Context: an optimization exercise on an open-source flow, tuned for small area. The choices shown serve that exercise and are no tape-out recipe. At most, simulation tests tie the RTL to the original design; equivalence was not proved. Some runs may be left out. An edit can pass the tests and still lose a function that they never use. Function not checked in runs 2 to 4: the RTL went through the layout flow alone. No driver is modelled on the clock port, so clocking that relies on it looks cheaper here than on a real chip.

<file path="flow/design.v">
module uart_rx #(
    parameter  CLK_FREQ  = 50_000_000,    
    parameter  BAUD_RATE = 115200,        
    parameter  PARITY    = "NONE"         
)
(
      input             clk     ,
      input             rstn    ,         
      input             uart_rx ,
      output [7:0]      rx_data ,
      output            rx_en   ,
      output            rx_busy
);
localparam  BAUD_CYCLES      = ( (CLK_FREQ*10*2 + BAUD_RATE) / (BAUD_RATE*2) ) / 10 ;
localparam  BAUD_CYCLES_FRAC = ( (CLK_FREQ*10*2 + BAUD_RATE) / (BAUD_RATE*2) ) % 10 ;
localparam           HALF_BAUD_CYCLES =  BAUD_CYCLES    / 2;
localparam  THREE_QUARTER_BAUD_CYCLES = (BAUD_CYCLES*3) / 4;
localparam [9:0] ADDITION_CYCLES = (BAUD_CYCLES_FRAC == 0) ? 10'b0000000000 :
                                   (BAUD_CYCLES_FRAC == 1) ? 10'b0000010000 :
                                   (BAUD_CYCLES_FRAC == 2) ? 10'b0010000100 :
                                   (BAUD_CYCLES_FRAC == 3) ? 10'b0010010010 :
                                   (BAUD_CYCLES_FRAC == 4) ? 10'b0101001010 :
                                   (BAUD_CYCLES_FRAC == 5) ? 10'b0101010101 :
                                   (BAUD_CYCLES_FRAC == 6) ? 10'b1010110101 :
                                   (BAUD_CYCLES_FRAC == 7) ? 10'b1101101101 :
                                   (BAUD_CYCLES_FRAC == 8) ? 10'b1101111011 :
                                    10'b1111101111 ;
wire [31:0] cycles [9:0];
assign cycles[0] = BAUD_CYCLES + (ADDITION_CYCLES[0] ? 1 : 0);
assign cycles[1] = BAUD_CYCLES + (ADDITION_CYCLES[1] ? 1 : 0);
assign cycles[2] = BAUD_CYCLES + (ADDITION_CYCLES[2] ? 1 : 0);
assign cycles[3] = BAUD_CYCLES + (ADDITION_CYCLES[3] ? 1 : 0);
assign cycles[4] = BAUD_CYCLES + (ADDITION_CYCLES[4] ? 1 : 0);
assign cycles[5] = BAUD_CYCLES + (ADDITION_CYCLES[5] ? 1 : 0);
assign cycles[6] = BAUD_CYCLES + (ADDITION_CYCLES[6] ? 1 : 0);
assign cycles[7] = BAUD_CYCLES + (ADDITION_CYCLES[7] ? 1 : 0);
assign cycles[8] = BAUD_CYCLES + (ADDITION_CYCLES[8] ? 1 : 0);
assign cycles[9] = BAUD_CYCLES + (ADDITION_CYCLES[9] ? 1 : 0);
reg        rx_d1;
always @ (posedge clk)
    if (~rstn)
        rx_d1 <= 1'b0;
    else
        rx_d1 <= uart_rx;
reg [31:0] count1;
always @ (posedge clk)
    if (~rstn) begin
        count1 <= 0;
    end else begin
        if (rx_d1)
            count1 <= (count1 < 'hFFFFFFFF) ? (count1 + 1) : count1;
        else
            count1 <= 0;
    end
localparam [ 3:0] TOTAL_BITS_MINUS1 = (PARITY == "ODD" || PARITY == "EVEN") ? 4'd9 : 4'd8;
localparam [ 1:0] S_IDLE     = 2'd0 ,
                  S_RX       = 2'd1 ,
                  S_STOP_BIT = 2'd2 ;
reg        [ 1:0] state;
reg        [ 8:0] rxbits;
reg        [ 3:0] rxcnt;
reg        [31:0] cycle;
reg        [32:0] countp;        
wire              rxbit   = countp[32];             
wire [ 7:0] rbyte   = (PARITY == "ODD" ) ? rxbits[7:0] : 
                      (PARITY == "EVEN") ? rxbits[7:0] : 
                      rxbits[8:1] ;
wire parity_correct = (PARITY == "ODD" ) ? ((~(^(rbyte))) == rxbits[8]) : 
                      (PARITY == "EVEN") ? (  (^(rbyte))  == rxbits[8]) : 
                           1'b1                    ;
always @ (posedge clk)
    if (~rstn) begin
        state    <= S_IDLE;
        rxbits   <= 9'b0;
        rxcnt    <= 4'd0;
        cycle    <= 1;
        countp   <= 33'h1_0000_0000;
    end else begin
        case (state)
            S_IDLE : begin
                if ((count1 >= THREE_QUARTER_BAUD_CYCLES) && (rx_d1 == 1'b0))   
                    state <= S_RX;
                rxcnt  <= 4'd0;
                cycle  <= 2;                                                    
                countp <= (33'h1_0000_0000 - 33'd1);                            
            end
            S_RX :
                if ( cycle < cycles[rxcnt] ) begin                              
                    cycle  <= cycle + 1;
                    countp <= rx_d1 ? (countp + 33'd1) : (countp - 33'd1);
                end else begin
                    cycle  <= 1;                                                
                    countp <= 33'h1_0000_0000;                                  
                    if ( rxcnt < TOTAL_BITS_MINUS1 ) begin                      
                        rxcnt <= rxcnt + 4'd1;
                        if ((rxcnt == 4'd0) && (rxbit == 1'b1))                 
                            state <= S_IDLE;                                    
                    end else begin
                        rxcnt <= 4'd0;
                        state <= S_STOP_BIT;
                    end
                    rxbits <= {rxbit, rxbits[8:1]};                             
                end
            default :   
                if ( cycle < THREE_QUARTER_BAUD_CYCLES) begin                   
                    cycle <= cycle + 1;
                end else begin
                    cycle <= 1;                                                 
                    state <= S_IDLE;                                            
                end
        endcase
    end
reg       f_tvalid;
reg [7:0] f_tdata;
always @ (posedge clk)
    if (~rstn) begin
        f_tvalid <= 1'b0;
        f_tdata  <= 8'h0;
    end else begin
        if (state == S_IDLE) begin
            f_tvalid <= 1'b0;
        end 
        else if (state == S_RX) begin
            f_tvalid <= 1'b0;
            f_tdata  <= 8'h0;
        end 
        else if (state == S_STOP_BIT) begin
            if ( cycle < THREE_QUARTER_BAUD_CYCLES) begin
            end else begin
                if ((count1 >= HALF_BAUD_CYCLES) && parity_correct) begin   
                    f_tvalid <= 1'b1;
                    f_tdata  <= rbyte;                                      
                end
            end
        end
    end
assign rx_en   = f_tvalid;
assign rx_data = f_tdata;
assign rx_busy = (state == S_IDLE) ? 1'b0 : 1'b1;
endmodule
`timescale 1ns / 1ps
module uart_tx #(
    parameter           CLK_FREQ  = 50_000_000,    
    parameter           BAUD_RATE = 115200,        
    parameter           BPS_NUM  = 16'd434
)
(
    input          clk,          
    input          rstn,         
    input [7:0]    tx_data,      
    input          tx_pluse,     
    output reg     uart_tx,
    output         tx_busy          
);
    reg             tx_pluse_reg;
    reg	[2:0]	    tx_bit_cnt;	 
    reg	[2:0]	    tx_state;		 
    reg	[2:0]	    tx_state_n;	 
    reg	[3:0]	    pluse_delay_cnt;
    reg             tx_en;
    localparam  IDLE	   = 4'h0;	 
    localparam  SEND_START = 4'h1;	 
    localparam  SEND_DATA  = 4'h2;	 
    localparam  SEND_STOP  = 4'h3;	 
    localparam  SEND_END   = 4'h4;	 
    reg	[15:0]	  clk_div_cnt;	 
    assign tx_busy = (tx_state != IDLE);
    always @(posedge clk)
    begin
        tx_pluse_reg <=  tx_pluse;
    end
    always @(posedge clk)
    begin
        if (~rstn) 
            tx_en <= 1'b0;
        else if(~tx_pluse_reg & tx_pluse)
            tx_en <= 1'b1;
        else if(tx_state == SEND_END)
            tx_en <= 1'b0;
    end
    always @ (posedge clk)
    begin
        if (~rstn) begin
            clk_div_cnt   <=  16'h0;
        end 
        else if(clk_div_cnt == BPS_NUM || (~tx_pluse_reg & tx_pluse))
            clk_div_cnt   <=  16'h0;
        else
            clk_div_cnt   <=  clk_div_cnt + 16'h1;
    end
    always @ (posedge clk)
    begin
        if (~rstn)
            tx_bit_cnt    <=  3'h0;
        else if(!tx_en)
            tx_bit_cnt    <=  3'h0;
        else if((tx_bit_cnt == 3'h7) && (clk_div_cnt == BPS_NUM))
            tx_bit_cnt    <=  3'h0;
        else if((tx_state == SEND_DATA) && (clk_div_cnt == BPS_NUM))
            tx_bit_cnt    <=  tx_bit_cnt + 3'h1;
        else 
            tx_bit_cnt    <=  tx_bit_cnt;
    end
    always @(posedge clk)
    begin
        if (~rstn)
            tx_state <= IDLE;
        else 
            tx_state <= tx_state_n;
    end
    always @ (*)
    begin
      case(tx_state)
        IDLE   	:  
        begin
            if(~tx_pluse_reg & tx_pluse)    
    	        tx_state_n = SEND_START;
    	    else
    	        tx_state_n = tx_state;
    	end
        SEND_START	:  
        begin
            if(clk_div_cnt == BPS_NUM)                
    	        tx_state_n = SEND_DATA;
    	    else
    		    tx_state_n = tx_state;
    	end
        SEND_DATA	:  
        begin
            if(tx_bit_cnt == 3'h7 && clk_div_cnt == BPS_NUM)     
    	        tx_state_n = SEND_STOP;
    	    else
    		    tx_state_n = tx_state;
    	end
        SEND_STOP	:  
        begin
            if(clk_div_cnt == BPS_NUM)               
    	        tx_state_n = SEND_END;
    	    else
    		    tx_state_n = tx_state;
        end
        SEND_END	:  tx_state_n = IDLE;
        default	:  tx_state_n = IDLE;
      endcase
    end
    always @ (posedge clk)
    begin
      if (~rstn) begin
          uart_tx <=  1'h1;
      end 
      else if(tx_en)
      begin
          case(tx_state)
              IDLE       :  uart_tx  <=  1'h1;            
              SEND_START :  uart_tx  <=  1'h0;            
              SEND_DATA  :                                   
              begin
                  case(tx_bit_cnt)
                      3'h0  :  uart_tx  <=  tx_data[0];
                      3'h1  :  uart_tx  <=  tx_data[1];
                      3'h2  :  uart_tx  <=  tx_data[2];
                      3'h3  :  uart_tx  <=  tx_data[3];
                      3'h4  :  uart_tx  <=  tx_data[4];
                      3'h5  :  uart_tx  <=  tx_data[5];
                      3'h6  :  uart_tx  <=  tx_data[6];
                      3'h7  :  uart_tx  <=  tx_data[7];
                      default: uart_tx  <=  1'h1;
                  endcase
              end
              SEND_STOP  :  uart_tx  <=  1'h1;           
              default    :  uart_tx  <=  1'h1;           
          endcase
      end
      else
          uart_tx <=  1'h1;
    end
endmodule
module UartWrapper #(
   parameter CLK_FREQ = 50_000_000,
   parameter BAUD_RATE = 115200,
   parameter BPS_NUM = 16'd434  
) (
   input                            clk,
   input                            rstn,
   input                            uart_rx,
   output                           uart_tx,
   input                            bram_wr_start,
   output                           bram_wr_en,
   output      [9:0]                bram_wr_addr,
   output      [7:0]                bram_wr_data
);
reg bram_wr_start_d1;
always @(posedge clk) begin
   bram_wr_start_d1 <= (~rstn) ? 1'b0 : bram_wr_start; 
end
wire bram_wr_new_request;
assign bram_wr_new_request = (~bram_wr_start_d1) & bram_wr_start;
reg [9:0] uart_tx_data_idx;
wire [4:0] uart_tx_data_row;
wire [4:0] uart_tx_data_col;
assign uart_tx_data_row = uart_tx_data_idx[9:5];
assign uart_tx_data_col = uart_tx_data_idx[4:0];
wire uart_tx_packet_end;
assign uart_tx_packet_end = (uart_tx_data_idx == 10'h3ff) ? 1'b1 : 1'b0;
wire [7:0]     rx_data;         
wire           rx_en;           
reg            rx_en_d1;        
wire           rx_busy;         
uart_rx #(
   .CLK_FREQ            (  CLK_FREQ      ),
   .BAUD_RATE           (  BAUD_RATE     )
)
u_uart_rx (                        
   .clk                 (  clk           ), 
   .rstn                (  rstn          ), 
   .uart_rx             (  uart_rx       ), 
   .rx_data             (  rx_data       ), 
   .rx_en               (  rx_en         ), 
   .rx_busy             (  rx_busy       )  
);
always @(posedge clk) begin
   rx_en_d1 <= (~rstn) ? 1'b0 : rx_en;
end 
wire uart_new_received;
assign uart_new_received = (~rx_en_d1) & rx_en;
wire           tx_busy;          
reg            tx_busy_d1;       
reg     [7:0]  tx_data;          
reg            tx_en;     
uart_tx #(
   .CLK_FREQ            (  CLK_FREQ       ),
   .BPS_NUM             (  BPS_NUM        )
) 
u_uart_tx(
   .clk                 (  clk           ),   
   .rstn                (  rstn          ),   
   .tx_data             (  tx_data       ),   
   .tx_pluse            (  tx_en         ),   
   .uart_tx             (  uart_tx       ),   
   .tx_busy             (  tx_busy       )    
);   
always @(posedge clk) begin
   tx_busy_d1 <= (~rstn) ? 1'b0 : tx_busy;
end 
wire uart_tx_finished;
assign uart_tx_finished = (~tx_busy) & tx_busy_d1;
parameter UART_ENCODE_TX_ROW = 3'b000;
parameter UART_ENCODE_TX_COL = 3'b100;
parameter UART_ENCODE_TX_WAIT = 3'b111;
reg [2:0] uart_tx_cur_state;
reg [2:0] uart_tx_nxt_state;
always @(posedge clk) begin
   if (~rstn) begin
      uart_tx_cur_state <= UART_ENCODE_TX_WAIT;
   end 
   else begin
      uart_tx_cur_state <= uart_tx_nxt_state;
   end 
end 
always @(*) begin
   if (~rstn) begin
      uart_tx_nxt_state = UART_ENCODE_TX_WAIT;
   end 
   else begin
      case (uart_tx_cur_state)
         UART_ENCODE_TX_ROW: begin
            uart_tx_nxt_state = uart_tx_finished ? UART_ENCODE_TX_COL : UART_ENCODE_TX_ROW;
         end 
         UART_ENCODE_TX_COL: begin
            uart_tx_nxt_state = uart_tx_finished ? UART_ENCODE_TX_WAIT : UART_ENCODE_TX_COL;
         end 
         UART_ENCODE_TX_WAIT: begin
            if (bram_wr_new_request) uart_tx_nxt_state = UART_ENCODE_TX_ROW;
            else if (uart_new_received && (~uart_tx_packet_end)) uart_tx_nxt_state = UART_ENCODE_TX_ROW;
            else uart_tx_nxt_state = UART_ENCODE_TX_WAIT;
         end
         default: begin
            uart_tx_nxt_state = UART_ENCODE_TX_WAIT;
         end 
      endcase 
   end 
end 
always @(posedge clk) begin
   if (~rstn || bram_wr_new_request) begin
      uart_tx_data_idx <= 10'b0;
   end 
   else if (uart_new_received && (~uart_tx_packet_end)) begin 
      uart_tx_data_idx <= uart_tx_data_idx + 10'b1;
   end 
end 
always @(posedge clk) begin
   if ((~rstn) || (~bram_wr_start)) begin
      tx_data <= 8'b0;
   end 
   else if (uart_tx_cur_state == UART_ENCODE_TX_ROW) begin
      tx_data <= {UART_ENCODE_TX_ROW, uart_tx_data_row};
   end 
   else if (uart_tx_cur_state == UART_ENCODE_TX_COL) begin 
      tx_data <= {UART_ENCODE_TX_COL, uart_tx_data_col};
   end
end 
reg [7:0] uart_wait_cnt;
always @(posedge clk) begin
   if (~rstn) begin
      tx_en <= 1'b0;
      uart_wait_cnt <= 8'b1;
   end  
   else if (bram_wr_new_request || uart_tx_finished) begin
      tx_en <= 1'b0;
      uart_wait_cnt <= 8'b1;
   end 
   else begin
      if (uart_wait_cnt != 8'b0) begin
         tx_en <= 1'b0;
         uart_wait_cnt <= uart_wait_cnt + 8'b1;
      end  
      else begin
         tx_en <= (uart_tx_cur_state != UART_ENCODE_TX_WAIT) ? 1'b1 : 1'b0;
         uart_wait_cnt <= 8'b0;
      end 
   end
end 
reg         bram_wr_en_r;
reg [9:0]   bram_wr_addr_r;
reg [7:0]   bram_wr_data_r;
always @(posedge clk) begin
   if ((~rstn) || (~bram_wr_start)) begin
      bram_wr_en_r <= 1'b0;
      bram_wr_addr_r <= 10'b0;
      bram_wr_data_r <= 8'b0;
   end 
   else begin
      if (uart_new_received && bram_wr_start) begin
         bram_wr_en_r <= 1'b1;
         bram_wr_addr_r <= {uart_tx_data_row, uart_tx_data_col};
         bram_wr_data_r <= rx_data;
      end 
   end 
end
assign bram_wr_en = bram_wr_en_r;
assign bram_wr_data = bram_wr_data_r;
assign bram_wr_addr = bram_wr_addr_r;
endmodule
module KeyDebounce #(
    parameter CLK_FREQ = 50_000_000,   
    parameter KEY_CNT = 8              
) (
    input clk,
    input rstn,
    input [KEY_CNT-1:0] keys,          
    output reg [KEY_CNT-1:0] keys_stable
);
parameter STATE_IDLE     = 1'b0;       
parameter STATE_SAMPLING = 1'b1;       
reg current_state;
reg next_state;
parameter KEY_CLK_MAX = CLK_FREQ * 20 / 1000 - 1;   
reg [31:0] key_clk_cnt;
wire key_sampling_finished;                        
assign key_sampling_finished = (key_clk_cnt >= KEY_CLK_MAX);   
reg [KEY_CNT-1:0] key_prev;
wire [KEY_CNT-1:0] key_change;                     
assign key_change = keys ^ key_prev;                
always @(posedge clk) begin
    if (~rstn) current_state <= STATE_IDLE;
    else current_state <= next_state;                    
end
always @(*) begin
    case (current_state)
        STATE_IDLE: begin
            if (|key_change) begin                  
                next_state = STATE_SAMPLING;        
            end
            else begin
                next_state = STATE_IDLE;            
            end
        end
        STATE_SAMPLING: begin
            if (key_sampling_finished) begin        
                next_state = STATE_IDLE;            
            end
            else begin
                next_state = STATE_SAMPLING;        
            end
        end
        default: begin
            next_state = STATE_IDLE;                
        end
    endcase
end
always @(posedge clk) begin
    if (~rstn || current_state == STATE_IDLE || (|key_change)) begin
        key_clk_cnt <= 32'b0;
    end
    else if (current_state == STATE_SAMPLING) begin
        key_clk_cnt <= key_clk_cnt + 32'b1;
    end
end
always @(posedge clk) begin
    if (~rstn) key_prev <= {KEY_CNT{1'b1}};
    else key_prev <= keys;                              
end
always @(posedge clk) begin
    if (~rstn) begin
        keys_stable <= {KEY_CNT{1'b1}};
    end
    else if (current_state == STATE_SAMPLING && next_state == STATE_IDLE) begin
        keys_stable <= key_prev;                    
    end
end
endmodule
module Control #(
    parameter CLK_FREQ = 50_000_000
)
(
    input               clk,
    input               rstn,
    input               sw,
    input   [6:0]       keys,
    output  [7:0]       led,
    output              detect_start,
    input               detect_finish,
    input   [2:0]       detect_peak_num,
    output  [12:0]      detect_time,  
    output  [1:0]       disp_mode, 
    output  [2:0]       disp_peak_idx, 
    output              bram_wr_start
);
reg  [15:0] ms_cnt;         
wire        ms_tick;        
assign ms_tick = (ms_cnt == (CLK_FREQ/1000 - 1));
always @(posedge clk) begin
    if (~rstn) begin
        ms_cnt <= 16'b0;
    end 
    else if (ms_tick) begin
        ms_cnt <= 16'b0;
    end 
    else begin 
        ms_cnt <= ms_cnt + 16'b1;
    end 
end
reg  [5:0]  us_cnt;          
wire        us_tick;         
assign us_tick = (us_cnt == (CLK_FREQ/1000000 - 1));
always @(posedge clk) begin
    if (~rstn) begin
        us_cnt <= 6'b0;
    end 
    else if (ms_tick) begin
        us_cnt <= 6'b0;
    end 
    else begin 
        us_cnt <= us_cnt + 6'b1;
    end 
end
wire [7:0] keys_stable;
reg  [7:0] keys_d1;  
always @(posedge clk) begin
   keys_d1 <= keys_stable;
end
wire pressed_dw_key0      = keys_d1[0] & (~keys_stable[0]);
wire pressed_dw_key1      = keys_d1[1] & (~keys_stable[1]);
wire pressed_dw_key2      = keys_d1[2] & (~keys_stable[2]);
wire pressed_dw_key3      = keys_d1[3] & (~keys_stable[3]);
wire pressed_dw_key4      = keys_d1[4] & (~keys_stable[4]);
wire pressed_dw_key5      = keys_d1[5] & (~keys_stable[5]);
wire pressed_dw_key6      = keys_d1[6] & (~keys_stable[6]);
wire switch_on_loading;
assign switch_on_loading = ~keys_stable[7]; 
KeyDebounce #(
   .CLK_FREQ(CLK_FREQ),
   .KEY_CNT(8)
) u_key (
   .clk(clk), 
   .rstn(rstn),
   .keys({~sw, keys}),
   .keys_stable(keys_stable)
);
localparam STATE_INITED     = 3'b000;
localparam STATE_LOADING    = 3'b001;
localparam STATE_PENDING    = 3'b010;
localparam STATE_RUNNING    = 3'b011;
localparam STATE_DONE       = 3'b100;
reg [2:0] current_state;
reg [2:0] next_state;
always @(posedge clk) begin
    if (~rstn) begin
        current_state <= STATE_INITED;
    end 
    else begin 
        current_state <= next_state;
    end 
end
always @(*) begin 
    if (~rstn) next_state = STATE_INITED;
    else begin 
        case (current_state)
            STATE_INITED: begin
                next_state = STATE_PENDING;
            end 
            STATE_LOADING: begin
                next_state = switch_on_loading ? STATE_LOADING : STATE_PENDING;
            end 
            STATE_PENDING: begin
                if (switch_on_loading) next_state = STATE_LOADING;
                else next_state = pressed_dw_key0 ? STATE_RUNNING : STATE_PENDING;
            end 
            STATE_RUNNING: begin
                next_state = detect_finish ? STATE_DONE : STATE_RUNNING;
            end 
            STATE_DONE: begin
                if (pressed_dw_key0) next_state = STATE_PENDING;
                else next_state = STATE_DONE;
            end 
            default: begin
                next_state = STATE_INITED;
            end 
        endcase
    end 
end
assign bram_wr_start = (current_state == STATE_LOADING);
assign detect_start = (current_state == STATE_RUNNING);
reg [12:0] detect_time_us;
always @(posedge clk) begin
    if (~rstn || (current_state <= STATE_PENDING)) begin
        detect_time_us <= 13'b0;
    end 
    else if (us_tick && (current_state == STATE_RUNNING)) begin
        detect_time_us <= (detect_time_us < 13'h1fff) 
                        ? detect_time_us + 13'b1 : detect_time_us;
    end 
end 
assign detect_time = detect_time_us;
localparam SEG_MODE_NONE      = 2'b00; 
localparam SEG_MODE_TIME      = 2'b01; 
localparam SEG_MODE_POS       = 2'b10; 
localparam SEG_MODE_VAL       = 2'b11; 
reg [1:0] disp_mode_r;
reg [2:0] disp_peak_idx_r;
assign disp_mode = disp_mode_r;
assign disp_peak_idx = disp_peak_idx_r;
reg state_change;
always @(posedge clk) begin
    if (~rstn) begin 
        disp_mode_r <= SEG_MODE_NONE;
        disp_peak_idx_r <= 3'b111;
        state_change<=1'b0;
    end
    else if(rstn) begin
        if (current_state == STATE_DONE && next_state == STATE_DONE && !state_change) begin
            state_change <= 1'b1;
            disp_mode_r <= SEG_MODE_TIME;  
            disp_peak_idx_r <= 3'b000;     
        end
        else if (current_state != STATE_DONE) begin
            state_change <= 1'b0;
            disp_mode_r <= SEG_MODE_NONE;
            disp_peak_idx_r <= 3'b111;
        end
        else if (current_state == STATE_DONE) begin
            if (pressed_dw_key1) begin 
                disp_peak_idx_r <= 3'd0;
                disp_mode_r <= (disp_mode_r == SEG_MODE_POS) ? SEG_MODE_VAL : SEG_MODE_POS;
            end
            else if (pressed_dw_key2) begin 
                disp_peak_idx_r <= 3'd1;
                disp_mode_r <= (disp_mode_r == SEG_MODE_POS) ? SEG_MODE_VAL : SEG_MODE_POS;
            end
            else if (pressed_dw_key3) begin 
                disp_peak_idx_r <= 3'd2;
                disp_mode_r <= (disp_mode_r == SEG_MODE_POS) ? SEG_MODE_VAL : SEG_MODE_POS;
            end
            else if (pressed_dw_key4) begin 
                disp_peak_idx_r <= 3'd3;
                disp_mode_r <= (disp_mode_r == SEG_MODE_POS) ? SEG_MODE_VAL : SEG_MODE_POS;
            end
            else if (pressed_dw_key5) begin 
                disp_peak_idx_r <= 3'd4;
                disp_mode_r <= (disp_mode_r == SEG_MODE_POS) ? SEG_MODE_VAL : SEG_MODE_POS;
            end
            else if (pressed_dw_key6) begin 
                disp_peak_idx_r <= 3'd5;
                disp_mode_r <= (disp_mode_r == SEG_MODE_POS) ? SEG_MODE_VAL : SEG_MODE_POS;
            end
        end
    end
end 
reg [8:0] blink_ms;  
always @(posedge clk) begin
    if (~rstn) begin
        blink_ms <= 9'b0;
    end 
    else if (ms_tick) begin
        blink_ms <= (blink_ms < 9'd500)? blink_ms + 9'b1 : 9'b0;
    end
end
reg led7;
always @(posedge clk) begin
    if (~rstn) begin
        led7 <= 1'b0;
    end 
    else if (current_state == STATE_LOADING) begin
        led7 <= ((blink_ms == 9'd500) && ms_tick) ? ~led7 : led7;
    end 
    else begin
        led7 <= 1'b1;
    end
end
reg led0;
always @(posedge clk) begin
    if (~rstn) begin
        led0 <= 1'b0;
    end 
    else begin
        case (current_state)
            STATE_INITED: begin
                led0 <= 1'b0;
            end 
            STATE_LOADING: begin
                led0 <= 1'b0;
            end 
            STATE_PENDING: begin
                led0 <= 1'b0;
            end 
            STATE_RUNNING: begin
                if(ms_tick && (blink_ms == 9'd500)) begin
                    led0 <= ~led0;
                end
                else begin
                led0 <= 1'b1;
                end 
            end
            STATE_DONE: begin
                led0 <= 1'b1;
            end 
            default: begin
                led0 <= 1'b0;
            end
        endcase
    end
end
reg [5:0] peak_led;  
always @(posedge clk) begin
    if(~rstn)begin 
        peak_led<=6'b000_000;
    end
    else begin
        if(current_state==STATE_DONE)begin
            case(detect_peak_num)
                3'd0: peak_led<=6'b000_000;
                3'd1: peak_led<=6'b000_001;
                3'd2: peak_led<=6'b000_011;
                3'd3: peak_led<=6'b000_111;
                3'd4: peak_led<=6'b001_111;
                3'd5: peak_led<=6'b011_111;
                3'd6: peak_led<=6'b111_111;
                default: peak_led<=6'b000_000;
            endcase
        end
    end
end
assign led = {led7, peak_led, led0};
endmodule
module SegWrapper #(
   parameter CLK_FREQ = 50_000_000,
   parameter SEG_FLASH_DUR = 49_999
) (
   input                            clk,
   input                            rstn,
   input      [1:0]                 disp_mode, 
   input      [12:0]                detect_time,
   input      [2:0]                 disp_peak_idx,
   input      [4:0]                 disp_peak_row,
   input      [4:0]                 disp_peak_col,
   input      [7:0]                 disp_peak_val,
   output  reg[3:0]                 seg_sel,
   output  reg[7:0]                 seg_data
);
reg[19:0]scan_cnt;
always @(posedge clk) begin
   if(~rstn)begin 
      scan_cnt<=20'd0;
   end
   else if(scan_cnt==SEG_FLASH_DUR) begin
      scan_cnt<=20'd0;
   end
   else begin
      scan_cnt<=scan_cnt+20'd1;
   end
end
always @(posedge clk) begin 
   if(~rstn)begin
      seg_sel<=4'b0001;
   end
   else if(scan_cnt==SEG_FLASH_DUR) begin
      seg_sel<={seg_sel[2:0],seg_sel[3]};
   end
end
reg[3:0]display_numbers[0:3]; 
always @(*) begin
   case (disp_mode)
      2'b00: begin  
         display_numbers[0] = 4'd0;
         display_numbers[1] = 4'd0;
         display_numbers[2] = 4'd0;
         display_numbers[3] = 4'd0;
      end
      2'b01: begin  
         display_numbers[0] = detect_time/1000;            
         display_numbers[1] = (detect_time%1000)/100;   
         display_numbers[2] = (detect_time%100)/10;     
         display_numbers[3] = detect_time%10;             
      end
      2'b10: begin  
         display_numbers[0] = disp_peak_row / 10;   
         display_numbers[1] = disp_peak_row % 10;   
         display_numbers[2] = disp_peak_col / 10;   
         display_numbers[3] = disp_peak_col % 10;   
      end
      2'b11: begin  
         display_numbers[0] = disp_peak_val/1000; 
         display_numbers[1] = (disp_peak_val/100)%10;            
         display_numbers[2] = (disp_peak_val%100)/10;     
         display_numbers[3] = disp_peak_val%10;             
      end
      default: begin
         display_numbers[0] = 4'd0;
         display_numbers[1] = 4'd0;
         display_numbers[2] = 4'd0;
         display_numbers[3] = 4'd0;
      end
   endcase 
end
wire[7:0]seg_table[0:15];
assign seg_table[0] = 8'h3f;
assign seg_table[1] = 8'h06;
assign seg_table[2] = 8'h5b;
assign seg_table[3] = 8'h4f;
assign seg_table[4] = 8'h66;
assign seg_table[5] = 8'h6d;
assign seg_table[6] = 8'h7d;
assign seg_table[7] = 8'h07;
assign seg_table[8] = 8'h7f;
assign seg_table[9] = 8'h6f;
assign seg_table[10] = 8'h77;
assign seg_table[11] = 8'h7c;
assign seg_table[12] = 8'h39;
assign seg_table[13] = 8'h5e;
assign seg_table[14] = 8'h79;
assign seg_table[15] = 8'h71;
always @(posedge clk) begin
   if (~rstn) begin
      seg_data <= 8'h00;
   end 
   else begin
      case (seg_sel)
         4'b0001: seg_data <= seg_table[display_numbers[0]];
         4'b0010: seg_data <= seg_table[display_numbers[1]];
         4'b0100: seg_data <= seg_table[display_numbers[2]];
         4'b1000: seg_data <= seg_table[display_numbers[3]];
         default: seg_data <= 8'h00;
      endcase
   end
end
endmodule
module Core(
   input               clk,
   input               rstn,
   output  [9:0]       bram_rd_addr,
   input   [7:0]       bram_rd_data,
   input               detect_start,
   output              detect_finish,
   output  [2:0]       detect_peak_num,
   input   [2:0]       disp_peak_idx,
   output  [4:0]       disp_peak_row,
   output  [4:0]       disp_peak_col,  
   output  [7:0]       disp_peak_val
);
reg detect_start_d1;  
always @(posedge clk) begin
   if (~rstn) begin
      detect_start_d1 <= 1'b0;
   end 
   else begin
      detect_start_d1 <= detect_start;
   end 
end
wire detect_new_request;
assign detect_new_request = detect_start & (~detect_start_d1);
reg [15:0] wait_cnt;
always @(posedge clk) begin
   if (~rstn || detect_new_request) begin
      wait_cnt <= 16'b0;
   end 
   else if (detect_start && wait_cnt != 16'hff_ff) begin
      wait_cnt <= wait_cnt + 16'd1;
   end 
end 
assign detect_finish = (wait_cnt == 16'hff_ff); 
assign detect_peak_num = detect_finish ? 3'd6 : 3'b0; 
reg  [4:0]       disp_peak_row_r;
reg  [4:0]       disp_peak_col_r;
reg  [7:0]       disp_peak_val_r;
assign disp_peak_row = disp_peak_row_r;
assign disp_peak_col = disp_peak_col_r;
assign disp_peak_val = disp_peak_val_r;
always @(*) begin
   if (~rstn || ~detect_finish) begin
      disp_peak_row_r <= 5'b0;
      disp_peak_col_r <= 5'b0;
      disp_peak_val_r <= 8'b0;
   end 
   else begin
      case (disp_peak_idx)
         3'd0: begin
            disp_peak_row_r <= 5'd10;
            disp_peak_col_r <= 5'd15;
            disp_peak_val_r <= 8'd120;
         end 
         3'd1: begin
            disp_peak_row_r <= 5'd12;
            disp_peak_col_r <= 5'd18;
            disp_peak_val_r <= 8'd100;
         end 
         3'd2: begin
            disp_peak_row_r <= 5'd14;
            disp_peak_col_r <= 5'd20;
            disp_peak_val_r <= 8'd80;
         end 
         3'd3: begin
            disp_peak_row_r <= 5'd16;
            disp_peak_col_r <= 5'd25;
            disp_peak_val_r <= 8'd60;
         end 
         3'd4: begin
            disp_peak_row_r <= 5'd18;
            disp_peak_col_r <= 5'd30;
            disp_peak_val_r <= 8'd40;
         end 
         3'd5: begin
            disp_peak_row_r <= 5'd10;
            disp_peak_col_r <= 5'd31;
            disp_peak_val_r <= 8'd99;
         end
         default: begin
            disp_peak_row_r <= 5'b0;
            disp_peak_col_r <= 5'b0;
            disp_peak_val_r <= 8'b0;
         end 
      endcase
   end 
end 
assign bram_rd_addr = 10'b0; 
endmodule
module Top #(
    parameter CLK_FREQ = 32'd2_000_000
) (
    input             clk,
    input             rstn,
    input             sw,
    input      [6:0]  keys, 
    input             uart_rx,
    output            uart_tx,
    output     [7:0]  led,
    output     [3:0]  seg_sel,
    output     [7:0]  seg_data,
    output            bram_wr_en,
    output     [9:0]  bram_wr_addr,
    output     [7:0]  bram_wr_data
);
wire core_clk;
assign core_clk = clk;
wire sys_rstn;
assign sys_rstn = rstn;
wire detect_start;
wire detect_finish;
wire [2:0] detect_peak_num;
wire [12:0] detect_time;
wire [1:0] disp_mode;
wire [2:0] disp_peak_idx;
wire [4:0] disp_peak_row;
wire [4:0] disp_peak_col;
wire [7:0] disp_peak_val;
wire bram_wr_start;
Control #(
    .CLK_FREQ(CLK_FREQ)
) u_control (
    .clk    (clk),
    .rstn   (sys_rstn),
    .sw     (sw),
    .keys   (keys),
    .led    (led),
    .detect_start   (detect_start),
    .detect_finish  (detect_finish),
    .detect_peak_num(detect_peak_num),
    .detect_time    (detect_time),  
    .disp_mode      (disp_mode), 
    .disp_peak_idx  (disp_peak_idx),
    .bram_wr_start  (bram_wr_start)
);
wire [7:0] bram_rd_data;
wire [9:0] bram_rd_addr;
assign bram_rd_data = 8'b0;
SegWrapper #(
  .CLK_FREQ (CLK_FREQ),
  .SEG_FLASH_DUR (CLK_FREQ/1000 - 1)
) u_seg (
    .clk            (clk),
    .rstn           (sys_rstn),
    .disp_mode      (disp_mode), 
    .detect_time    (detect_time),
    .disp_peak_idx  (disp_peak_idx),
    .disp_peak_row  (disp_peak_row),
    .disp_peak_col  (disp_peak_col),
    .disp_peak_val  (disp_peak_val),
    .seg_sel        (seg_sel),
    .seg_data       (seg_data)
);
UartWrapper #(
   .CLK_FREQ (CLK_FREQ),
   .BPS_NUM  (CLK_FREQ/115200)
) u_uart_wrapper (
   .clk            (clk),
   .rstn           (sys_rstn),
   .uart_rx        (uart_rx),
   .uart_tx        (uart_tx),
   .bram_wr_start  (bram_wr_start),
   .bram_wr_en     (bram_wr_en),
   .bram_wr_addr   (bram_wr_addr),
   .bram_wr_data   (bram_wr_data)
);
reg [1:0] detect_start_d;
always @(posedge core_clk) begin
    if (~sys_rstn) begin
        detect_start_d <= 2'b0;
    end 
    else begin
        detect_start_d <= {detect_start_d[0], detect_start};
    end 
end
wire detect_finish_w;
reg [1:0] detect_finish_d;
assign detect_finish = detect_finish_d[1];
always @(posedge clk) begin
    if (~sys_rstn) begin
        detect_finish_d <= 2'b0;
    end 
    else begin
        detect_finish_d <= {detect_finish_d[0], detect_finish_w};
    end 
end
reg [2:0] detect_peak_num_d0;
reg [2:0] detect_peak_num_d1;
wire [2:0] detect_peak_num_w;
assign detect_peak_num = detect_peak_num_d1;
always @(posedge clk) begin
    if (~sys_rstn) begin
        detect_peak_num_d0 <= 3'b0;
        detect_peak_num_d1 <= 3'b0;
    end 
    else begin
        detect_peak_num_d0 <= detect_peak_num_w;
        detect_peak_num_d1 <= detect_peak_num_d0;
    end
end
reg [2:0] disp_peak_idx_d0;
reg [2:0] disp_peak_idx_d1;
always @(posedge core_clk) begin
    if (~sys_rstn) begin
        disp_peak_idx_d0 <= 3'b0;
        disp_peak_idx_d1 <= 3'b0;
    end 
    else begin
        disp_peak_idx_d0 <= disp_peak_idx;
        disp_peak_idx_d1 <= disp_peak_idx_d0;
    end
end
wire [5:0] disp_peak_row_w;
wire [5:0] disp_peak_col_w;
wire [7:0] disp_peak_val_w;
reg [5:0] disp_peak_row_d0;
reg [5:0] disp_peak_col_d0;
reg [7:0] disp_peak_val_d0;
reg [5:0] disp_peak_row_d1;
reg [5:0] disp_peak_col_d1;
reg [7:0] disp_peak_val_d1;
assign disp_peak_row = disp_peak_row_d1;
assign disp_peak_col = disp_peak_col_d1;
assign disp_peak_val = disp_peak_val_d1;
always @(posedge clk) begin
    if (~sys_rstn) begin
        disp_peak_row_d0 <= 6'b0;
        disp_peak_col_d0 <= 6'b0;
        disp_peak_val_d0 <= 8'b0;
        disp_peak_row_d1 <= 6'b0;
        disp_peak_col_d1 <= 6'b0;
        disp_peak_val_d1 <= 8'b0;
    end 
    else begin
        disp_peak_row_d0 <= disp_peak_row_w;
        disp_peak_col_d0 <= disp_peak_col_w;
        disp_peak_val_d0 <= disp_peak_val_w;
        disp_peak_row_d1 <= disp_peak_row_d0;
        disp_peak_col_d1 <= disp_peak_col_d0;
        disp_peak_val_d1 <= disp_peak_val_d0;
    end
end
Core u_core (
   .clk               (core_clk),
   .rstn              (sys_rstn),
   .bram_rd_addr      (bram_rd_addr),
   .bram_rd_data      (bram_rd_data),
   .detect_start      (detect_start_d[1]),
   .detect_finish     (detect_finish_w),
   .detect_peak_num   (detect_peak_num_w),
   .disp_peak_idx     (disp_peak_idx_d1),
   .disp_peak_row     (disp_peak_row_w),
   .disp_peak_col     (disp_peak_col_w),  
   .disp_peak_val     (disp_peak_val_w)
);  
endmodule
</file>
<file path="flow/run.sh">
#!/bin/bash
# synth_recipe.tcl (not shown) runs the flow's synth.tcl, then flattens the netlist and writes it again
# the make line also repeats each setting of config.mk as NAME=value (left out here)
make -C /OpenROAD-flow-scripts/flow DESIGN_CONFIG=/design/flow/config.mk WORK_HOME=/design/flow/orfs CLKGATE_MAP_FILE= SYNTH_SCRIPT=/design/flow/synth_recipe.tcl finish
</file>
<file path="flow/config.mk">
export PLATFORM = sky130hd
export DESIGN_NAME = Top
export DESIGN_NICKNAME = Top
export VERILOG_FILES = /design/flow/design.v
export SDC_FILE = /design/flow/constraint.sdc
export NUM_CORES = 4
export LEC_CHECK = 0
export CAP_MARGIN = 20
export CORE_MARGIN = 2
export CORE_UTILIZATION = 40
export SLEW_MARGIN = 20
</file>
<file path="flow/constraint.sdc">
create_clock -name core_clock -period 12.0 [get_ports {clk}]
set_input_delay 2.4000 -clock core_clock [delete_from_list [all_inputs] [get_ports {clk}]]
set_output_delay 2.4000 -clock core_clock [all_outputs]
set_load 0.01 [all_outputs]
</file>
**Run 1: critical path on the layout**

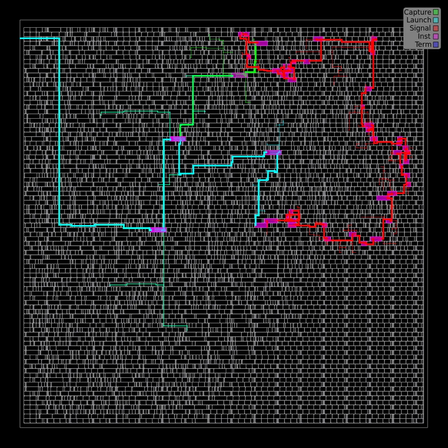
Layout Cells excl Fill: 3,731
Finished Core Util: 0.4511
setup TNS: 0 ns
worst setup margin: 0.6673 ns

**Run 1: port wiring**

Drawn at 2 px/um.
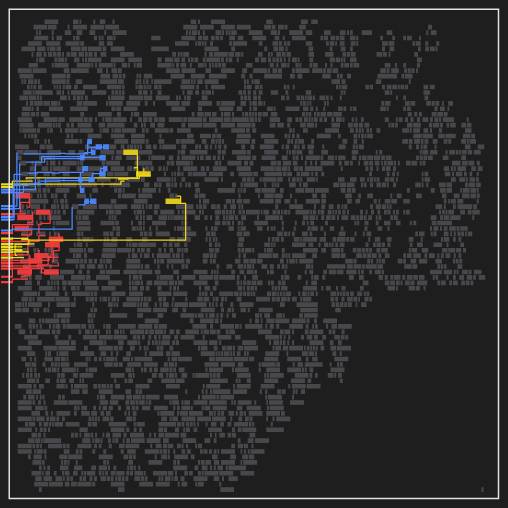
[blue] `keys` | bits: 7 | direction: input | edge: left | end cells: 14 | buffers: 7 | wire: 433 um
[red] `bram_wr_addr` | bits: 10 | direction: output | edge: left | end cells: 10 | buffers: 10 | wire: 304 um
[yellow] `led` | bits: 8 | direction: output | edge: left | end cells: 3 | buffers: 8 | wire: 339 um
Top Ports: 51
PortBufs: 49

==> impl_metrics.env, run 1 <==
export IMPL_status="timing/DRC/antenna clean"
export IMPL_root_buffer="clkbuf_16"
export IMPL_max_slew_worst_pin_slew_ns=1.040
export IMPL_whs_path_depth=0
export IMPL_antenna_found_initial=0
export IMPL_grtUsageTotal=0.1845
export IMPL_die_x_um=243.9
export IMPL_layout_cells_most_common="dfxtp_1"
export IMPL_synth_avg_cell_area_um2=7.847
export IMPL_cts_setup_buffers=0
export IMPL_dp_slack_ns=0.8357
export IMPL_critical_path_class="reg2reg"
export IMPL_hold_path_class="reg2reg"
export IMPL_start_util=0.4066
export IMPL_drv_slew=0
export IMPL_ys_seq_elements=391
export IMPL_clock_skew_ns=0.01219
export IMPL_final_cell_mix="dfxtp_1, nor2_1, nand2_1, o21ai_0, a21oi_1"
export IMPL_synthCells=2933
export IMPL_rows=87
export IMPL_drcViolationCount=0
export IMPL_clock_sinks=391
export IMPL_area_growth_pct=10.95
export IMPL_ys_flop_type="dfxtp_1"
export IMPL_drv_cap=0
export IMPL_crit_required_ns=12.42
export IMPL_hp_start="u_uart_wrapper.tx_en"
export IMPL_htreeDepth=2
export IMPL_ys_warn_count=11
export IMPL_core_um2=56600
export IMPL_wl_per_cell_um=15.03
export IMPL_largest_reg_flops=33
export IMPL_grt_max_degree=76
export IMPL_synth_async_reset_ratio=0
export IMPL_relSlewSlack=0.3052
export IMPL_routabilityCongestion=0.9028
export IMPL_setup_violations_final=0
export IMPL_r2r_end="u_seg.seg_data[0]"
export IMPL_whs_endpoint="u_uart_wrapper.u_uart_tx.tx_pluse_reg"
export IMPL_crit_path_end_kind="flip-flop"
export IMPL_overflow=0
export IMPL_grt_pass1_wl_mm=94.76
export IMPL_syn_area_um2=23010
export IMPL_worstSkewPairLatency_ns=0.54
export IMPL_synth_edf_count=0
export IMPL_drive_gt1_frac=0.05244
export IMPL_synth_seq_area_share=0.3401
export IMPL_fin_crit_sh=0.9444
export IMPL_cts_made_buffers=39
export IMPL_drt_first_pass_iters=5
export IMPL_nNetsFinal=3031
export IMPL_die_h_um=243.9
export IMPL_top_register="u_uart_wrapper.u_uart_rx.countp"
export IMPL_synthDistinctLibCells=104
export IMPL_rsz0062_at_grt="false"
export IMPL_dp_hpwl_mm=40.62
export IMPL_num_vias=20670
export IMPL_finalCriticalPeriod_ns=11.33
export IMPL_finalHoldViolations=0
export IMPL_cp_data_arrival_time_ns=11.76
export IMPL_antenna_cells=0
export IMPL_slowest_delay_ns=0.60
export IMPL_cp_max_fo=14
export IMPL_grt_pass1_vias=19630
export IMPL_clk_path_buf_depth=3
export IMPL_cts_tree="built"
export IMPL_cp_slowest_cell="or4_4"
export IMPL_r2r_start="u_control.detect_time_us[8]"
export IMPL_clock_fmax_mhz=88.24
export IMPL_clk_pin_slew_worst_paths_ns=0.06
export IMPL_worst_setup_path_start_kind="flip-flop"
export IMPL_cp_common_cell="ha_1"
export IMPL_dr_first_iter_drc_count=1224
export IMPL_postRouteAntennaNets=0
export IMPL_vias_per_cell=5.540
export IMPL_postRouteWirelength_mm=56.07
export IMPL_ff2ff_setup_slack_ns=0.67
export IMPL_reg2reg_depth=42
**Run 1: hierarchy map of the flops**

Drawn at 1.5 px/um. Other sequential cells in the stronger grey, the rest of the logic in the fainter grey.
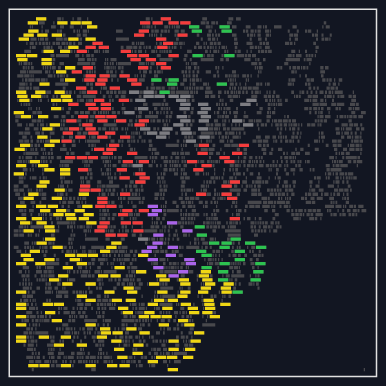
[yellow] `u_uart_wrapper` | sequential cells: 195
[green] `u_seg` | sequential cells: 31 | where: a column down the middle
[red] `u_control` | sequential cells: 112
[purple] `u_core` | sequential cells: 17
die area: 59,470 um2

**Run 1: sequential cells coloured by netlist name**

Drawn at 3 px/um. Other sequential cells in the stronger grey, the rest of the logic in the fainter grey.
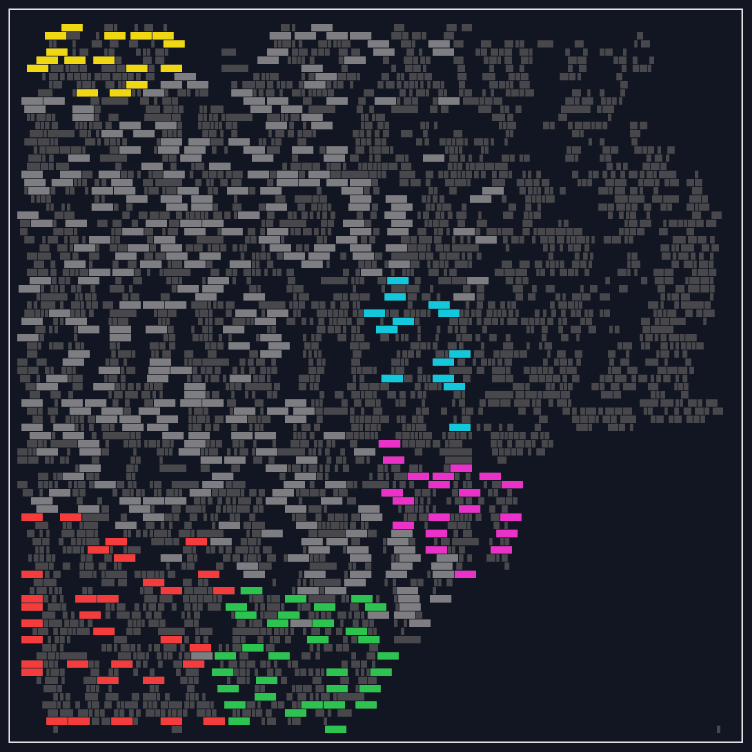
[green] `u_uart_wrapper.u_uart_rx.count1` | sequential cells: 32 | where: bottom middle
[cyan] `u_control.detect_time_us` | sequential cells: 13 | where: middle
[yellow] `u_uart_wrapper.u_uart_tx.clk_div_cnt` | sequential cells: 16 | where: top left
[red] `u_uart_wrapper.u_uart_rx.countp` | sequential cells: 33 | where: bottom left
[magenta] `u_seg.scan_cnt` | sequential cells: 20
not coloured: 277

==> run 1: kinds of logic after synthesis <==
family	Yosys count	share of synthesized area
AOI/OAI and AO/OA	715	0.2041
xor gates and xnor gates	219	0.08394
adders and majority gates	82	0.04415
buffers and inverters	228	0.03996
DFF	391	0.3401
muxes	62	0.02773
other	1	0.0001629
and+or+nand+nor	1235	0.2598
==> run 1: what timing repair did <==
| action | 4_1_cts | 5_1_grt |
|---|---|---|
| endpoints found under the setup margin | 0 | 3 |
| hold buffers | 0 | 0 |
| gates resized for setup | 0 | 2 |
==> run 1: area by class of cell <==
type / count / area [um2]
fill: 5718 / 31070
multi-input combinational: 2341 / 14400
sequential: 391 / 7828
clock buffer: 64 / 1201
tap: 756 / 945.9
timing repair buffer: 81 / 743.2
inverter: 91 / 341.6
clock inverter: 7 / 75.07
==> run 1: stage by stage <==
step / cells / instance area (um2) / util / hold slack (ns)
6_report: 3731 / 25540 / 0.4511 / 0.3510
5_1_grt: 3731 / 25540 / 0.4511 / 0.3591
4_1_cts: 3730 / 25490 / 0.4504 / 0.3516
3_5_place_dp: 3659 / 24220 / 0.4278 / 0.3321
3_3_place_gp: 3658 / 24200 / 0.4276 / 0.3337
2_1_floorplan: 2960 / 23120 / - / 0.3235
==> run 1: worst max-delay path, delay by kind of cell (launching register included) <==
kind,cells,cell delay (ns)
AO/OA/AOI/OAI,22,5.34
adder cells (fa/ha/maj),3,0.75
buffers and inverters,3,0.39
flip-flops,1,0.33
multiplexers,2,0.53
AND/OR/NAND/NOR,12,3.90
==> run 1: worst max-delay path by stage <==
stage                                       from           endpoint  cells past startpoint
finish               u_control.detect_time_us[8]  u_seg.seg_data[0]                     42
detailed placement   u_control.detect_time_us[8]  u_seg.seg_data[0]                     42
global route         u_control.detect_time_us[8]  u_seg.seg_data[0]                     42
global placement     u_control.detect_time_us[8]  u_seg.seg_data[0]                     39
CTS                  u_control.detect_time_us[8]  u_seg.seg_data[0]                     42
floorplan           u_control.detect_time_us[12]  u_seg.seg_data[0]                     44
==> run 1: layer usage <==
metal  global-route usage  share of wire  vias up
met4              0.04394          0.017        0
met5                    0              0        -
li1                     -              -    10420
met3              0.02776          0.044       71
met1               0.2479           0.48     9761
met2               0.3101           0.46      423
==> run 1: synth_stat cells (12+ instances only) <==
master | count | area share
a211oi_1 | 36 | 0.012
a21boi_0 | 31 | 0.010
a21o_1 | 22 | 0.0072
a21oi_1 | 184 | 0.040
a22oi_1 | 12 | 0.0039
a31oi_1 | 22 | 0.0060
and2_1 | 52 | 0.014
and3_1 | 57 | 0.015
and4_1 | 16 | 0.0061
buf_2 | 12 | 0.0026
clkbuf_1 | 105 | 0.017
dfxtp_1 | 391 | 0.34
ha_1 | 74 | 0.040
inv_1 | 89 | 0.015
mux2i_1 | 51 | 0.022
nand2_1 | 295 | 0.048
nand2b_1 | 34 | 0.0092
nand3_1 | 110 | 0.024
nand3b_1 | 12 | 0.0039
nand4_1 | 42 | 0.011
nor2_1 | 382 | 0.062
nor2b_1 | 30 | 0.0082
nor3_1 | 78 | 0.017
nor4_1 | 38 | 0.010
o211a_1 | 14 | 0.0061
o211ai_1 | 23 | 0.0075
o21a_1 | 13 | 0.0042
o21ai_0 | 188 | 0.041
o21bai_1 | 12 | 0.0039
o22ai_1 | 12 | 0.0033
o31ai_1 | 22 | 0.0072
or3_1 | 34 | 0.0092
xnor2_1 | 113 | 0.043
xor2_1 | 105 | 0.040
==> run 2: a larger rewrite; changed files in full <==
==> flow/design.v <==
module Top #(
    parameter CLK_FREQ = 32'd2_000_000
) (
    input             clk,
    input             rstn,
    input             sw,
    input      [6:0]  keys,
    input             uart_rx,
    output            uart_tx,
    output     [7:0]  led,
    output     [3:0]  seg_sel,
    output     [7:0]  seg_data,
    output            bram_wr_en,
    output     [9:0]  bram_wr_addr,
    output     [7:0]  bram_wr_data
);
wire rst = ~rstn;
reg  [10:0] ms_cnt;
wire ms_tick = &{ms_cnt[10:6], ms_cnt[3:0]};
wire us_tick = (ms_cnt[5:0] == 6'd1);
always @(posedge clk) begin
    if (rst | ms_tick) ms_cnt <= 11'd0;
    else               ms_cnt <= ms_cnt + 11'd1;
end
reg  [8:0] blink_ms;
wire blink_end = &{blink_ms[8:4], blink_ms[2]};    
wire blink_tick = blink_end & ms_tick;
always @(posedge clk) begin
    if (rst)          blink_ms <= 9'd0;
    else if (ms_tick) blink_ms <= blink_end ? 9'd0 : blink_ms + 9'd1;
end
wire [7:0] kin = {~sw, keys};
reg  [7:0] kprev;
reg  [7:0] kstab;
reg        ksamp;
reg [15:0] kcnt;
wire [7:0] kchg = kin ^ kprev;
wire       kany = |kchg;
wire       kfin = ksamp & (&{kcnt[15], kcnt[12:10], kcnt[5:0]});
always @(posedge clk) begin
    if (rst) begin
        ksamp <= 1'b0;
        kprev <= 8'hff;
        kstab <= 8'hff;
    end else begin
        ksamp <= ksamp ? ~kfin : kany;
        kprev <= kin;
        if (kfin) kstab <= kprev;
    end
end
always @(posedge clk) begin
    if (rst | ~ksamp | kany) kcnt <= 16'd0;
    else                     kcnt <= kcnt + 16'd1;
end
wire [6:0] kfall = {7{kfin}} & kstab[6:0] & ~kprev[6:0];
reg        press0;
reg  [2:0] pressk;        
always @(posedge clk) begin
    if (rst) begin
        press0 <= 1'b0;
        pressk <= 3'd0;
    end else begin
        press0 <= kfall[0];
        pressk <= kfall[1] ? 3'd1 : kfall[2] ? 3'd2 : kfall[3] ? 3'd3 :
                  kfall[4] ? 3'd4 : kfall[5] ? 3'd5 : kfall[6] ? 3'd6 : 3'd0;
    end
end
wire sw_on = ~kstab[7];
localparam S_PEND = 3'd0;
localparam S_LD1  = 3'd1;
localparam S_LD   = 3'd3;
localparam S_RUN  = 3'd2;
localparam S_DN1  = 3'd6;
localparam S_DN   = 3'd4;
reg  [2:0] state;
wire st_ld   = (state == S_LD1) | (state == S_LD);
wire st_run  = (state == S_RUN);
wire st_dn1  = (state == S_DN1);
wire st_dn   = (state == S_DN1) | (state == S_DN);
wire st_idle = (state == S_PEND) | st_ld;       
wire detect_finish;
always @(posedge clk) begin
    if (rst) state <= S_PEND;
    else case (state)
        S_PEND:       state <= sw_on ? S_LD1 : press0 ? S_RUN : S_PEND;
        S_LD1, S_LD:  state <= sw_on ? S_LD : S_PEND;
        S_RUN:        state <= detect_finish ? S_DN1 : S_RUN;
        default:      state <= press0 ? S_PEND : S_DN;
    endcase
end
reg       dt_th;
reg [3:0] dt_h, dt_t, dt_o;
always @(posedge clk) begin
    if (rst | st_idle) begin
        dt_th <= 1'b0; dt_h <= 4'd0; dt_t <= 4'd0; dt_o <= 4'd0;
    end else if (us_tick & st_run) begin
        if (dt_o != 4'd9) dt_o <= dt_o + 4'd1;
        else begin
            dt_o <= 4'd0;
            if (dt_t != 4'd9) dt_t <= dt_t + 4'd1;
            else begin
                dt_t <= 4'd0;
                if (dt_h != 4'd9) dt_h <= dt_h + 4'd1;
                else begin
                    dt_h <= 4'd0;
                    dt_th <= 1'b1;
                end
            end
        end
    end
end
reg [1:0] disp_mode;
reg [2:0] disp_idx;
always @(posedge clk) begin
    if (rst) begin
        disp_mode <= 2'b00;
        disp_idx  <= 3'b111;
    end else if (st_dn1 & ~press0) begin
        disp_mode <= 2'b01;
        disp_idx  <= 3'b000;
    end else if (~st_dn) begin
        disp_mode <= 2'b00;
        disp_idx  <= 3'b111;
    end else if (pressk != 3'd0) begin
        disp_idx  <= pressk - 3'd1;
        disp_mode <= (disp_mode == 2'b10) ? 2'b11 : 2'b10;
    end
end
reg led7, led0, peak;
always @(posedge clk) begin
    if (rst) begin
        led7 <= 1'b0;
        led0 <= 1'b0;
        peak <= 1'b0;
    end else begin
        led7 <= st_ld ? (led7 ^ blink_tick) : 1'b1;
        led0 <= st_run ? ~(blink_tick & led0) : st_dn;
        if (st_dn) peak <= detect_finish;
    end
end
assign led = {led7, {6{peak}}, led0};
reg  [16:0] run_cnt;
wire        run_post = run_cnt[16] & (run_cnt[3] | (run_cnt[2] & run_cnt[1]));   
wire        run_last = run_cnt[16] & run_cnt[3] & run_cnt[0];                     
always @(posedge clk) begin
    if (rst | run_last)        run_cnt <= 17'd0;
    else if (st_run | run_post) run_cnt <= run_cnt + 17'd1;
end
assign detect_finish = run_cnt[16] & (run_cnt[3] | run_cnt[2]);
reg [2:0] ip0, ip1, ip2, ip3;
always @(posedge clk) begin
    ip0 <= disp_idx; ip1 <= ip0; ip2 <= ip1; ip3 <= ip2;
end
wire [2:0] pk = detect_finish ? ip3 : 3'd7;
reg [1:0] scan;
always @(posedge clk) begin
    if (rst)          scan <= 2'd0;
    else if (ms_tick) scan <= scan + 2'd1;
end
assign seg_sel = {scan == 2'd3, scan == 2'd2, scan == 2'd1, scan == 2'd0};
reg [3:0] pos_d, val_d;
always @(*) begin
    pos_d = 4'd0;
    val_d = 4'd0;
    case (pk)
        3'd0: begin pos_d = (scan==0)?4'd1:(scan==1)?4'd0:(scan==2)?4'd1:4'd5;
                    val_d = (scan==1)?4'd1:(scan==2)?4'd2:4'd0; end
        3'd1: begin pos_d = (scan==0)?4'd1:(scan==1)?4'd2:(scan==2)?4'd1:4'd8;
                    val_d = (scan==1)?4'd1:4'd0; end
        3'd2: begin pos_d = (scan==0)?4'd1:(scan==1)?4'd4:(scan==2)?4'd2:4'd0;
                    val_d = (scan==2)?4'd8:4'd0; end
        3'd3: begin pos_d = (scan==0)?4'd1:(scan==1)?4'd6:(scan==2)?4'd2:4'd5;
                    val_d = (scan==2)?4'd6:4'd0; end
        3'd4: begin pos_d = (scan==0)?4'd1:(scan==1)?4'd8:(scan==2)?4'd3:4'd0;
                    val_d = (scan==2)?4'd4:4'd0; end
        3'd5: begin pos_d = (scan==0)?4'd1:(scan==1)?4'd0:(scan==2)?4'd3:4'd1;
                    val_d = (scan==2)?4'd9:(scan==3)?4'd9:4'd0; end
        default: ;
    endcase
end
wire [3:0] time_d = (scan == 2'd0) ? {3'd0, dt_th} :
                    (scan == 2'd1) ? dt_h : (scan == 2'd2) ? dt_t : dt_o;
wire [3:0] digit = (disp_mode == 2'b01) ? time_d :
                   (disp_mode == 2'b10) ? pos_d :
                   (disp_mode == 2'b11) ? val_d : 4'd0;
reg [3:0] dq;
always @(posedge clk) begin
    if (rst) dq <= 4'd15;
    else     dq <= digit;
end
wire [7:0] seg_pat = (dq == 4'd0) ? 8'h3f : (dq == 4'd1) ? 8'h06 :
                     (dq == 4'd2) ? 8'h5b : (dq == 4'd3) ? 8'h4f :
                     (dq == 4'd4) ? 8'h66 : (dq == 4'd5) ? 8'h6d :
                     (dq == 4'd6) ? 8'h7d : (dq == 4'd7) ? 8'h07 :
                     (dq == 4'd8) ? 8'h7f : (dq == 4'd9) ? 8'h6f : 8'h00;
assign seg_data = seg_pat;
localparam R_IDLE = 2'd0;
localparam R_RX   = 2'd1;
localparam R_STOP = 2'd2;
localparam R_VAL  = 2'd3;      
reg        rx_d1;
reg  [3:0] ones;               
reg  [1:0] rstate;
reg  [3:0] rxcnt;
reg  [4:0] rcyc;
reg  [3:0] zeros;              
reg  [7:0] rbits;
wire rx_en = (rstate == R_VAL);
wire rxbit = ~(zeros[3] & zeros[0]);
wire long_bit = (rxcnt == 4'd1) | (rxcnt == 4'd3) | (rxcnt == 4'd6) | (rxcnt == 4'd8);
wire bit_end = long_bit ? (rcyc == 5'd18) : (rcyc == 5'd17);
always @(posedge clk) begin
    if (rst) begin
        rx_d1 <= 1'b0;
        ones  <= 4'd0;
    end else begin
        rx_d1 <= uart_rx;
        ones  <= ~rx_d1 ? 4'd0 : (ones[3] & ones[2]) ? ones : ones + 4'd1;
    end
end
always @(posedge clk) begin
    if (rst) rstate <= R_IDLE;
    else case (rstate)
        R_RX: begin
            if (bit_end) begin
                if (rxcnt == 4'd8)                 rstate <= R_STOP;
                else if ((rxcnt == 4'd0) & rxbit) rstate <= R_IDLE;
            end
        end
        R_STOP: begin
            if (rcyc[3] & rcyc[2]) rstate <= ones[3] ? R_VAL : R_IDLE;
        end
        default: begin
            if (ones[3] & ones[2] & ~rx_d1) rstate <= R_RX;
            else                            rstate <= R_IDLE;
        end
    endcase
end
always @(posedge clk) begin
    case (rstate)
        R_RX: begin
            if (bit_end) begin
                rcyc  <= 5'd1;
                zeros <= 4'd0;
                rxcnt <= (rxcnt == 4'd8) ? 4'd0 : rxcnt + 4'd1;
                rbits <= {rxbit, rbits[7:1]};
            end else begin
                rcyc  <= rcyc + 5'd1;
                zeros <= (~rx_d1 & ~(zeros[3] & zeros[0])) ? zeros + 4'd1 : zeros;
            end
        end
        R_STOP: begin
            rcyc <= (rcyc[3] & rcyc[2]) ? 5'd1 : rcyc + 5'd1;
        end
        default: begin
            rxcnt <= 4'd0;
            rcyc  <= 5'd2;
            zeros <= 4'd1;
        end
    endcase
end
wire bram_start = st_ld;
wire bram_new   = (state == S_LD1);
reg  [9:0] req_idx;
wire       req_end = &req_idx;
always @(posedge clk) begin
    if (rst | bram_new)         req_idx <= 10'd0;
    else if (rx_en & ~req_end)  req_idx <= req_idx + 10'd1;
end
reg       wr_en;
reg [9:0] wr_addr;
reg [7:0] wr_data;
always @(posedge clk) begin
    if (rst | ~bram_start) wr_en <= 1'b0;
    else if (rx_en)        wr_en <= 1'b1;
end
always @(posedge clk) begin
    if (rx_en & bram_start) begin
        wr_addr <= req_idx;
        wr_data <= rbits;
    end
end
assign bram_wr_en   = wr_en;
assign bram_wr_addr = wr_addr;
assign bram_wr_data = wr_data;
localparam E_WAIT = 2'd0;
localparam E_ROW  = 2'd1;
localparam E_COL  = 2'd2;
localparam T_IDLE = 3'd0;
localparam T_FIN  = 3'd1;    
localparam T_PRE  = 3'd2;    
localparam T_STRT = 3'd3;
localparam T_DATA = 3'd4;
localparam T_STOP = 3'd5;
localparam T_END  = 3'd6;
reg  [1:0] estate;
reg  [2:0] tstate;
reg  [8:0] tcnt;
reg        tbit;
reg        tx_q;
wire [4:0] dcnt   = tcnt[4:0];
wire [2:0] bcnt   = tcnt[7:5];
wire       d_end  = &dcnt;
wire       w_done = &tcnt;
wire       tx_fin = (tstate == T_FIN);
wire       tx_cond = ~bram_new & w_done & (estate != E_WAIT);
wire [8:0] tcnt_inc = d_end ? {tcnt[8:5] + 4'd1, 5'd14} : {tcnt[8:5], dcnt + 5'd1};
always @(posedge clk) begin
    if (rst) estate <= E_WAIT;
    else case (estate)
        E_ROW:   if (tx_fin) estate <= E_COL;
        E_COL:   if (tx_fin) estate <= E_WAIT;
        default: if (bram_new | (rx_en & ~req_end)) estate <= E_ROW;
    endcase
end
always @(posedge clk) begin
    if (rst) tstate <= T_IDLE;
    else case (tstate)
        T_IDLE:  if (tx_cond) tstate <= T_PRE;
        T_FIN:   tstate <= T_IDLE;
        T_PRE:   tstate <= T_STRT;
        T_STRT:  if (d_end) tstate <= T_DATA;
        T_DATA:  if (d_end & (bcnt == 3'd0)) tstate <= T_STOP;
        T_STOP:  if (d_end) tstate <= T_END;
        default: tstate <= T_FIN;
    endcase
end
wire [8:0] tcnt_n = (rst | tx_fin | ((tstate == T_IDLE) & bram_new)) ? {1'b0, 3'd1, 5'd28} :
                    (tstate == T_PRE) ? {4'd0, 5'd14} :
                    ((tstate == T_IDLE) & w_done) ? tcnt : tcnt_inc;
always @(posedge clk) tcnt <= tcnt_n;
wire       is_col = (estate == E_COL);
wire [7:0] req_byte = {is_col, 2'b00, is_col ? req_idx[4:0] : req_idx[9:5]};
wire [7:0] req_rot  = {req_byte[6:0], req_byte[7]};
always @(posedge clk) begin
    tbit <= bram_start & req_rot[tcnt_n[7:5]];
end
always @(posedge clk) begin
    if (rst) tx_q <= 1'b1;
    else     tx_q <= (tstate == T_STRT) ? 1'b0 : (tstate == T_DATA) ? tbit : 1'b1;
end
assign uart_tx = tx_q;
endmodule
**Run 2: zoomed window**

Region (59, 30) to (89, 60) um. Cells in grey, sequential cells in the stronger grey; small squares are vias.
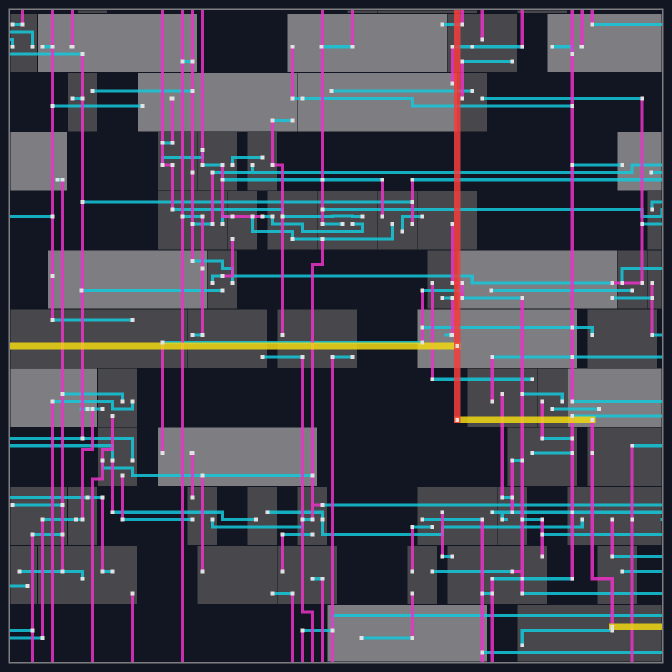
[yellow] met3
[red] met4
[cyan] met1
[magenta] met2
sequential cells in the window: 11
most frequent: dfxtp_1 (11), nor2_1 (10)
netlist names of flops here include: `ms_cnt` (3), `req_idx` (3)
cells with their middle in the window: 52

==> run 2 against run 1 <==
  * Routed wire length fell by 73%
  * Final cell count fell by 67%
  * Synthesized cell count fell by 69%
  * Clock skew is 0.0018 ns lower
  * First-iteration DRC count shrank 76%
  * Non-clock buffer count shrank 29
  * Core utilization increased by 2.1 points
  * Critical endpoint is now tbit
  * Largest cell class is now flip-flops and latches
==> impl_metrics.env, run 2 <==
export IMPL_crit_path_end_kind="flip-flop"
export IMPL_yosysMostFrequentCell="dfxtp_1"
export IMPL_top_register="run_cnt"
export IMPL_synth_common_cells="dfxtp_1, nor2_1, nand2_1"
export IMPL_cts_made_buffers=17
export IMPL_setup_tns_ns=0
export IMPL_register_area_um2=4124
export IMPL_status="timing/DRC/antenna clean"
export IMPL_core_um2=20430
export IMPL_io_pin_count=51
export IMPL_postRouteAntennaNets=0
export IMPL_postRouteWirelength_mm=15.38
export IMPL_synth_seq_area_share=0.4914
export IMPL_setup_violations_final=0
export IMPL_syn_area_um2=8393
export IMPL_yosys_area_top_type="dfxtp_1"
export IMPL_critical_path_class="in2reg"
export IMPL_grt_pass1_wl_mm=26.08
export IMPL_drcViolationCount=0
export IMPL_area_growth_pct=14.95
export IMPL_rsz0062_at_grt="false"
export IMPL_dr_first_iter_drc_count=291
export IMPL_synth_top_cells_by_area="dfxtp_1, edfxtp_1, nor2_1"
export IMPL_rows=52
export IMPL_drv_cap=0
export IMPL_synthCells=901
export IMPL_worst_setup_path_start_kind="input port"
export IMPL_root_buffer="clkbuf_16"
export IMPL_overflow=0
export IMPL_ys_seq_elements=189
export IMPL_synth_edf_count=34
export IMPL_synth_avg_cell_area_um2=9.315
export IMPL_grt_pass1_vias=5547
export IMPL_antenna_cells=0
export IMPL_cts_setup_buffers=0
export IMPL_placed_cells=1187
export IMPL_max_slew_worst_pin_slew_ns=0.9398
export IMPL_final_cell_mix="dfxtp_1, nor2_1, nand2_1, a21oi_1, clkdlybuf4s50_1"
export IMPL_multi_input_area_um2=3965
export IMPL_routabilityCongestion=0.7746
export IMPL_cts_tree="built"
export IMPL_cts_resized_gates=0
export IMPL_nNetsFinal=976
export IMPL_drv_slew=0
export IMPL_relSlewSlack=0.3693
export IMPL_die_h_um=148.9
export IMPL_clock_sinks=189
export IMPL_layout_cells_most_common="dfxtp_1"
export IMPL_largest_reg_flops=17
export IMPL_grt_max_degree=41
export IMPL_portBuffers=49
export IMPL_wl_per_cell_um=12.62
export IMPL_synth_async_reset_ratio=0
export IMPL_crit_required_ns=12.32
export IMPL_num_vias=6063
export IMPL_cp_data_arrival_time_ns=5.03
export IMPL_clk_pin_slew_worst_paths_ns=0.07
export IMPL_start_util=0.4108
**Run 2: port wiring**

Drawn at 3 px/um.
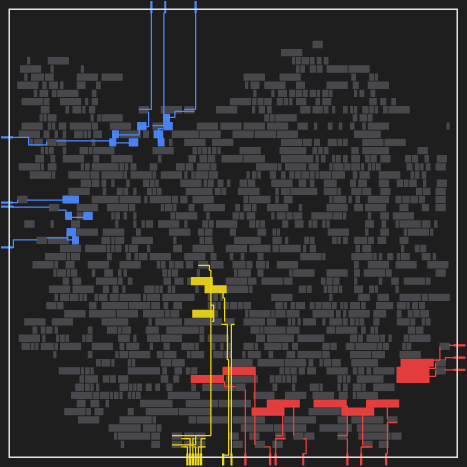
[red] `bram_wr_addr` | bits: 10 | direction: output | edge: 7 bottom, 3 right | end cells: 10 | buffers: 10 | wire: 182 um
[yellow] `led` | bits: 8 | direction: output | edge: bottom | end cells: 3 | buffers: 8 | wire: 230 um
[blue] `keys` | bits: 7 | direction: input | edge: 4 left, 3 top | end cells: 14 | buffers: 7 | wire: 264 um

[run 2: changes by cell type after synthesis, moves of 40 or more]
cell      delta
nand2_1    -219
xor2_1      -70
xnor2_1     -76
inv_1       -56
ha_1        -45
nand3_1     -73
nor2_1     -264
nor3_1      -59
a21oi_1    -132
dfxtp_1    -236
and3_1      -40
clkbuf_1    -80
and2_1      -45
o21ai_0    -147
[run 2: through the flow]
stage          worst slack, ns  cell area, um2    util  hold slack (ns)
6_report                 7.280            9648  0.4723           0.3276
2_1_floorplan            8.071            8393       -           0.3096
4_1_cts                  7.289            9648  0.4723           0.3282
3_5_place_dp             6.837            9062  0.4436           0.3121
3_3_place_gp             6.895            9062  0.4436           0.3099
5_1_grt                  7.089            9648  0.4723           0.3372
[run 2: layout make-up]
cell class,instances,share of cell area
timing repair buffer,52,0.05265
clock buffer,19,0.04746
multi-input combinational,642,0.4110
tap,270,0.03501
clock inverter,13,0.01323
inverter,34,0.01323
sequential,189,0.4274
[run 2: metal layers]
layer	track usage	routed length, um	up-vias
li1	-	-	3184
met1	0.2037	8077	2798
met2	0.2220	6776	70
met3	0.03394	397	11
met4	0.03857	132	0
met5	0	0	-
[run 2: path summary, 6_finish.rpt]
kind,startpoint,to,slack [ns],cells past startpoint
setup reg to reg,tcnt[1],tbit,9.47,8
hold reg to reg,ip2[2],ip3[2],0.33,0
hold / removal,ip2[2],ip3[2],0.33,0
setup / recovery,rstn,tbit,7.28,8
[run 2: logic make-up (layout without fill, tap and decap cells)]
family	after synthesis	count (layout)	synth area share
adder cells (fa/ha/maj)	29	29	0.04323
XOR/XNOR	72	72	0.07513
buffers and inverters	70	118	0.03622
multiplexers	17	17	0.02370
flip-flops	189	189	0.4914
AO/OA/AOI/OAI	151	151	0.1108
AND/OR/NAND/NOR	372	372	0.2191
other	1	1	0.0004468
[run 2: critical path, cell delays in order]
cell      delay, ns
buf_2          0.08
buf_4          0.41
clkinv_1       0.60
o31a_1         0.50
a211oi_2       0.32
mux4_2         0.54
nand3b_1       0.09
a31oi_1        0.08
--- run 3 (diff from run 2) ---
--- a/flow/design.v
+++ b/flow/design.v
@@ -24,9 +24,9 @@
 end
 reg  [8:0] blink_ms;
-wire blink_end = &{blink_ms[8:4], blink_ms[2]};    
+wire blink_end = (blink_ms == 9'd67);
 wire blink_tick = blink_end & ms_tick;
 always @(posedge clk) begin
     if (rst)          blink_ms <= 9'd0;
-    else if (ms_tick) blink_ms <= blink_end ? 9'd0 : blink_ms + 9'd1;
+    else if (ms_tick) blink_ms <= blink_end ? 9'd0 : {blink_ms[7:0], ~(blink_ms[8] ^ blink_ms[4])};
 end
 wire [7:0] kin = {~sw, keys};
@@ -37,5 +37,5 @@
 wire [7:0] kchg = kin ^ kprev;
 wire       kany = |kchg;
-wire       kfin = ksamp & (&{kcnt[15], kcnt[12:10], kcnt[5:0]});
+wire       kfin = ksamp & (kcnt == 16'hff2f);
 always @(posedge clk) begin
     if (rst) begin
@@ -51,5 +51,5 @@
 always @(posedge clk) begin
     if (rst | ~ksamp | kany) kcnt <= 16'd0;
-    else                     kcnt <= kcnt + 16'd1;
+    else                     kcnt <= {kcnt[14:0], ~(kcnt[15] ^ kcnt[13] ^ kcnt[12] ^ kcnt[10])};
 end
 wire [6:0] kfall = {7{kfin}} & kstab[6:0] & ~kprev[6:0];
--- a/flow/config.mk
+++ b/flow/config.mk
@@ -9,3 +9,4 @@
 export CORE_MARGIN = 2
 export CORE_UTILIZATION = 40
+export CTS_BUF_LIST = sky130_fd_sc_hd__clkbuf_8
 export SLEW_MARGIN = 20
**Run 3: port wiring**

Drawn at 3 px/um.
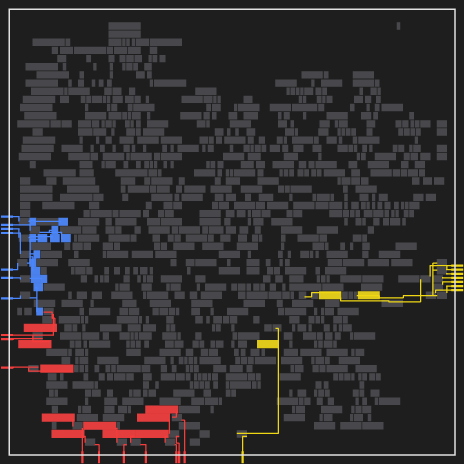
[red] `bram_wr_addr` | bits: 10 | direction: output | edge: 7 bottom, 3 left | end cells: 10 | buffers: 10 | wire: 141 um
[yellow] `led` | bits: 8 | direction: output | edge: 7 right, 1 bottom | end cells: 3 | buffers: 8 | wire: 183 um
[blue] `keys` | bits: 7 | direction: input | edge: left | end cells: 14 | buffers: 7 | wire: 105 um

==> run 3 against run 2 <==
  * Still clean
  * Clock-buffer cell count fell by 1
  * Final cell count fell by 2.4%
  * Non-clock buffer count rose by 2
  * Die area fell by 0.99%
==> impl_metrics.env, run 3 <==
export IMPL_status="timing/DRC/antenna clean"
export IMPL_clock_fmax_mhz=220.5
export IMPL_synthCells=877
export IMPL_design_die_area_um2=21940
export IMPL_overflow=0
export IMPL_drv_slew=0
export IMPL_antenna_found_initial=0
export IMPL_synth_seq_area_share=0.4964
export IMPL_clock_sinks=189
export IMPL_r2r_start="tcnt[0]"
export IMPL_drcViolationCount=0
export IMPL_synth_edf_count=34
export IMPL_worstSkewPairLatency_ns=0.46
export IMPL_setup_tns_ns=0
export IMPL_wl_per_cell_um=12.71
export IMPL_synth_async_reset_ratio=0
export IMPL_final_cell_mix="dfxtp_1, nor2_1, nand2_1, clkdlybuf4s50_1, a21oi_1"
export IMPL_layout_cells_most_common="dfxtp_1"
export IMPL_crit_path_end_kind="output pin"
export IMPL_synth_common_cells="dfxtp_1, nor2_1, nand2_1"
export IMPL_yosys_area_top_type="dfxtp_1"
export IMPL_grt_max_degree=65
export IMPL_drv_cap=0
export IMPL_yosysMostFrequentCell="dfxtp_1"
export IMPL_postRouteAntennaNets=0
export IMPL_worst_setup_path_start_kind="flip-flop"
export IMPL_synth_compound_area_frac=0.1068
export IMPL_start_util=0.4093
export IMPL_critical_path_class="reg2out"
export IMPL_drt_first_pass_iters=6
export IMPL_core_um2=20300
export IMPL_synthDistinctLibCells=61
export IMPL_layoutNonFillerInstCount=1190
export IMPL_clk_path_buf_depth=2
export IMPL_cp_max_fo=12
export IMPL_top_register="run_cnt"
export IMPL_nNetsFinal=945
export IMPL_io_pin_count=51
export IMPL_yosysTopAreaCellShare=0.3735
export IMPL_grt_pass1_vias=5363
export IMPL_hold_path_class="reg2reg"
export IMPL_clock_skew_ns=0.01692
export IMPL_ys_flop_type="dfxtp_1"
export IMPL_setup_violations_final=0
export IMPL_die_x_um=148.1
export IMPL_rsz0062_at_grt="false"
export IMPL_root_buffer="clkbuf_8"
export IMPL_holdBufCountCts=0
export IMPL_dr_first_iter_drc_count=278
export IMPL_fin_crit_sh=0.3779
export IMPL_synth_adder_area_share=0.04066
export IMPL_max_slew_worst_pin_slew_ns=0.8311
**Run 3: zoomed window**

Region (59, 29) to (89, 59) um. Cells in grey, sequential cells in the stronger grey; small squares are vias.
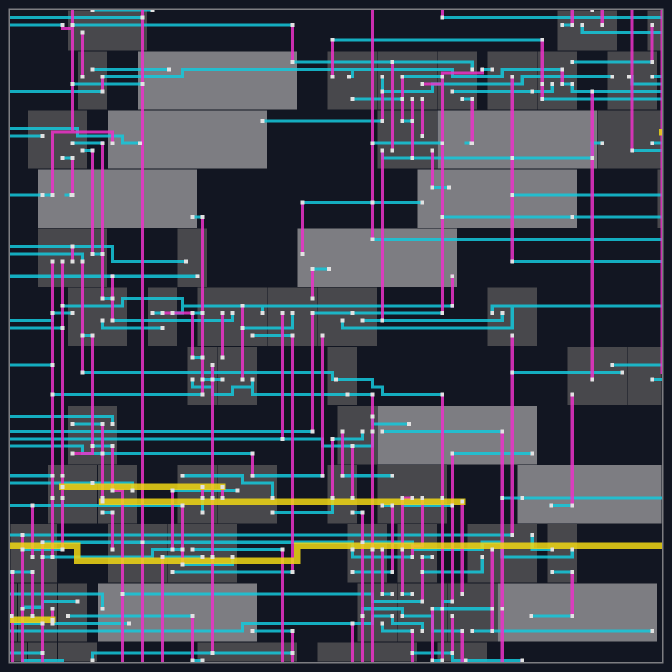
[magenta] met2
[yellow] met3
[cyan] met1
netlist names of flops here include: `tcnt` (3), `state` (2), `tstate` (2)
sequential cells in the window: 10
cells with their middle in the window: 54
most frequent: dfxtp_1 (10), nand2_1 (4)

run 3: worst min path at each step:
stage                     startpoint  endpoint  slack (ns)  cells after the start
after detailed placement      ip2[2]    ip3[2]        0.31                      0
after global routing          ip2[2]    ip3[2]        0.35                      0
after global placement        ip2[0]    ip3[0]        0.31                      0
final                         ip2[0]    ip3[0]        0.33                      0
after CTS                     ip2[2]    ip3[2]        0.34                      0
after floorplan               ip0[0]    ip1[0]        0.31                      0
run 3: critical path, stage by stage, from the launching register on:
cell	delay [ns]
dfxtp_1	0.53
or2_2	0.21
nor2_1	0.05
a21oi_1	0.12
a21oi_1	0.08
a21oi_1	0.13
clkdlybuf4s50_1	0.55
run 3: per-stage QoR:
step                      setup WS [ns]  area [um2]
after floorplan                   8.249        8308
after CTS                         7.420        9373
after detailed placement          7.573        8982
final                             7.465        9378
after global routing              7.299        9378
after global placement            7.350        8977
run 3: layer usage:
| metal | wire length (um) | track usage | vias up |
|---|---|---|---|
| li1 | - | - | 3101 |
| met1 | 7845 | 0.2018 | 2696 |
| met2 | 6482 | 0.2113 | 86 |
| met3 | 640 | 0.04448 | 11 |
| met4 | 158 | 0.03714 | 0 |
| met5 | 0 | 0 | - |
run 3: logic make-up after synthesis:
logic type,after synthesis
fa+ha+maj,27
compound gates,144
simple gates,356
flops,189
mux,28
xor+xnor,57
buf+inv,75
other cells,1
run 3: area by class of cell:
cell class              count  area, um2
well taps                 270      337.8
fillers                  1993      10920
repair buffers             54      523.0
inverters                  32      120.1
flip-flops and latches    189       4124
multi-input cells         613       3882
clock buffers              18      247.7
clock inverters            14      142.6
--- run 4 (diff from run 3) ---
--- a/flow/config.mk
+++ b/flow/config.mk
@@ -8,5 +8,5 @@
 export CAP_MARGIN = 20
 export CORE_MARGIN = 2
-export CORE_UTILIZATION = 40
-export CTS_BUF_LIST = sky130_fd_sc_hd__clkbuf_8
+export CORE_UTILIZATION = 60
+export CTS_BUF_LIST = sky130_fd_sc_hd__clkbuf_4 sky130_fd_sc_hd__clkbuf_16
 export SLEW_MARGIN = 20
**Run 4: selected gate families**

Drawn at 4 px/um.
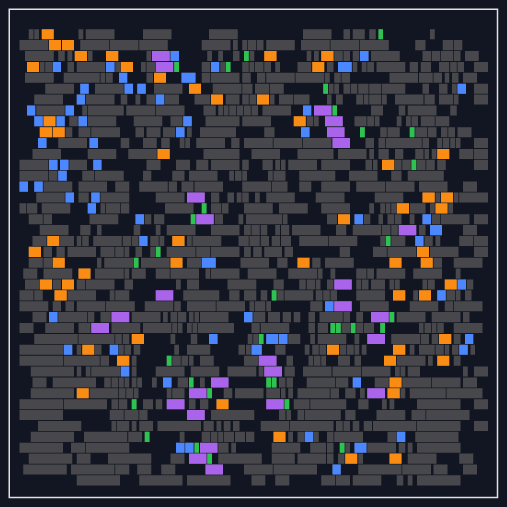
[orange] XOR/XNOR gates | cells: 57 | most used: xnor2_1 | where: all over the die
[purple] adder and majority cells | cells: 27 | most used: ha_1
[green] inverters | cells: 32 | most used: inv_1
[blue] AND and OR gates | cells: 63 | most used: and2_1 | where: all over the die
Layout Cells excl Fill: 1,096
multi-input gate share of total cell area: 0.4106

==> run 4 against run 3 <==
  * Cell area increased by 0.84%
  * Fmax increased by 0.25%
  * Final cell count down 7.9%
  * Routed wire length up 0.74%
  * Worst setup slack better by 0.011 ns
  * Sequential cell count unchanged
  * Area after synthesis did not move
  * Non-clock buffer count unchanged
  * Clock-buffer cell count down 1
  * Via count grew 3.8%
==> impl_metrics.env, run 4 <==
export IMPL_n_fill_cell=1012
export IMPL_reg2reg_depth=9
export IMPL_worst_setup_path_start_kind="flip-flop"
export IMPL_largest_reg_flops=17
export IMPL_ys_warn_count=1
export IMPL_nNetsFinal=945
export IMPL_relSlewSlack=0.4326
export IMPL_max_slew_worst_pin_slew_ns=0.8511
export IMPL_yosys_area_top_type="dfxtp_1"
export IMPL_die_h_um=121.7
export IMPL_drv_cap=0
export IMPL_clk_pin_slew_worst_paths_ns=0.08
export IMPL_cts_setup_buffers=0
export IMPL_finalCriticalPeriod_ns=4.523
export IMPL_clock_fmax_mhz=221.1
export IMPL_synth_common_cells="dfxtp_1, nor2_1, nand2_1"
export IMPL_cp_data_arrival_time_ns=2.12
export IMPL_dp_hpwl_mm=10.65
export IMPL_cp_slowest_cell="clkdlybuf4s50_1"
export IMPL_grt_max_degree=65
export IMPL_synth_avg_cell_area_um2=9.473
export IMPL_clock_sinks=189
export IMPL_whs_endpoint="ip3[1]"
export IMPL_setup_violations_final=0
export IMPL_yosysTopAreaCellShare=0.3735
export IMPL_crit_family="simple AND/OR/NAND/NOR gates"
export IMPL_cts_tree="built"
export IMPL_status="timing/DRC/antenna clean"
export IMPL_cts_made_buffers=17
export IMPL_clk_path_buf_depth=2
export IMPL_crit_path_end_kind="output pin"
export IMPL_area_growth_pct=13.83
export IMPL_rows=42
export IMPL_layout_cells_most_common="dfxtp_1"
export IMPL_antenna_found_initial=0
export IMPL_grt_pass1_vias=5744
export IMPL_clock_skew_ns=0.009825
export IMPL_hp_start="ip2[1]"
export IMPL_ys_flop_type="dfxtp_1"
export IMPL_syn_area_um2=8308
export IMPL_multi_input_area_um2=3882
export IMPL_holdBufCountCts=0
export IMPL_crit_chain="or2_2 > nor2_1 > a21oi_1 > a21oi_1 > a21oi_1 > clkdlybuf4s50_1"
export IMPL_drt_first_pass_iters=5
export IMPL_antenna_cells=0
export IMPL_finalHoldViolations=0
export IMPL_portBuffers=49
export IMPL_start_util=0.6200
export IMPL_cts_resized_gates=0
export IMPL_ys_seq_elements=189
export IMPL_register_area_um2=4124
export IMPL_postRouteAntennaNets=0
export IMPL_grtUsageTotal=0.2182
export IMPL_path_buf_inv=1
export IMPL_root_buffer="clkbuf_16"
export IMPL_final_cell_mix="dfxtp_1, nor2_1, nand2_1, clkdlybuf4s50_1, a21oi_1"
export IMPL_vias_per_cell=5.580
export IMPL_whs_path_depth=0
export IMPL_routabilityCongestion=0.8402
export IMPL_htreeDepth=4
export IMPL_slowest_delay_ns=0.49
export IMPL_hold_path_class="reg2reg"
export IMPL_synth_async_reset_ratio=0
export IMPL_crit_required_ns=9.60
export IMPL_io_pin_count=51
export IMPL_r2r_start="tcnt[0]"
export IMPL_rsz0062_at_grt="false"
export IMPL_worstSkewPairLatency_ns=0.43
**Run 4: zoomed window**

Region (46, 22) to (76, 52) um. Cells in grey, sequential cells in the stronger grey; small squares are vias.
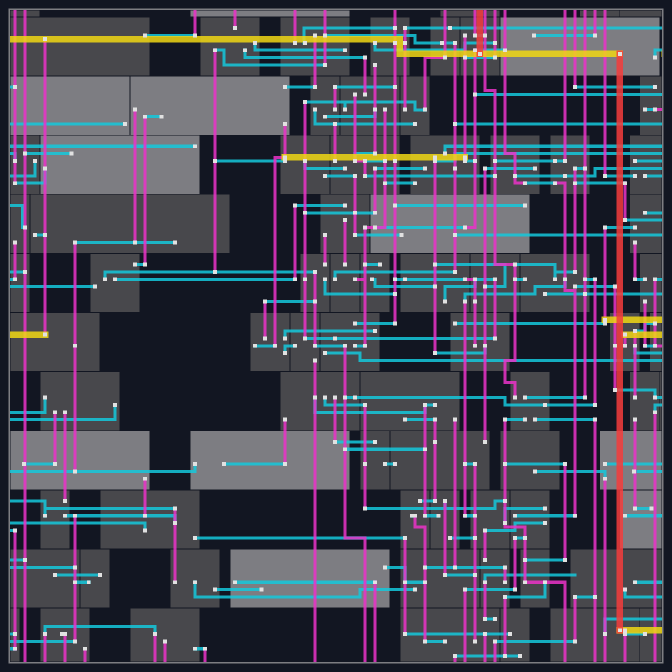
[red] met4
[cyan] met1
[magenta] met2
[yellow] met3
most frequent: dfxtp_1 (8), nor2_1 (7), nand2_1 (7)
netlist names of flops here include: `estate` (2), `ones` (2), `tstate` (2)
cells with their middle in the window: 69
sequential cells in the window: 8

-- run 4: cell families (layout without fill, tap and decap cells) --
family	count (synthesis)	count (layout)	synth area share
and+or+nand+nor	356	356	0.2218
DFF	189	189	0.4964
AOI/OAI and AO/OA	144	144	0.1068
buffers and inverters	75	118	0.03825
xor gates and xnor gates	57	57	0.06009
muxes	28	28	0.03554
adders and majority gates	27	27	0.04066
other	1	1	0.0004514
-- run 4: final cells by class --
| type | instances | share of cell area |
|---|---|---|
| multi-input combinational | 613 | 0.4106 |
| sequential | 189 | 0.4361 |
| inverter | 32 | 0.01270 |
| clock buffer | 17 | 0.04499 |
| timing repair buffer | 54 | 0.05531 |
| clock inverter | 15 | 0.01707 |
| tap | 176 | 0.02329 |
-- run 4: worst register-to-register path, cell delays in order (launching register included) --
cell and delay, ns:
dfxtp_1 0.41, ha_1 0.25, and3_1 0.17, ha_1 0.45
xnor2_1 0.18, nor2_1 0.05, nor3_1 0.44, mux4_2 0.29
nor2b_1 0.04, o41ai_1 0.31
-- run 4: worst max path at each step --
stage / from / end / slack [ns]
after floorplan: rstn / tbit / 8.25
after global placement: sw / kcnt[0] / 7.54
after detailed placement: sw / kcnt[15] / 7.39
after CTS: dq[2] / seg_data[3] / 7.51
after global routing: dq[2] / seg_data[3] / 7.35
final: dq[2] / seg_data[3] / 7.48
-- run 4: routing by layer --
metal	GRT usage	vias to the layer above	share of wire
met3	0.05197	15	0.033
li1	-	3107	-
met1	0.2971	2877	0.50
met5	0	-	0
met2	0.3511	117	0.46
met4	0.05891	0	0.0098
-- run 4: per-stage QoR --
stage / setup WS [ns] / cells / hold slack, ns / utilization / area (um2)
6_report: 7.477 / 1096 / 0.3226 / 0.7057 / 9457
5_1_grt: 7.352 / 1096 / 0.3286 / 0.7057 / 9457
4_1_cts: 7.509 / 1096 / 0.3256 / 0.7049 / 9447
3_5_place_dp: 7.390 / 1064 / 0.3135 / 0.6612 / 8860
3_3_place_gp: 7.539 / 1064 / 0.3112 / 0.6612 / 8860
2_1_floorplan: 8.249 / 877 / 0.3096 / - / 8308
--- run 5 (diff from run 4) ---
--- a/flow/design.v
+++ b/flow/design.v
@@ -24,9 +24,9 @@
 end
 reg  [8:0] blink_ms;
-wire blink_end = (blink_ms == 9'd67);
+wire blink_end = &{blink_ms[8:4], blink_ms[2]};    
 wire blink_tick = blink_end & ms_tick;
 always @(posedge clk) begin
     if (rst)          blink_ms <= 9'd0;
-    else if (ms_tick) blink_ms <= blink_end ? 9'd0 : {blink_ms[7:0], ~(blink_ms[8] ^ blink_ms[4])};
+    else if (ms_tick) blink_ms <= blink_end ? 9'd0 : blink_ms + 9'd1;
 end
 wire [7:0] kin = {~sw, keys};
@@ -37,5 +37,5 @@
 wire [7:0] kchg = kin ^ kprev;
 wire       kany = |kchg;
-wire       kfin = ksamp & (kcnt == 16'hff2f);
+wire       kfin = ksamp & (&{kcnt[15], kcnt[12:10], kcnt[5:0]});
 always @(posedge clk) begin
     if (rst) begin
@@ -51,5 +51,5 @@
 always @(posedge clk) begin
     if (rst | ~ksamp | kany) kcnt <= 16'd0;
-    else                     kcnt <= {kcnt[14:0], ~(kcnt[15] ^ kcnt[13] ^ kcnt[12] ^ kcnt[10])};
+    else                     kcnt <= kcnt + 16'd1;
 end
 wire [6:0] kfall = {7{kfin}} & kstab[6:0] & ~kprev[6:0];
@@ -140,12 +140,23 @@
 end
 assign led = {led7, {6{peak}}, led0};
-reg  [16:0] run_cnt;
-wire        run_post = run_cnt[16] & (run_cnt[3] | (run_cnt[2] & run_cnt[1]));   
-wire        run_last = run_cnt[16] & run_cnt[3] & run_cnt[0];                     
+reg        ds0, ds1, ds2;
+reg [15:0] wait_cnt;
+reg        fd0, fd1;
+wire       new_req = ds1 & ~ds2;
+wire       fin_w = &wait_cnt;
 always @(posedge clk) begin
-    if (rst | run_last)        run_cnt <= 17'd0;
-    else if (st_run | run_post) run_cnt <= run_cnt + 17'd1;
+    if (rst) begin
+        ds0 <= 1'b0; ds1 <= 1'b0; ds2 <= 1'b0;
+        fd0 <= 1'b0; fd1 <= 1'b0;
+    end else begin
+        ds0 <= st_run; ds1 <= ds0; ds2 <= ds1;
+        fd0 <= fin_w;  fd1 <= fd0;
+    end
 end
-assign detect_finish = run_cnt[16] & (run_cnt[3] | run_cnt[2]);
+always @(posedge clk) begin
+    if (rst | new_req)       wait_cnt <= 16'd0;
+    else if (ds1 & ~fin_w)   wait_cnt <= wait_cnt + 16'd1;
+end
+assign detect_finish = fd1;
 reg [2:0] ip0, ip1, ip2, ip3;
 always @(posedge clk) begin
@@ -184,15 +195,25 @@
                    (disp_mode == 2'b10) ? pos_d :
                    (disp_mode == 2'b11) ? val_d : 4'd0;
-reg [3:0] dq;
+reg [7:0] seg_pat;
+always @(*) begin
+    case (digit)
+        4'd0: seg_pat = 8'h3f;
+        4'd1: seg_pat = 8'h06;
+        4'd2: seg_pat = 8'h5b;
+        4'd3: seg_pat = 8'h4f;
+        4'd4: seg_pat = 8'h66;
+        4'd5: seg_pat = 8'h6d;
+        4'd6: seg_pat = 8'h7d;
+        4'd7: seg_pat = 8'h07;
+        4'd8: seg_pat = 8'h7f;
+        default: seg_pat = 8'h6f;
+    endcase
+end
+reg [7:0] seg_q;
 always @(posedge clk) begin
-    if (rst) dq <= 4'd15;
-    else     dq <= digit;
+    if (rst) seg_q <= 8'h00;
+    else     seg_q <= seg_pat;
 end
-wire [7:0] seg_pat = (dq == 4'd0) ? 8'h3f : (dq == 4'd1) ? 8'h06 :
-                     (dq == 4'd2) ? 8'h5b : (dq == 4'd3) ? 8'h4f :
-                     (dq == 4'd4) ? 8'h66 : (dq == 4'd5) ? 8'h6d :
-                     (dq == 4'd6) ? 8'h7d : (dq == 4'd7) ? 8'h07 :
-                     (dq == 4'd8) ? 8'h7f : (dq == 4'd9) ? 8'h6f : 8'h00;
-assign seg_data = seg_pat;
+assign seg_data = seg_q;
 localparam R_IDLE = 2'd0;
 localparam R_RX   = 2'd1;
@@ -296,14 +317,12 @@
 reg  [1:0] estate;
 reg  [2:0] tstate;
-reg  [8:0] tcnt;
+reg  [7:0] wcnt;
+reg  [4:0] dcnt;
+reg  [2:0] bcnt;
 reg        tbit;
 reg        tx_q;
-wire [4:0] dcnt   = tcnt[4:0];
-wire [2:0] bcnt   = tcnt[7:5];
-wire       d_end  = &dcnt;
-wire       w_done = &tcnt;
-wire       tx_fin = (tstate == T_FIN);
-wire       tx_cond = ~bram_new & w_done & (estate != E_WAIT);
-wire [8:0] tcnt_inc = d_end ? {tcnt[8:5] + 4'd1, 5'd14} : {tcnt[8:5], dcnt + 5'd1};
+wire tx_fin  = (tstate == T_FIN);
+wire d_end   = (dcnt == 5'd17);
+wire tx_cond = ~bram_new & ~tx_fin & (wcnt == 8'd0) & (estate != E_WAIT);
 always @(posedge clk) begin
     if (rst) estate <= E_WAIT;
@@ -315,4 +334,8 @@
 end
 always @(posedge clk) begin
+    if (rst | bram_new | tx_fin) wcnt <= 8'd1;
+    else if (wcnt != 8'd0)       wcnt <= wcnt + 8'd1;
+end
+always @(posedge clk) begin
     if (rst) tstate <= T_IDLE;
     else case (tstate)
@@ -321,18 +344,22 @@
         T_PRE:   tstate <= T_STRT;
         T_STRT:  if (d_end) tstate <= T_DATA;
-        T_DATA:  if (d_end & (bcnt == 3'd0)) tstate <= T_STOP;
+        T_DATA:  if (d_end & (bcnt == 3'd7)) tstate <= T_STOP;
         T_STOP:  if (d_end) tstate <= T_END;
         default: tstate <= T_FIN;
     endcase
 end
-wire [8:0] tcnt_n = (rst | tx_fin | ((tstate == T_IDLE) & bram_new)) ? {1'b0, 3'd1, 5'd28} :
-                    (tstate == T_PRE) ? {4'd0, 5'd14} :
-                    ((tstate == T_IDLE) & w_done) ? tcnt : tcnt_inc;
-always @(posedge clk) tcnt <= tcnt_n;
+always @(posedge clk) begin
+    if ((tstate == T_PRE) | d_end) dcnt <= 5'd0;
+    else                           dcnt <= dcnt + 5'd1;
+end
+wire [2:0] bcnt_n = bcnt + {2'd0, (tstate == T_DATA) & d_end};
+always @(posedge clk) begin
+    if (rst) bcnt <= 3'd0;
+    else     bcnt <= bcnt_n;
+end
 wire       is_col = (estate == E_COL);
 wire [7:0] req_byte = {is_col, 2'b00, is_col ? req_idx[4:0] : req_idx[9:5]};
-wire [7:0] req_rot  = {req_byte[6:0], req_byte[7]};
 always @(posedge clk) begin
-    tbit <= bram_start & req_rot[tcnt_n[7:5]];
+    tbit <= bram_start & req_byte[bcnt_n];
 end
 always @(posedge clk) begin
--- a/flow/config.mk
+++ b/flow/config.mk
@@ -8,5 +8,4 @@
 export CAP_MARGIN = 20
 export CORE_MARGIN = 2
-export CORE_UTILIZATION = 60
-export CTS_BUF_LIST = sky130_fd_sc_hd__clkbuf_4 sky130_fd_sc_hd__clkbuf_16
+export CORE_UTILIZATION = 40
 export SLEW_MARGIN = 20
**Run 5: zoomed window**

Region (62, 31) to (92, 61) um. Cells in grey, sequential cells in the stronger grey; small squares are vias.
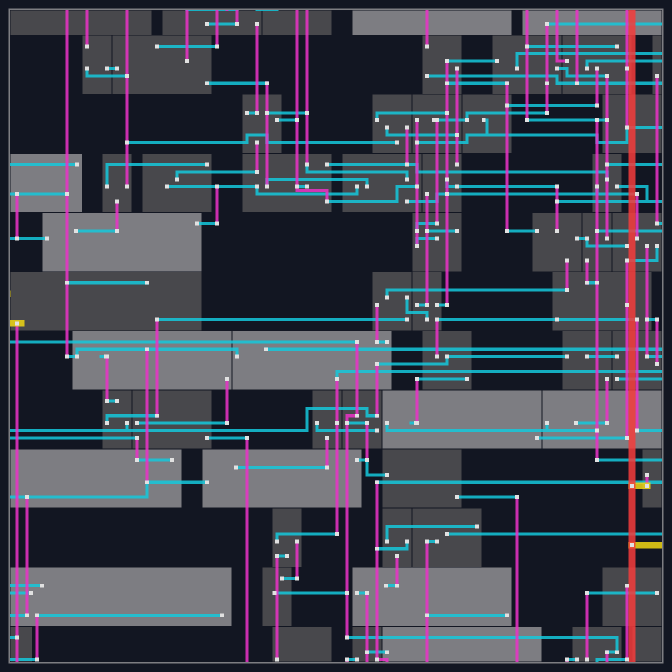
[red] met4
[cyan] met1
[yellow] met3
[magenta] met2
most frequent: dfxtp_1 (8), nor2_1 (7)
sequential cells in the window: 10
cells with their middle in the window: 47
netlist names of flops here include: `bcnt` (2), `req_idx` (2), `zeros` (2)

==> run 5 against run 4 <==
  * Via count is 5.1% higher
  * Clock-buffer cell count is 14 higher
  * First-iteration DRC count is 16% lower
  * Fmax is 0.20% lower
  * Clock skew is 0.0020 ns lower
  * Routed wire length is 9.9% higher
  * Die area is 62% higher
  * Largest cell class unchanged
  * Highest routed layer unchanged
==> impl_metrics.env, run 5 <==
export IMPL_design_die_area_um2=23950
export IMPL_drv_slew=0
export IMPL_cts_made_buffers=24
export IMPL_io_pin_count=51
export IMPL_setup_tns_ns=0
export IMPL_ys_seq_elements=203
export IMPL_synthCells=932
export IMPL_hold_path_class="reg2reg"
export IMPL_critical_path_class="reg2out"
export IMPL_finalHoldViolations=0
export IMPL_num_vias=6426
export IMPL_area_growth_pct=16.53
export IMPL_drt_first_pass_iters=4
export IMPL_clock_fmax_mhz=220.6
export IMPL_rows=55
export IMPL_setup_violations_final=0
export IMPL_start_util=0.4041
export IMPL_final_cell_mix="dfxtp_1, nor2_1, nand2_1, xor2_1, clkdlybuf4s50_1"
export IMPL_overflow=0
export IMPL_crit_path_end_kind="output pin"
export IMPL_worst_setup_path_start_kind="flip-flop"
export IMPL_antenna_found_initial=0
export IMPL_synth_avg_cell_area_um2=9.756
export IMPL_worstSkewPairLatency_ns=0.51
export IMPL_status="timing/DRC/antenna clean"
export IMPL_grtUsageTotal=0.1393
export IMPL_cp_max_fo=12
export IMPL_grt_pass1_vias=5977
export IMPL_hold_worst_slack_ns=0.3232
export IMPL_postRouteWirelength_mm=16.75
export IMPL_yosysTopAreaCellShare=0.3721
export IMPL_synth_edf_count=34
export IMPL_grt_max_degree=43
export IMPL_wl_per_cell_um=13.05
export IMPL_postRouteAntennaNets=0
export IMPL_crit_required_ns=9.60
export IMPL_die_x_um=154.8
export IMPL_vias_per_cell=5.005
export IMPL_yosysMostFrequentCell="dfxtp_1"
export IMPL_portBuffers=49
export IMPL_fin_crit_sh=0.3777
export IMPL_holdBufCountCts=0
export IMPL_routabilityCongestion=0.7577
export IMPL_nNetsFinal=1033
export IMPL_finalCriticalPeriod_ns=4.533
export IMPL_synth_seq_area_share=0.4844
export IMPL_drv_cap=0
export IMPL_clock_sinks=203
export IMPL_layout_cells_most_common="dfxtp_1"
export IMPL_synthDistinctLibCells=80
export IMPL_cts_resized_gates=0
export IMPL_antenna_cells=0
export IMPL_ys_flop_type="dfxtp_1"
export IMPL_root_buffer="clkbuf_16"
export IMPL_cp_data_arrival_time_ns=2.13
export IMPL_core_um2=22500
export IMPL_cts_setup_buffers=0
export IMPL_dp_hpwl_mm=11.46
export IMPL_cts_tree="built"
**Run 5: sequential cells coloured by netlist name**

Drawn at 4 px/um. Other sequential cells in the stronger grey, the rest of the logic in the fainter grey.
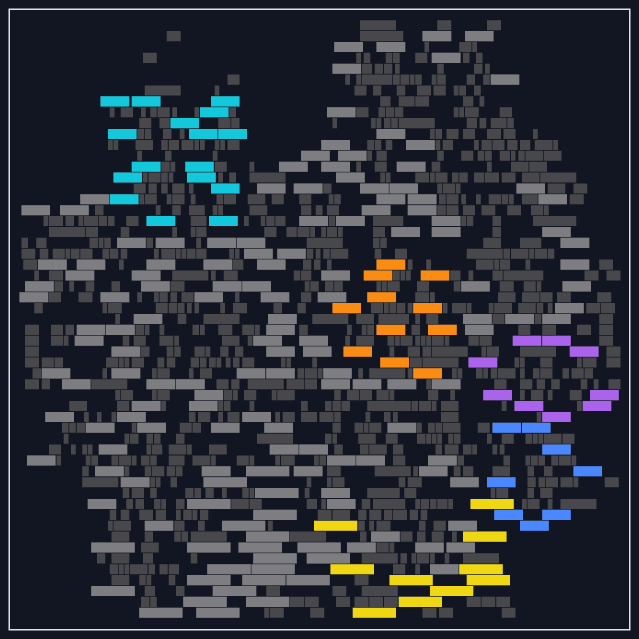
[blue] `wcnt` | sequential cells: 8 | where: bottom right
[purple] `blink_ms` | sequential cells: 9
[orange] `ms_cnt` | sequential cells: 11 | where: middle
[yellow] `wr_addr` | sequential cells: 10
[cyan] `kcnt` | sequential cells: 16
not coloured: 149
Finished Core Util: 0.4708
register area: 4404 um2
fraction of area in registers: 0.4157

==> run 5: cell types whose count changed after synthesis, sizes merged, moves of 6 or more <==
cell	delta
o21ai	-11
xor2	+26
dfxtp	+14
and2	-16
clkbuf	-19
ha	+14
o22ai	-6
nand3	+21
nor2	+40
a211oi	+7
a21oi	-6
or3	-7
nand2	-7
buf	+7
==> run 5: logic make-up after synthesis <==
logic type,count (synthesis),synth area share
xor gates and xnor gates,83,0.07995
and+or+nand+nor,389,0.2221
DFF,203,0.4844
other,1,0.0004124
buffers and inverters,68,0.03605
adders and majority gates,41,0.05642
AOI/OAI and AO/OA,119,0.08642
muxes,28,0.03426
==> run 5: metal layers <==
layer	track usage	vias up	part of all wire	routed length (um)
met2	0.2228	78	0.44	7309
met3	0.02634	26	0.037	624
li1	-	3335	-	-
met1	0.1934	2987	0.51	8508
met5	0	-	0	0
met4	0.03880	0	0.018	309
==> run 5: path summary, 6_finish.rpt <==
check                from         end  depth (start not counted)  slack, ns
setup / recovery  scan[0]  seg_sel[2]                          3       7.47
hold / removal     ip0[2]      ip1[2]                          0       0.32
setup reg to reg  scan[0]    seg_q[4]                         12       9.04
hold reg to reg    ip0[2]      ip1[2]                          0       0.32
==> run 5: final cells by class <==
| type | instances | area (um2) |
|---|---|---|
| fillers | 2103 | 11910 |
| clock buffers | 31 | 669.4 |
| well taps | 285 | 356.6 |
| inverters | 37 | 138.9 |
| clock inverters | 13 | 138.9 |
| flip-flops and latches | 203 | 4404 |
| multi-input cells | 661 | 4364 |
| repair buffers | 54 | 523.0 |
==> run 5: worst max-delay path: stages, from the launching register on <==
cell             delay (ns)
dfxtp_1                0.37
inv_1                  0.13
ha_1                   0.49
clkdlybuf4s50_1        0.63
==> run 5: metrics by stage <==
step	std cells	instance area (um2)	utilization	setup WS [ns]
2_1_floorplan	932	9092	-	8.567
3_3_place_gp	1240	9783	0.4348	7.880
3_5_place_dp	1240	9783	0.4348	7.826
4_1_cts	1284	10590	0.4707	7.437
5_1_grt	1284	10600	0.4708	7.351
6_report	1284	10600	0.4708	7.467
==> run 6: a larger rewrite; changed files in full <==
==> flow/design.v <==
module Top #(
    parameter CLK_FREQ = 32'd2_000_000
) (
    input             clk,
    input             rstn,
    input             sw,
    input      [6:0]  keys,
    input             uart_rx,
    output            uart_tx,
    output     [7:0]  led,
    output     [3:0]  seg_sel,
    output     [7:0]  seg_data,
    output            bram_wr_en,
    output     [9:0]  bram_wr_addr,
    output     [7:0]  bram_wr_data
);
wire rst = ~rstn;
reg  [10:0] ms_cnt;
wire ms_tick = &{ms_cnt[10:6], ms_cnt[3:0]};
wire us_tick = (ms_cnt[5:0] == 6'd1);
always @(posedge clk) begin
    if (rst | ms_tick) ms_cnt <= 11'd0;
    else               ms_cnt <= ms_cnt + 11'd1;
end
reg  [8:0] blink_ms;
wire blink_end = (blink_ms == 9'd67);
wire blink_tick = blink_end & ms_tick;
always @(posedge clk) begin
    if (rst)          blink_ms <= 9'd0;
    else if (ms_tick) blink_ms <= blink_end ? 9'd0 : {blink_ms[7:0], ~(blink_ms[8] ^ blink_ms[4])};
end
wire [7:0] kin = {~sw, keys};
reg  [7:0] kprev;
reg  [7:0] kstab;
reg        ksamp;
reg [15:0] kcnt;
wire [7:0] kchg = kin ^ kprev;
wire       kany = |kchg;
wire       kfin = ksamp & (kcnt == 16'hff2f);
always @(posedge clk) begin
    if (rst) begin
        ksamp <= 1'b0;
        kprev <= 8'hff;
        kstab <= 8'hff;
    end else begin
        ksamp <= ksamp ? ~kfin : kany;
        kprev <= kin;
        if (kfin) kstab <= kprev;
    end
end
always @(posedge clk) begin
    if (rst | ~ksamp | kany) kcnt <= 16'd0;
    else                     kcnt <= {kcnt[14:0], ~(kcnt[15] ^ kcnt[13] ^ kcnt[12] ^ kcnt[10])};
end
wire [6:0] kfall = {7{kfin}} & kstab[6:0] & ~kprev[6:0];
reg        press0;
reg  [2:0] pressk;        
always @(posedge clk) begin
    if (rst) begin
        press0 <= 1'b0;
        pressk <= 3'd0;
    end else begin
        press0 <= kfall[0];
        pressk <= kfall[1] ? 3'd1 : kfall[2] ? 3'd2 : kfall[3] ? 3'd3 :
                  kfall[4] ? 3'd4 : kfall[5] ? 3'd5 : kfall[6] ? 3'd6 : 3'd0;
    end
end
wire sw_on = ~kstab[7];
localparam S_PEND = 3'd0;
localparam S_LD1  = 3'd1;
localparam S_LD   = 3'd3;
localparam S_RUN  = 3'd2;
localparam S_DN1  = 3'd6;
localparam S_DN   = 3'd4;
reg  [2:0] state;
wire st_ld   = (state == S_LD1) | (state == S_LD);
wire st_run  = (state == S_RUN);
wire st_dn1  = (state == S_DN1);
wire st_dn   = (state == S_DN1) | (state == S_DN);
wire st_idle = (state == S_PEND) | st_ld;       
wire detect_finish;
always @(posedge clk) begin
    if (rst) state <= S_PEND;
    else case (state)
        S_PEND:       state <= sw_on ? S_LD1 : press0 ? S_RUN : S_PEND;
        S_LD1, S_LD:  state <= sw_on ? S_LD : S_PEND;
        S_RUN:        state <= detect_finish ? S_DN1 : S_RUN;
        default:      state <= press0 ? S_PEND : S_DN;
    endcase
end
reg       dt_th;
reg [3:0] dt_h, dt_t, dt_o;
always @(posedge clk) begin
    if (rst | st_idle) begin
        dt_th <= 1'b0; dt_h <= 4'd0; dt_t <= 4'd0; dt_o <= 4'd0;
    end else if (us_tick & st_run) begin
        if (dt_o != 4'd9) dt_o <= dt_o + 4'd1;
        else begin
            dt_o <= 4'd0;
            if (dt_t != 4'd9) dt_t <= dt_t + 4'd1;
            else begin
                dt_t <= 4'd0;
                if (dt_h != 4'd9) dt_h <= dt_h + 4'd1;
                else begin
                    dt_h <= 4'd0;
                    dt_th <= 1'b1;
                end
            end
        end
    end
end
reg [1:0] disp_mode;
reg [2:0] disp_idx;
always @(posedge clk) begin
    if (rst) begin
        disp_mode <= 2'b00;
        disp_idx  <= 3'b111;
    end else if (st_dn1 & ~press0) begin
        disp_mode <= 2'b01;
        disp_idx  <= 3'b000;
    end else if (~st_dn) begin
        disp_mode <= 2'b00;
        disp_idx  <= 3'b111;
    end else if (pressk != 3'd0) begin
        disp_idx  <= pressk - 3'd1;
        disp_mode <= (disp_mode == 2'b10) ? 2'b11 : 2'b10;
    end
end
reg led7, led0, peak;
always @(posedge clk) begin
    if (rst) begin
        led7 <= 1'b0;
        led0 <= 1'b0;
        peak <= 1'b0;
    end else begin
        led7 <= st_ld ? (led7 ^ blink_tick) : 1'b1;
        led0 <= st_run ? ~(blink_tick & led0) : st_dn;
        if (st_dn) peak <= detect_finish;
    end
end
assign led = {led7, {6{peak}}, led0};
reg  [16:0] run_cnt;
wire        run_post = run_cnt[16] & (run_cnt[3] | (run_cnt[2] & run_cnt[1]));   
wire        run_last = run_cnt[16] & run_cnt[3] & run_cnt[0];                     
always @(posedge clk) begin
    if (rst | run_last)        run_cnt <= 17'd0;
    else if (st_run | run_post) run_cnt <= run_cnt + 17'd1;
end
assign detect_finish = run_cnt[16] & (run_cnt[3] | run_cnt[2]);
reg [2:0] ip0, ip1, ip2, ip3;
always @(posedge clk) begin
    ip0 <= disp_idx; ip1 <= ip0; ip2 <= ip1; ip3 <= ip2;
end
wire [2:0] pk = detect_finish ? ip3 : 3'd7;
reg [1:0] scan;
always @(posedge clk) begin
    if (rst)          scan <= 2'd0;
    else if (ms_tick) scan <= scan + 2'd1;
end
assign seg_sel = {scan == 2'd3, scan == 2'd2, scan == 2'd1, scan == 2'd0};
reg [3:0] pos_d, val_d;
always @(*) begin
    pos_d = 4'd0;
    val_d = 4'd0;
    case (pk)
        3'd0: begin pos_d = (scan==0)?4'd1:(scan==1)?4'd0:(scan==2)?4'd1:4'd5;
                    val_d = (scan==1)?4'd1:(scan==2)?4'd2:4'd0; end
        3'd1: begin pos_d = (scan==0)?4'd1:(scan==1)?4'd2:(scan==2)?4'd1:4'd8;
                    val_d = (scan==1)?4'd1:4'd0; end
        3'd2: begin pos_d = (scan==0)?4'd1:(scan==1)?4'd4:(scan==2)?4'd2:4'd0;
                    val_d = (scan==2)?4'd8:4'd0; end
        3'd3: begin pos_d = (scan==0)?4'd1:(scan==1)?4'd6:(scan==2)?4'd2:4'd5;
                    val_d = (scan==2)?4'd6:4'd0; end
        3'd4: begin pos_d = (scan==0)?4'd1:(scan==1)?4'd8:(scan==2)?4'd3:4'd0;
                    val_d = (scan==2)?4'd4:4'd0; end
        3'd5: begin pos_d = (scan==0)?4'd1:(scan==1)?4'd0:(scan==2)?4'd3:4'd1;
                    val_d = (scan==2)?4'd9:(scan==3)?4'd9:4'd0; end
        default: ;
    endcase
end
wire [3:0] time_d = (scan == 2'd0) ? {3'd0, dt_th} :
                    (scan == 2'd1) ? dt_h : (scan == 2'd2) ? dt_t : dt_o;
wire [3:0] digit = (disp_mode == 2'b01) ? time_d :
                   (disp_mode == 2'b10) ? pos_d :
                   (disp_mode == 2'b11) ? val_d : 4'd0;
reg [3:0] dq;
always @(posedge clk) begin
    if (rst) dq <= 4'd15;
    else     dq <= digit;
end
wire [7:0] seg_pat = (dq == 4'd0) ? 8'h3f : (dq == 4'd1) ? 8'h06 :
                     (dq == 4'd2) ? 8'h5b : (dq == 4'd3) ? 8'h4f :
                     (dq == 4'd4) ? 8'h66 : (dq == 4'd5) ? 8'h6d :
                     (dq == 4'd6) ? 8'h7d : (dq == 4'd7) ? 8'h07 :
                     (dq == 4'd8) ? 8'h7f : (dq == 4'd9) ? 8'h6f : 8'h00;
assign seg_data = seg_pat;
reg        rx_d1;
reg  [3:0] ones;               
reg  [3:0] rxcnt;
reg  [4:0] rcyc;
reg  [3:0] zeros;              
reg  [7:0] rbits;
wire r_idle  = rxcnt[3] & rxcnt[2];
wire rx_en   = r_idle & rxcnt[0];
wire r_stop  = rxcnt[3] & ~rxcnt[2] & rxcnt[0];
wire r_end   = rcyc[4] & rcyc[1];
wire rxbit   = ~(zeros[3] & zeros[0]);
wire r_last  = rxcnt[3];                    
wire nx_long = (rxcnt == 4'd0) | (rxcnt == 4'd2) | (rxcnt == 4'd5) | (rxcnt == 4'd7);
always @(posedge clk) begin
    if (rst) begin
        rx_d1 <= 1'b0;
        ones  <= 4'd0;
    end else begin
        rx_d1 <= uart_rx;
        ones  <= ~rx_d1 ? 4'd0 : (ones[3] & ones[2]) ? ones : ones + 4'd1;
    end
end
always @(posedge clk) begin
    if (rst) rxcnt <= 4'd12;
    else if (r_idle) rxcnt <= (ones[3] & ones[2] & ~rx_d1) ? 4'd0 : 4'd12;
    else if (r_end) begin
        if (r_stop)                           rxcnt <= ones[3] ? 4'd13 : 4'd12;
        else if (r_last)                      rxcnt <= 4'd9;
        else if ((rxcnt == 4'd0) & rxbit)     rxcnt <= 4'd12;
        else                                  rxcnt <= rxcnt + 4'd1;
    end
end
always @(posedge clk) begin
    if (r_idle) begin
        rcyc  <= 5'd3;
        zeros <= 4'd1;
    end else if (r_end) begin
        rcyc  <= r_last ? 5'd7 : nx_long ? 5'd1 : 5'd2;
        zeros <= 4'd0;
    end else begin
        rcyc  <= rcyc + 5'd1;
        zeros <= (~rx_d1 & ~(zeros[3] & zeros[0])) ? zeros + 4'd1 : zeros;
    end
end
always @(posedge clk) begin
    if (~r_idle & ~r_stop & r_end) rbits <= {rxbit, rbits[7:1]};
end
wire bram_start = st_ld;
wire bram_new   = (state == S_LD1);
reg  [9:0] idx_q;
reg        idx_inc, idx_zero;
wire [9:0] req_idx = {10{~idx_zero}} & (idx_q + {9'd0, idx_inc});
wire       req_end = ~idx_zero & (&idx_q[9:1]) & (idx_q[0] ^ idx_inc);
always @(posedge clk) begin
    if (rst) begin
        idx_q    <= 10'd0;
        idx_inc  <= 1'b0;
        idx_zero <= 1'b0;
    end else if (bram_new | rx_en) begin
        idx_q    <= req_idx;
        idx_inc  <= ~bram_new & ~req_end;
        idx_zero <= bram_new;
    end
end
reg       wr_en;
reg [7:0] wr_data;
always @(posedge clk) begin
    if (rst | ~bram_start) wr_en <= 1'b0;
    else if (rx_en)        wr_en <= 1'b1;
end
always @(posedge clk) begin
    if (rx_en & bram_start) wr_data <= rbits;
end
assign bram_wr_en   = wr_en;
assign bram_wr_data = wr_data;
assign bram_wr_addr = idx_q;
assign bram_wr_data = wr_data;
localparam E_WAIT = 2'd0;
localparam E_ROW  = 2'd1;
localparam E_COL  = 2'd2;
localparam T_IDLE = 3'd0;
localparam T_FIN  = 3'd1;    
localparam T_PRE  = 3'd2;    
localparam T_STRT = 3'd3;
localparam T_DATA = 3'd4;
localparam T_STOP = 3'd5;
localparam T_END  = 3'd6;
reg  [1:0] estate;
reg  [2:0] tstate;
reg  [8:0] tcnt;
reg        tbit;
reg        tx_q;
wire [4:0] dcnt   = tcnt[4:0];
wire [2:0] bcnt   = tcnt[7:5];
wire       d_end  = &dcnt;
wire       w_done = &tcnt;
wire       tx_fin = (tstate == T_FIN);
wire       tx_cond = ~bram_new & w_done & (estate != E_WAIT);
wire [8:0] tcnt_inc = d_end ? {tcnt[8:5] + 4'd1, 5'd14} : {tcnt[8:5], dcnt + 5'd1};
always @(posedge clk) begin
    if (rst) estate <= E_WAIT;
    else case (estate)
        E_ROW:   if (tx_fin) estate <= E_COL;
        E_COL:   if (tx_fin) estate <= E_WAIT;
        default: if (bram_new | (rx_en & ~req_end)) estate <= E_ROW;
    endcase
end
always @(posedge clk) begin
    if (rst) tstate <= T_IDLE;
    else case (tstate)
        T_IDLE:  if (tx_cond) tstate <= T_PRE;
        T_FIN:   tstate <= T_IDLE;
        T_PRE:   tstate <= T_STRT;
        T_STRT:  if (d_end) tstate <= T_DATA;
        T_DATA:  if (d_end & (bcnt == 3'd0)) tstate <= T_STOP;
        T_STOP:  if (d_end) tstate <= T_END;
        default: tstate <= T_FIN;
    endcase
end
wire [8:0] tcnt_n = (rst | tx_fin | ((tstate == T_IDLE) & bram_new)) ? {1'b0, 3'd1, 5'd28} :
                    (tstate == T_PRE) ? {4'd0, 5'd14} :
                    ((tstate == T_IDLE) & w_done) ? tcnt : tcnt_inc;
always @(posedge clk) tcnt <= tcnt_n;
wire       is_col = (estate == E_COL);
wire [7:0] req_byte = {is_col, 2'b00, is_col ? req_idx[4:0] : req_idx[9:5]};
wire [7:0] req_rot  = {req_byte[6:0], req_byte[7]};
always @(posedge clk) begin
    tbit <= bram_start & req_rot[tcnt_n[7:5]];
end
always @(posedge clk) begin
    if (rst) tx_q <= 1'b1;
    else     tx_q <= (tstate == T_STRT) ? 1'b0 : (tstate == T_DATA) ? tbit : 1'b1;
end
assign uart_tx = tx_q;
endmodule
==> flow/config.mk <==
export PLATFORM = sky130hd
export DESIGN_NAME = Top
export DESIGN_NICKNAME = Top
export VERILOG_FILES = /design/flow/design.v
export SDC_FILE = /design/flow/constraint.sdc
export NUM_CORES = 4
export LEC_CHECK = 0
export CAP_MARGIN = 20
export CORE_MARGIN = 2
export CORE_UTILIZATION = 40
export CTS_BUF_LIST = sky130_fd_sc_hd__clkbuf_8
export SLEW_MARGIN = 20
**Run 6: critical path on the layout**

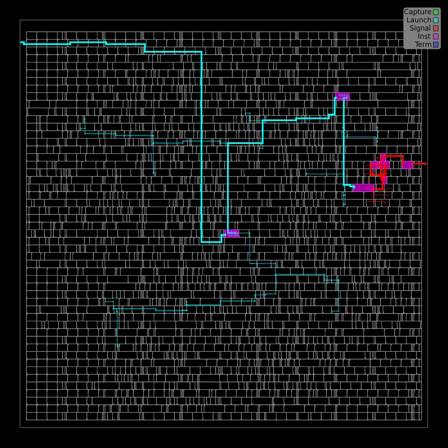
Finished Core Util: 0.4636
Layout Cells excl Fill: 1,196

==> run 6 against run 5 <==
  * Still clean
  * Global-route usage increased by 1.1 points
  * Fmax increased by 0.65%
  * Clock-buffer cell count decreased by 11
  * Sequential share of layout area decreased by 0.35 points
  * Die area decreased by 11%
  * Worst setup slack improved by 0.029 ns
==> impl_metrics.env, run 6 <==
export IMPL_r2r_start="tcnt[0]"
export IMPL_r2r_end="tbit"
export IMPL_core_um2=19590
export IMPL_drv_cap=0
export IMPL_cp_common_cell="a21oi_1"
export IMPL_grtUsageTotal=0.1502
export IMPL_synth_edf_count=16
export IMPL_grt_pass1_wl_mm=26.67
export IMPL_path_buf_inv=1
export IMPL_setup_tns_ns=0
export IMPL_postRouteAntennaNets=0
export IMPL_hold_worst_slack_ns=0.3322
export IMPL_final_cell_mix="dfxtp_1, nor2_1, nand2_1, a21oi_1, clkdlybuf4s50_1"
export IMPL_htreeDepth=4
export IMPL_drive_gt1_frac=0.05371
export IMPL_die_h_um=145.7
export IMPL_rsz0062_at_grt="false"
export IMPL_overflow=0
export IMPL_wl_per_cell_um=12.94
export IMPL_slowest_delay_ns=0.55
export IMPL_status="timing/DRC/antenna clean"
export IMPL_max_slew_worst_pin_slew_ns=0.9761
export IMPL_finalCriticalPeriod_ns=4.503
export IMPL_synthCells=890
export IMPL_cts_tree="built"
export IMPL_nNetsFinal=955
export IMPL_dp_slack_ns=7.804
export IMPL_io_pin_count=51
export IMPL_setup_violations_final=0
export IMPL_ys_warn_count=1
export IMPL_cts_resized_gates=0
export IMPL_postRouteWirelength_mm=15.48
export IMPL_cp_data_arrival_time_ns=2.10
export IMPL_dp_hpwl_mm=10.56
export IMPL_crit_path_end_kind="output pin"
export IMPL_synth_seq_area_share=0.4664
export IMPL_crit_chain="or2_2 > nor2_1 > a21oi_1 > a21oi_1 > a21oi_1 > clkdlybuf4s50_1"
export IMPL_clk_path_buf_depth=2
export IMPL_n_fill_cell=1933
export IMPL_synth_avg_cell_area_um2=9.018
export IMPL_cts_setup_buffers=0
export IMPL_start_util=0.4097
export IMPL_synth_common_cells="dfxtp_1, nor2_1, nand2_1"
export IMPL_layout_cells_most_common="dfxtp_1"
export IMPL_design_die_area_um2=21220
export IMPL_routabilityCongestion=0.8236
export IMPL_whs_endpoint="ip2[2]"
export IMPL_critical_path_class="reg2out"
export IMPL_num_vias=6029
export IMPL_ys_seq_elements=179
export IMPL_hold_path_class="reg2reg"
export IMPL_antenna_found_initial=0
export IMPL_antenna_cells=0
export IMPL_synthDistinctLibCells=73
export IMPL_drt_first_pass_iters=5
export IMPL_synth_async_reset_ratio=0
export IMPL_relSlewSlack=0.3469
export IMPL_crit_family="buffers and inverters"
**Run 6: port wiring**

Drawn at 3 px/um.
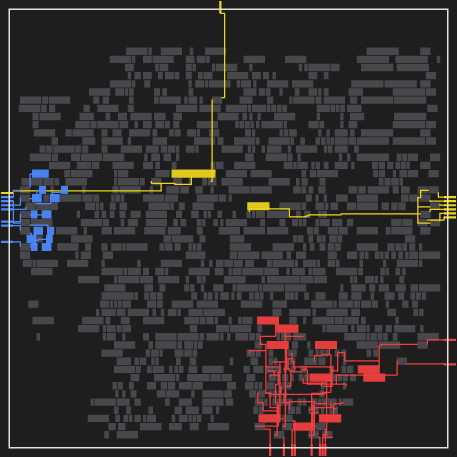
[yellow] `led` | bits: 8 | direction: output | edge: 6 right, 1 left, 1 top | end cells: 3 | buffers: 8 | wire: 241 um
[red] `bram_wr_addr` | bits: 10 | direction: output | edge: 8 bottom, 2 right | end cells: 10 | buffers: 10 | wire: 558 um
[blue] `keys` | bits: 7 | direction: input | edge: left | end cells: 14 | buffers: 7 | wire: 103 um

-- run 6: cell count changes after synthesis, sizes merged, moves of 11 or more --
cell | previous run | this run
edfxtp | 34 | 16
nand2 | 62 | 77
nor2 | 130 | 108
xor2 | 49 | 27
o211ai | 1 | 12
and2 | 12 | 24
ha | 41 | 26
nand3 | 47 | 28
clkbuf | 13 | 28
inv | 36 | 24
a21oi | 41 | 68
-- run 6: area by class of cell --
class / count / area [um2] / share of cell area
Clock buffer: 20 / 275.3 / 0.03031
Timing Repair Buffer: 53 / 515.5 / 0.05676
Multi-Input combinational cell: 642 / 3994 / 0.4397
Tap cell: 265 / 331.6 / 0.03651
Inverter: 25 / 93.84 / 0.01033
Sequential cell: 179 / 3744 / 0.4122
Clock inverter: 12 / 128.9 / 0.01419
-- run 6: logic make-up (layout without fill, tap and decap cells) --
group	count (synthesis)	in the layout	synth area share
AO/OA/AOI/OAI	170	170	0.1350
XOR/XNOR	59	59	0.06438
adder cells (fa/ha/maj)	26	26	0.04053
buffers and inverters	69	110	0.03741
flip-flops	179	179	0.4664
multiplexers	23	23	0.02884
other	1	1	0.0004672
AND/OR/NAND/NOR	363	363	0.2270
-- run 6: how the worst max path moves through the flow --
stage / startpoint / to / slack (ns) / depth (start not counted)
2_1_floorplan: dq[1] / seg_data[3] / 8.45 / 6
3_3_place_gp: sw / kcnt[0] / 7.51 / 5
3_5_place_dp: rstn / blink_ms[0] / 7.80 / 6
4_1_cts: dq[2] / seg_data[3] / 7.46 / 6
5_1_grt: dq[2] / seg_data[3] / 7.28 / 6
6_report: dq[2] / seg_data[3] / 7.50 / 6
-- run 6: stage by stage --
step	cell area [um2]	std cells
global placement	8673	1164
finish	9082	1196
CTS	9082	1196
floorplan	8026	890
detailed placement	8678	1164
global route	9082	1196
-- run 6: per-layer routing --
| metal | vias up | GRT usage | wire, um | part of all wire |
|---|---|---|---|---|
| li1 | 3160 | - | - | - |
| met1 | 2768 | 0.2117 | 8070 | 0.52 |
| met2 | 97 | 0.2275 | 6708 | 0.43 |
| met3 | 4 | 0.04075 | 611 | 0.039 |
| met4 | 0 | 0.04069 | 88 | 0.0057 |
| met5 | - | 0 | 0 | 0 |
--- run 7 (diff from run 6) ---
==> flow/flow/run.sh (new file) <==
#!/bin/bash
# Layout flow: the standard synthesis, then an area-oriented re-mapping
# of the combinational logic only (every register cell of the standard
# synthesis is kept as it is, with its name and type), then the standard
# ORFS layout with single-cell port buffers and a clock tree of clkbuf_8
# without dummy loads. Each tool's output goes to a log file here.
set -euo pipefail
HERE=$(pwd)
LIB=$FLOW_HOME/platforms/$FLOW_PLATFORM/lib/sky130_fd_sc_hd__tt_025C_1v80.lib
RES=$HERE/orfs/results/$FLOW_PLATFORM/Top/base

# 1. standard synthesis
bash standard.sh synth > synth_standard.log 2>&1

# 2. re-map the combinational logic for area
cp $RES/1_2_yosys.v $HERE/netlist_standard.v
DU=$(sed -n '/^export DONT_USE_CELLS/,/^$/p' $FLOW_HOME/platforms/$FLOW_PLATFORM/config.mk \
     | grep -o 'sky130_fd_sc_hd__[a-z0-9_]*' | sort -u | sed 's/^/-dont_use /' | tr '\n' ' ')
cat > $HERE/reopt.ys <<EOT
read_liberty -ignore_miss_func $LIB
setattr -mod -set keep_hierarchy 1 sky130_fd_sc_hd__df* sky130_fd_sc_hd__edf* sky130_fd_sc_hd__sdf* sky130_fd_sc_hd__sedf* sky130_fd_sc_hd__dlx* sky130_fd_sc_hd__dlr* sky130_fd_sc_hd__dlclkp* sky130_fd_sc_hd__sdlclkp*
read_verilog $HERE/netlist_standard.v
hierarchy -top $FLOW_TOP
flatten
opt_clean -purge
abc -liberty $LIB $DU -script $HERE/flow/area.abc
opt_clean -purge
hilomap -singleton -hicell sky130_fd_sc_hd__conb_1 HI -locell sky130_fd_sc_hd__conb_1 LO
splitnets
opt_clean -purge
insbuf -buf sky130_fd_sc_hd__buf_1 A X
read_liberty -overwrite -lib $LIB
hierarchy -top $FLOW_TOP
check -assert
stat -liberty $LIB
write_verilog -noattr -noexpr -nohex -nodec $HERE/netlist_reopt.v
EOT
YOSYS=$FLOW_HOME/../tools/install/yosys/bin/yosys
[[ -x $YOSYS ]] || YOSYS=yosys
$YOSYS -s $HERE/reopt.ys > reopt_yosys.log 2>&1
cp $HERE/netlist_reopt.v $RES/1_2_yosys.v
rm -f $RES/1_synth.odb $RES/1_synth.sdc

# 3. the rest of the standard layout
export BUFFER_PORTS_ARGS="-buffer_cell sky130_fd_sc_hd__buf_1"
export CTS_ARGS="-sink_clustering_enable -repair_clock_nets -buf_list sky130_fd_sc_hd__clkbuf_8 -dont_use_dummy_load"
bash standard.sh finish > layout_standard.log 2>&1
==> flow/flow/area.abc (new file) <==
&get -n
&st
&dch -f
&nf -a -R 1000
&put
mfs2 -W 4
strash
&get -n
&st
&syn2
&dch -f
&nf -a -R 1000
&put
mfs2 -W 4
strash
&get -n
&st
&dch -f
&nf -a -R 1000
&put
topo
==> flow/standard.sh (new file) <==
#!/bin/bash
# synth_recipe.tcl (not shown) runs the flow's synth.tcl, then flattens the netlist and writes it again
# the make line also repeats each setting of config.mk as NAME=value (left out here)
make -C /OpenROAD-flow-scripts/flow DESIGN_CONFIG=/design/flow/config.mk WORK_HOME=/design/flow/orfs CLKGATE_MAP_FILE= SYNTH_SCRIPT=/design/flow/synth_recipe.tcl "${@:-finish}"
--- a/flow/config.mk
+++ b/flow/config.mk
@@ -9,4 +9,3 @@
 export CORE_MARGIN = 2
 export CORE_UTILIZATION = 40
-export CTS_BUF_LIST = sky130_fd_sc_hd__clkbuf_8
 export SLEW_MARGIN = 20
removed: flow/run.sh
**Run 7: zoomed window**

Region (53, 26) to (83, 56) um. Cells in grey, sequential cells in the stronger grey; small squares are vias.
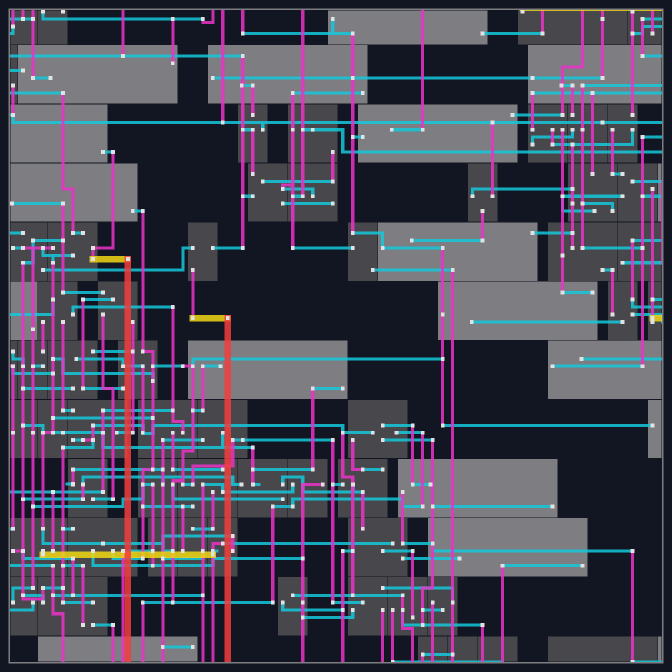
[yellow] met3
[red] met4
[cyan] met1
[magenta] met2
most frequent: dfxtp_1 (13), nand2_1 (8), nor2_1 (7)
cells with their middle in the window: 63
sequential cells in the window: 13
netlist names of flops here include: `ms_cnt` (4), `ip1` (2), `rcyc` (2)

==> run 7 against run 6 <==
  * Non-clock buffer count decreased by 3
  * Sequential cell count is the same
  * Routed wire length down 8.9%
  * Global-route usage grew 1.0 points
  * Critical endpoint is now pressk[2]
  * Clock-buffer cell count is 3 lower
  * Core utilization fell by 1.4 points
  * Hold slack worse by 0.018 ns
  * Via count fell by 9.0%
==> impl_metrics.env, run 7 <==
export IMPL_die_x_um=135.1
export IMPL_syn_area_um2=6875
export IMPL_cp_data_arrival_time_ns=4.77
export IMPL_place_area_um2=7276
export IMPL_clock_fmax_mhz=223.2
export IMPL_crit_required_ns=12.29
export IMPL_wl_per_cell_um=13.91
export IMPL_status="timing/DRC/antenna clean"
export IMPL_num_vias=5486
export IMPL_cp_slowest_cell="clkinv_1"
export IMPL_n_fill_cell=1651
export IMPL_endpoint="pressk[2]"
export IMPL_grt_pass1_vias=5227
export IMPL_overflow=0
export IMPL_rows=47
export IMPL_root_buffer="clkbuf_8"
export IMPL_vias_per_cell=5.416
export IMPL_synthCells=744
export IMPL_worst_setup_path_start_kind="input port"
export IMPL_postRouteAntennaNets=0
export IMPL_reg2reg_depth=14
export IMPL_fin_crit_sh=0.3733
export IMPL_nNetsFinal=806
export IMPL_finalCriticalPeriod_ns=4.480
export IMPL_worstSkewPairLatency_ns=0.46
export IMPL_core_um2=16700
export IMPL_hold_path_class="reg2reg"
export IMPL_use_met2=0.2696
export IMPL_setup_tns_ns=0
export IMPL_ys_warn_count=1
export IMPL_final_cell_area_um2=7510
export IMPL_cts_setup_buffers=0
export IMPL_dr_first_iter_drc_count=405
export IMPL_design_die_area_um2=18250
export IMPL_clock_skew_ns=0.02864
export IMPL_routabilityCongestion=0.8581
export IMPL_final_cell_mix="dfxtp_1, nor2_1, a21oi_1, o21ai_0, nand2_1"
export IMPL_r2r_start="state[1]"
export IMPL_start_util=0.4117
export IMPL_dp_hpwl_mm=10.12
export IMPL_grt_busiest_layer="met2"
export IMPL_met1_usage=0.2013
export IMPL_holdBufCountCts=0
export IMPL_clk_path_buf_depth=2
export IMPL_drt_first_pass_iters=4
export IMPL_grt_pass1_wl_mm=23.96
export IMPL_area_growth_pct=9.227
export IMPL_cp_max_fo=38
export IMPL_r2r_end="run_cnt[15]"
export IMPL_hold_worst_slack_ns=0.3144
export IMPL_io_pin_count=51
export IMPL_postRouteWirelength_mm=14.09
export IMPL_antenna_cells=0
export IMPL_register_area_um2=3744
export IMPL_layout_cells_most_common="dfxtp_1"
export IMPL_synth_avg_cell_area_um2=9.241
export IMPL_crit_chain="clkbuf_2 > buf_4 > clkinv_1 > or2_0 > a2111oi_0"
export IMPL_finalHoldViolations=0
export IMPL_drcViolationCount=0
export IMPL_grt_max_degree=39
export IMPL_drv_slew=0
export IMPL_multi_input_area_um2=2985
export IMPL_cts_resized_gates=0
export IMPL_cts_made_buffers=17
export IMPL_setup_violations_final=0
export IMPL_antenna_found_initial=0
export IMPL_ff2ff_setup_slack_ns=8.26
export IMPL_path_buf_inv=3
export IMPL_relSlewSlack=0.4631
export IMPL_critical_path_class="in2reg"
export IMPL_slowest_delay_ns=0.71
export IMPL_cts_tree="built"
export IMPL_crit_family="buffers and inverters"
export IMPL_fin_util=0.4497
export IMPL_top_regs="run_cnt: 17 flops, kcnt: 16 flops, ms_cnt: 11 flops"
export IMPL_drv_cap=0
export IMPL_cp_depth=5
export IMPL_htreeDepth=4
export IMPL_rsz0062_at_grt="false"
export IMPL_crit_start="rstn"
export IMPL_drive_gt1_frac=0.02396
export IMPL_grtUsageMet3=0.03341
export IMPL_crit_path_end_kind="flip-flop"
export IMPL_largest_reg_flops=17
export IMPL_top_register="run_cnt"
export IMPL_die_h_um=135.1
export IMPL_max_slew_worst_pin_slew_ns=0.8037
export IMPL_clock_sinks=179
export IMPL_clk_pin_slew_worst_paths_ns=0.09
export IMPL_grtUsageTotal=0.1607
export IMPL_portBuffers=49
**Run 7: selected gate families**

Drawn at 3 px/um.
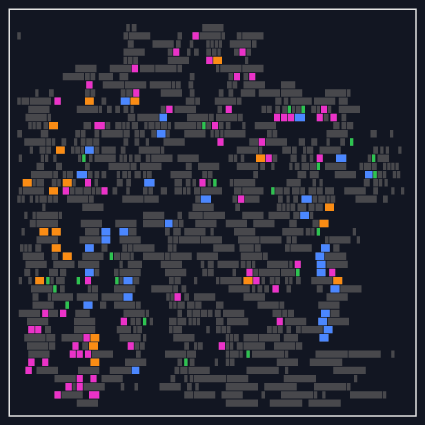
[blue] AND-OR and OR-AND gates | cells: 31
[orange] XOR/XNOR gates | cells: 21 | most used: xnor2_1
[green] inverters | cells: 21 | most used: clkinv_1
[magenta] AND and OR gates | cells: 58 | most used: and2_0

==> run 7: per-layer routing <==
metal,routed length (um),share of wire,up-vias
met4,286,0.020,0
li1,-,-,2779
met3,426,0.030,20
met1,6727,0.48,2595
met2,6654,0.47,92
met5,0,0,-
==> run 7: how the worst min path moves through the flow <==
| stage | startpoint | endpoint | slack (ns) | cells past startpoint |
|---|---|---|---|---|
| 2_1_floorplan | ip0[0] | ip1[0] | 0.31 | 0 |
| 3_3_place_gp | ip2[2] | ip3[2] | 0.31 | 0 |
| 3_5_place_dp | ip2[1] | ip3[1] | 0.31 | 0 |
| 4_1_cts | ip0[2] | ip1[2] | 0.31 | 0 |
| 5_1_grt | ip0[2] | ip1[2] | 0.31 | 0 |
| 6_report | ip0[2] | ip1[2] | 0.31 | 0 |
==> run 7: per-stage QoR <==
step                std cells  setup WS (ns)
floorplan                 744          7.956
global placement          996          7.182
detailed placement        996          7.008
CTS                      1013          7.480
global route             1013          7.339
finish                   1013          7.520
==> run 7: worst register-to-register path, stage by stage (launching register included) <==
cell      delay (ns)
dfxtp_1         0.43
nor2b_1         0.36
nand2_1         0.20
o21ai_0         0.13
and2_0          0.27
and3_1          0.27
and3_1          0.21
and2_0          0.23
and3_1          0.26
and3_1          0.21
and2_0          0.24
and3_1          0.23
and2_0          0.28
a21oi_1         0.11
a311oi_1        0.23
==> run 7: cell type report <==
type,instances,area share
Sequential cell,179,0.4985
Multi-Input combinational cell,526,0.3975
Tap cell,220,0.03665
Clock buffer,17,0.03116
Timing Repair Buffer,50,0.02566
Inverter,21,0.01050
--- run 8 (diff from run 7) ---
--- a/flow/flow/run.sh
+++ b/flow/flow/run.sh
@@ -23,4 +23,5 @@
 hierarchy -top $FLOW_TOP
 flatten
+rename -hide w:*.*
 opt_clean -purge
 abc -liberty $LIB $DU -script $HERE/flow/area.abc
**Run 8: critical path on the layout**

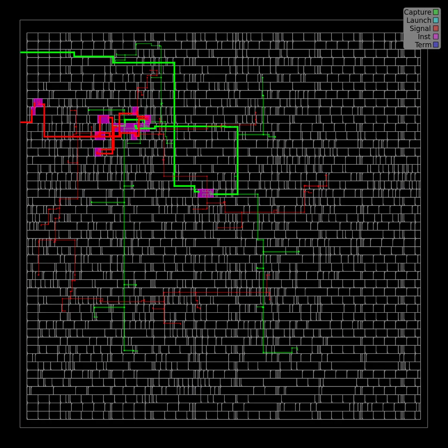
Finished Core Util: 0.4512
Layout Cells excl Fill: 1,013

==> run 8 against run 7 <==
  * Core utilization grew 0.15 points
  * Area after synthesis down 0.44%
  * Still clean
  * Critical path type unchanged
  * Synthesized cell count fell by 1.1%
==> impl_metrics.env, run 8 <==
export IMPL_cts_setup_buffers=0
export IMPL_cts_tree="built"
export IMPL_design_die_area_um2=18180
export IMPL_setup_violations_final=0
export IMPL_cp_max_fo=38
export IMPL_io_pin_count=51
export IMPL_crit_path_end_kind="flip-flop"
export IMPL_syn_area_um2=6845
export IMPL_wl_per_cell_um=13.72
export IMPL_core_um2=16640
export IMPL_clock_fmax_mhz=219.8
export IMPL_path_buf_inv=2
export IMPL_max_slew_worst_pin_slew_ns=0.8589
export IMPL_routabilityCongestion=0.8532
export IMPL_top_register="run_cnt"
export IMPL_cts_made_buffers=17
export IMPL_clock_skew_ns=0.02413
export IMPL_root_buffer="clkbuf_8"
export IMPL_slowest_delay_ns=0.51
export IMPL_htreeDepth=4
export IMPL_final_cell_mix="dfxtp_1, nor2_1, a21oi_1, o21ai_0, nand2_1"
export IMPL_clk_pin_slew_worst_paths_ns=0.08
export IMPL_ys_warn_count=1
export IMPL_synth_avg_cell_area_um2=9.301
export IMPL_num_vias=5490
export IMPL_top_regs="run_cnt: 17 flops, kcnt: 16 flops, ms_cnt: 11 flops"
export IMPL_placed_cells=996
export IMPL_clk_path_buf_depth=2
export IMPL_antenna_found_initial=0
export IMPL_antenna_cells=0
export IMPL_dp_hpwl_mm=9.924
export IMPL_grtUsageTotal=0.1537
export IMPL_rsz0062_at_grt="false"
export IMPL_grt_pass1_wl_mm=22.89
export IMPL_synthCells=736
export IMPL_crit_family="compound AO/OA/AOI/OAI gates"
export IMPL_dr_first_iter_drc_count=420
export IMPL_holdBufCountCts=0
export IMPL_finalCriticalPeriod_ns=4.550
export IMPL_hold_worst_slack_ns=0.3219
export IMPL_worstSkewPairLatency_ns=0.44
export IMPL_start_util=0.4113
export IMPL_postRouteAntennaNets=0
export IMPL_portBuffers=49
export IMPL_crit_chain="buf_1 > buf_4 > o21ai_0 > o21ai_0 > o21ai_0 > o31a_1 > or4b_1 > o21ai_0"
export IMPL_crit_required_ns=12.36
export IMPL_grt_pass1_vias=5040
export IMPL_hold_path_class="reg2reg"
export IMPL_cp_common_cell="o21ai_0"
export IMPL_setup_tns_ns=0
export IMPL_drcViolationCount=0
export IMPL_critical_path_class="in2reg"
export IMPL_postRouteWirelength_mm=13.90
export IMPL_worst_setup_path_start_kind="input port"
export IMPL_die_h_um=134.8
export IMPL_die_x_um=134.8
export IMPL_drt_first_pass_iters=5
export IMPL_drv_cap=0
export IMPL_vias_per_cell=5.420
export IMPL_largest_reg_flops=17
export IMPL_relSlewSlack=0.4274
export IMPL_area_growth_pct=9.687
export IMPL_cts_resized_gates=0
export IMPL_clock_sinks=179
export IMPL_status="timing/DRC/antenna clean"
export IMPL_cp_slowest_cell="or4b_1"
export IMPL_rows=47
export IMPL_drv_slew=0
export IMPL_fin_crit_sh=0.3792
export IMPL_finalHoldViolations=0
export IMPL_cp_data_arrival_time_ns=4.91
export IMPL_nNetsFinal=806
export IMPL_grt_max_degree=39
export IMPL_drive_gt1_frac=0.02270
export IMPL_overflow=0
**Run 8: selected gate families**

Drawn at 4 px/um.
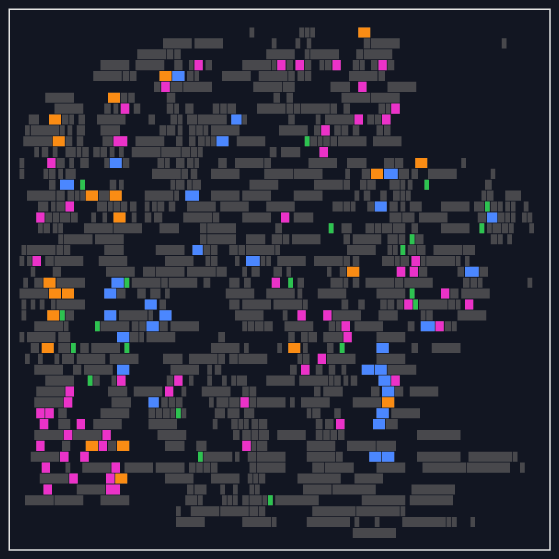
[magenta] AND and OR gates | cells: 58 | most used: and2_0 | where: all over the die
[blue] AND-OR and OR-AND gates | cells: 31
[orange] XOR/XNOR gates | cells: 21 | most used: xnor2_1 | where: all over the die
[green] inverters | cells: 21 | most used: clkinv_1
multi-input gate share of total cell area: 0.3976
most common cell after layout, fill and taps aside: dfxtp_1

[run 8: worst register-to-register path: cells and delay by family, from the launching register on]
kind | cells | cell delay [ns]
simple gates | 11 | 2.69
compound gates | 3 | 0.49
flops | 1 | 0.45
[run 8: worst paths after layout]
| check | start | to | slack [ns] | depth (start not counted) |
|---|---|---|---|---|
| max reg2reg | state[1] | run_cnt[15] | 8.25 | 14 |
| min | ip0[1] | ip1[1] | 0.32 | 0 |
| max | rstn | tbit | 7.45 | 8 |
| min reg2reg | ip0[1] | ip1[1] | 0.32 | 0 |
[run 8: metrics by stage]
stage	cell area, um2	utilization	worst slack (ns)
floorplan	6845	-	7.956
global placement	7274	0.4371	7.192
detailed placement	7274	0.4371	7.035
CTS	7508	0.4512	7.505
global route	7508	0.4512	7.130
finish	7508	0.4512	7.450
[run 8: area by class of cell]
| type | instances | area [um2] |
|---|---|---|
| fillers | 1573 | 9134 |
| flip-flops and latches | 179 | 3744 |
| multi-input cells | 526 | 2985 |
| well taps | 220 | 275.3 |
| clock buffers | 17 | 234.0 |
| repair buffers | 50 | 191.4 |
| inverters | 21 | 78.83 |
[run 8: per-layer routing]
| metal | GRT usage | up-vias | part of all wire | wire (um) |
|---|---|---|---|---|
| li1 | - | 2777 | - | - |
| met1 | 0.1937 | 2555 | 0.47 | 6556 |
| met2 | 0.2552 | 136 | 0.47 | 6499 |
| met3 | 0.03266 | 22 | 0.043 | 600 |
| met4 | 0.06550 | 0 | 0.018 | 244 |
| met5 | 0 | - | 0 | 0 |
--- run 9 (diff from run 8) ---
--- a/flow/flow/area.abc
+++ b/flow/flow/area.abc
@@ -1,2 +1,6 @@
+&get -n
+&st
+&deepsyn -T 60
+&put
 &get -n
 &st
@@ -16,4 +20,8 @@
 &get -n
 &st
+&deepsyn -T 60
+&put
+&get -n
+&st
 &dch -f
 &nf -a -R 1000
**Run 9: port wiring**

Drawn at 4 px/um.
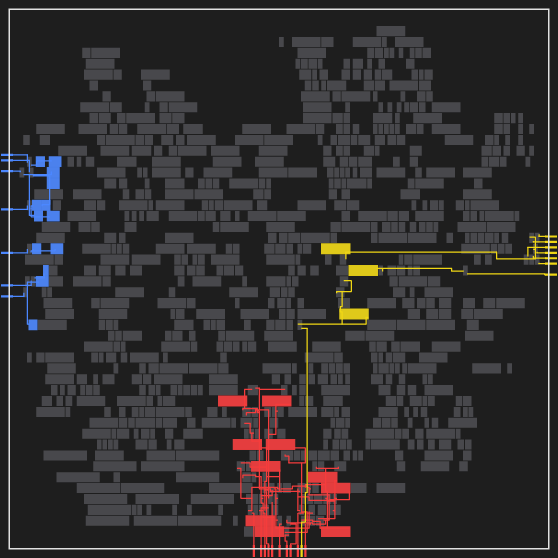
[red] `bram_wr_addr` | bits: 10 | direction: output | edge: bottom | end cells: 10 | buffers: 10 | wire: 461 um
[blue] `keys` | bits: 7 | direction: input | edge: left | end cells: 13 | buffers: 7 | wire: 105 um
[yellow] `led` | bits: 8 | direction: output | edge: 7 right, 1 bottom | end cells: 3 | buffers: 8 | wire: 214 um

==> run 9 against run 8 <==
  * Still clean
  * Routed wire length down 6.9%
  * Die area down 0.50%
  * Critical path depth up 2
  * Non-clock buffer count up 1
==> impl_metrics.env, run 9 <==
export IMPL_status="timing/DRC/antenna clean"
export IMPL_routabilityCongestion=0.8275
export IMPL_dp_hpwl_mm=9.248
export IMPL_drive_gt1_frac=0.02548
export IMPL_rows=47
export IMPL_rsz0062_at_grt="false"
export IMPL_grt_max_degree=47
export IMPL_worstSkewPairLatency_ns=0.45
export IMPL_postRouteWirelength_mm=12.94
export IMPL_nNetsFinal=798
export IMPL_n_fill_cell=1592
export IMPL_finalHoldViolations=0
export IMPL_dr_first_iter_drc_count=371
export IMPL_setup_tns_ns=0
export IMPL_cts_resized_gates=0
export IMPL_vias_per_cell=5.198
export IMPL_cts_made_buffers=17
export IMPL_hp_start="ip2[1]"
export IMPL_layoutNonFillerInstCount=1005
export IMPL_worst_setup_path_start_kind="input port"
export IMPL_postRouteAntennaNets=0
export IMPL_area_growth_pct=9.866
export IMPL_core_um2=16640
export IMPL_htreeDepth=4
export IMPL_largest_reg_flops=17
export IMPL_whs_endpoint="ip3[1]"
export IMPL_ff2ff_setup_slack_ns=8.62
export IMPL_max_slew_worst_pin_slew_ns=0.8694
export IMPL_setup_violations_final=0
export IMPL_finalCriticalPeriod_ns=4.414
export IMPL_crit_path_end_kind="flip-flop"
export IMPL_portBuffers=49
export IMPL_io_pin_count=51
export IMPL_drv_cap=0
export IMPL_clock_sinks=179
export IMPL_start_util=0.4092
export IMPL_drt_first_pass_iters=5
export IMPL_reg2reg_depth=13
export IMPL_die_h_um=134.5
export IMPL_fin_crit_sh=0.3678
export IMPL_top_regs="run_cnt: 17 flops, kcnt: 16 flops, ms_cnt: 11 flops"
export IMPL_cp_max_fo=46
export IMPL_antenna_found_initial=0
export IMPL_whs_path_depth=0
export IMPL_hold_path_class="reg2reg"
export IMPL_critical_path_class="in2reg"
export IMPL_design_die_area_um2=18080
export IMPL_crit_required_ns=12.36
export IMPL_relSlewSlack=0.4192
export IMPL_drv_slew=0
export IMPL_synthCells=727
export IMPL_final_cell_mix="dfxtp_1, nand2_1, a21oi_1, nor2_1, buf_1"
export IMPL_cts_setup_buffers=0
export IMPL_synth_avg_cell_area_um2=9.368
export IMPL_antenna_cells=0
export IMPL_root_buffer="clkbuf_8"
export IMPL_ys_warn_count=1
export IMPL_overflow=0
export IMPL_clock_skew_ns=0.02272
export IMPL_top_register="run_cnt"
export IMPL_cts_tree="built"
export IMPL_r2r_start="state[0]"
**Run 9: zoomed window**

Region (52, 25) to (82, 55) um. Cells in grey, sequential cells in the stronger grey; small squares are vias.
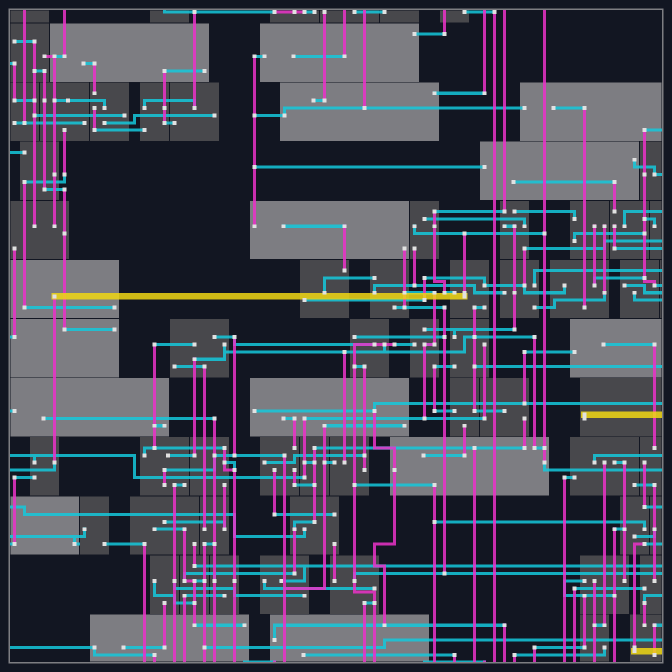
[cyan] met1
[yellow] met3
[magenta] met2
netlist names of flops here include: `run_cnt` (5), `idx_q` (4), `estate` (2)
cells with their middle in the window: 61
sequential cells in the window: 14
most frequent: dfxtp_1 (14), nor2_1 (7), nand2_1 (7)

run 9: changes by cell type in the layout (fill, tap and decap cells not counted), moves of 5 or more:
cell	previous run	this run
nand2_1	50	63
nand2b_1	18	24
nor3_1	33	41
a211oi_1	11	4
a21oi_1	70	62
o21ai_0	65	47
nor2_1	73	60
o21a_1	4	12
o211ai_1	6	1
and2_0	31	36
clkinv_1	21	16
a31oi_1	7	12
run 9: cell type report:
| cell class | count | area share |
|---|---|---|
| inverters | 16 | 0.008027 |
| repair buffers | 51 | 0.02676 |
| well taps | 220 | 0.03679 |
| flip-flops and latches | 179 | 0.5003 |
| clock buffers | 17 | 0.03127 |
| multi-input cells | 522 | 0.3968 |
run 9: worst max path at each step:
stage / cells after the start / to / startpoint / slack (ns)
6_report: 10 / tbit / rstn / 7.59
3_3_place_gp: 10 / tbit / rstn / 7.29
4_1_cts: 10 / tbit / rstn / 7.63
3_5_place_dp: 10 / tbit / rstn / 7.18
2_1_floorplan: 9 / tbit / rstn / 8.10
5_1_grt: 10 / tbit / rstn / 7.34
run 9: layer usage:
metal	vias up	part of all wire	global-route usage
met5	-	0	0
met4	0	0.015	0.05673
met3	15	0.034	0.03491
met2	97	0.46	0.2401
met1	2403	0.49	0.1932
li1	2709	-	-
run 9: worst max-delay path: stages:
cell and delay [ns]:
clkbuf_2 0.07, buf_4 0.38, o21ai_0 0.34, o21a_1 0.29
or2_0 0.34, a2111oi_0 0.46, o21ai_0 0.15, a21oi_1 0.15
a31oi_1 0.05, nor2_1 0.10
run 9: stage by stage:
| stage | hold WS (ns) | setup WS (ns) | utilization | instance area (um2) |
|---|---|---|---|---|
| floorplan | 0.3096 | 8.104 | - | 6810 |
| global placement | 0.3110 | 7.293 | 0.4355 | 7248 |
| detailed placement | 0.3121 | 7.178 | 0.4355 | 7248 |
| CTS | 0.3286 | 7.629 | 0.4496 | 7482 |
| global route | 0.3351 | 7.342 | 0.4496 | 7482 |
| finish | 0.3272 | 7.586 | 0.4496 | 7482 |
--- run 10 (diff from run 9) ---
--- a/flow/flow/run.sh
+++ b/flow/flow/run.sh
@@ -45,4 +45,4 @@
 # 3. the rest of the standard layout
 export BUFFER_PORTS_ARGS="-buffer_cell sky130_fd_sc_hd__buf_1"
-export CTS_ARGS="-sink_clustering_enable -repair_clock_nets -buf_list sky130_fd_sc_hd__clkbuf_8 -dont_use_dummy_load"
+export CTS_ARGS="-sink_clustering_enable -repair_clock_nets -buf_list sky130_fd_sc_hd__clkbuf_8 -sink_clustering_size 30 -sink_clustering_max_diameter 80 -dont_use_dummy_load"
 bash standard.sh finish > layout_standard.log 2>&1
==> flow/flow/area.abc (replaced) <==
&get -n
&st
&dch -f
&nf -a -R 1000
&put
mfs2 -W 4
strash
&get -n
&st
&syn2
&dch -f
&nf -a -R 1000
&put
mfs2 -W 4
strash
&get -n
&st
&dch -f
&nf -a -R 1000
&put
topo
**Run 10: zoomed window**

Region (52, 25) to (82, 55) um. Cells in grey, sequential cells in the stronger grey; small squares are vias.
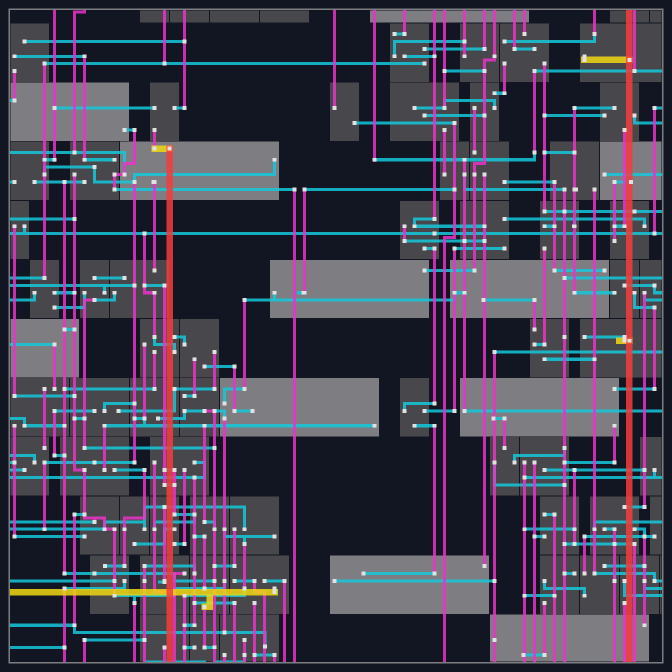
[red] met4
[yellow] met3
[magenta] met2
[cyan] met1
netlist names of flops here include: `ms_cnt` (5), `rxcnt` (2)
sequential cells in the window: 8
most frequent: a21oi_1 (11), dfxtp_1 (8)
cells with their middle in the window: 64

==> run 10 against run 9 <==
  * Still clean on timing, DRC and antenna
  * First-iteration DRC count is 13% higher
  * Clock-buffer cell count stayed put
  * Routed wire length is 7.4% higher
  * Fmax is 3.0% lower
  * Global-route usage is 0.53 points higher
  * Worst setup slack worse by 0.14 ns
  * Cell area is 0.35% higher
  * Sequential cell count stayed put
  * Clock skew is 0.0014 ns higher
  * Critical path type unchanged
==> impl_metrics.env, run 10 <==
export IMPL_htreeDepth=4
export IMPL_drt_first_pass_iters=5
export IMPL_n_fill_cell=1573
export IMPL_num_vias=5490
export IMPL_overflow=0
export IMPL_wl_met3_um=600
export IMPL_finalCriticalPeriod_ns=4.550
export IMPL_syn_area_um2=6845
export IMPL_crit_required_ns=12.36
export IMPL_die_x_um=134.8
export IMPL_ys_warn_count=1
export IMPL_finalHoldViolations=0
export IMPL_relSlewSlack=0.4274
export IMPL_postRouteAntennaNets=0
export IMPL_dp_hpwl_mm=9.924
export IMPL_setup_violations_final=0
export IMPL_rows=47
export IMPL_cts_setup_buffers=0
export IMPL_clock_sinks=179
export IMPL_cts_made_buffers=17
export IMPL_worst_setup_path_start_kind="input port"
export IMPL_dr_first_iter_drc_count=420
export IMPL_grt_max_degree=39
export IMPL_grt_pass1_vias=5040
export IMPL_cp_data_arrival_time_ns=4.91
export IMPL_hp_start="ip0[1]"
export IMPL_antenna_found_initial=0
export IMPL_top_register="run_cnt"
export IMPL_crit_path_end_kind="flip-flop"
export IMPL_design_die_area_um2=18180
export IMPL_cts_tree="built"
export IMPL_drt_met1_wl_mm=6.556
export IMPL_clk_path_buf_depth=2
export IMPL_root_buffer="clkbuf_8"
export IMPL_wl_met2_mm=6.499
export IMPL_grtUsageTotal=0.1537
export IMPL_critical_path_class="in2reg"
export IMPL_clk_pin_slew_worst_paths_ns=0.08
export IMPL_layout_cells_most_common="dfxtp_1"
export IMPL_cts_resized_gates=0
export IMPL_r2r_start="state[1]"
export IMPL_status="timing/DRC/antenna clean"
export IMPL_routabilityCongestion=0.8532
export IMPL_grt_pass1_wl_mm=22.89
export IMPL_nNetsFinal=806
export IMPL_route_top_layer_used="met4"
export IMPL_clock_skew_ns=0.02413
export IMPL_fin_crit_sh=0.3792
export IMPL_die_h_um=134.8
export IMPL_io_pin_count=51
export IMPL_drv_cap=0
export IMPL_synth_avg_cell_area_um2=9.301
export IMPL_max_slew_worst_pin_slew_ns=0.8589
export IMPL_postRouteWirelength_mm=13.90
export IMPL_drcViolationCount=0
export IMPL_final_cell_area_um2=7508
export IMPL_drv_slew=0
export IMPL_antenna_cells=0
export IMPL_synthCells=736
export IMPL_core_um2=16640
export IMPL_top_regs="run_cnt: 17 flops, kcnt: 16 flops, ms_cnt: 11 flops"
export IMPL_hold_path_class="reg2reg"
**Run 10: sequential cells coloured by netlist name**

Drawn at 4 px/um. Other sequential cells in the stronger grey, the rest of the logic in the fainter grey.
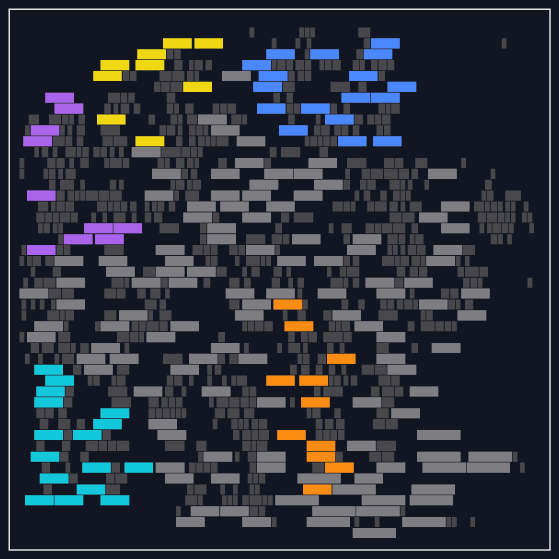
[purple] `idx_q` | sequential cells: 10
[orange] `ms_cnt` | sequential cells: 11 | where: bottom middle
[yellow] `tcnt` | sequential cells: 9 | where: top left
[blue] `run_cnt` | sequential cells: 17 | where: top middle
[cyan] `kcnt` | sequential cells: 16 | where: bottom left

## run 10: cell types whose count changed in the layout (fill, tap and decap cells not counted), sizes merged, moves of 5 or more
cell	change
nand2b	-6
nor2	+13
clkinv	+5
o21a	-8
a31oi	-5
a21oi	+8
nor3	-8
o211ai	+5
and2	-5
o21ai	+18
a211oi	+7
nand2	-13
## run 10: critical path, stage by stage
cell and delay [ns]:
buf_1 0.06, buf_4 0.36, o21ai_0 0.20, o21ai_0 0.41
o21ai_0 0.38, o31a_1 0.38, or4b_1 0.51, o21ai_0 0.18
## run 10: final timing paths
check,slack (ns),to,cells past startpoint
worst min register to register,0.32,ip1[1],0
worst max-delay path,7.45,tbit,8
worst min-delay path,0.32,ip1[1],0
worst max register to register,8.25,run_cnt[15],14
## run 10: cell type report
class / count / share of cell area
Sequential cell: 179 / 0.4986
Multi-Input combinational cell: 526 / 0.3976
Tap cell: 220 / 0.03666
Clock buffer: 17 / 0.03116
Timing Repair Buffer: 50 / 0.02550
Inverter: 21 / 0.01050
## run 10: metrics by stage
stage	setup slack [ns]	utilization	cells	hold WS, ns
finish	7.450	0.4512	1013	0.3219
global route	7.130	0.4512	1013	0.3197
CTS	7.505	0.4512	1013	0.3192
detailed placement	7.035	0.4371	996	0.3128
global placement	7.192	0.4371	996	0.3104
floorplan	7.956	-	736	0.3096
## run 10: metal layers
layer	vias up	global-route usage
met3	22	0.03266
li1	2777	-
met1	2555	0.1937
met5	-	0
met4	0	0.06550
met2	136	0.2552
--- run 11 (diff from run 10) ---
--- a/flow/flow/run.sh
+++ b/flow/flow/run.sh
@@ -4,5 +4,6 @@
 # synthesis is kept as it is, with its name and type), then the standard
 # ORFS layout with single-cell port buffers and a clock tree of clkbuf_8
-# without dummy loads. Each tool's output goes to a log file here.
+# without dummy loads, whose buffers are then sized down where the clock
+# slew allows (flow/post_cts.tcl). Each tool's output goes to a log file here.
 set -euo pipefail
 HERE=$(pwd)
@@ -45,4 +46,5 @@
 # 3. the rest of the standard layout
 export BUFFER_PORTS_ARGS="-buffer_cell sky130_fd_sc_hd__buf_1"
-export CTS_ARGS="-sink_clustering_enable -repair_clock_nets -buf_list sky130_fd_sc_hd__clkbuf_8 -sink_clustering_size 30 -sink_clustering_max_diameter 80 -dont_use_dummy_load"
+export POST_CTS_TCL=$HERE/flow/post_cts.tcl
+export CTS_ARGS="-sink_clustering_enable -repair_clock_nets -buf_list sky130_fd_sc_hd__clkbuf_8 -dont_use_dummy_load"
 bash standard.sh finish > layout_standard.log 2>&1
--- a/flow/flow/area.abc
+++ b/flow/flow/area.abc
@@ -1,2 +1,6 @@
+&get -n
+&st
+&deepsyn -T 60
+&put
 &get -n
 &st
@@ -16,4 +20,8 @@
 &get -n
 &st
+&deepsyn -T 60
+&put
+&get -n
+&st
 &dch -f
 &nf -a -R 1000
==> flow/flow/post_cts.tcl (new file) <==
proc my_worst_clk_slew {} {
  set worst 0.0
  foreach pin [get_pins -hierarchical */CLK] {
    set s [get_property $pin slew_max]
    if {$s > $worst} { set worst $s }
  }
  return $worst
}
estimate_parasitics -placement
puts "clock buffer sizing: worst clock-pin slew before [my_worst_clk_slew]"
foreach inst [get_cells clkbuf_*] {
  set old [get_property $inst ref_name]
  if {$old != "sky130_fd_sc_hd__clkbuf_8"} { continue }
  replace_cell $inst sky130_fd_sc_hd__clkbuf_4
  estimate_parasitics -placement
  set w [my_worst_clk_slew]
  if {$w > 0.105} {
    replace_cell $inst $old
    estimate_parasitics -placement
  } else {
    puts "clock buffer sizing: [get_name $inst] -> clkbuf_4 (worst slew $w)"
  }
}
puts "clock buffer sizing: worst clock-pin slew after [my_worst_clk_slew]"
--- a/flow/config.mk
+++ b/flow/config.mk
@@ -8,4 +8,4 @@
 export CAP_MARGIN = 20
 export CORE_MARGIN = 2
-export CORE_UTILIZATION = 40
+export CORE_UTILIZATION = 60
 export SLEW_MARGIN = 20
**Run 11: critical path on the layout**

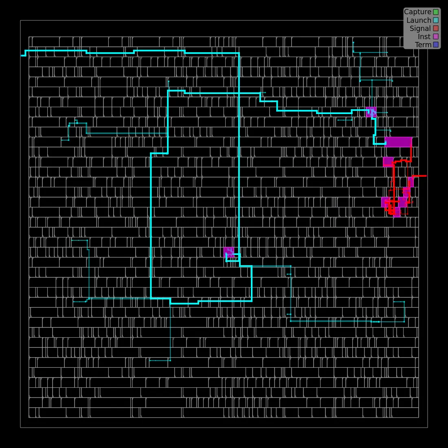
Layout Cells excl Fill: 926
fin crit period: 4.373 ns
Finished Core Util: 0.6713
worst setup margin: 7.627 ns

==> run 11 against run 10 <==
  * Register-to-register slack improved by 0.30 ns
  * Clock skew increased by 0.0070 ns
  * Non-clock buffer count increased by 1
  * Critical path type is now reg2out
  * Critical endpoint is now seg_data[1]
==> impl_metrics.env, run 11 <==
export IMPL_core_um2=10940
export IMPL_dr_first_iter_drc_count=433
export IMPL_io_pin_count=51
export IMPL_cp_data_arrival_time_ns=1.97
export IMPL_drv_slew=0
export IMPL_nNetsFinal=798
export IMPL_largest_reg_flops=17
export IMPL_whs_path_depth=0
export IMPL_crit_family="compound AO/OA/AOI/OAI gates"
export IMPL_syn_area_um2=6810
export IMPL_setup_violations_final=0
export IMPL_dp_hpwl_mm=9.036
export IMPL_clock_skew_ns=0.03110
export IMPL_cp_common_cell="a21oi_1"
export IMPL_drt_first_pass_iters=5
export IMPL_drive_gt1_frac=0.02548
export IMPL_grtUsageTotal=0.2142
export IMPL_crit_required_ns=9.60
export IMPL_area_growth_pct=7.790
export IMPL_drcViolationCount=0
export IMPL_layout_cells_most_common="dfxtp_1"
export IMPL_reg2reg_depth=14
export IMPL_cts_tree="built"
export IMPL_synth_avg_cell_area_um2=9.368
export IMPL_cp_max_fo=7
export IMPL_top_register="run_cnt"
export IMPL_wl_per_cell_um=13.69
export IMPL_overflow=0
export IMPL_rsz0062_at_grt="false"
export IMPL_crit_chain="o21a_1 > or2_0 > a21oi_1 > nor2b_1 > a21oi_1 > buf_1"
export IMPL_worstSkewPairLatency_ns=0.57
export IMPL_status="timing/DRC/antenna clean"
export IMPL_routabilityCongestion=0.8336
export IMPL_r2r_start="state[0]"
export IMPL_grt_pass1_wl_mm=21.92
export IMPL_critical_path_class="reg2out"
export IMPL_whs_endpoint="ip1[2]"
export IMPL_placed_cells=908
export IMPL_portBuffers=49
export IMPL_final_cell_mix="dfxtp_1, nand2_1, a21oi_1, nor2_1, buf_1"
export IMPL_synthCells=727
export IMPL_die_h_um=110.5
export IMPL_crit_path_end_kind="output pin"
export IMPL_cp_slowest_cell="dfxtp_1"
export IMPL_grt_pass1_vias=4953
export IMPL_relSlewSlack=0.4605
export IMPL_ff2ff_setup_slack_ns=8.55
export IMPL_path_buf_inv=1
export IMPL_start_util=0.6228
export IMPL_hold_path_class="reg2reg"
export IMPL_r2r_end="run_cnt[16]"
export IMPL_grt_max_degree=47
export IMPL_postRouteWirelength_mm=12.68
export IMPL_design_die_area_um2=12220
export IMPL_postRouteAntennaNets=0
export IMPL_clock_sinks=179
export IMPL_hold_worst_slack_ns=0.3261
export IMPL_finalHoldViolations=0
export IMPL_register_area_um2=3744
export IMPL_hp_start="ip0[2]"
export IMPL_worst_setup_path_start_kind="flip-flop"
export IMPL_num_vias=5288
export IMPL_multi_input_area_um2=2969
export IMPL_max_slew_worst_pin_slew_ns=0.8076
export IMPL_slowest_delay_ns=0.37
export IMPL_fin_crit_sh=0.3644
export IMPL_clk_pin_slew_worst_paths_ns=0.09
export IMPL_n_fill_cell=925
export IMPL_clock_fmax_mhz=228.7
export IMPL_antenna_found_initial=1
export IMPL_rows=38
export IMPL_die_x_um=110.5
export IMPL_setup_tns_ns=0
export IMPL_drv_cap=0
export IMPL_top_regs="run_cnt: 17 flops, kcnt: 16 flops, ms_cnt: 11 flops"
export IMPL_ys_warn_count=1
export IMPL_vias_per_cell=5.711
**Run 11: zoomed window**

Region (40, 18) to (70, 48) um. Cells in grey, sequential cells in the stronger grey; small squares are vias.
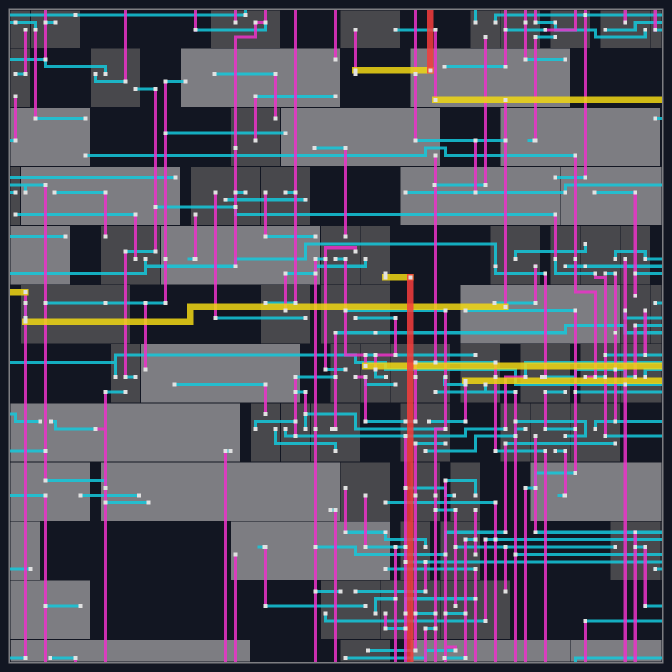
[yellow] met3
[cyan] met1
[red] met4
[magenta] met2
netlist names of flops here include: `idx_q` (4), `ms_cnt` (4), `wr_data` (2)
most frequent: dfxtp_1 (13), nor2b_1 (8), nand2_1 (8)
sequential cells in the window: 15
cells with their middle in the window: 62

## run 11: area by class of cell
| type | instances | share of cell area |
|---|---|---|
| multi-input combinational | 522 | 0.4045 |
| tap | 140 | 0.02386 |
| timing repair buffer | 51 | 0.02727 |
| clock buffer | 17 | 0.02591 |
| inverter | 16 | 0.008181 |
| antenna | 1 | 0.0003409 |
| sequential | 179 | 0.5100 |
## run 11: worst max-delay path by stage
stage                      from          end  slack [ns]  cells after the start
after floorplan            rstn         tbit        8.10                      9
after detailed placement   rstn     idx_q[9]        7.18                      8
after global placement     rstn         tbit        7.27                     10
after global routing      dq[2]  seg_data[1]        7.48                      6
final                     dq[2]  seg_data[1]        7.63                      6
## run 11: layer usage
layer  routed length (um)  GRT usage
met1                 6031     0.2791
met2                 5918     0.3387
met3                  540    0.06696
met4                  184    0.07500
met5                    0          0
## run 11: per-stage QoR
stage	instance area, um2	setup WS [ns]
3_5_place_dp	7148	7.184
2_1_floorplan	6810	8.104
5_1_grt	7341	7.481
3_3_place_gp	7148	7.269
6_report	7341	7.627
--- run 12 (diff from run 11) ---
==> flow/flow/post_cts.tcl (replaced) <==
proc my_worst_clk_slew {} {
  set worst 0.0
  foreach pin [get_pins -hierarchical */CLK] {
    set s [get_property $pin slew_max]
    if {$s > $worst} { set worst $s }
  }
  return $worst
}
estimate_parasitics -placement
puts "clock buffer sizing: worst clock-pin slew before [my_worst_clk_slew]"
foreach {from to} {sky130_fd_sc_hd__clkbuf_8 sky130_fd_sc_hd__clkbuf_4 sky130_fd_sc_hd__clkbuf_4 sky130_fd_sc_hd__clkbuf_2} {
  foreach inst [get_cells clkbuf_*] {
    set old [get_property $inst ref_name]
    if {$old != $from} { continue }
    replace_cell $inst $to
    estimate_parasitics -placement
    set w [my_worst_clk_slew]
    if {$w > 0.105} {
      replace_cell $inst $old
      estimate_parasitics -placement
    } else {
      puts "clock buffer sizing: [get_name $inst] -> $to (worst slew $w)"
    }
  }
}
puts "clock buffer sizing: worst clock-pin slew after [my_worst_clk_slew]"
--- a/flow/config.mk
+++ b/flow/config.mk
@@ -8,4 +8,4 @@
 export CAP_MARGIN = 20
 export CORE_MARGIN = 2
-export CORE_UTILIZATION = 60
+export CORE_UTILIZATION = 75
 export SLEW_MARGIN = 20
**Run 12: selected gate families**

Drawn at 4 px/um.
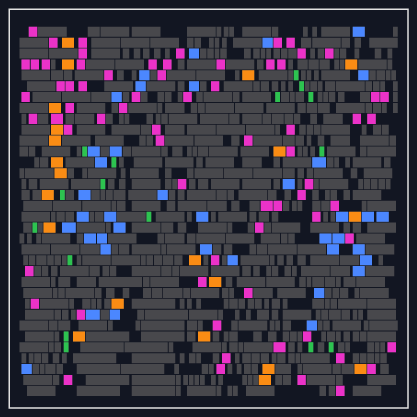
[blue] AND-OR and OR-AND gates | cells: 39 | most used: o21a_1
[magenta] AND and OR gates | cells: 68 | most used: and2_0 | where: all over the die
[orange] XOR/XNOR gates | cells: 21 | most used: xnor2_1 | where: all over the die
[green] inverters | cells: 16 | most used: clkinv_1 | where: all over the die
multi-input gate share of total cell area: 0.4044
Layout Cells excl Fill: 893

==> run 12 against run 11 <==
  * Sequential share of layout area barely moved
  * Clock-buffer cell count is the same
  * Critical path depth up 4
  * Cell area barely moved
  * Via count up 3.0%
  * Register-to-register slack barely moved
  * Final cell count fell by 3.6%
  * Highest routed layer unchanged
  * First-iteration DRC count shrank 47%
  * Largest cell class unchanged
==> impl_metrics.env, run 12 <==
export IMPL_critical_path_class="in2reg"
export IMPL_dp_hpwl_mm=9.203
export IMPL_route_top_layer_used="met4"
export IMPL_place_area_um2=7108
export IMPL_grt_max_degree=47
export IMPL_dr_first_iter_drc_count=229
export IMPL_portBuffers=49
export IMPL_ys_warn_count=1
export IMPL_crit_chain="clkbuf_2 > buf_4 > o21ai_0 > o21a_1 > or2_0 > a2111oi_0 > o21ai_0 > a21oi_1 > a31oi_1 > nor2_1"
export IMPL_cp_data_arrival_time_ns=4.79
export IMPL_relSlewSlack=0.4484
export IMPL_top_register="run_cnt"
export IMPL_worstSkewPairLatency_ns=0.46
export IMPL_clk_pin_slew_worst_paths_ns=0.06
export IMPL_start_util=0.7771
export IMPL_cp_common_cell="o21ai_0"
export IMPL_drt_first_pass_iters=4
export IMPL_overflow=0
export IMPL_area_growth_pct=7.808
export IMPL_cp_slowest_cell="a2111oi_0"
export IMPL_nNetsFinal=798
export IMPL_antenna_found_initial=0
export IMPL_clock_fmax_mhz=225.2
export IMPL_syn_area_um2=6810
export IMPL_path_buf_inv=2
export IMPL_vias_per_cell=6.096
export IMPL_core_um2=8763
export IMPL_final_cell_mix="dfxtp_1, nand2_1, a21oi_1, nor2_1, buf_1"
export IMPL_finalCriticalPeriod_ns=4.441
export IMPL_postRouteAntennaNets=0
export IMPL_crit_path_end_kind="flip-flop"
export IMPL_fin_util=0.8378
export IMPL_io_pin_count=51
export IMPL_clock_skew_ns=0.04650
export IMPL_crit_family="compound AO/OA/AOI/OAI gates"
export IMPL_num_vias=5444
export IMPL_drive_gt1_frac=0.02548
export IMPL_max_slew_worst_pin_slew_ns=0.8257
export IMPL_fin_crit_sh=0.3701
export IMPL_synthCells=727
export IMPL_grt_pass1_wl_mm=22.11
export IMPL_die_h_um=99.29
export IMPL_setup_slack_ns=7.559
export IMPL_drcViolationCount=0
export IMPL_clock_sinks=179
export IMPL_grtUsageTotal=0.2755
export IMPL_status="timing/DRC/antenna clean"
export IMPL_postRouteWirelength_mm=13.30
export IMPL_synth_avg_cell_area_um2=9.368
export IMPL_layout_cells_most_common="dfxtp_1"
export IMPL_routabilityCongestion=0.8976
export IMPL_largest_reg_flops=17
export IMPL_rows=34
export IMPL_hold_path_class="reg2reg"
export IMPL_wl_met3_um=578
export IMPL_crit_required_ns=12.35
export IMPL_dp_slack_ns=7.211
export IMPL_antenna_cells=0
export IMPL_drv_slew=0
export IMPL_grt_pass1_vias=5118
**Run 12: sequential cells coloured by netlist name**

Drawn at 6 px/um. Other sequential cells in the stronger grey, the rest of the logic in the fainter grey.
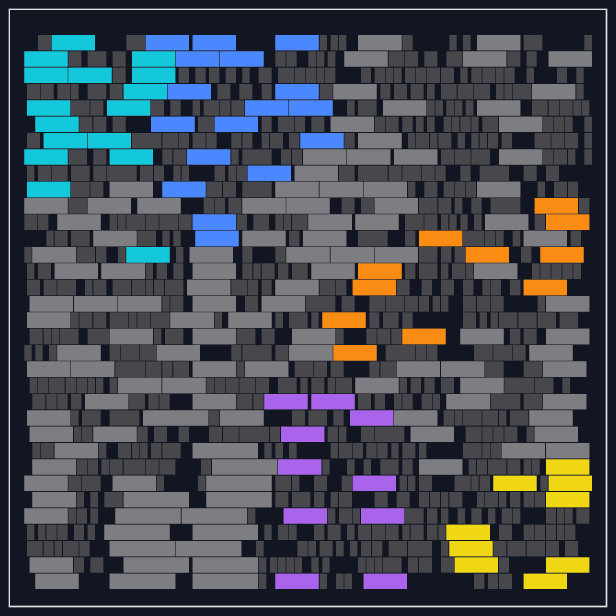
[blue] `run_cnt` | sequential cells: 17
[purple] `idx_q` | sequential cells: 10 | where: bottom middle
[cyan] `kcnt` | sequential cells: 16 | where: top left
[orange] `ms_cnt` | sequential cells: 11
[yellow] `tcnt` | sequential cells: 9 | where: bottom right

run 12: cell count changes in the layout (fill, tap and decap cells not counted), sizes merged:
cell,change
diode,-1
run 12: through the flow:
step                instances  hold WS [ns]
detailed placement        876        0.3121
finish                    893        0.3275
floorplan                 727        0.3096
global placement          876        0.3105
global route              893        0.3346
run 12: path summary, 6_finish.rpt:
kind,start,endpoint,slack (ns),depth (start not counted)
worst max register to register,state[1],run_cnt[16],8.55,14
worst max-delay path,rstn,tbit,7.56,10
worst min register to register,ip2[0],ip3[0],0.33,0
worst min-delay path,ip2[0],ip3[0],0.33,0
run 12: cell type report:
| class | instances | area (um2) |
|---|---|---|
| inverter | 16 | 60.06 |
| tap | 108 | 135.1 |
| timing repair buffer | 51 | 200.2 |
| multi-input combinational | 522 | 2969 |
| clock buffer | 17 | 234.0 |
| fill | 561 | 1421 |
| sequential | 179 | 3744 |
run 12: per-layer routing:
| metal | GRT usage | up-vias |
|---|---|---|
| li1 | - | 2711 |
| met1 | 0.3332 | 2582 |
| met2 | 0.4870 | 134 |
| met3 | 0.06887 | 17 |
| met4 | 0.08219 | 0 |
| met5 | 0 | - |
--- run 13 (diff from run 12) ---
--- a/flow/flow/post_cts.tcl
+++ b/flow/flow/post_cts.tcl
@@ -16,5 +16,5 @@
     estimate_parasitics -placement
     set w [my_worst_clk_slew]
-    if {$w > 0.105} {
+    if {$w > 0.118} {
       replace_cell $inst $old
       estimate_parasitics -placement
--- a/flow/config.mk
+++ b/flow/config.mk
@@ -8,4 +8,4 @@
 export CAP_MARGIN = 20
 export CORE_MARGIN = 2
-export CORE_UTILIZATION = 75
+export CORE_UTILIZATION = 60
 export SLEW_MARGIN = 20
**Run 13: sequential cells coloured by netlist name**

Drawn at 6 px/um. Other sequential cells in the stronger grey, the rest of the logic in the fainter grey.
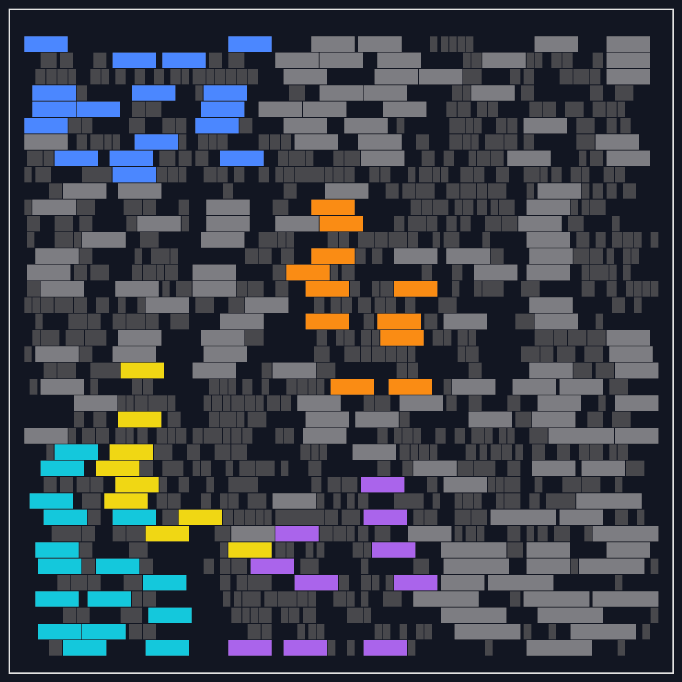
[purple] `idx_q` | sequential cells: 10 | where: bottom middle
[orange] `ms_cnt` | sequential cells: 11 | where: middle
[yellow] `tcnt` | sequential cells: 9 | where: bottom left
[cyan] `kcnt` | sequential cells: 16 | where: bottom left
[blue] `run_cnt` | sequential cells: 17 | where: top left
not coloured: 116
Finished Core Util: 0.6672
register area: 3744 um2

==> run 13 against run 12 <==
  * Sequential share of layout area increased by 0.32 points
  * Still clean
  * Highest routed layer unchanged
  * Critical path type is now reg2out
  * Largest cell class unchanged
  * Global-route usage decreased by 5.4 points
  * Register-to-register slack got worse by 0.04 ns
  * Sequential cell count unchanged
  * Cell area fell by 0.63%
  * Final cell count up 2.6%
==> impl_metrics.env, run 13 <==
export IMPL_nNetsFinal=789
export IMPL_critical_path_class="reg2out"
export IMPL_setup_slack_ns=7.685
export IMPL_clock_skew_ns=0.04283
export IMPL_final_cell_mix="dfxtp_1, nor2_1, a21oi_1, nand2_1, buf_1"
export IMPL_cp_common_cell="nor2_1"
export IMPL_clk_pin_slew_worst_paths_ns=0.09
export IMPL_design_die_area_um2=12190
export IMPL_postRouteAntennaNets=0
export IMPL_status="timing/DRC/antenna clean"
export IMPL_synthCells=718
export IMPL_area_growth_pct=7.405
export IMPL_start_util=0.6212
export IMPL_top_register="run_cnt"
export IMPL_finalCriticalPeriod_ns=4.315
export IMPL_finalHoldViolations=0
export IMPL_portBuffers=49
export IMPL_drv_slew=0
export IMPL_endpoint="seg_data[6]"
export IMPL_r2r_start="state[1]"
export IMPL_crit_chain="or2_0 > nand2b_1 > nor2_1 > nor2_1 > nor2b_1 > nor3_1 > buf_1"
export IMPL_top_regs="run_cnt: 17 flops, kcnt: 16 flops, ms_cnt: 11 flops"
export IMPL_max_slew_worst_pin_slew_ns=0.7965
export IMPL_slowest_delay_ns=0.34
export IMPL_grt_pass1_vias=4992
export IMPL_drt_first_pass_iters=5
export IMPL_die_h_um=110.4
export IMPL_core_um2=10940
export IMPL_drive_gt1_frac=0.02577
export IMPL_cp_max_fo=4
export IMPL_crit_start="dq[1]"
export IMPL_worstSkewPairLatency_ns=0.58
export IMPL_routabilityCongestion=0.8651
export IMPL_antenna_found_initial=0
export IMPL_grt_max_degree=35
export IMPL_cts_tree="built"
export IMPL_antenna_cells=0
export IMPL_drv_cap=0
export IMPL_cp_slowest_cell="dfxtp_1"
export IMPL_r2r_end="run_cnt[15]"
export IMPL_whs_path_depth=0
export IMPL_worst_setup_path_start_kind="flip-flop"
export IMPL_die_x_um=110.4
export IMPL_overflow=0
export IMPL_cp_data_arrival_time_ns=1.91
export IMPL_clock_sinks=179
export IMPL_postRouteWirelength_mm=12.94
export IMPL_ff2ff_setup_slack_ns=8.51
export IMPL_crit_path_end_kind="output pin"
export IMPL_num_vias=5284
export IMPL_vias_per_cell=5.769
export IMPL_grtUsageTotal=0.2210
export IMPL_dp_hpwl_mm=9.233
export IMPL_io_pin_count=51
export IMPL_rsz0062_at_grt="false"
export IMPL_dr_first_iter_drc_count=322
export IMPL_synth_avg_cell_area_um2=9.461
export IMPL_grt_pass1_wl_mm=22.49
export IMPL_reg2reg_depth=13
export IMPL_clock_fmax_mhz=231.8
export IMPL_ys_warn_count=1
export IMPL_dp_slack_ns=7.335
export IMPL_drcViolationCount=0
export IMPL_largest_reg_flops=17
export IMPL_setup_violations_final=0
export IMPL_hold_path_class="reg2reg"
export IMPL_syn_area_um2=6793
export IMPL_layout_cells_most_common="dfxtp_1"
export IMPL_relSlewSlack=0.4679
export IMPL_crit_required_ns=9.60
export IMPL_rows=38
export IMPL_wl_per_cell_um=14.13
export IMPL_setup_tns_ns=0
export IMPL_fin_crit_sh=0.3596
**Run 13: port wiring**

Drawn at 4 px/um.
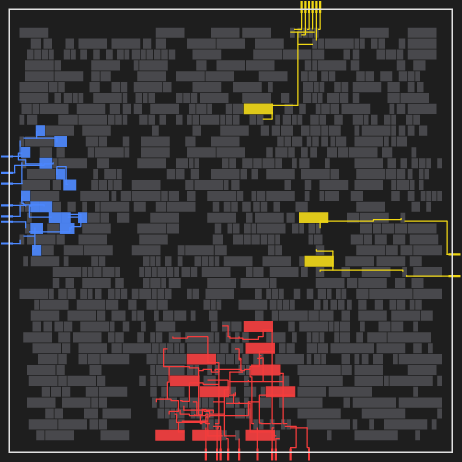
[yellow] `led` | bits: 8 | direction: output | edge: 6 top, 2 right | end cells: 3 | buffers: 8 | wire: 158 um
[red] `bram_wr_addr` | bits: 10 | direction: output | edge: bottom | end cells: 10 | buffers: 10 | wire: 450 um
[blue] `keys` | bits: 7 | direction: input | edge: left | end cells: 15 | buffers: 7 | wire: 122 um

-- run 13: how the worst min path moves through the flow --
stage	start	end	slack (ns)
after floorplan	ip0[0]	ip1[0]	0.31
after global placement	ip2[1]	ip3[1]	0.31
after detailed placement	ip1[0]	ip2[0]	0.31
after global routing	ip2[0]	ip3[0]	0.34
final	ip2[0]	ip3[0]	0.33
-- run 13: area by class of cell --
type,count,area [um2]
Clock buffer,17,168.9
Sequential cell,179,3744
Fill cell,934,3640
Timing Repair Buffer,51,196.4
Multi-Input combinational cell,515,2959
Inverter,14,52.55
Tap cell,140,175.2
-- run 13: metrics by stage --
step | cells | hold slack (ns) | area (um2)
floorplan | 718 | 0.3096 | 6793
global placement | 898 | 0.3095 | 7122
detailed placement | 898 | 0.3121 | 7122
global route | 916 | 0.3403 | 7296
finish | 916 | 0.3297 | 7296
-- run 13: critical path: cells and delay by family (launching register included) --
kind          cells  cell delay (ns)
buf+inv           1             0.17
flops             1             0.34
simple gates      6             0.84
-- run 13: metal layers --
metal	part of all wire	vias to the layer above	track usage
met5	0	-	0
met4	0.010	0	0.07417
met3	0.043	12	0.06147
met2	0.47	108	0.3542
met1	0.48	2483	0.2905
li1	-	2681	-
--- run 14 (diff from run 13) ---
--- a/flow/design.v
+++ b/flow/design.v
@@ -110,19 +110,23 @@
     end
 end
-reg [1:0] disp_mode;
+reg       disp_val;
 reg [2:0] disp_idx;
+wire      disp_peak = (disp_idx[2:1] != 2'b11);
+wire      mode_time = (disp_idx == 3'd6);
+wire      mode_pos  = disp_peak & ~disp_val;
+wire      mode_val  = disp_peak & disp_val;
 always @(posedge clk) begin
     if (rst) begin
-        disp_mode <= 2'b00;
-        disp_idx  <= 3'b111;
+        disp_val <= 1'b0;
+        disp_idx <= 3'd7;
     end else if (st_dn1 & ~press0) begin
-        disp_mode <= 2'b01;
-        disp_idx  <= 3'b000;
+        disp_val <= 1'b0;
+        disp_idx <= 3'd6;
     end else if (~st_dn) begin
-        disp_mode <= 2'b00;
-        disp_idx  <= 3'b111;
+        disp_val <= 1'b0;
+        disp_idx <= 3'd7;
     end else if (pressk != 3'd0) begin
-        disp_idx  <= pressk - 3'd1;
-        disp_mode <= (disp_mode == 2'b10) ? 2'b11 : 2'b10;
+        disp_idx <= pressk - 3'd1;
+        disp_val <= mode_pos;
     end
 end
@@ -164,5 +168,5 @@
     val_d = 4'd0;
     case (pk)
-        3'd0: begin pos_d = (scan==0)?4'd1:(scan==1)?4'd0:(scan==2)?4'd1:4'd5;
+        3'd0, 3'd6: begin pos_d = (scan==0)?4'd1:(scan==1)?4'd0:(scan==2)?4'd1:4'd5;
                     val_d = (scan==1)?4'd1:(scan==2)?4'd2:4'd0; end
         3'd1: begin pos_d = (scan==0)?4'd1:(scan==1)?4'd2:(scan==2)?4'd1:4'd8;
@@ -181,7 +185,5 @@
 wire [3:0] time_d = (scan == 2'd0) ? {3'd0, dt_th} :
                     (scan == 2'd1) ? dt_h : (scan == 2'd2) ? dt_t : dt_o;
-wire [3:0] digit = (disp_mode == 2'b01) ? time_d :
-                   (disp_mode == 2'b10) ? pos_d :
-                   (disp_mode == 2'b11) ? val_d : 4'd0;
+wire [3:0] digit = mode_time ? time_d : mode_pos ? pos_d : mode_val ? val_d : 4'd0;
 reg [3:0] dq;
 always @(posedge clk) begin
@@ -272,7 +274,4 @@
 assign bram_wr_addr = idx_q;
 assign bram_wr_data = wr_data;
-localparam E_WAIT = 2'd0;
-localparam E_ROW  = 2'd1;
-localparam E_COL  = 2'd2;
 localparam T_IDLE = 3'd0;
 localparam T_FIN  = 3'd1;    
@@ -282,29 +281,26 @@
 localparam T_STOP = 3'd5;
 localparam T_END  = 3'd6;
-reg  [1:0] estate;
+localparam T_WAIT = 3'd7;    
+reg        ecol;
 reg  [2:0] tstate;
 reg  [8:0] tcnt;
 reg        tbit;
 reg        tx_q;
-wire [4:0] dcnt   = tcnt[4:0];
-wire [2:0] bcnt   = tcnt[7:5];
-wire       d_end  = &dcnt;
-wire       w_done = &tcnt;
-wire       tx_fin = (tstate == T_FIN);
-wire       tx_cond = ~bram_new & w_done & (estate != E_WAIT);
+wire [4:0] dcnt    = tcnt[4:0];
+wire [2:0] bcnt    = tcnt[7:5];
+wire       d_end   = &dcnt;
+wire       w_done  = &tcnt;
+wire       e_wait  = (tstate == T_WAIT);
+wire       tx_idle = (tstate == T_IDLE) | e_wait;
+wire       tx_fin  = (tstate == T_FIN);
 wire [8:0] tcnt_inc = d_end ? {tcnt[8:5] + 4'd1, 5'd14} : {tcnt[8:5], dcnt + 5'd1};
 always @(posedge clk) begin
-    if (rst) estate <= E_WAIT;
-    else case (estate)
-        E_ROW:   if (tx_fin) estate <= E_COL;
-        E_COL:   if (tx_fin) estate <= E_WAIT;
-        default: if (bram_new | (rx_en & ~req_end)) estate <= E_ROW;
-    endcase
-end
-always @(posedge clk) begin
-    if (rst) tstate <= T_IDLE;
-    else case (tstate)
-        T_IDLE:  if (tx_cond) tstate <= T_PRE;
-        T_FIN:   tstate <= T_IDLE;
+    if (rst) begin
+        ecol   <= 1'b1;
+        tstate <= T_WAIT;
+    end else case (tstate)
+        T_WAIT:  if (bram_new | (rx_en & ~req_end)) begin ecol <= 1'b0; tstate <= T_IDLE; end
+        T_IDLE:  if (~bram_new & w_done) tstate <= T_PRE;
+        T_FIN:   begin ecol <= 1'b1; tstate <= ecol ? T_WAIT : T_IDLE; end
         T_PRE:   tstate <= T_STRT;
         T_STRT:  if (d_end) tstate <= T_DATA;
@@ -314,9 +310,9 @@
     endcase
 end
-wire [8:0] tcnt_n = (rst | tx_fin | ((tstate == T_IDLE) & bram_new)) ? {1'b0, 3'd1, 5'd28} :
+wire [8:0] tcnt_n = (rst | tx_fin | (tx_idle & bram_new)) ? {1'b0, 3'd1, 5'd28} :
                     (tstate == T_PRE) ? {4'd0, 5'd14} :
-                    ((tstate == T_IDLE) & w_done) ? tcnt : tcnt_inc;
+                    (tx_idle & w_done) ? tcnt : tcnt_inc;
 always @(posedge clk) tcnt <= tcnt_n;
-wire       is_col = (estate == E_COL);
+wire       is_col = ecol;
 wire [7:0] req_byte = {is_col, 2'b00, is_col ? req_idx[4:0] : req_idx[9:5]};
 wire [7:0] req_rot  = {req_byte[6:0], req_byte[7]};
--- a/flow/flow/post_cts.tcl
+++ b/flow/flow/post_cts.tcl
@@ -16,5 +16,5 @@
     estimate_parasitics -placement
     set w [my_worst_clk_slew]
-    if {$w > 0.118} {
+    if {$w > 0.112} {
       replace_cell $inst $old
       estimate_parasitics -placement
**Run 14: critical path on the layout**

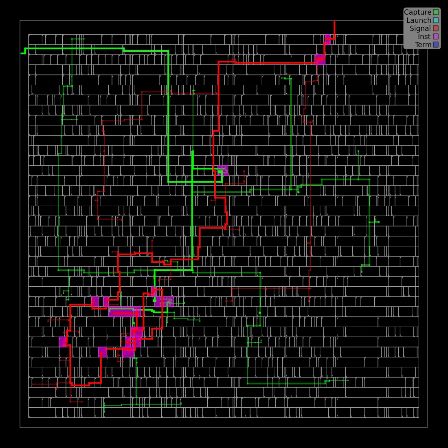
Layout Cells excl Fill: 917
worst setup margin: 7.475 ns
Finished Core Util: 0.6665
fin crit period: 4.525 ns

==> run 14 against run 13 <==
  * Worst setup slack got worse by 0.21 ns
  * Register-to-register slack worse by 0.24 ns
  * Sequential cell count is 2 lower
  * Largest cell class unchanged
  * Sequential share of layout area decreased by 0.28 points
  * Critical path depth up 5
  * Hold slack worse by 0.019 ns
  * Core utilization fell by 0.065 points
==> impl_metrics.env, run 14 <==
export IMPL_critical_path_class="in2reg"
export IMPL_dp_hpwl_mm=8.839
export IMPL_vias_per_cell=5.775
export IMPL_cp_data_arrival_time_ns=4.98
export IMPL_io_pin_count=51
export IMPL_crit_path_end_kind="flip-flop"
export IMPL_worstSkewPairLatency_ns=0.60
export IMPL_drt_first_pass_iters=4
export IMPL_start_util=0.6180
export IMPL_antenna_found_initial=0
export IMPL_fin_crit_sh=0.3771
export IMPL_clock_fmax_mhz=221.0
export IMPL_final_cell_mix="dfxtp_1, nand2_1, nor2_1, a21oi_1, buf_1"
export IMPL_die_x_um=109.9
export IMPL_die_h_um=109.9
export IMPL_finalHoldViolations=0
export IMPL_path_buf_inv=2
export IMPL_setup_violations_final=0
export IMPL_synthCells=718
export IMPL_drcViolationCount=0
export IMPL_cp_max_fo=30
export IMPL_rows=38
export IMPL_routabilityCongestion=0.8825
export IMPL_clock_skew_ns=0.03803
export IMPL_area_growth_pct=7.847
export IMPL_status="timing/DRC/antenna clean"
export IMPL_core_um2=10890
export IMPL_crit_required_ns=12.46
export IMPL_max_slew_worst_pin_slew_ns=0.8167
export IMPL_overflow=0
export IMPL_worst_setup_path_start_kind="input port"
export IMPL_cp_slowest_cell="or3_1"
export IMPL_synth_avg_cell_area_um2=9.372
export IMPL_hold_path_class="reg2reg"
**Run 14: selected gate families**

Drawn at 4 px/um.
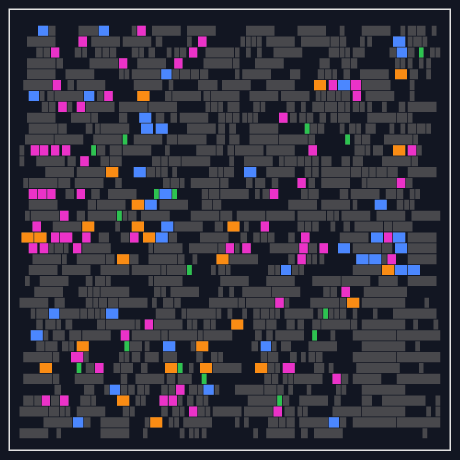
[magenta] AND and OR gates | cells: 62 | most used: and2_0 | where: all over the die
[orange] XOR/XNOR gates | cells: 25 | most used: xor2_1
[blue] AND-OR and OR-AND gates | cells: 36 | where: all over the die
[green] inverters | cells: 16 | most used: clkinv_1
multi-input gate share of total cell area: 0.4034

[run 14: layer usage]
metal,global-route usage,up-vias,share of wire
li1,-,2685,-
met1,0.2821,2509,0.48
met2,0.3659,83,0.47
met3,0.06343,19,0.036
met4,0.07957,0,0.014
met5,0,-,0
[run 14: worst paths after layout]
check / startpoint / end / slack [ns] / cells after the start
worst max-delay path: rstn / tbit / 7.48 / 12
worst min-delay path: ip2[1] / ip3[1] / 0.31 / 0
worst max register to register: state[1] / run_cnt[16] / 8.27 / 16
worst min register to register: ip2[1] / ip3[1] / 0.31 / 0
[run 14: worst reg2reg max path, cell delays in order (launching register included)]
cell     delay (ns)
dfxtp_1        0.39
nor2b_1        0.26
nor2b_1        0.25
a31oi_1        0.08
nor2b_1        0.23
and2_0         0.21
and3_1         0.22
and2_0         0.26
and3_1         0.23
and2_0         0.24
and3_1         0.24
and2_0         0.25
and3_1         0.23
and2_0         0.25
and3_1         0.22
nor2_1         0.04
nor2_1         0.07
[run 14: final cells by class]
class / instances / area, um2 / share of cell area
multi-input combinational: 515 / 2928 / 0.4034
tap: 140 / 175.2 / 0.02414
sequential: 177 / 3704 / 0.5103
clock buffer: 17 / 183.9 / 0.02534
inverter: 16 / 60.06 / 0.008276
timing repair buffer: 52 / 206.4 / 0.02845
[run 14: per-stage QoR]
stage | cells | setup slack [ns] | instance area (um2)
after detailed placement | 900 | 6.980 | 7073
after floorplan | 718 | 7.824 | 6729
after global routing | 917 | 7.318 | 7257
final | 917 | 7.475 | 7257
after global placement | 900 | 7.111 | 7073
--- run 15 (diff from run 14) ---
--- a/flow/design.v
+++ b/flow/design.v
@@ -33,16 +33,13 @@
 reg  [7:0] kprev;
 reg  [7:0] kstab;
-reg        ksamp;
 reg [15:0] kcnt;
 wire [7:0] kchg = kin ^ kprev;
 wire       kany = |kchg;
-wire       kfin = ksamp & (kcnt == 16'hff2f);
+wire       kfin = (kcnt == 16'hff2f);
 always @(posedge clk) begin
     if (rst) begin
-        ksamp <= 1'b0;
         kprev <= 8'hff;
         kstab <= 8'hff;
     end else begin
-        ksamp <= ksamp ? ~kfin : kany;
         kprev <= kin;
         if (kfin) kstab <= kprev;
@@ -50,6 +47,7 @@
 end
 always @(posedge clk) begin
-    if (rst | ~ksamp | kany) kcnt <= 16'd0;
-    else                     kcnt <= {kcnt[14:0], ~(kcnt[15] ^ kcnt[13] ^ kcnt[12] ^ kcnt[10])};
+    if (rst | kfin) kcnt <= 16'hffff;
+    else if (kany)  kcnt <= 16'd0;
+    else            kcnt <= {kcnt[14:0], ~(kcnt[15] ^ kcnt[13] ^ kcnt[12] ^ kcnt[10])};
 end
 wire [6:0] kfall = {7{kfin}} & kstab[6:0] & ~kprev[6:0];
**Run 15: sequential cells coloured by netlist name**

Drawn at 6 px/um. Other sequential cells in the stronger grey, the rest of the logic in the fainter grey.
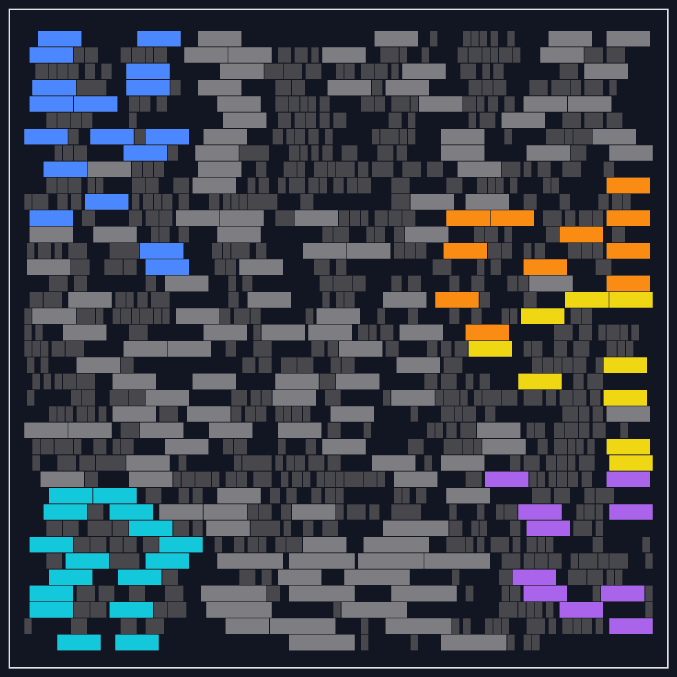
[blue] `run_cnt` | sequential cells: 17 | where: top left
[purple] `idx_q` | sequential cells: 10 | where: bottom right
[orange] `ms_cnt` | sequential cells: 11
[yellow] `tcnt` | sequential cells: 9 | where: right middle
[cyan] `kcnt` | sequential cells: 16 | where: bottom left
not coloured: 113
register area: 3684 um2
Finished Core Util: 0.6647
fraction of area in registers: 0.5112

==> run 15 against run 14 <==
  * Register-to-register slack improved by 0.32 ns
  * Critical endpoint is now seg_data[1]
  * Routed wire length shrank 0.36%
  * Cell area down 0.71%
  * Core utilization fell by 0.18 points
  * Sequential share of layout area is 0.085 points higher
  * Global-route usage is 0.25 points lower
  * Area after synthesis fell by 0.74%
  * Clock skew decreased by 0.0050 ns
==> impl_metrics.env, run 15 <==
export IMPL_status="timing/DRC/antenna clean"
export IMPL_synthCells=714
export IMPL_top_regs="run_cnt: 17 flops, kcnt: 16 flops, ms_cnt: 11 flops"
export IMPL_rsz0062_at_grt="false"
export IMPL_clock_sinks=176
export IMPL_cp_max_fo=7
export IMPL_postRouteAntennaNets=0
export IMPL_hold_path_class="reg2reg"
export IMPL_clk_pin_slew_worst_paths_ns=0.08
export IMPL_cp_common_cell="a21oi_1"
export IMPL_num_vias=5271
export IMPL_worstSkewPairLatency_ns=0.58
export IMPL_vias_per_cell=5.767
export IMPL_layout_cells_most_common="dfxtp_1"
export IMPL_grt_pass1_wl_mm=20.71
export IMPL_finalCriticalPeriod_ns=4.362
export IMPL_grt_pass1_vias=4699
export IMPL_fin_crit_sh=0.3635
export IMPL_start_util=0.6161
export IMPL_overflow=0
export IMPL_grt_max_degree=31
export IMPL_max_slew_worst_pin_slew_ns=0.9955
export IMPL_finalHoldViolations=0
export IMPL_io_pin_count=51
export IMPL_relSlewSlack=0.3293
export IMPL_die_x_um=109.5
export IMPL_clock_skew_ns=0.03304
export IMPL_clock_fmax_mhz=229.3
export IMPL_drive_gt1_frac=0.02458
export IMPL_worst_setup_path_start_kind="flip-flop"
export IMPL_dp_slack_ns=7.186
export IMPL_antenna_found_initial=1
export IMPL_cp_data_arrival_time_ns=1.96
export IMPL_top_register="run_cnt"
export IMPL_largest_reg_flops=17
export IMPL_final_cell_mix="dfxtp_1, nor2_1, nand2_1, a21oi_1, o21ai_0"
export IMPL_nNetsFinal=786
export IMPL_dr_first_iter_drc_count=360
export IMPL_postRouteWirelength_mm=12.63
export IMPL_cts_tree="built"
export IMPL_multi_input_area_um2=2902
export IMPL_critical_path_class="reg2out"
export IMPL_crit_path_end_kind="output pin"
export IMPL_drv_cap=0
export IMPL_dp_hpwl_mm=9.005
export IMPL_rows=38
export IMPL_crit_required_ns=9.60
export IMPL_die_h_um=109.5
export IMPL_portBuffers=49
export IMPL_grtUsageTotal=0.2212
export IMPL_setup_violations_final=0
export IMPL_wl_per_cell_um=13.82
export IMPL_drt_first_pass_iters=5
export IMPL_ys_warn_count=1
export IMPL_synth_avg_cell_area_um2=9.354
export IMPL_setup_tns_ns=0
export IMPL_crit_chain="o21a_1 > or2_0 > a21oi_1 > nor2b_1 > a21oi_1 > buf_1"
export IMPL_setup_slack_ns=7.638
export IMPL_drv_slew=0
export IMPL_core_um2=10840
export IMPL_n_fill_cell=948
export IMPL_area_growth_pct=7.887
export IMPL_design_die_area_um2=11990
export IMPL_cp_slowest_cell="dfxtp_1"
export IMPL_slowest_delay_ns=0.36
export IMPL_drcViolationCount=0
export IMPL_syn_area_um2=6679
export IMPL_routabilityCongestion=0.8766
**Run 15: selected gate families**

Drawn at 4 px/um.
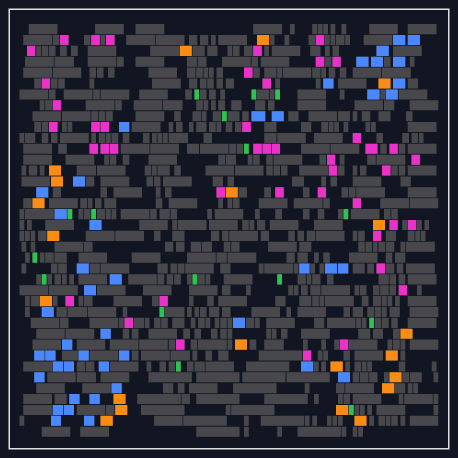
[orange] XOR/XNOR gates | cells: 21 | most used: xor2_1 | where: all over the die
[green] inverters | cells: 16 | most used: clkinv_1
[blue] AND-OR and OR-AND gates | cells: 44 | most used: a21o_1 | where: all over the die
[magenta] AND and OR gates | cells: 44 | most used: and3_1

run 15: cell type report:
class                      count  area share
sequential                   176      0.5112
multi-input combinational    513      0.4027
timing repair buffer          51     0.02761
clock buffer                  17     0.02553
tap                          140     0.02431
inverter                      16    0.008335
antenna                        1   0.0003473
run 15: critical path: cells and delay by family (launching register included):
kind	cells	cell delay [ns]
buffers and inverters	1	0.13
AOI/OAI and AO/OA	3	0.48
and+or+nand+nor	2	0.43
DFF	1	0.36
run 15: path summary, 6_finish.rpt:
path                 end       start  cells after the start  slack, ns
max          seg_data[1]       dq[2]                      6       7.64
min               ip3[1]      ip2[1]                      0       0.33
max reg2reg  run_cnt[16]  run_cnt[2]                     15       8.59
min reg2reg       ip3[1]      ip2[1]                      0       0.33
run 15: through the flow:
step | instance area (um2) | std cells | utilization | hold slack, ns
after floorplan | 6679 | 714 | - | 0.3096
after global placement | 7019 | 896 | 0.6475 | 0.3101
after detailed placement | 7019 | 896 | 0.6475 | 0.3143
after global routing | 7206 | 914 | 0.6647 | 0.3498
final | 7206 | 914 | 0.6647 | 0.3330
run 15: layer usage:
metal / wire (um) / vias to the layer above / track usage
met5: 0 / - / 0
met4: 174 / 0 / 0.08861
met3: 481 / 14 / 0.06283
met2: 5994 / 96 / 0.3571
met1: 5978 / 2454 / 0.2802
li1: - / 2707 / -

## static timing again, ports no longer ideal
The flow's constraints put no driver on any port. The routed layouts listed below were extracted and timed again, unchanged, in two steps.
Step 1 sets driving cells, clkbuf_16 on the clock port and buf_2 on the other inputs (assumed; they add their load-dependent delay and slew).
Step 2 adds t to the input delays and takes it off the output delays; t is the mean of the earliest and latest rising clock arrival at the registers after step 1. Input paths then give back, and output paths get back, about the clock's delay inside the block.
Three values: no drivers, after step 1, after step 2; two values: the first two.
| run | shift t [ns] | slack for setup (ns) | clock arrival spread, ns | worst register clock-pin slew, ns | worst slew at a driven data input, ns |
|---|---|---|---|---|---|
| run 1 | 0.587 | 0.667 / 0.667 / 0.667 | 0.014 / 0.014 | 0.06 / 0.06 | 0.06 |
| run 2 | 0.466 | 7.280 / 7.299 / 6.833 | 0.011 / 0.012 | 0.07 / 0.07 | 0.04 |
| run 3 | 0.489 | 7.465 / 7.428 / 7.582 | 0.018 / 0.017 | 0.10 / 0.10 | 0.03 |
| run 4 | 0.462 | 7.477 / 7.437 / 7.565 | 0.011 / 0.010 | 0.08 / 0.08 | 0.03 |
| run 5 | 0.545 | 7.467 / 7.426 / 7.862 | 0.009 / 0.008 | 0.06 / 0.06 | 0.04 |
| run 6 | 0.482 | 7.497 / 7.456 / 7.809 | 0.016 / 0.016 | 0.10 / 0.10 | 0.05 |
| run 7 | 0.477 | 7.520 / 7.530 / 7.053 | 0.041 / 0.041 | 0.10 / 0.10 | 0.03 |
| run 8 | 0.466 | 7.450 / 7.460 / 6.994 | 0.031 / 0.030 | 0.09 / 0.09 | 0.03 |
| run 9 | 0.468 | 7.586 / 7.600 / 7.132 | 0.027 / 0.027 | 0.09 / 0.09 | 0.03 |
| run 10 | 0.466 | 7.450 / 7.460 / 6.994 | 0.031 / 0.030 | 0.09 / 0.09 | 0.03 |
| run 11 | 0.597 | 7.627 / 7.588 / 7.151 | 0.033 / 0.033 | 0.10 / 0.10 | 0.03 |
| run 12 | 0.469 | 7.559 / 7.562 / 7.093 | 0.053 / 0.052 | 0.12 / 0.12 | 0.03 |
| run 13 | 0.589 | 7.685 / 7.651 / 7.291 | 0.043 / 0.042 | 0.12 / 0.12 | 0.03 |
| run 14 | 0.612 | 7.475 / 7.484 / 6.872 | 0.038 / 0.038 | 0.11 / 0.11 | 0.03 |
| run 15 | 0.601 | 7.638 / 7.602 / 7.184 | 0.034 / 0.034 | 0.10 / 0.10 | 0.03 |
After both steps setup and hold are still met in every run listed. For run 14, which loses most, drivers alone change the setup slack by +0.009 ns; drivers and shift together by -0.603 ns.
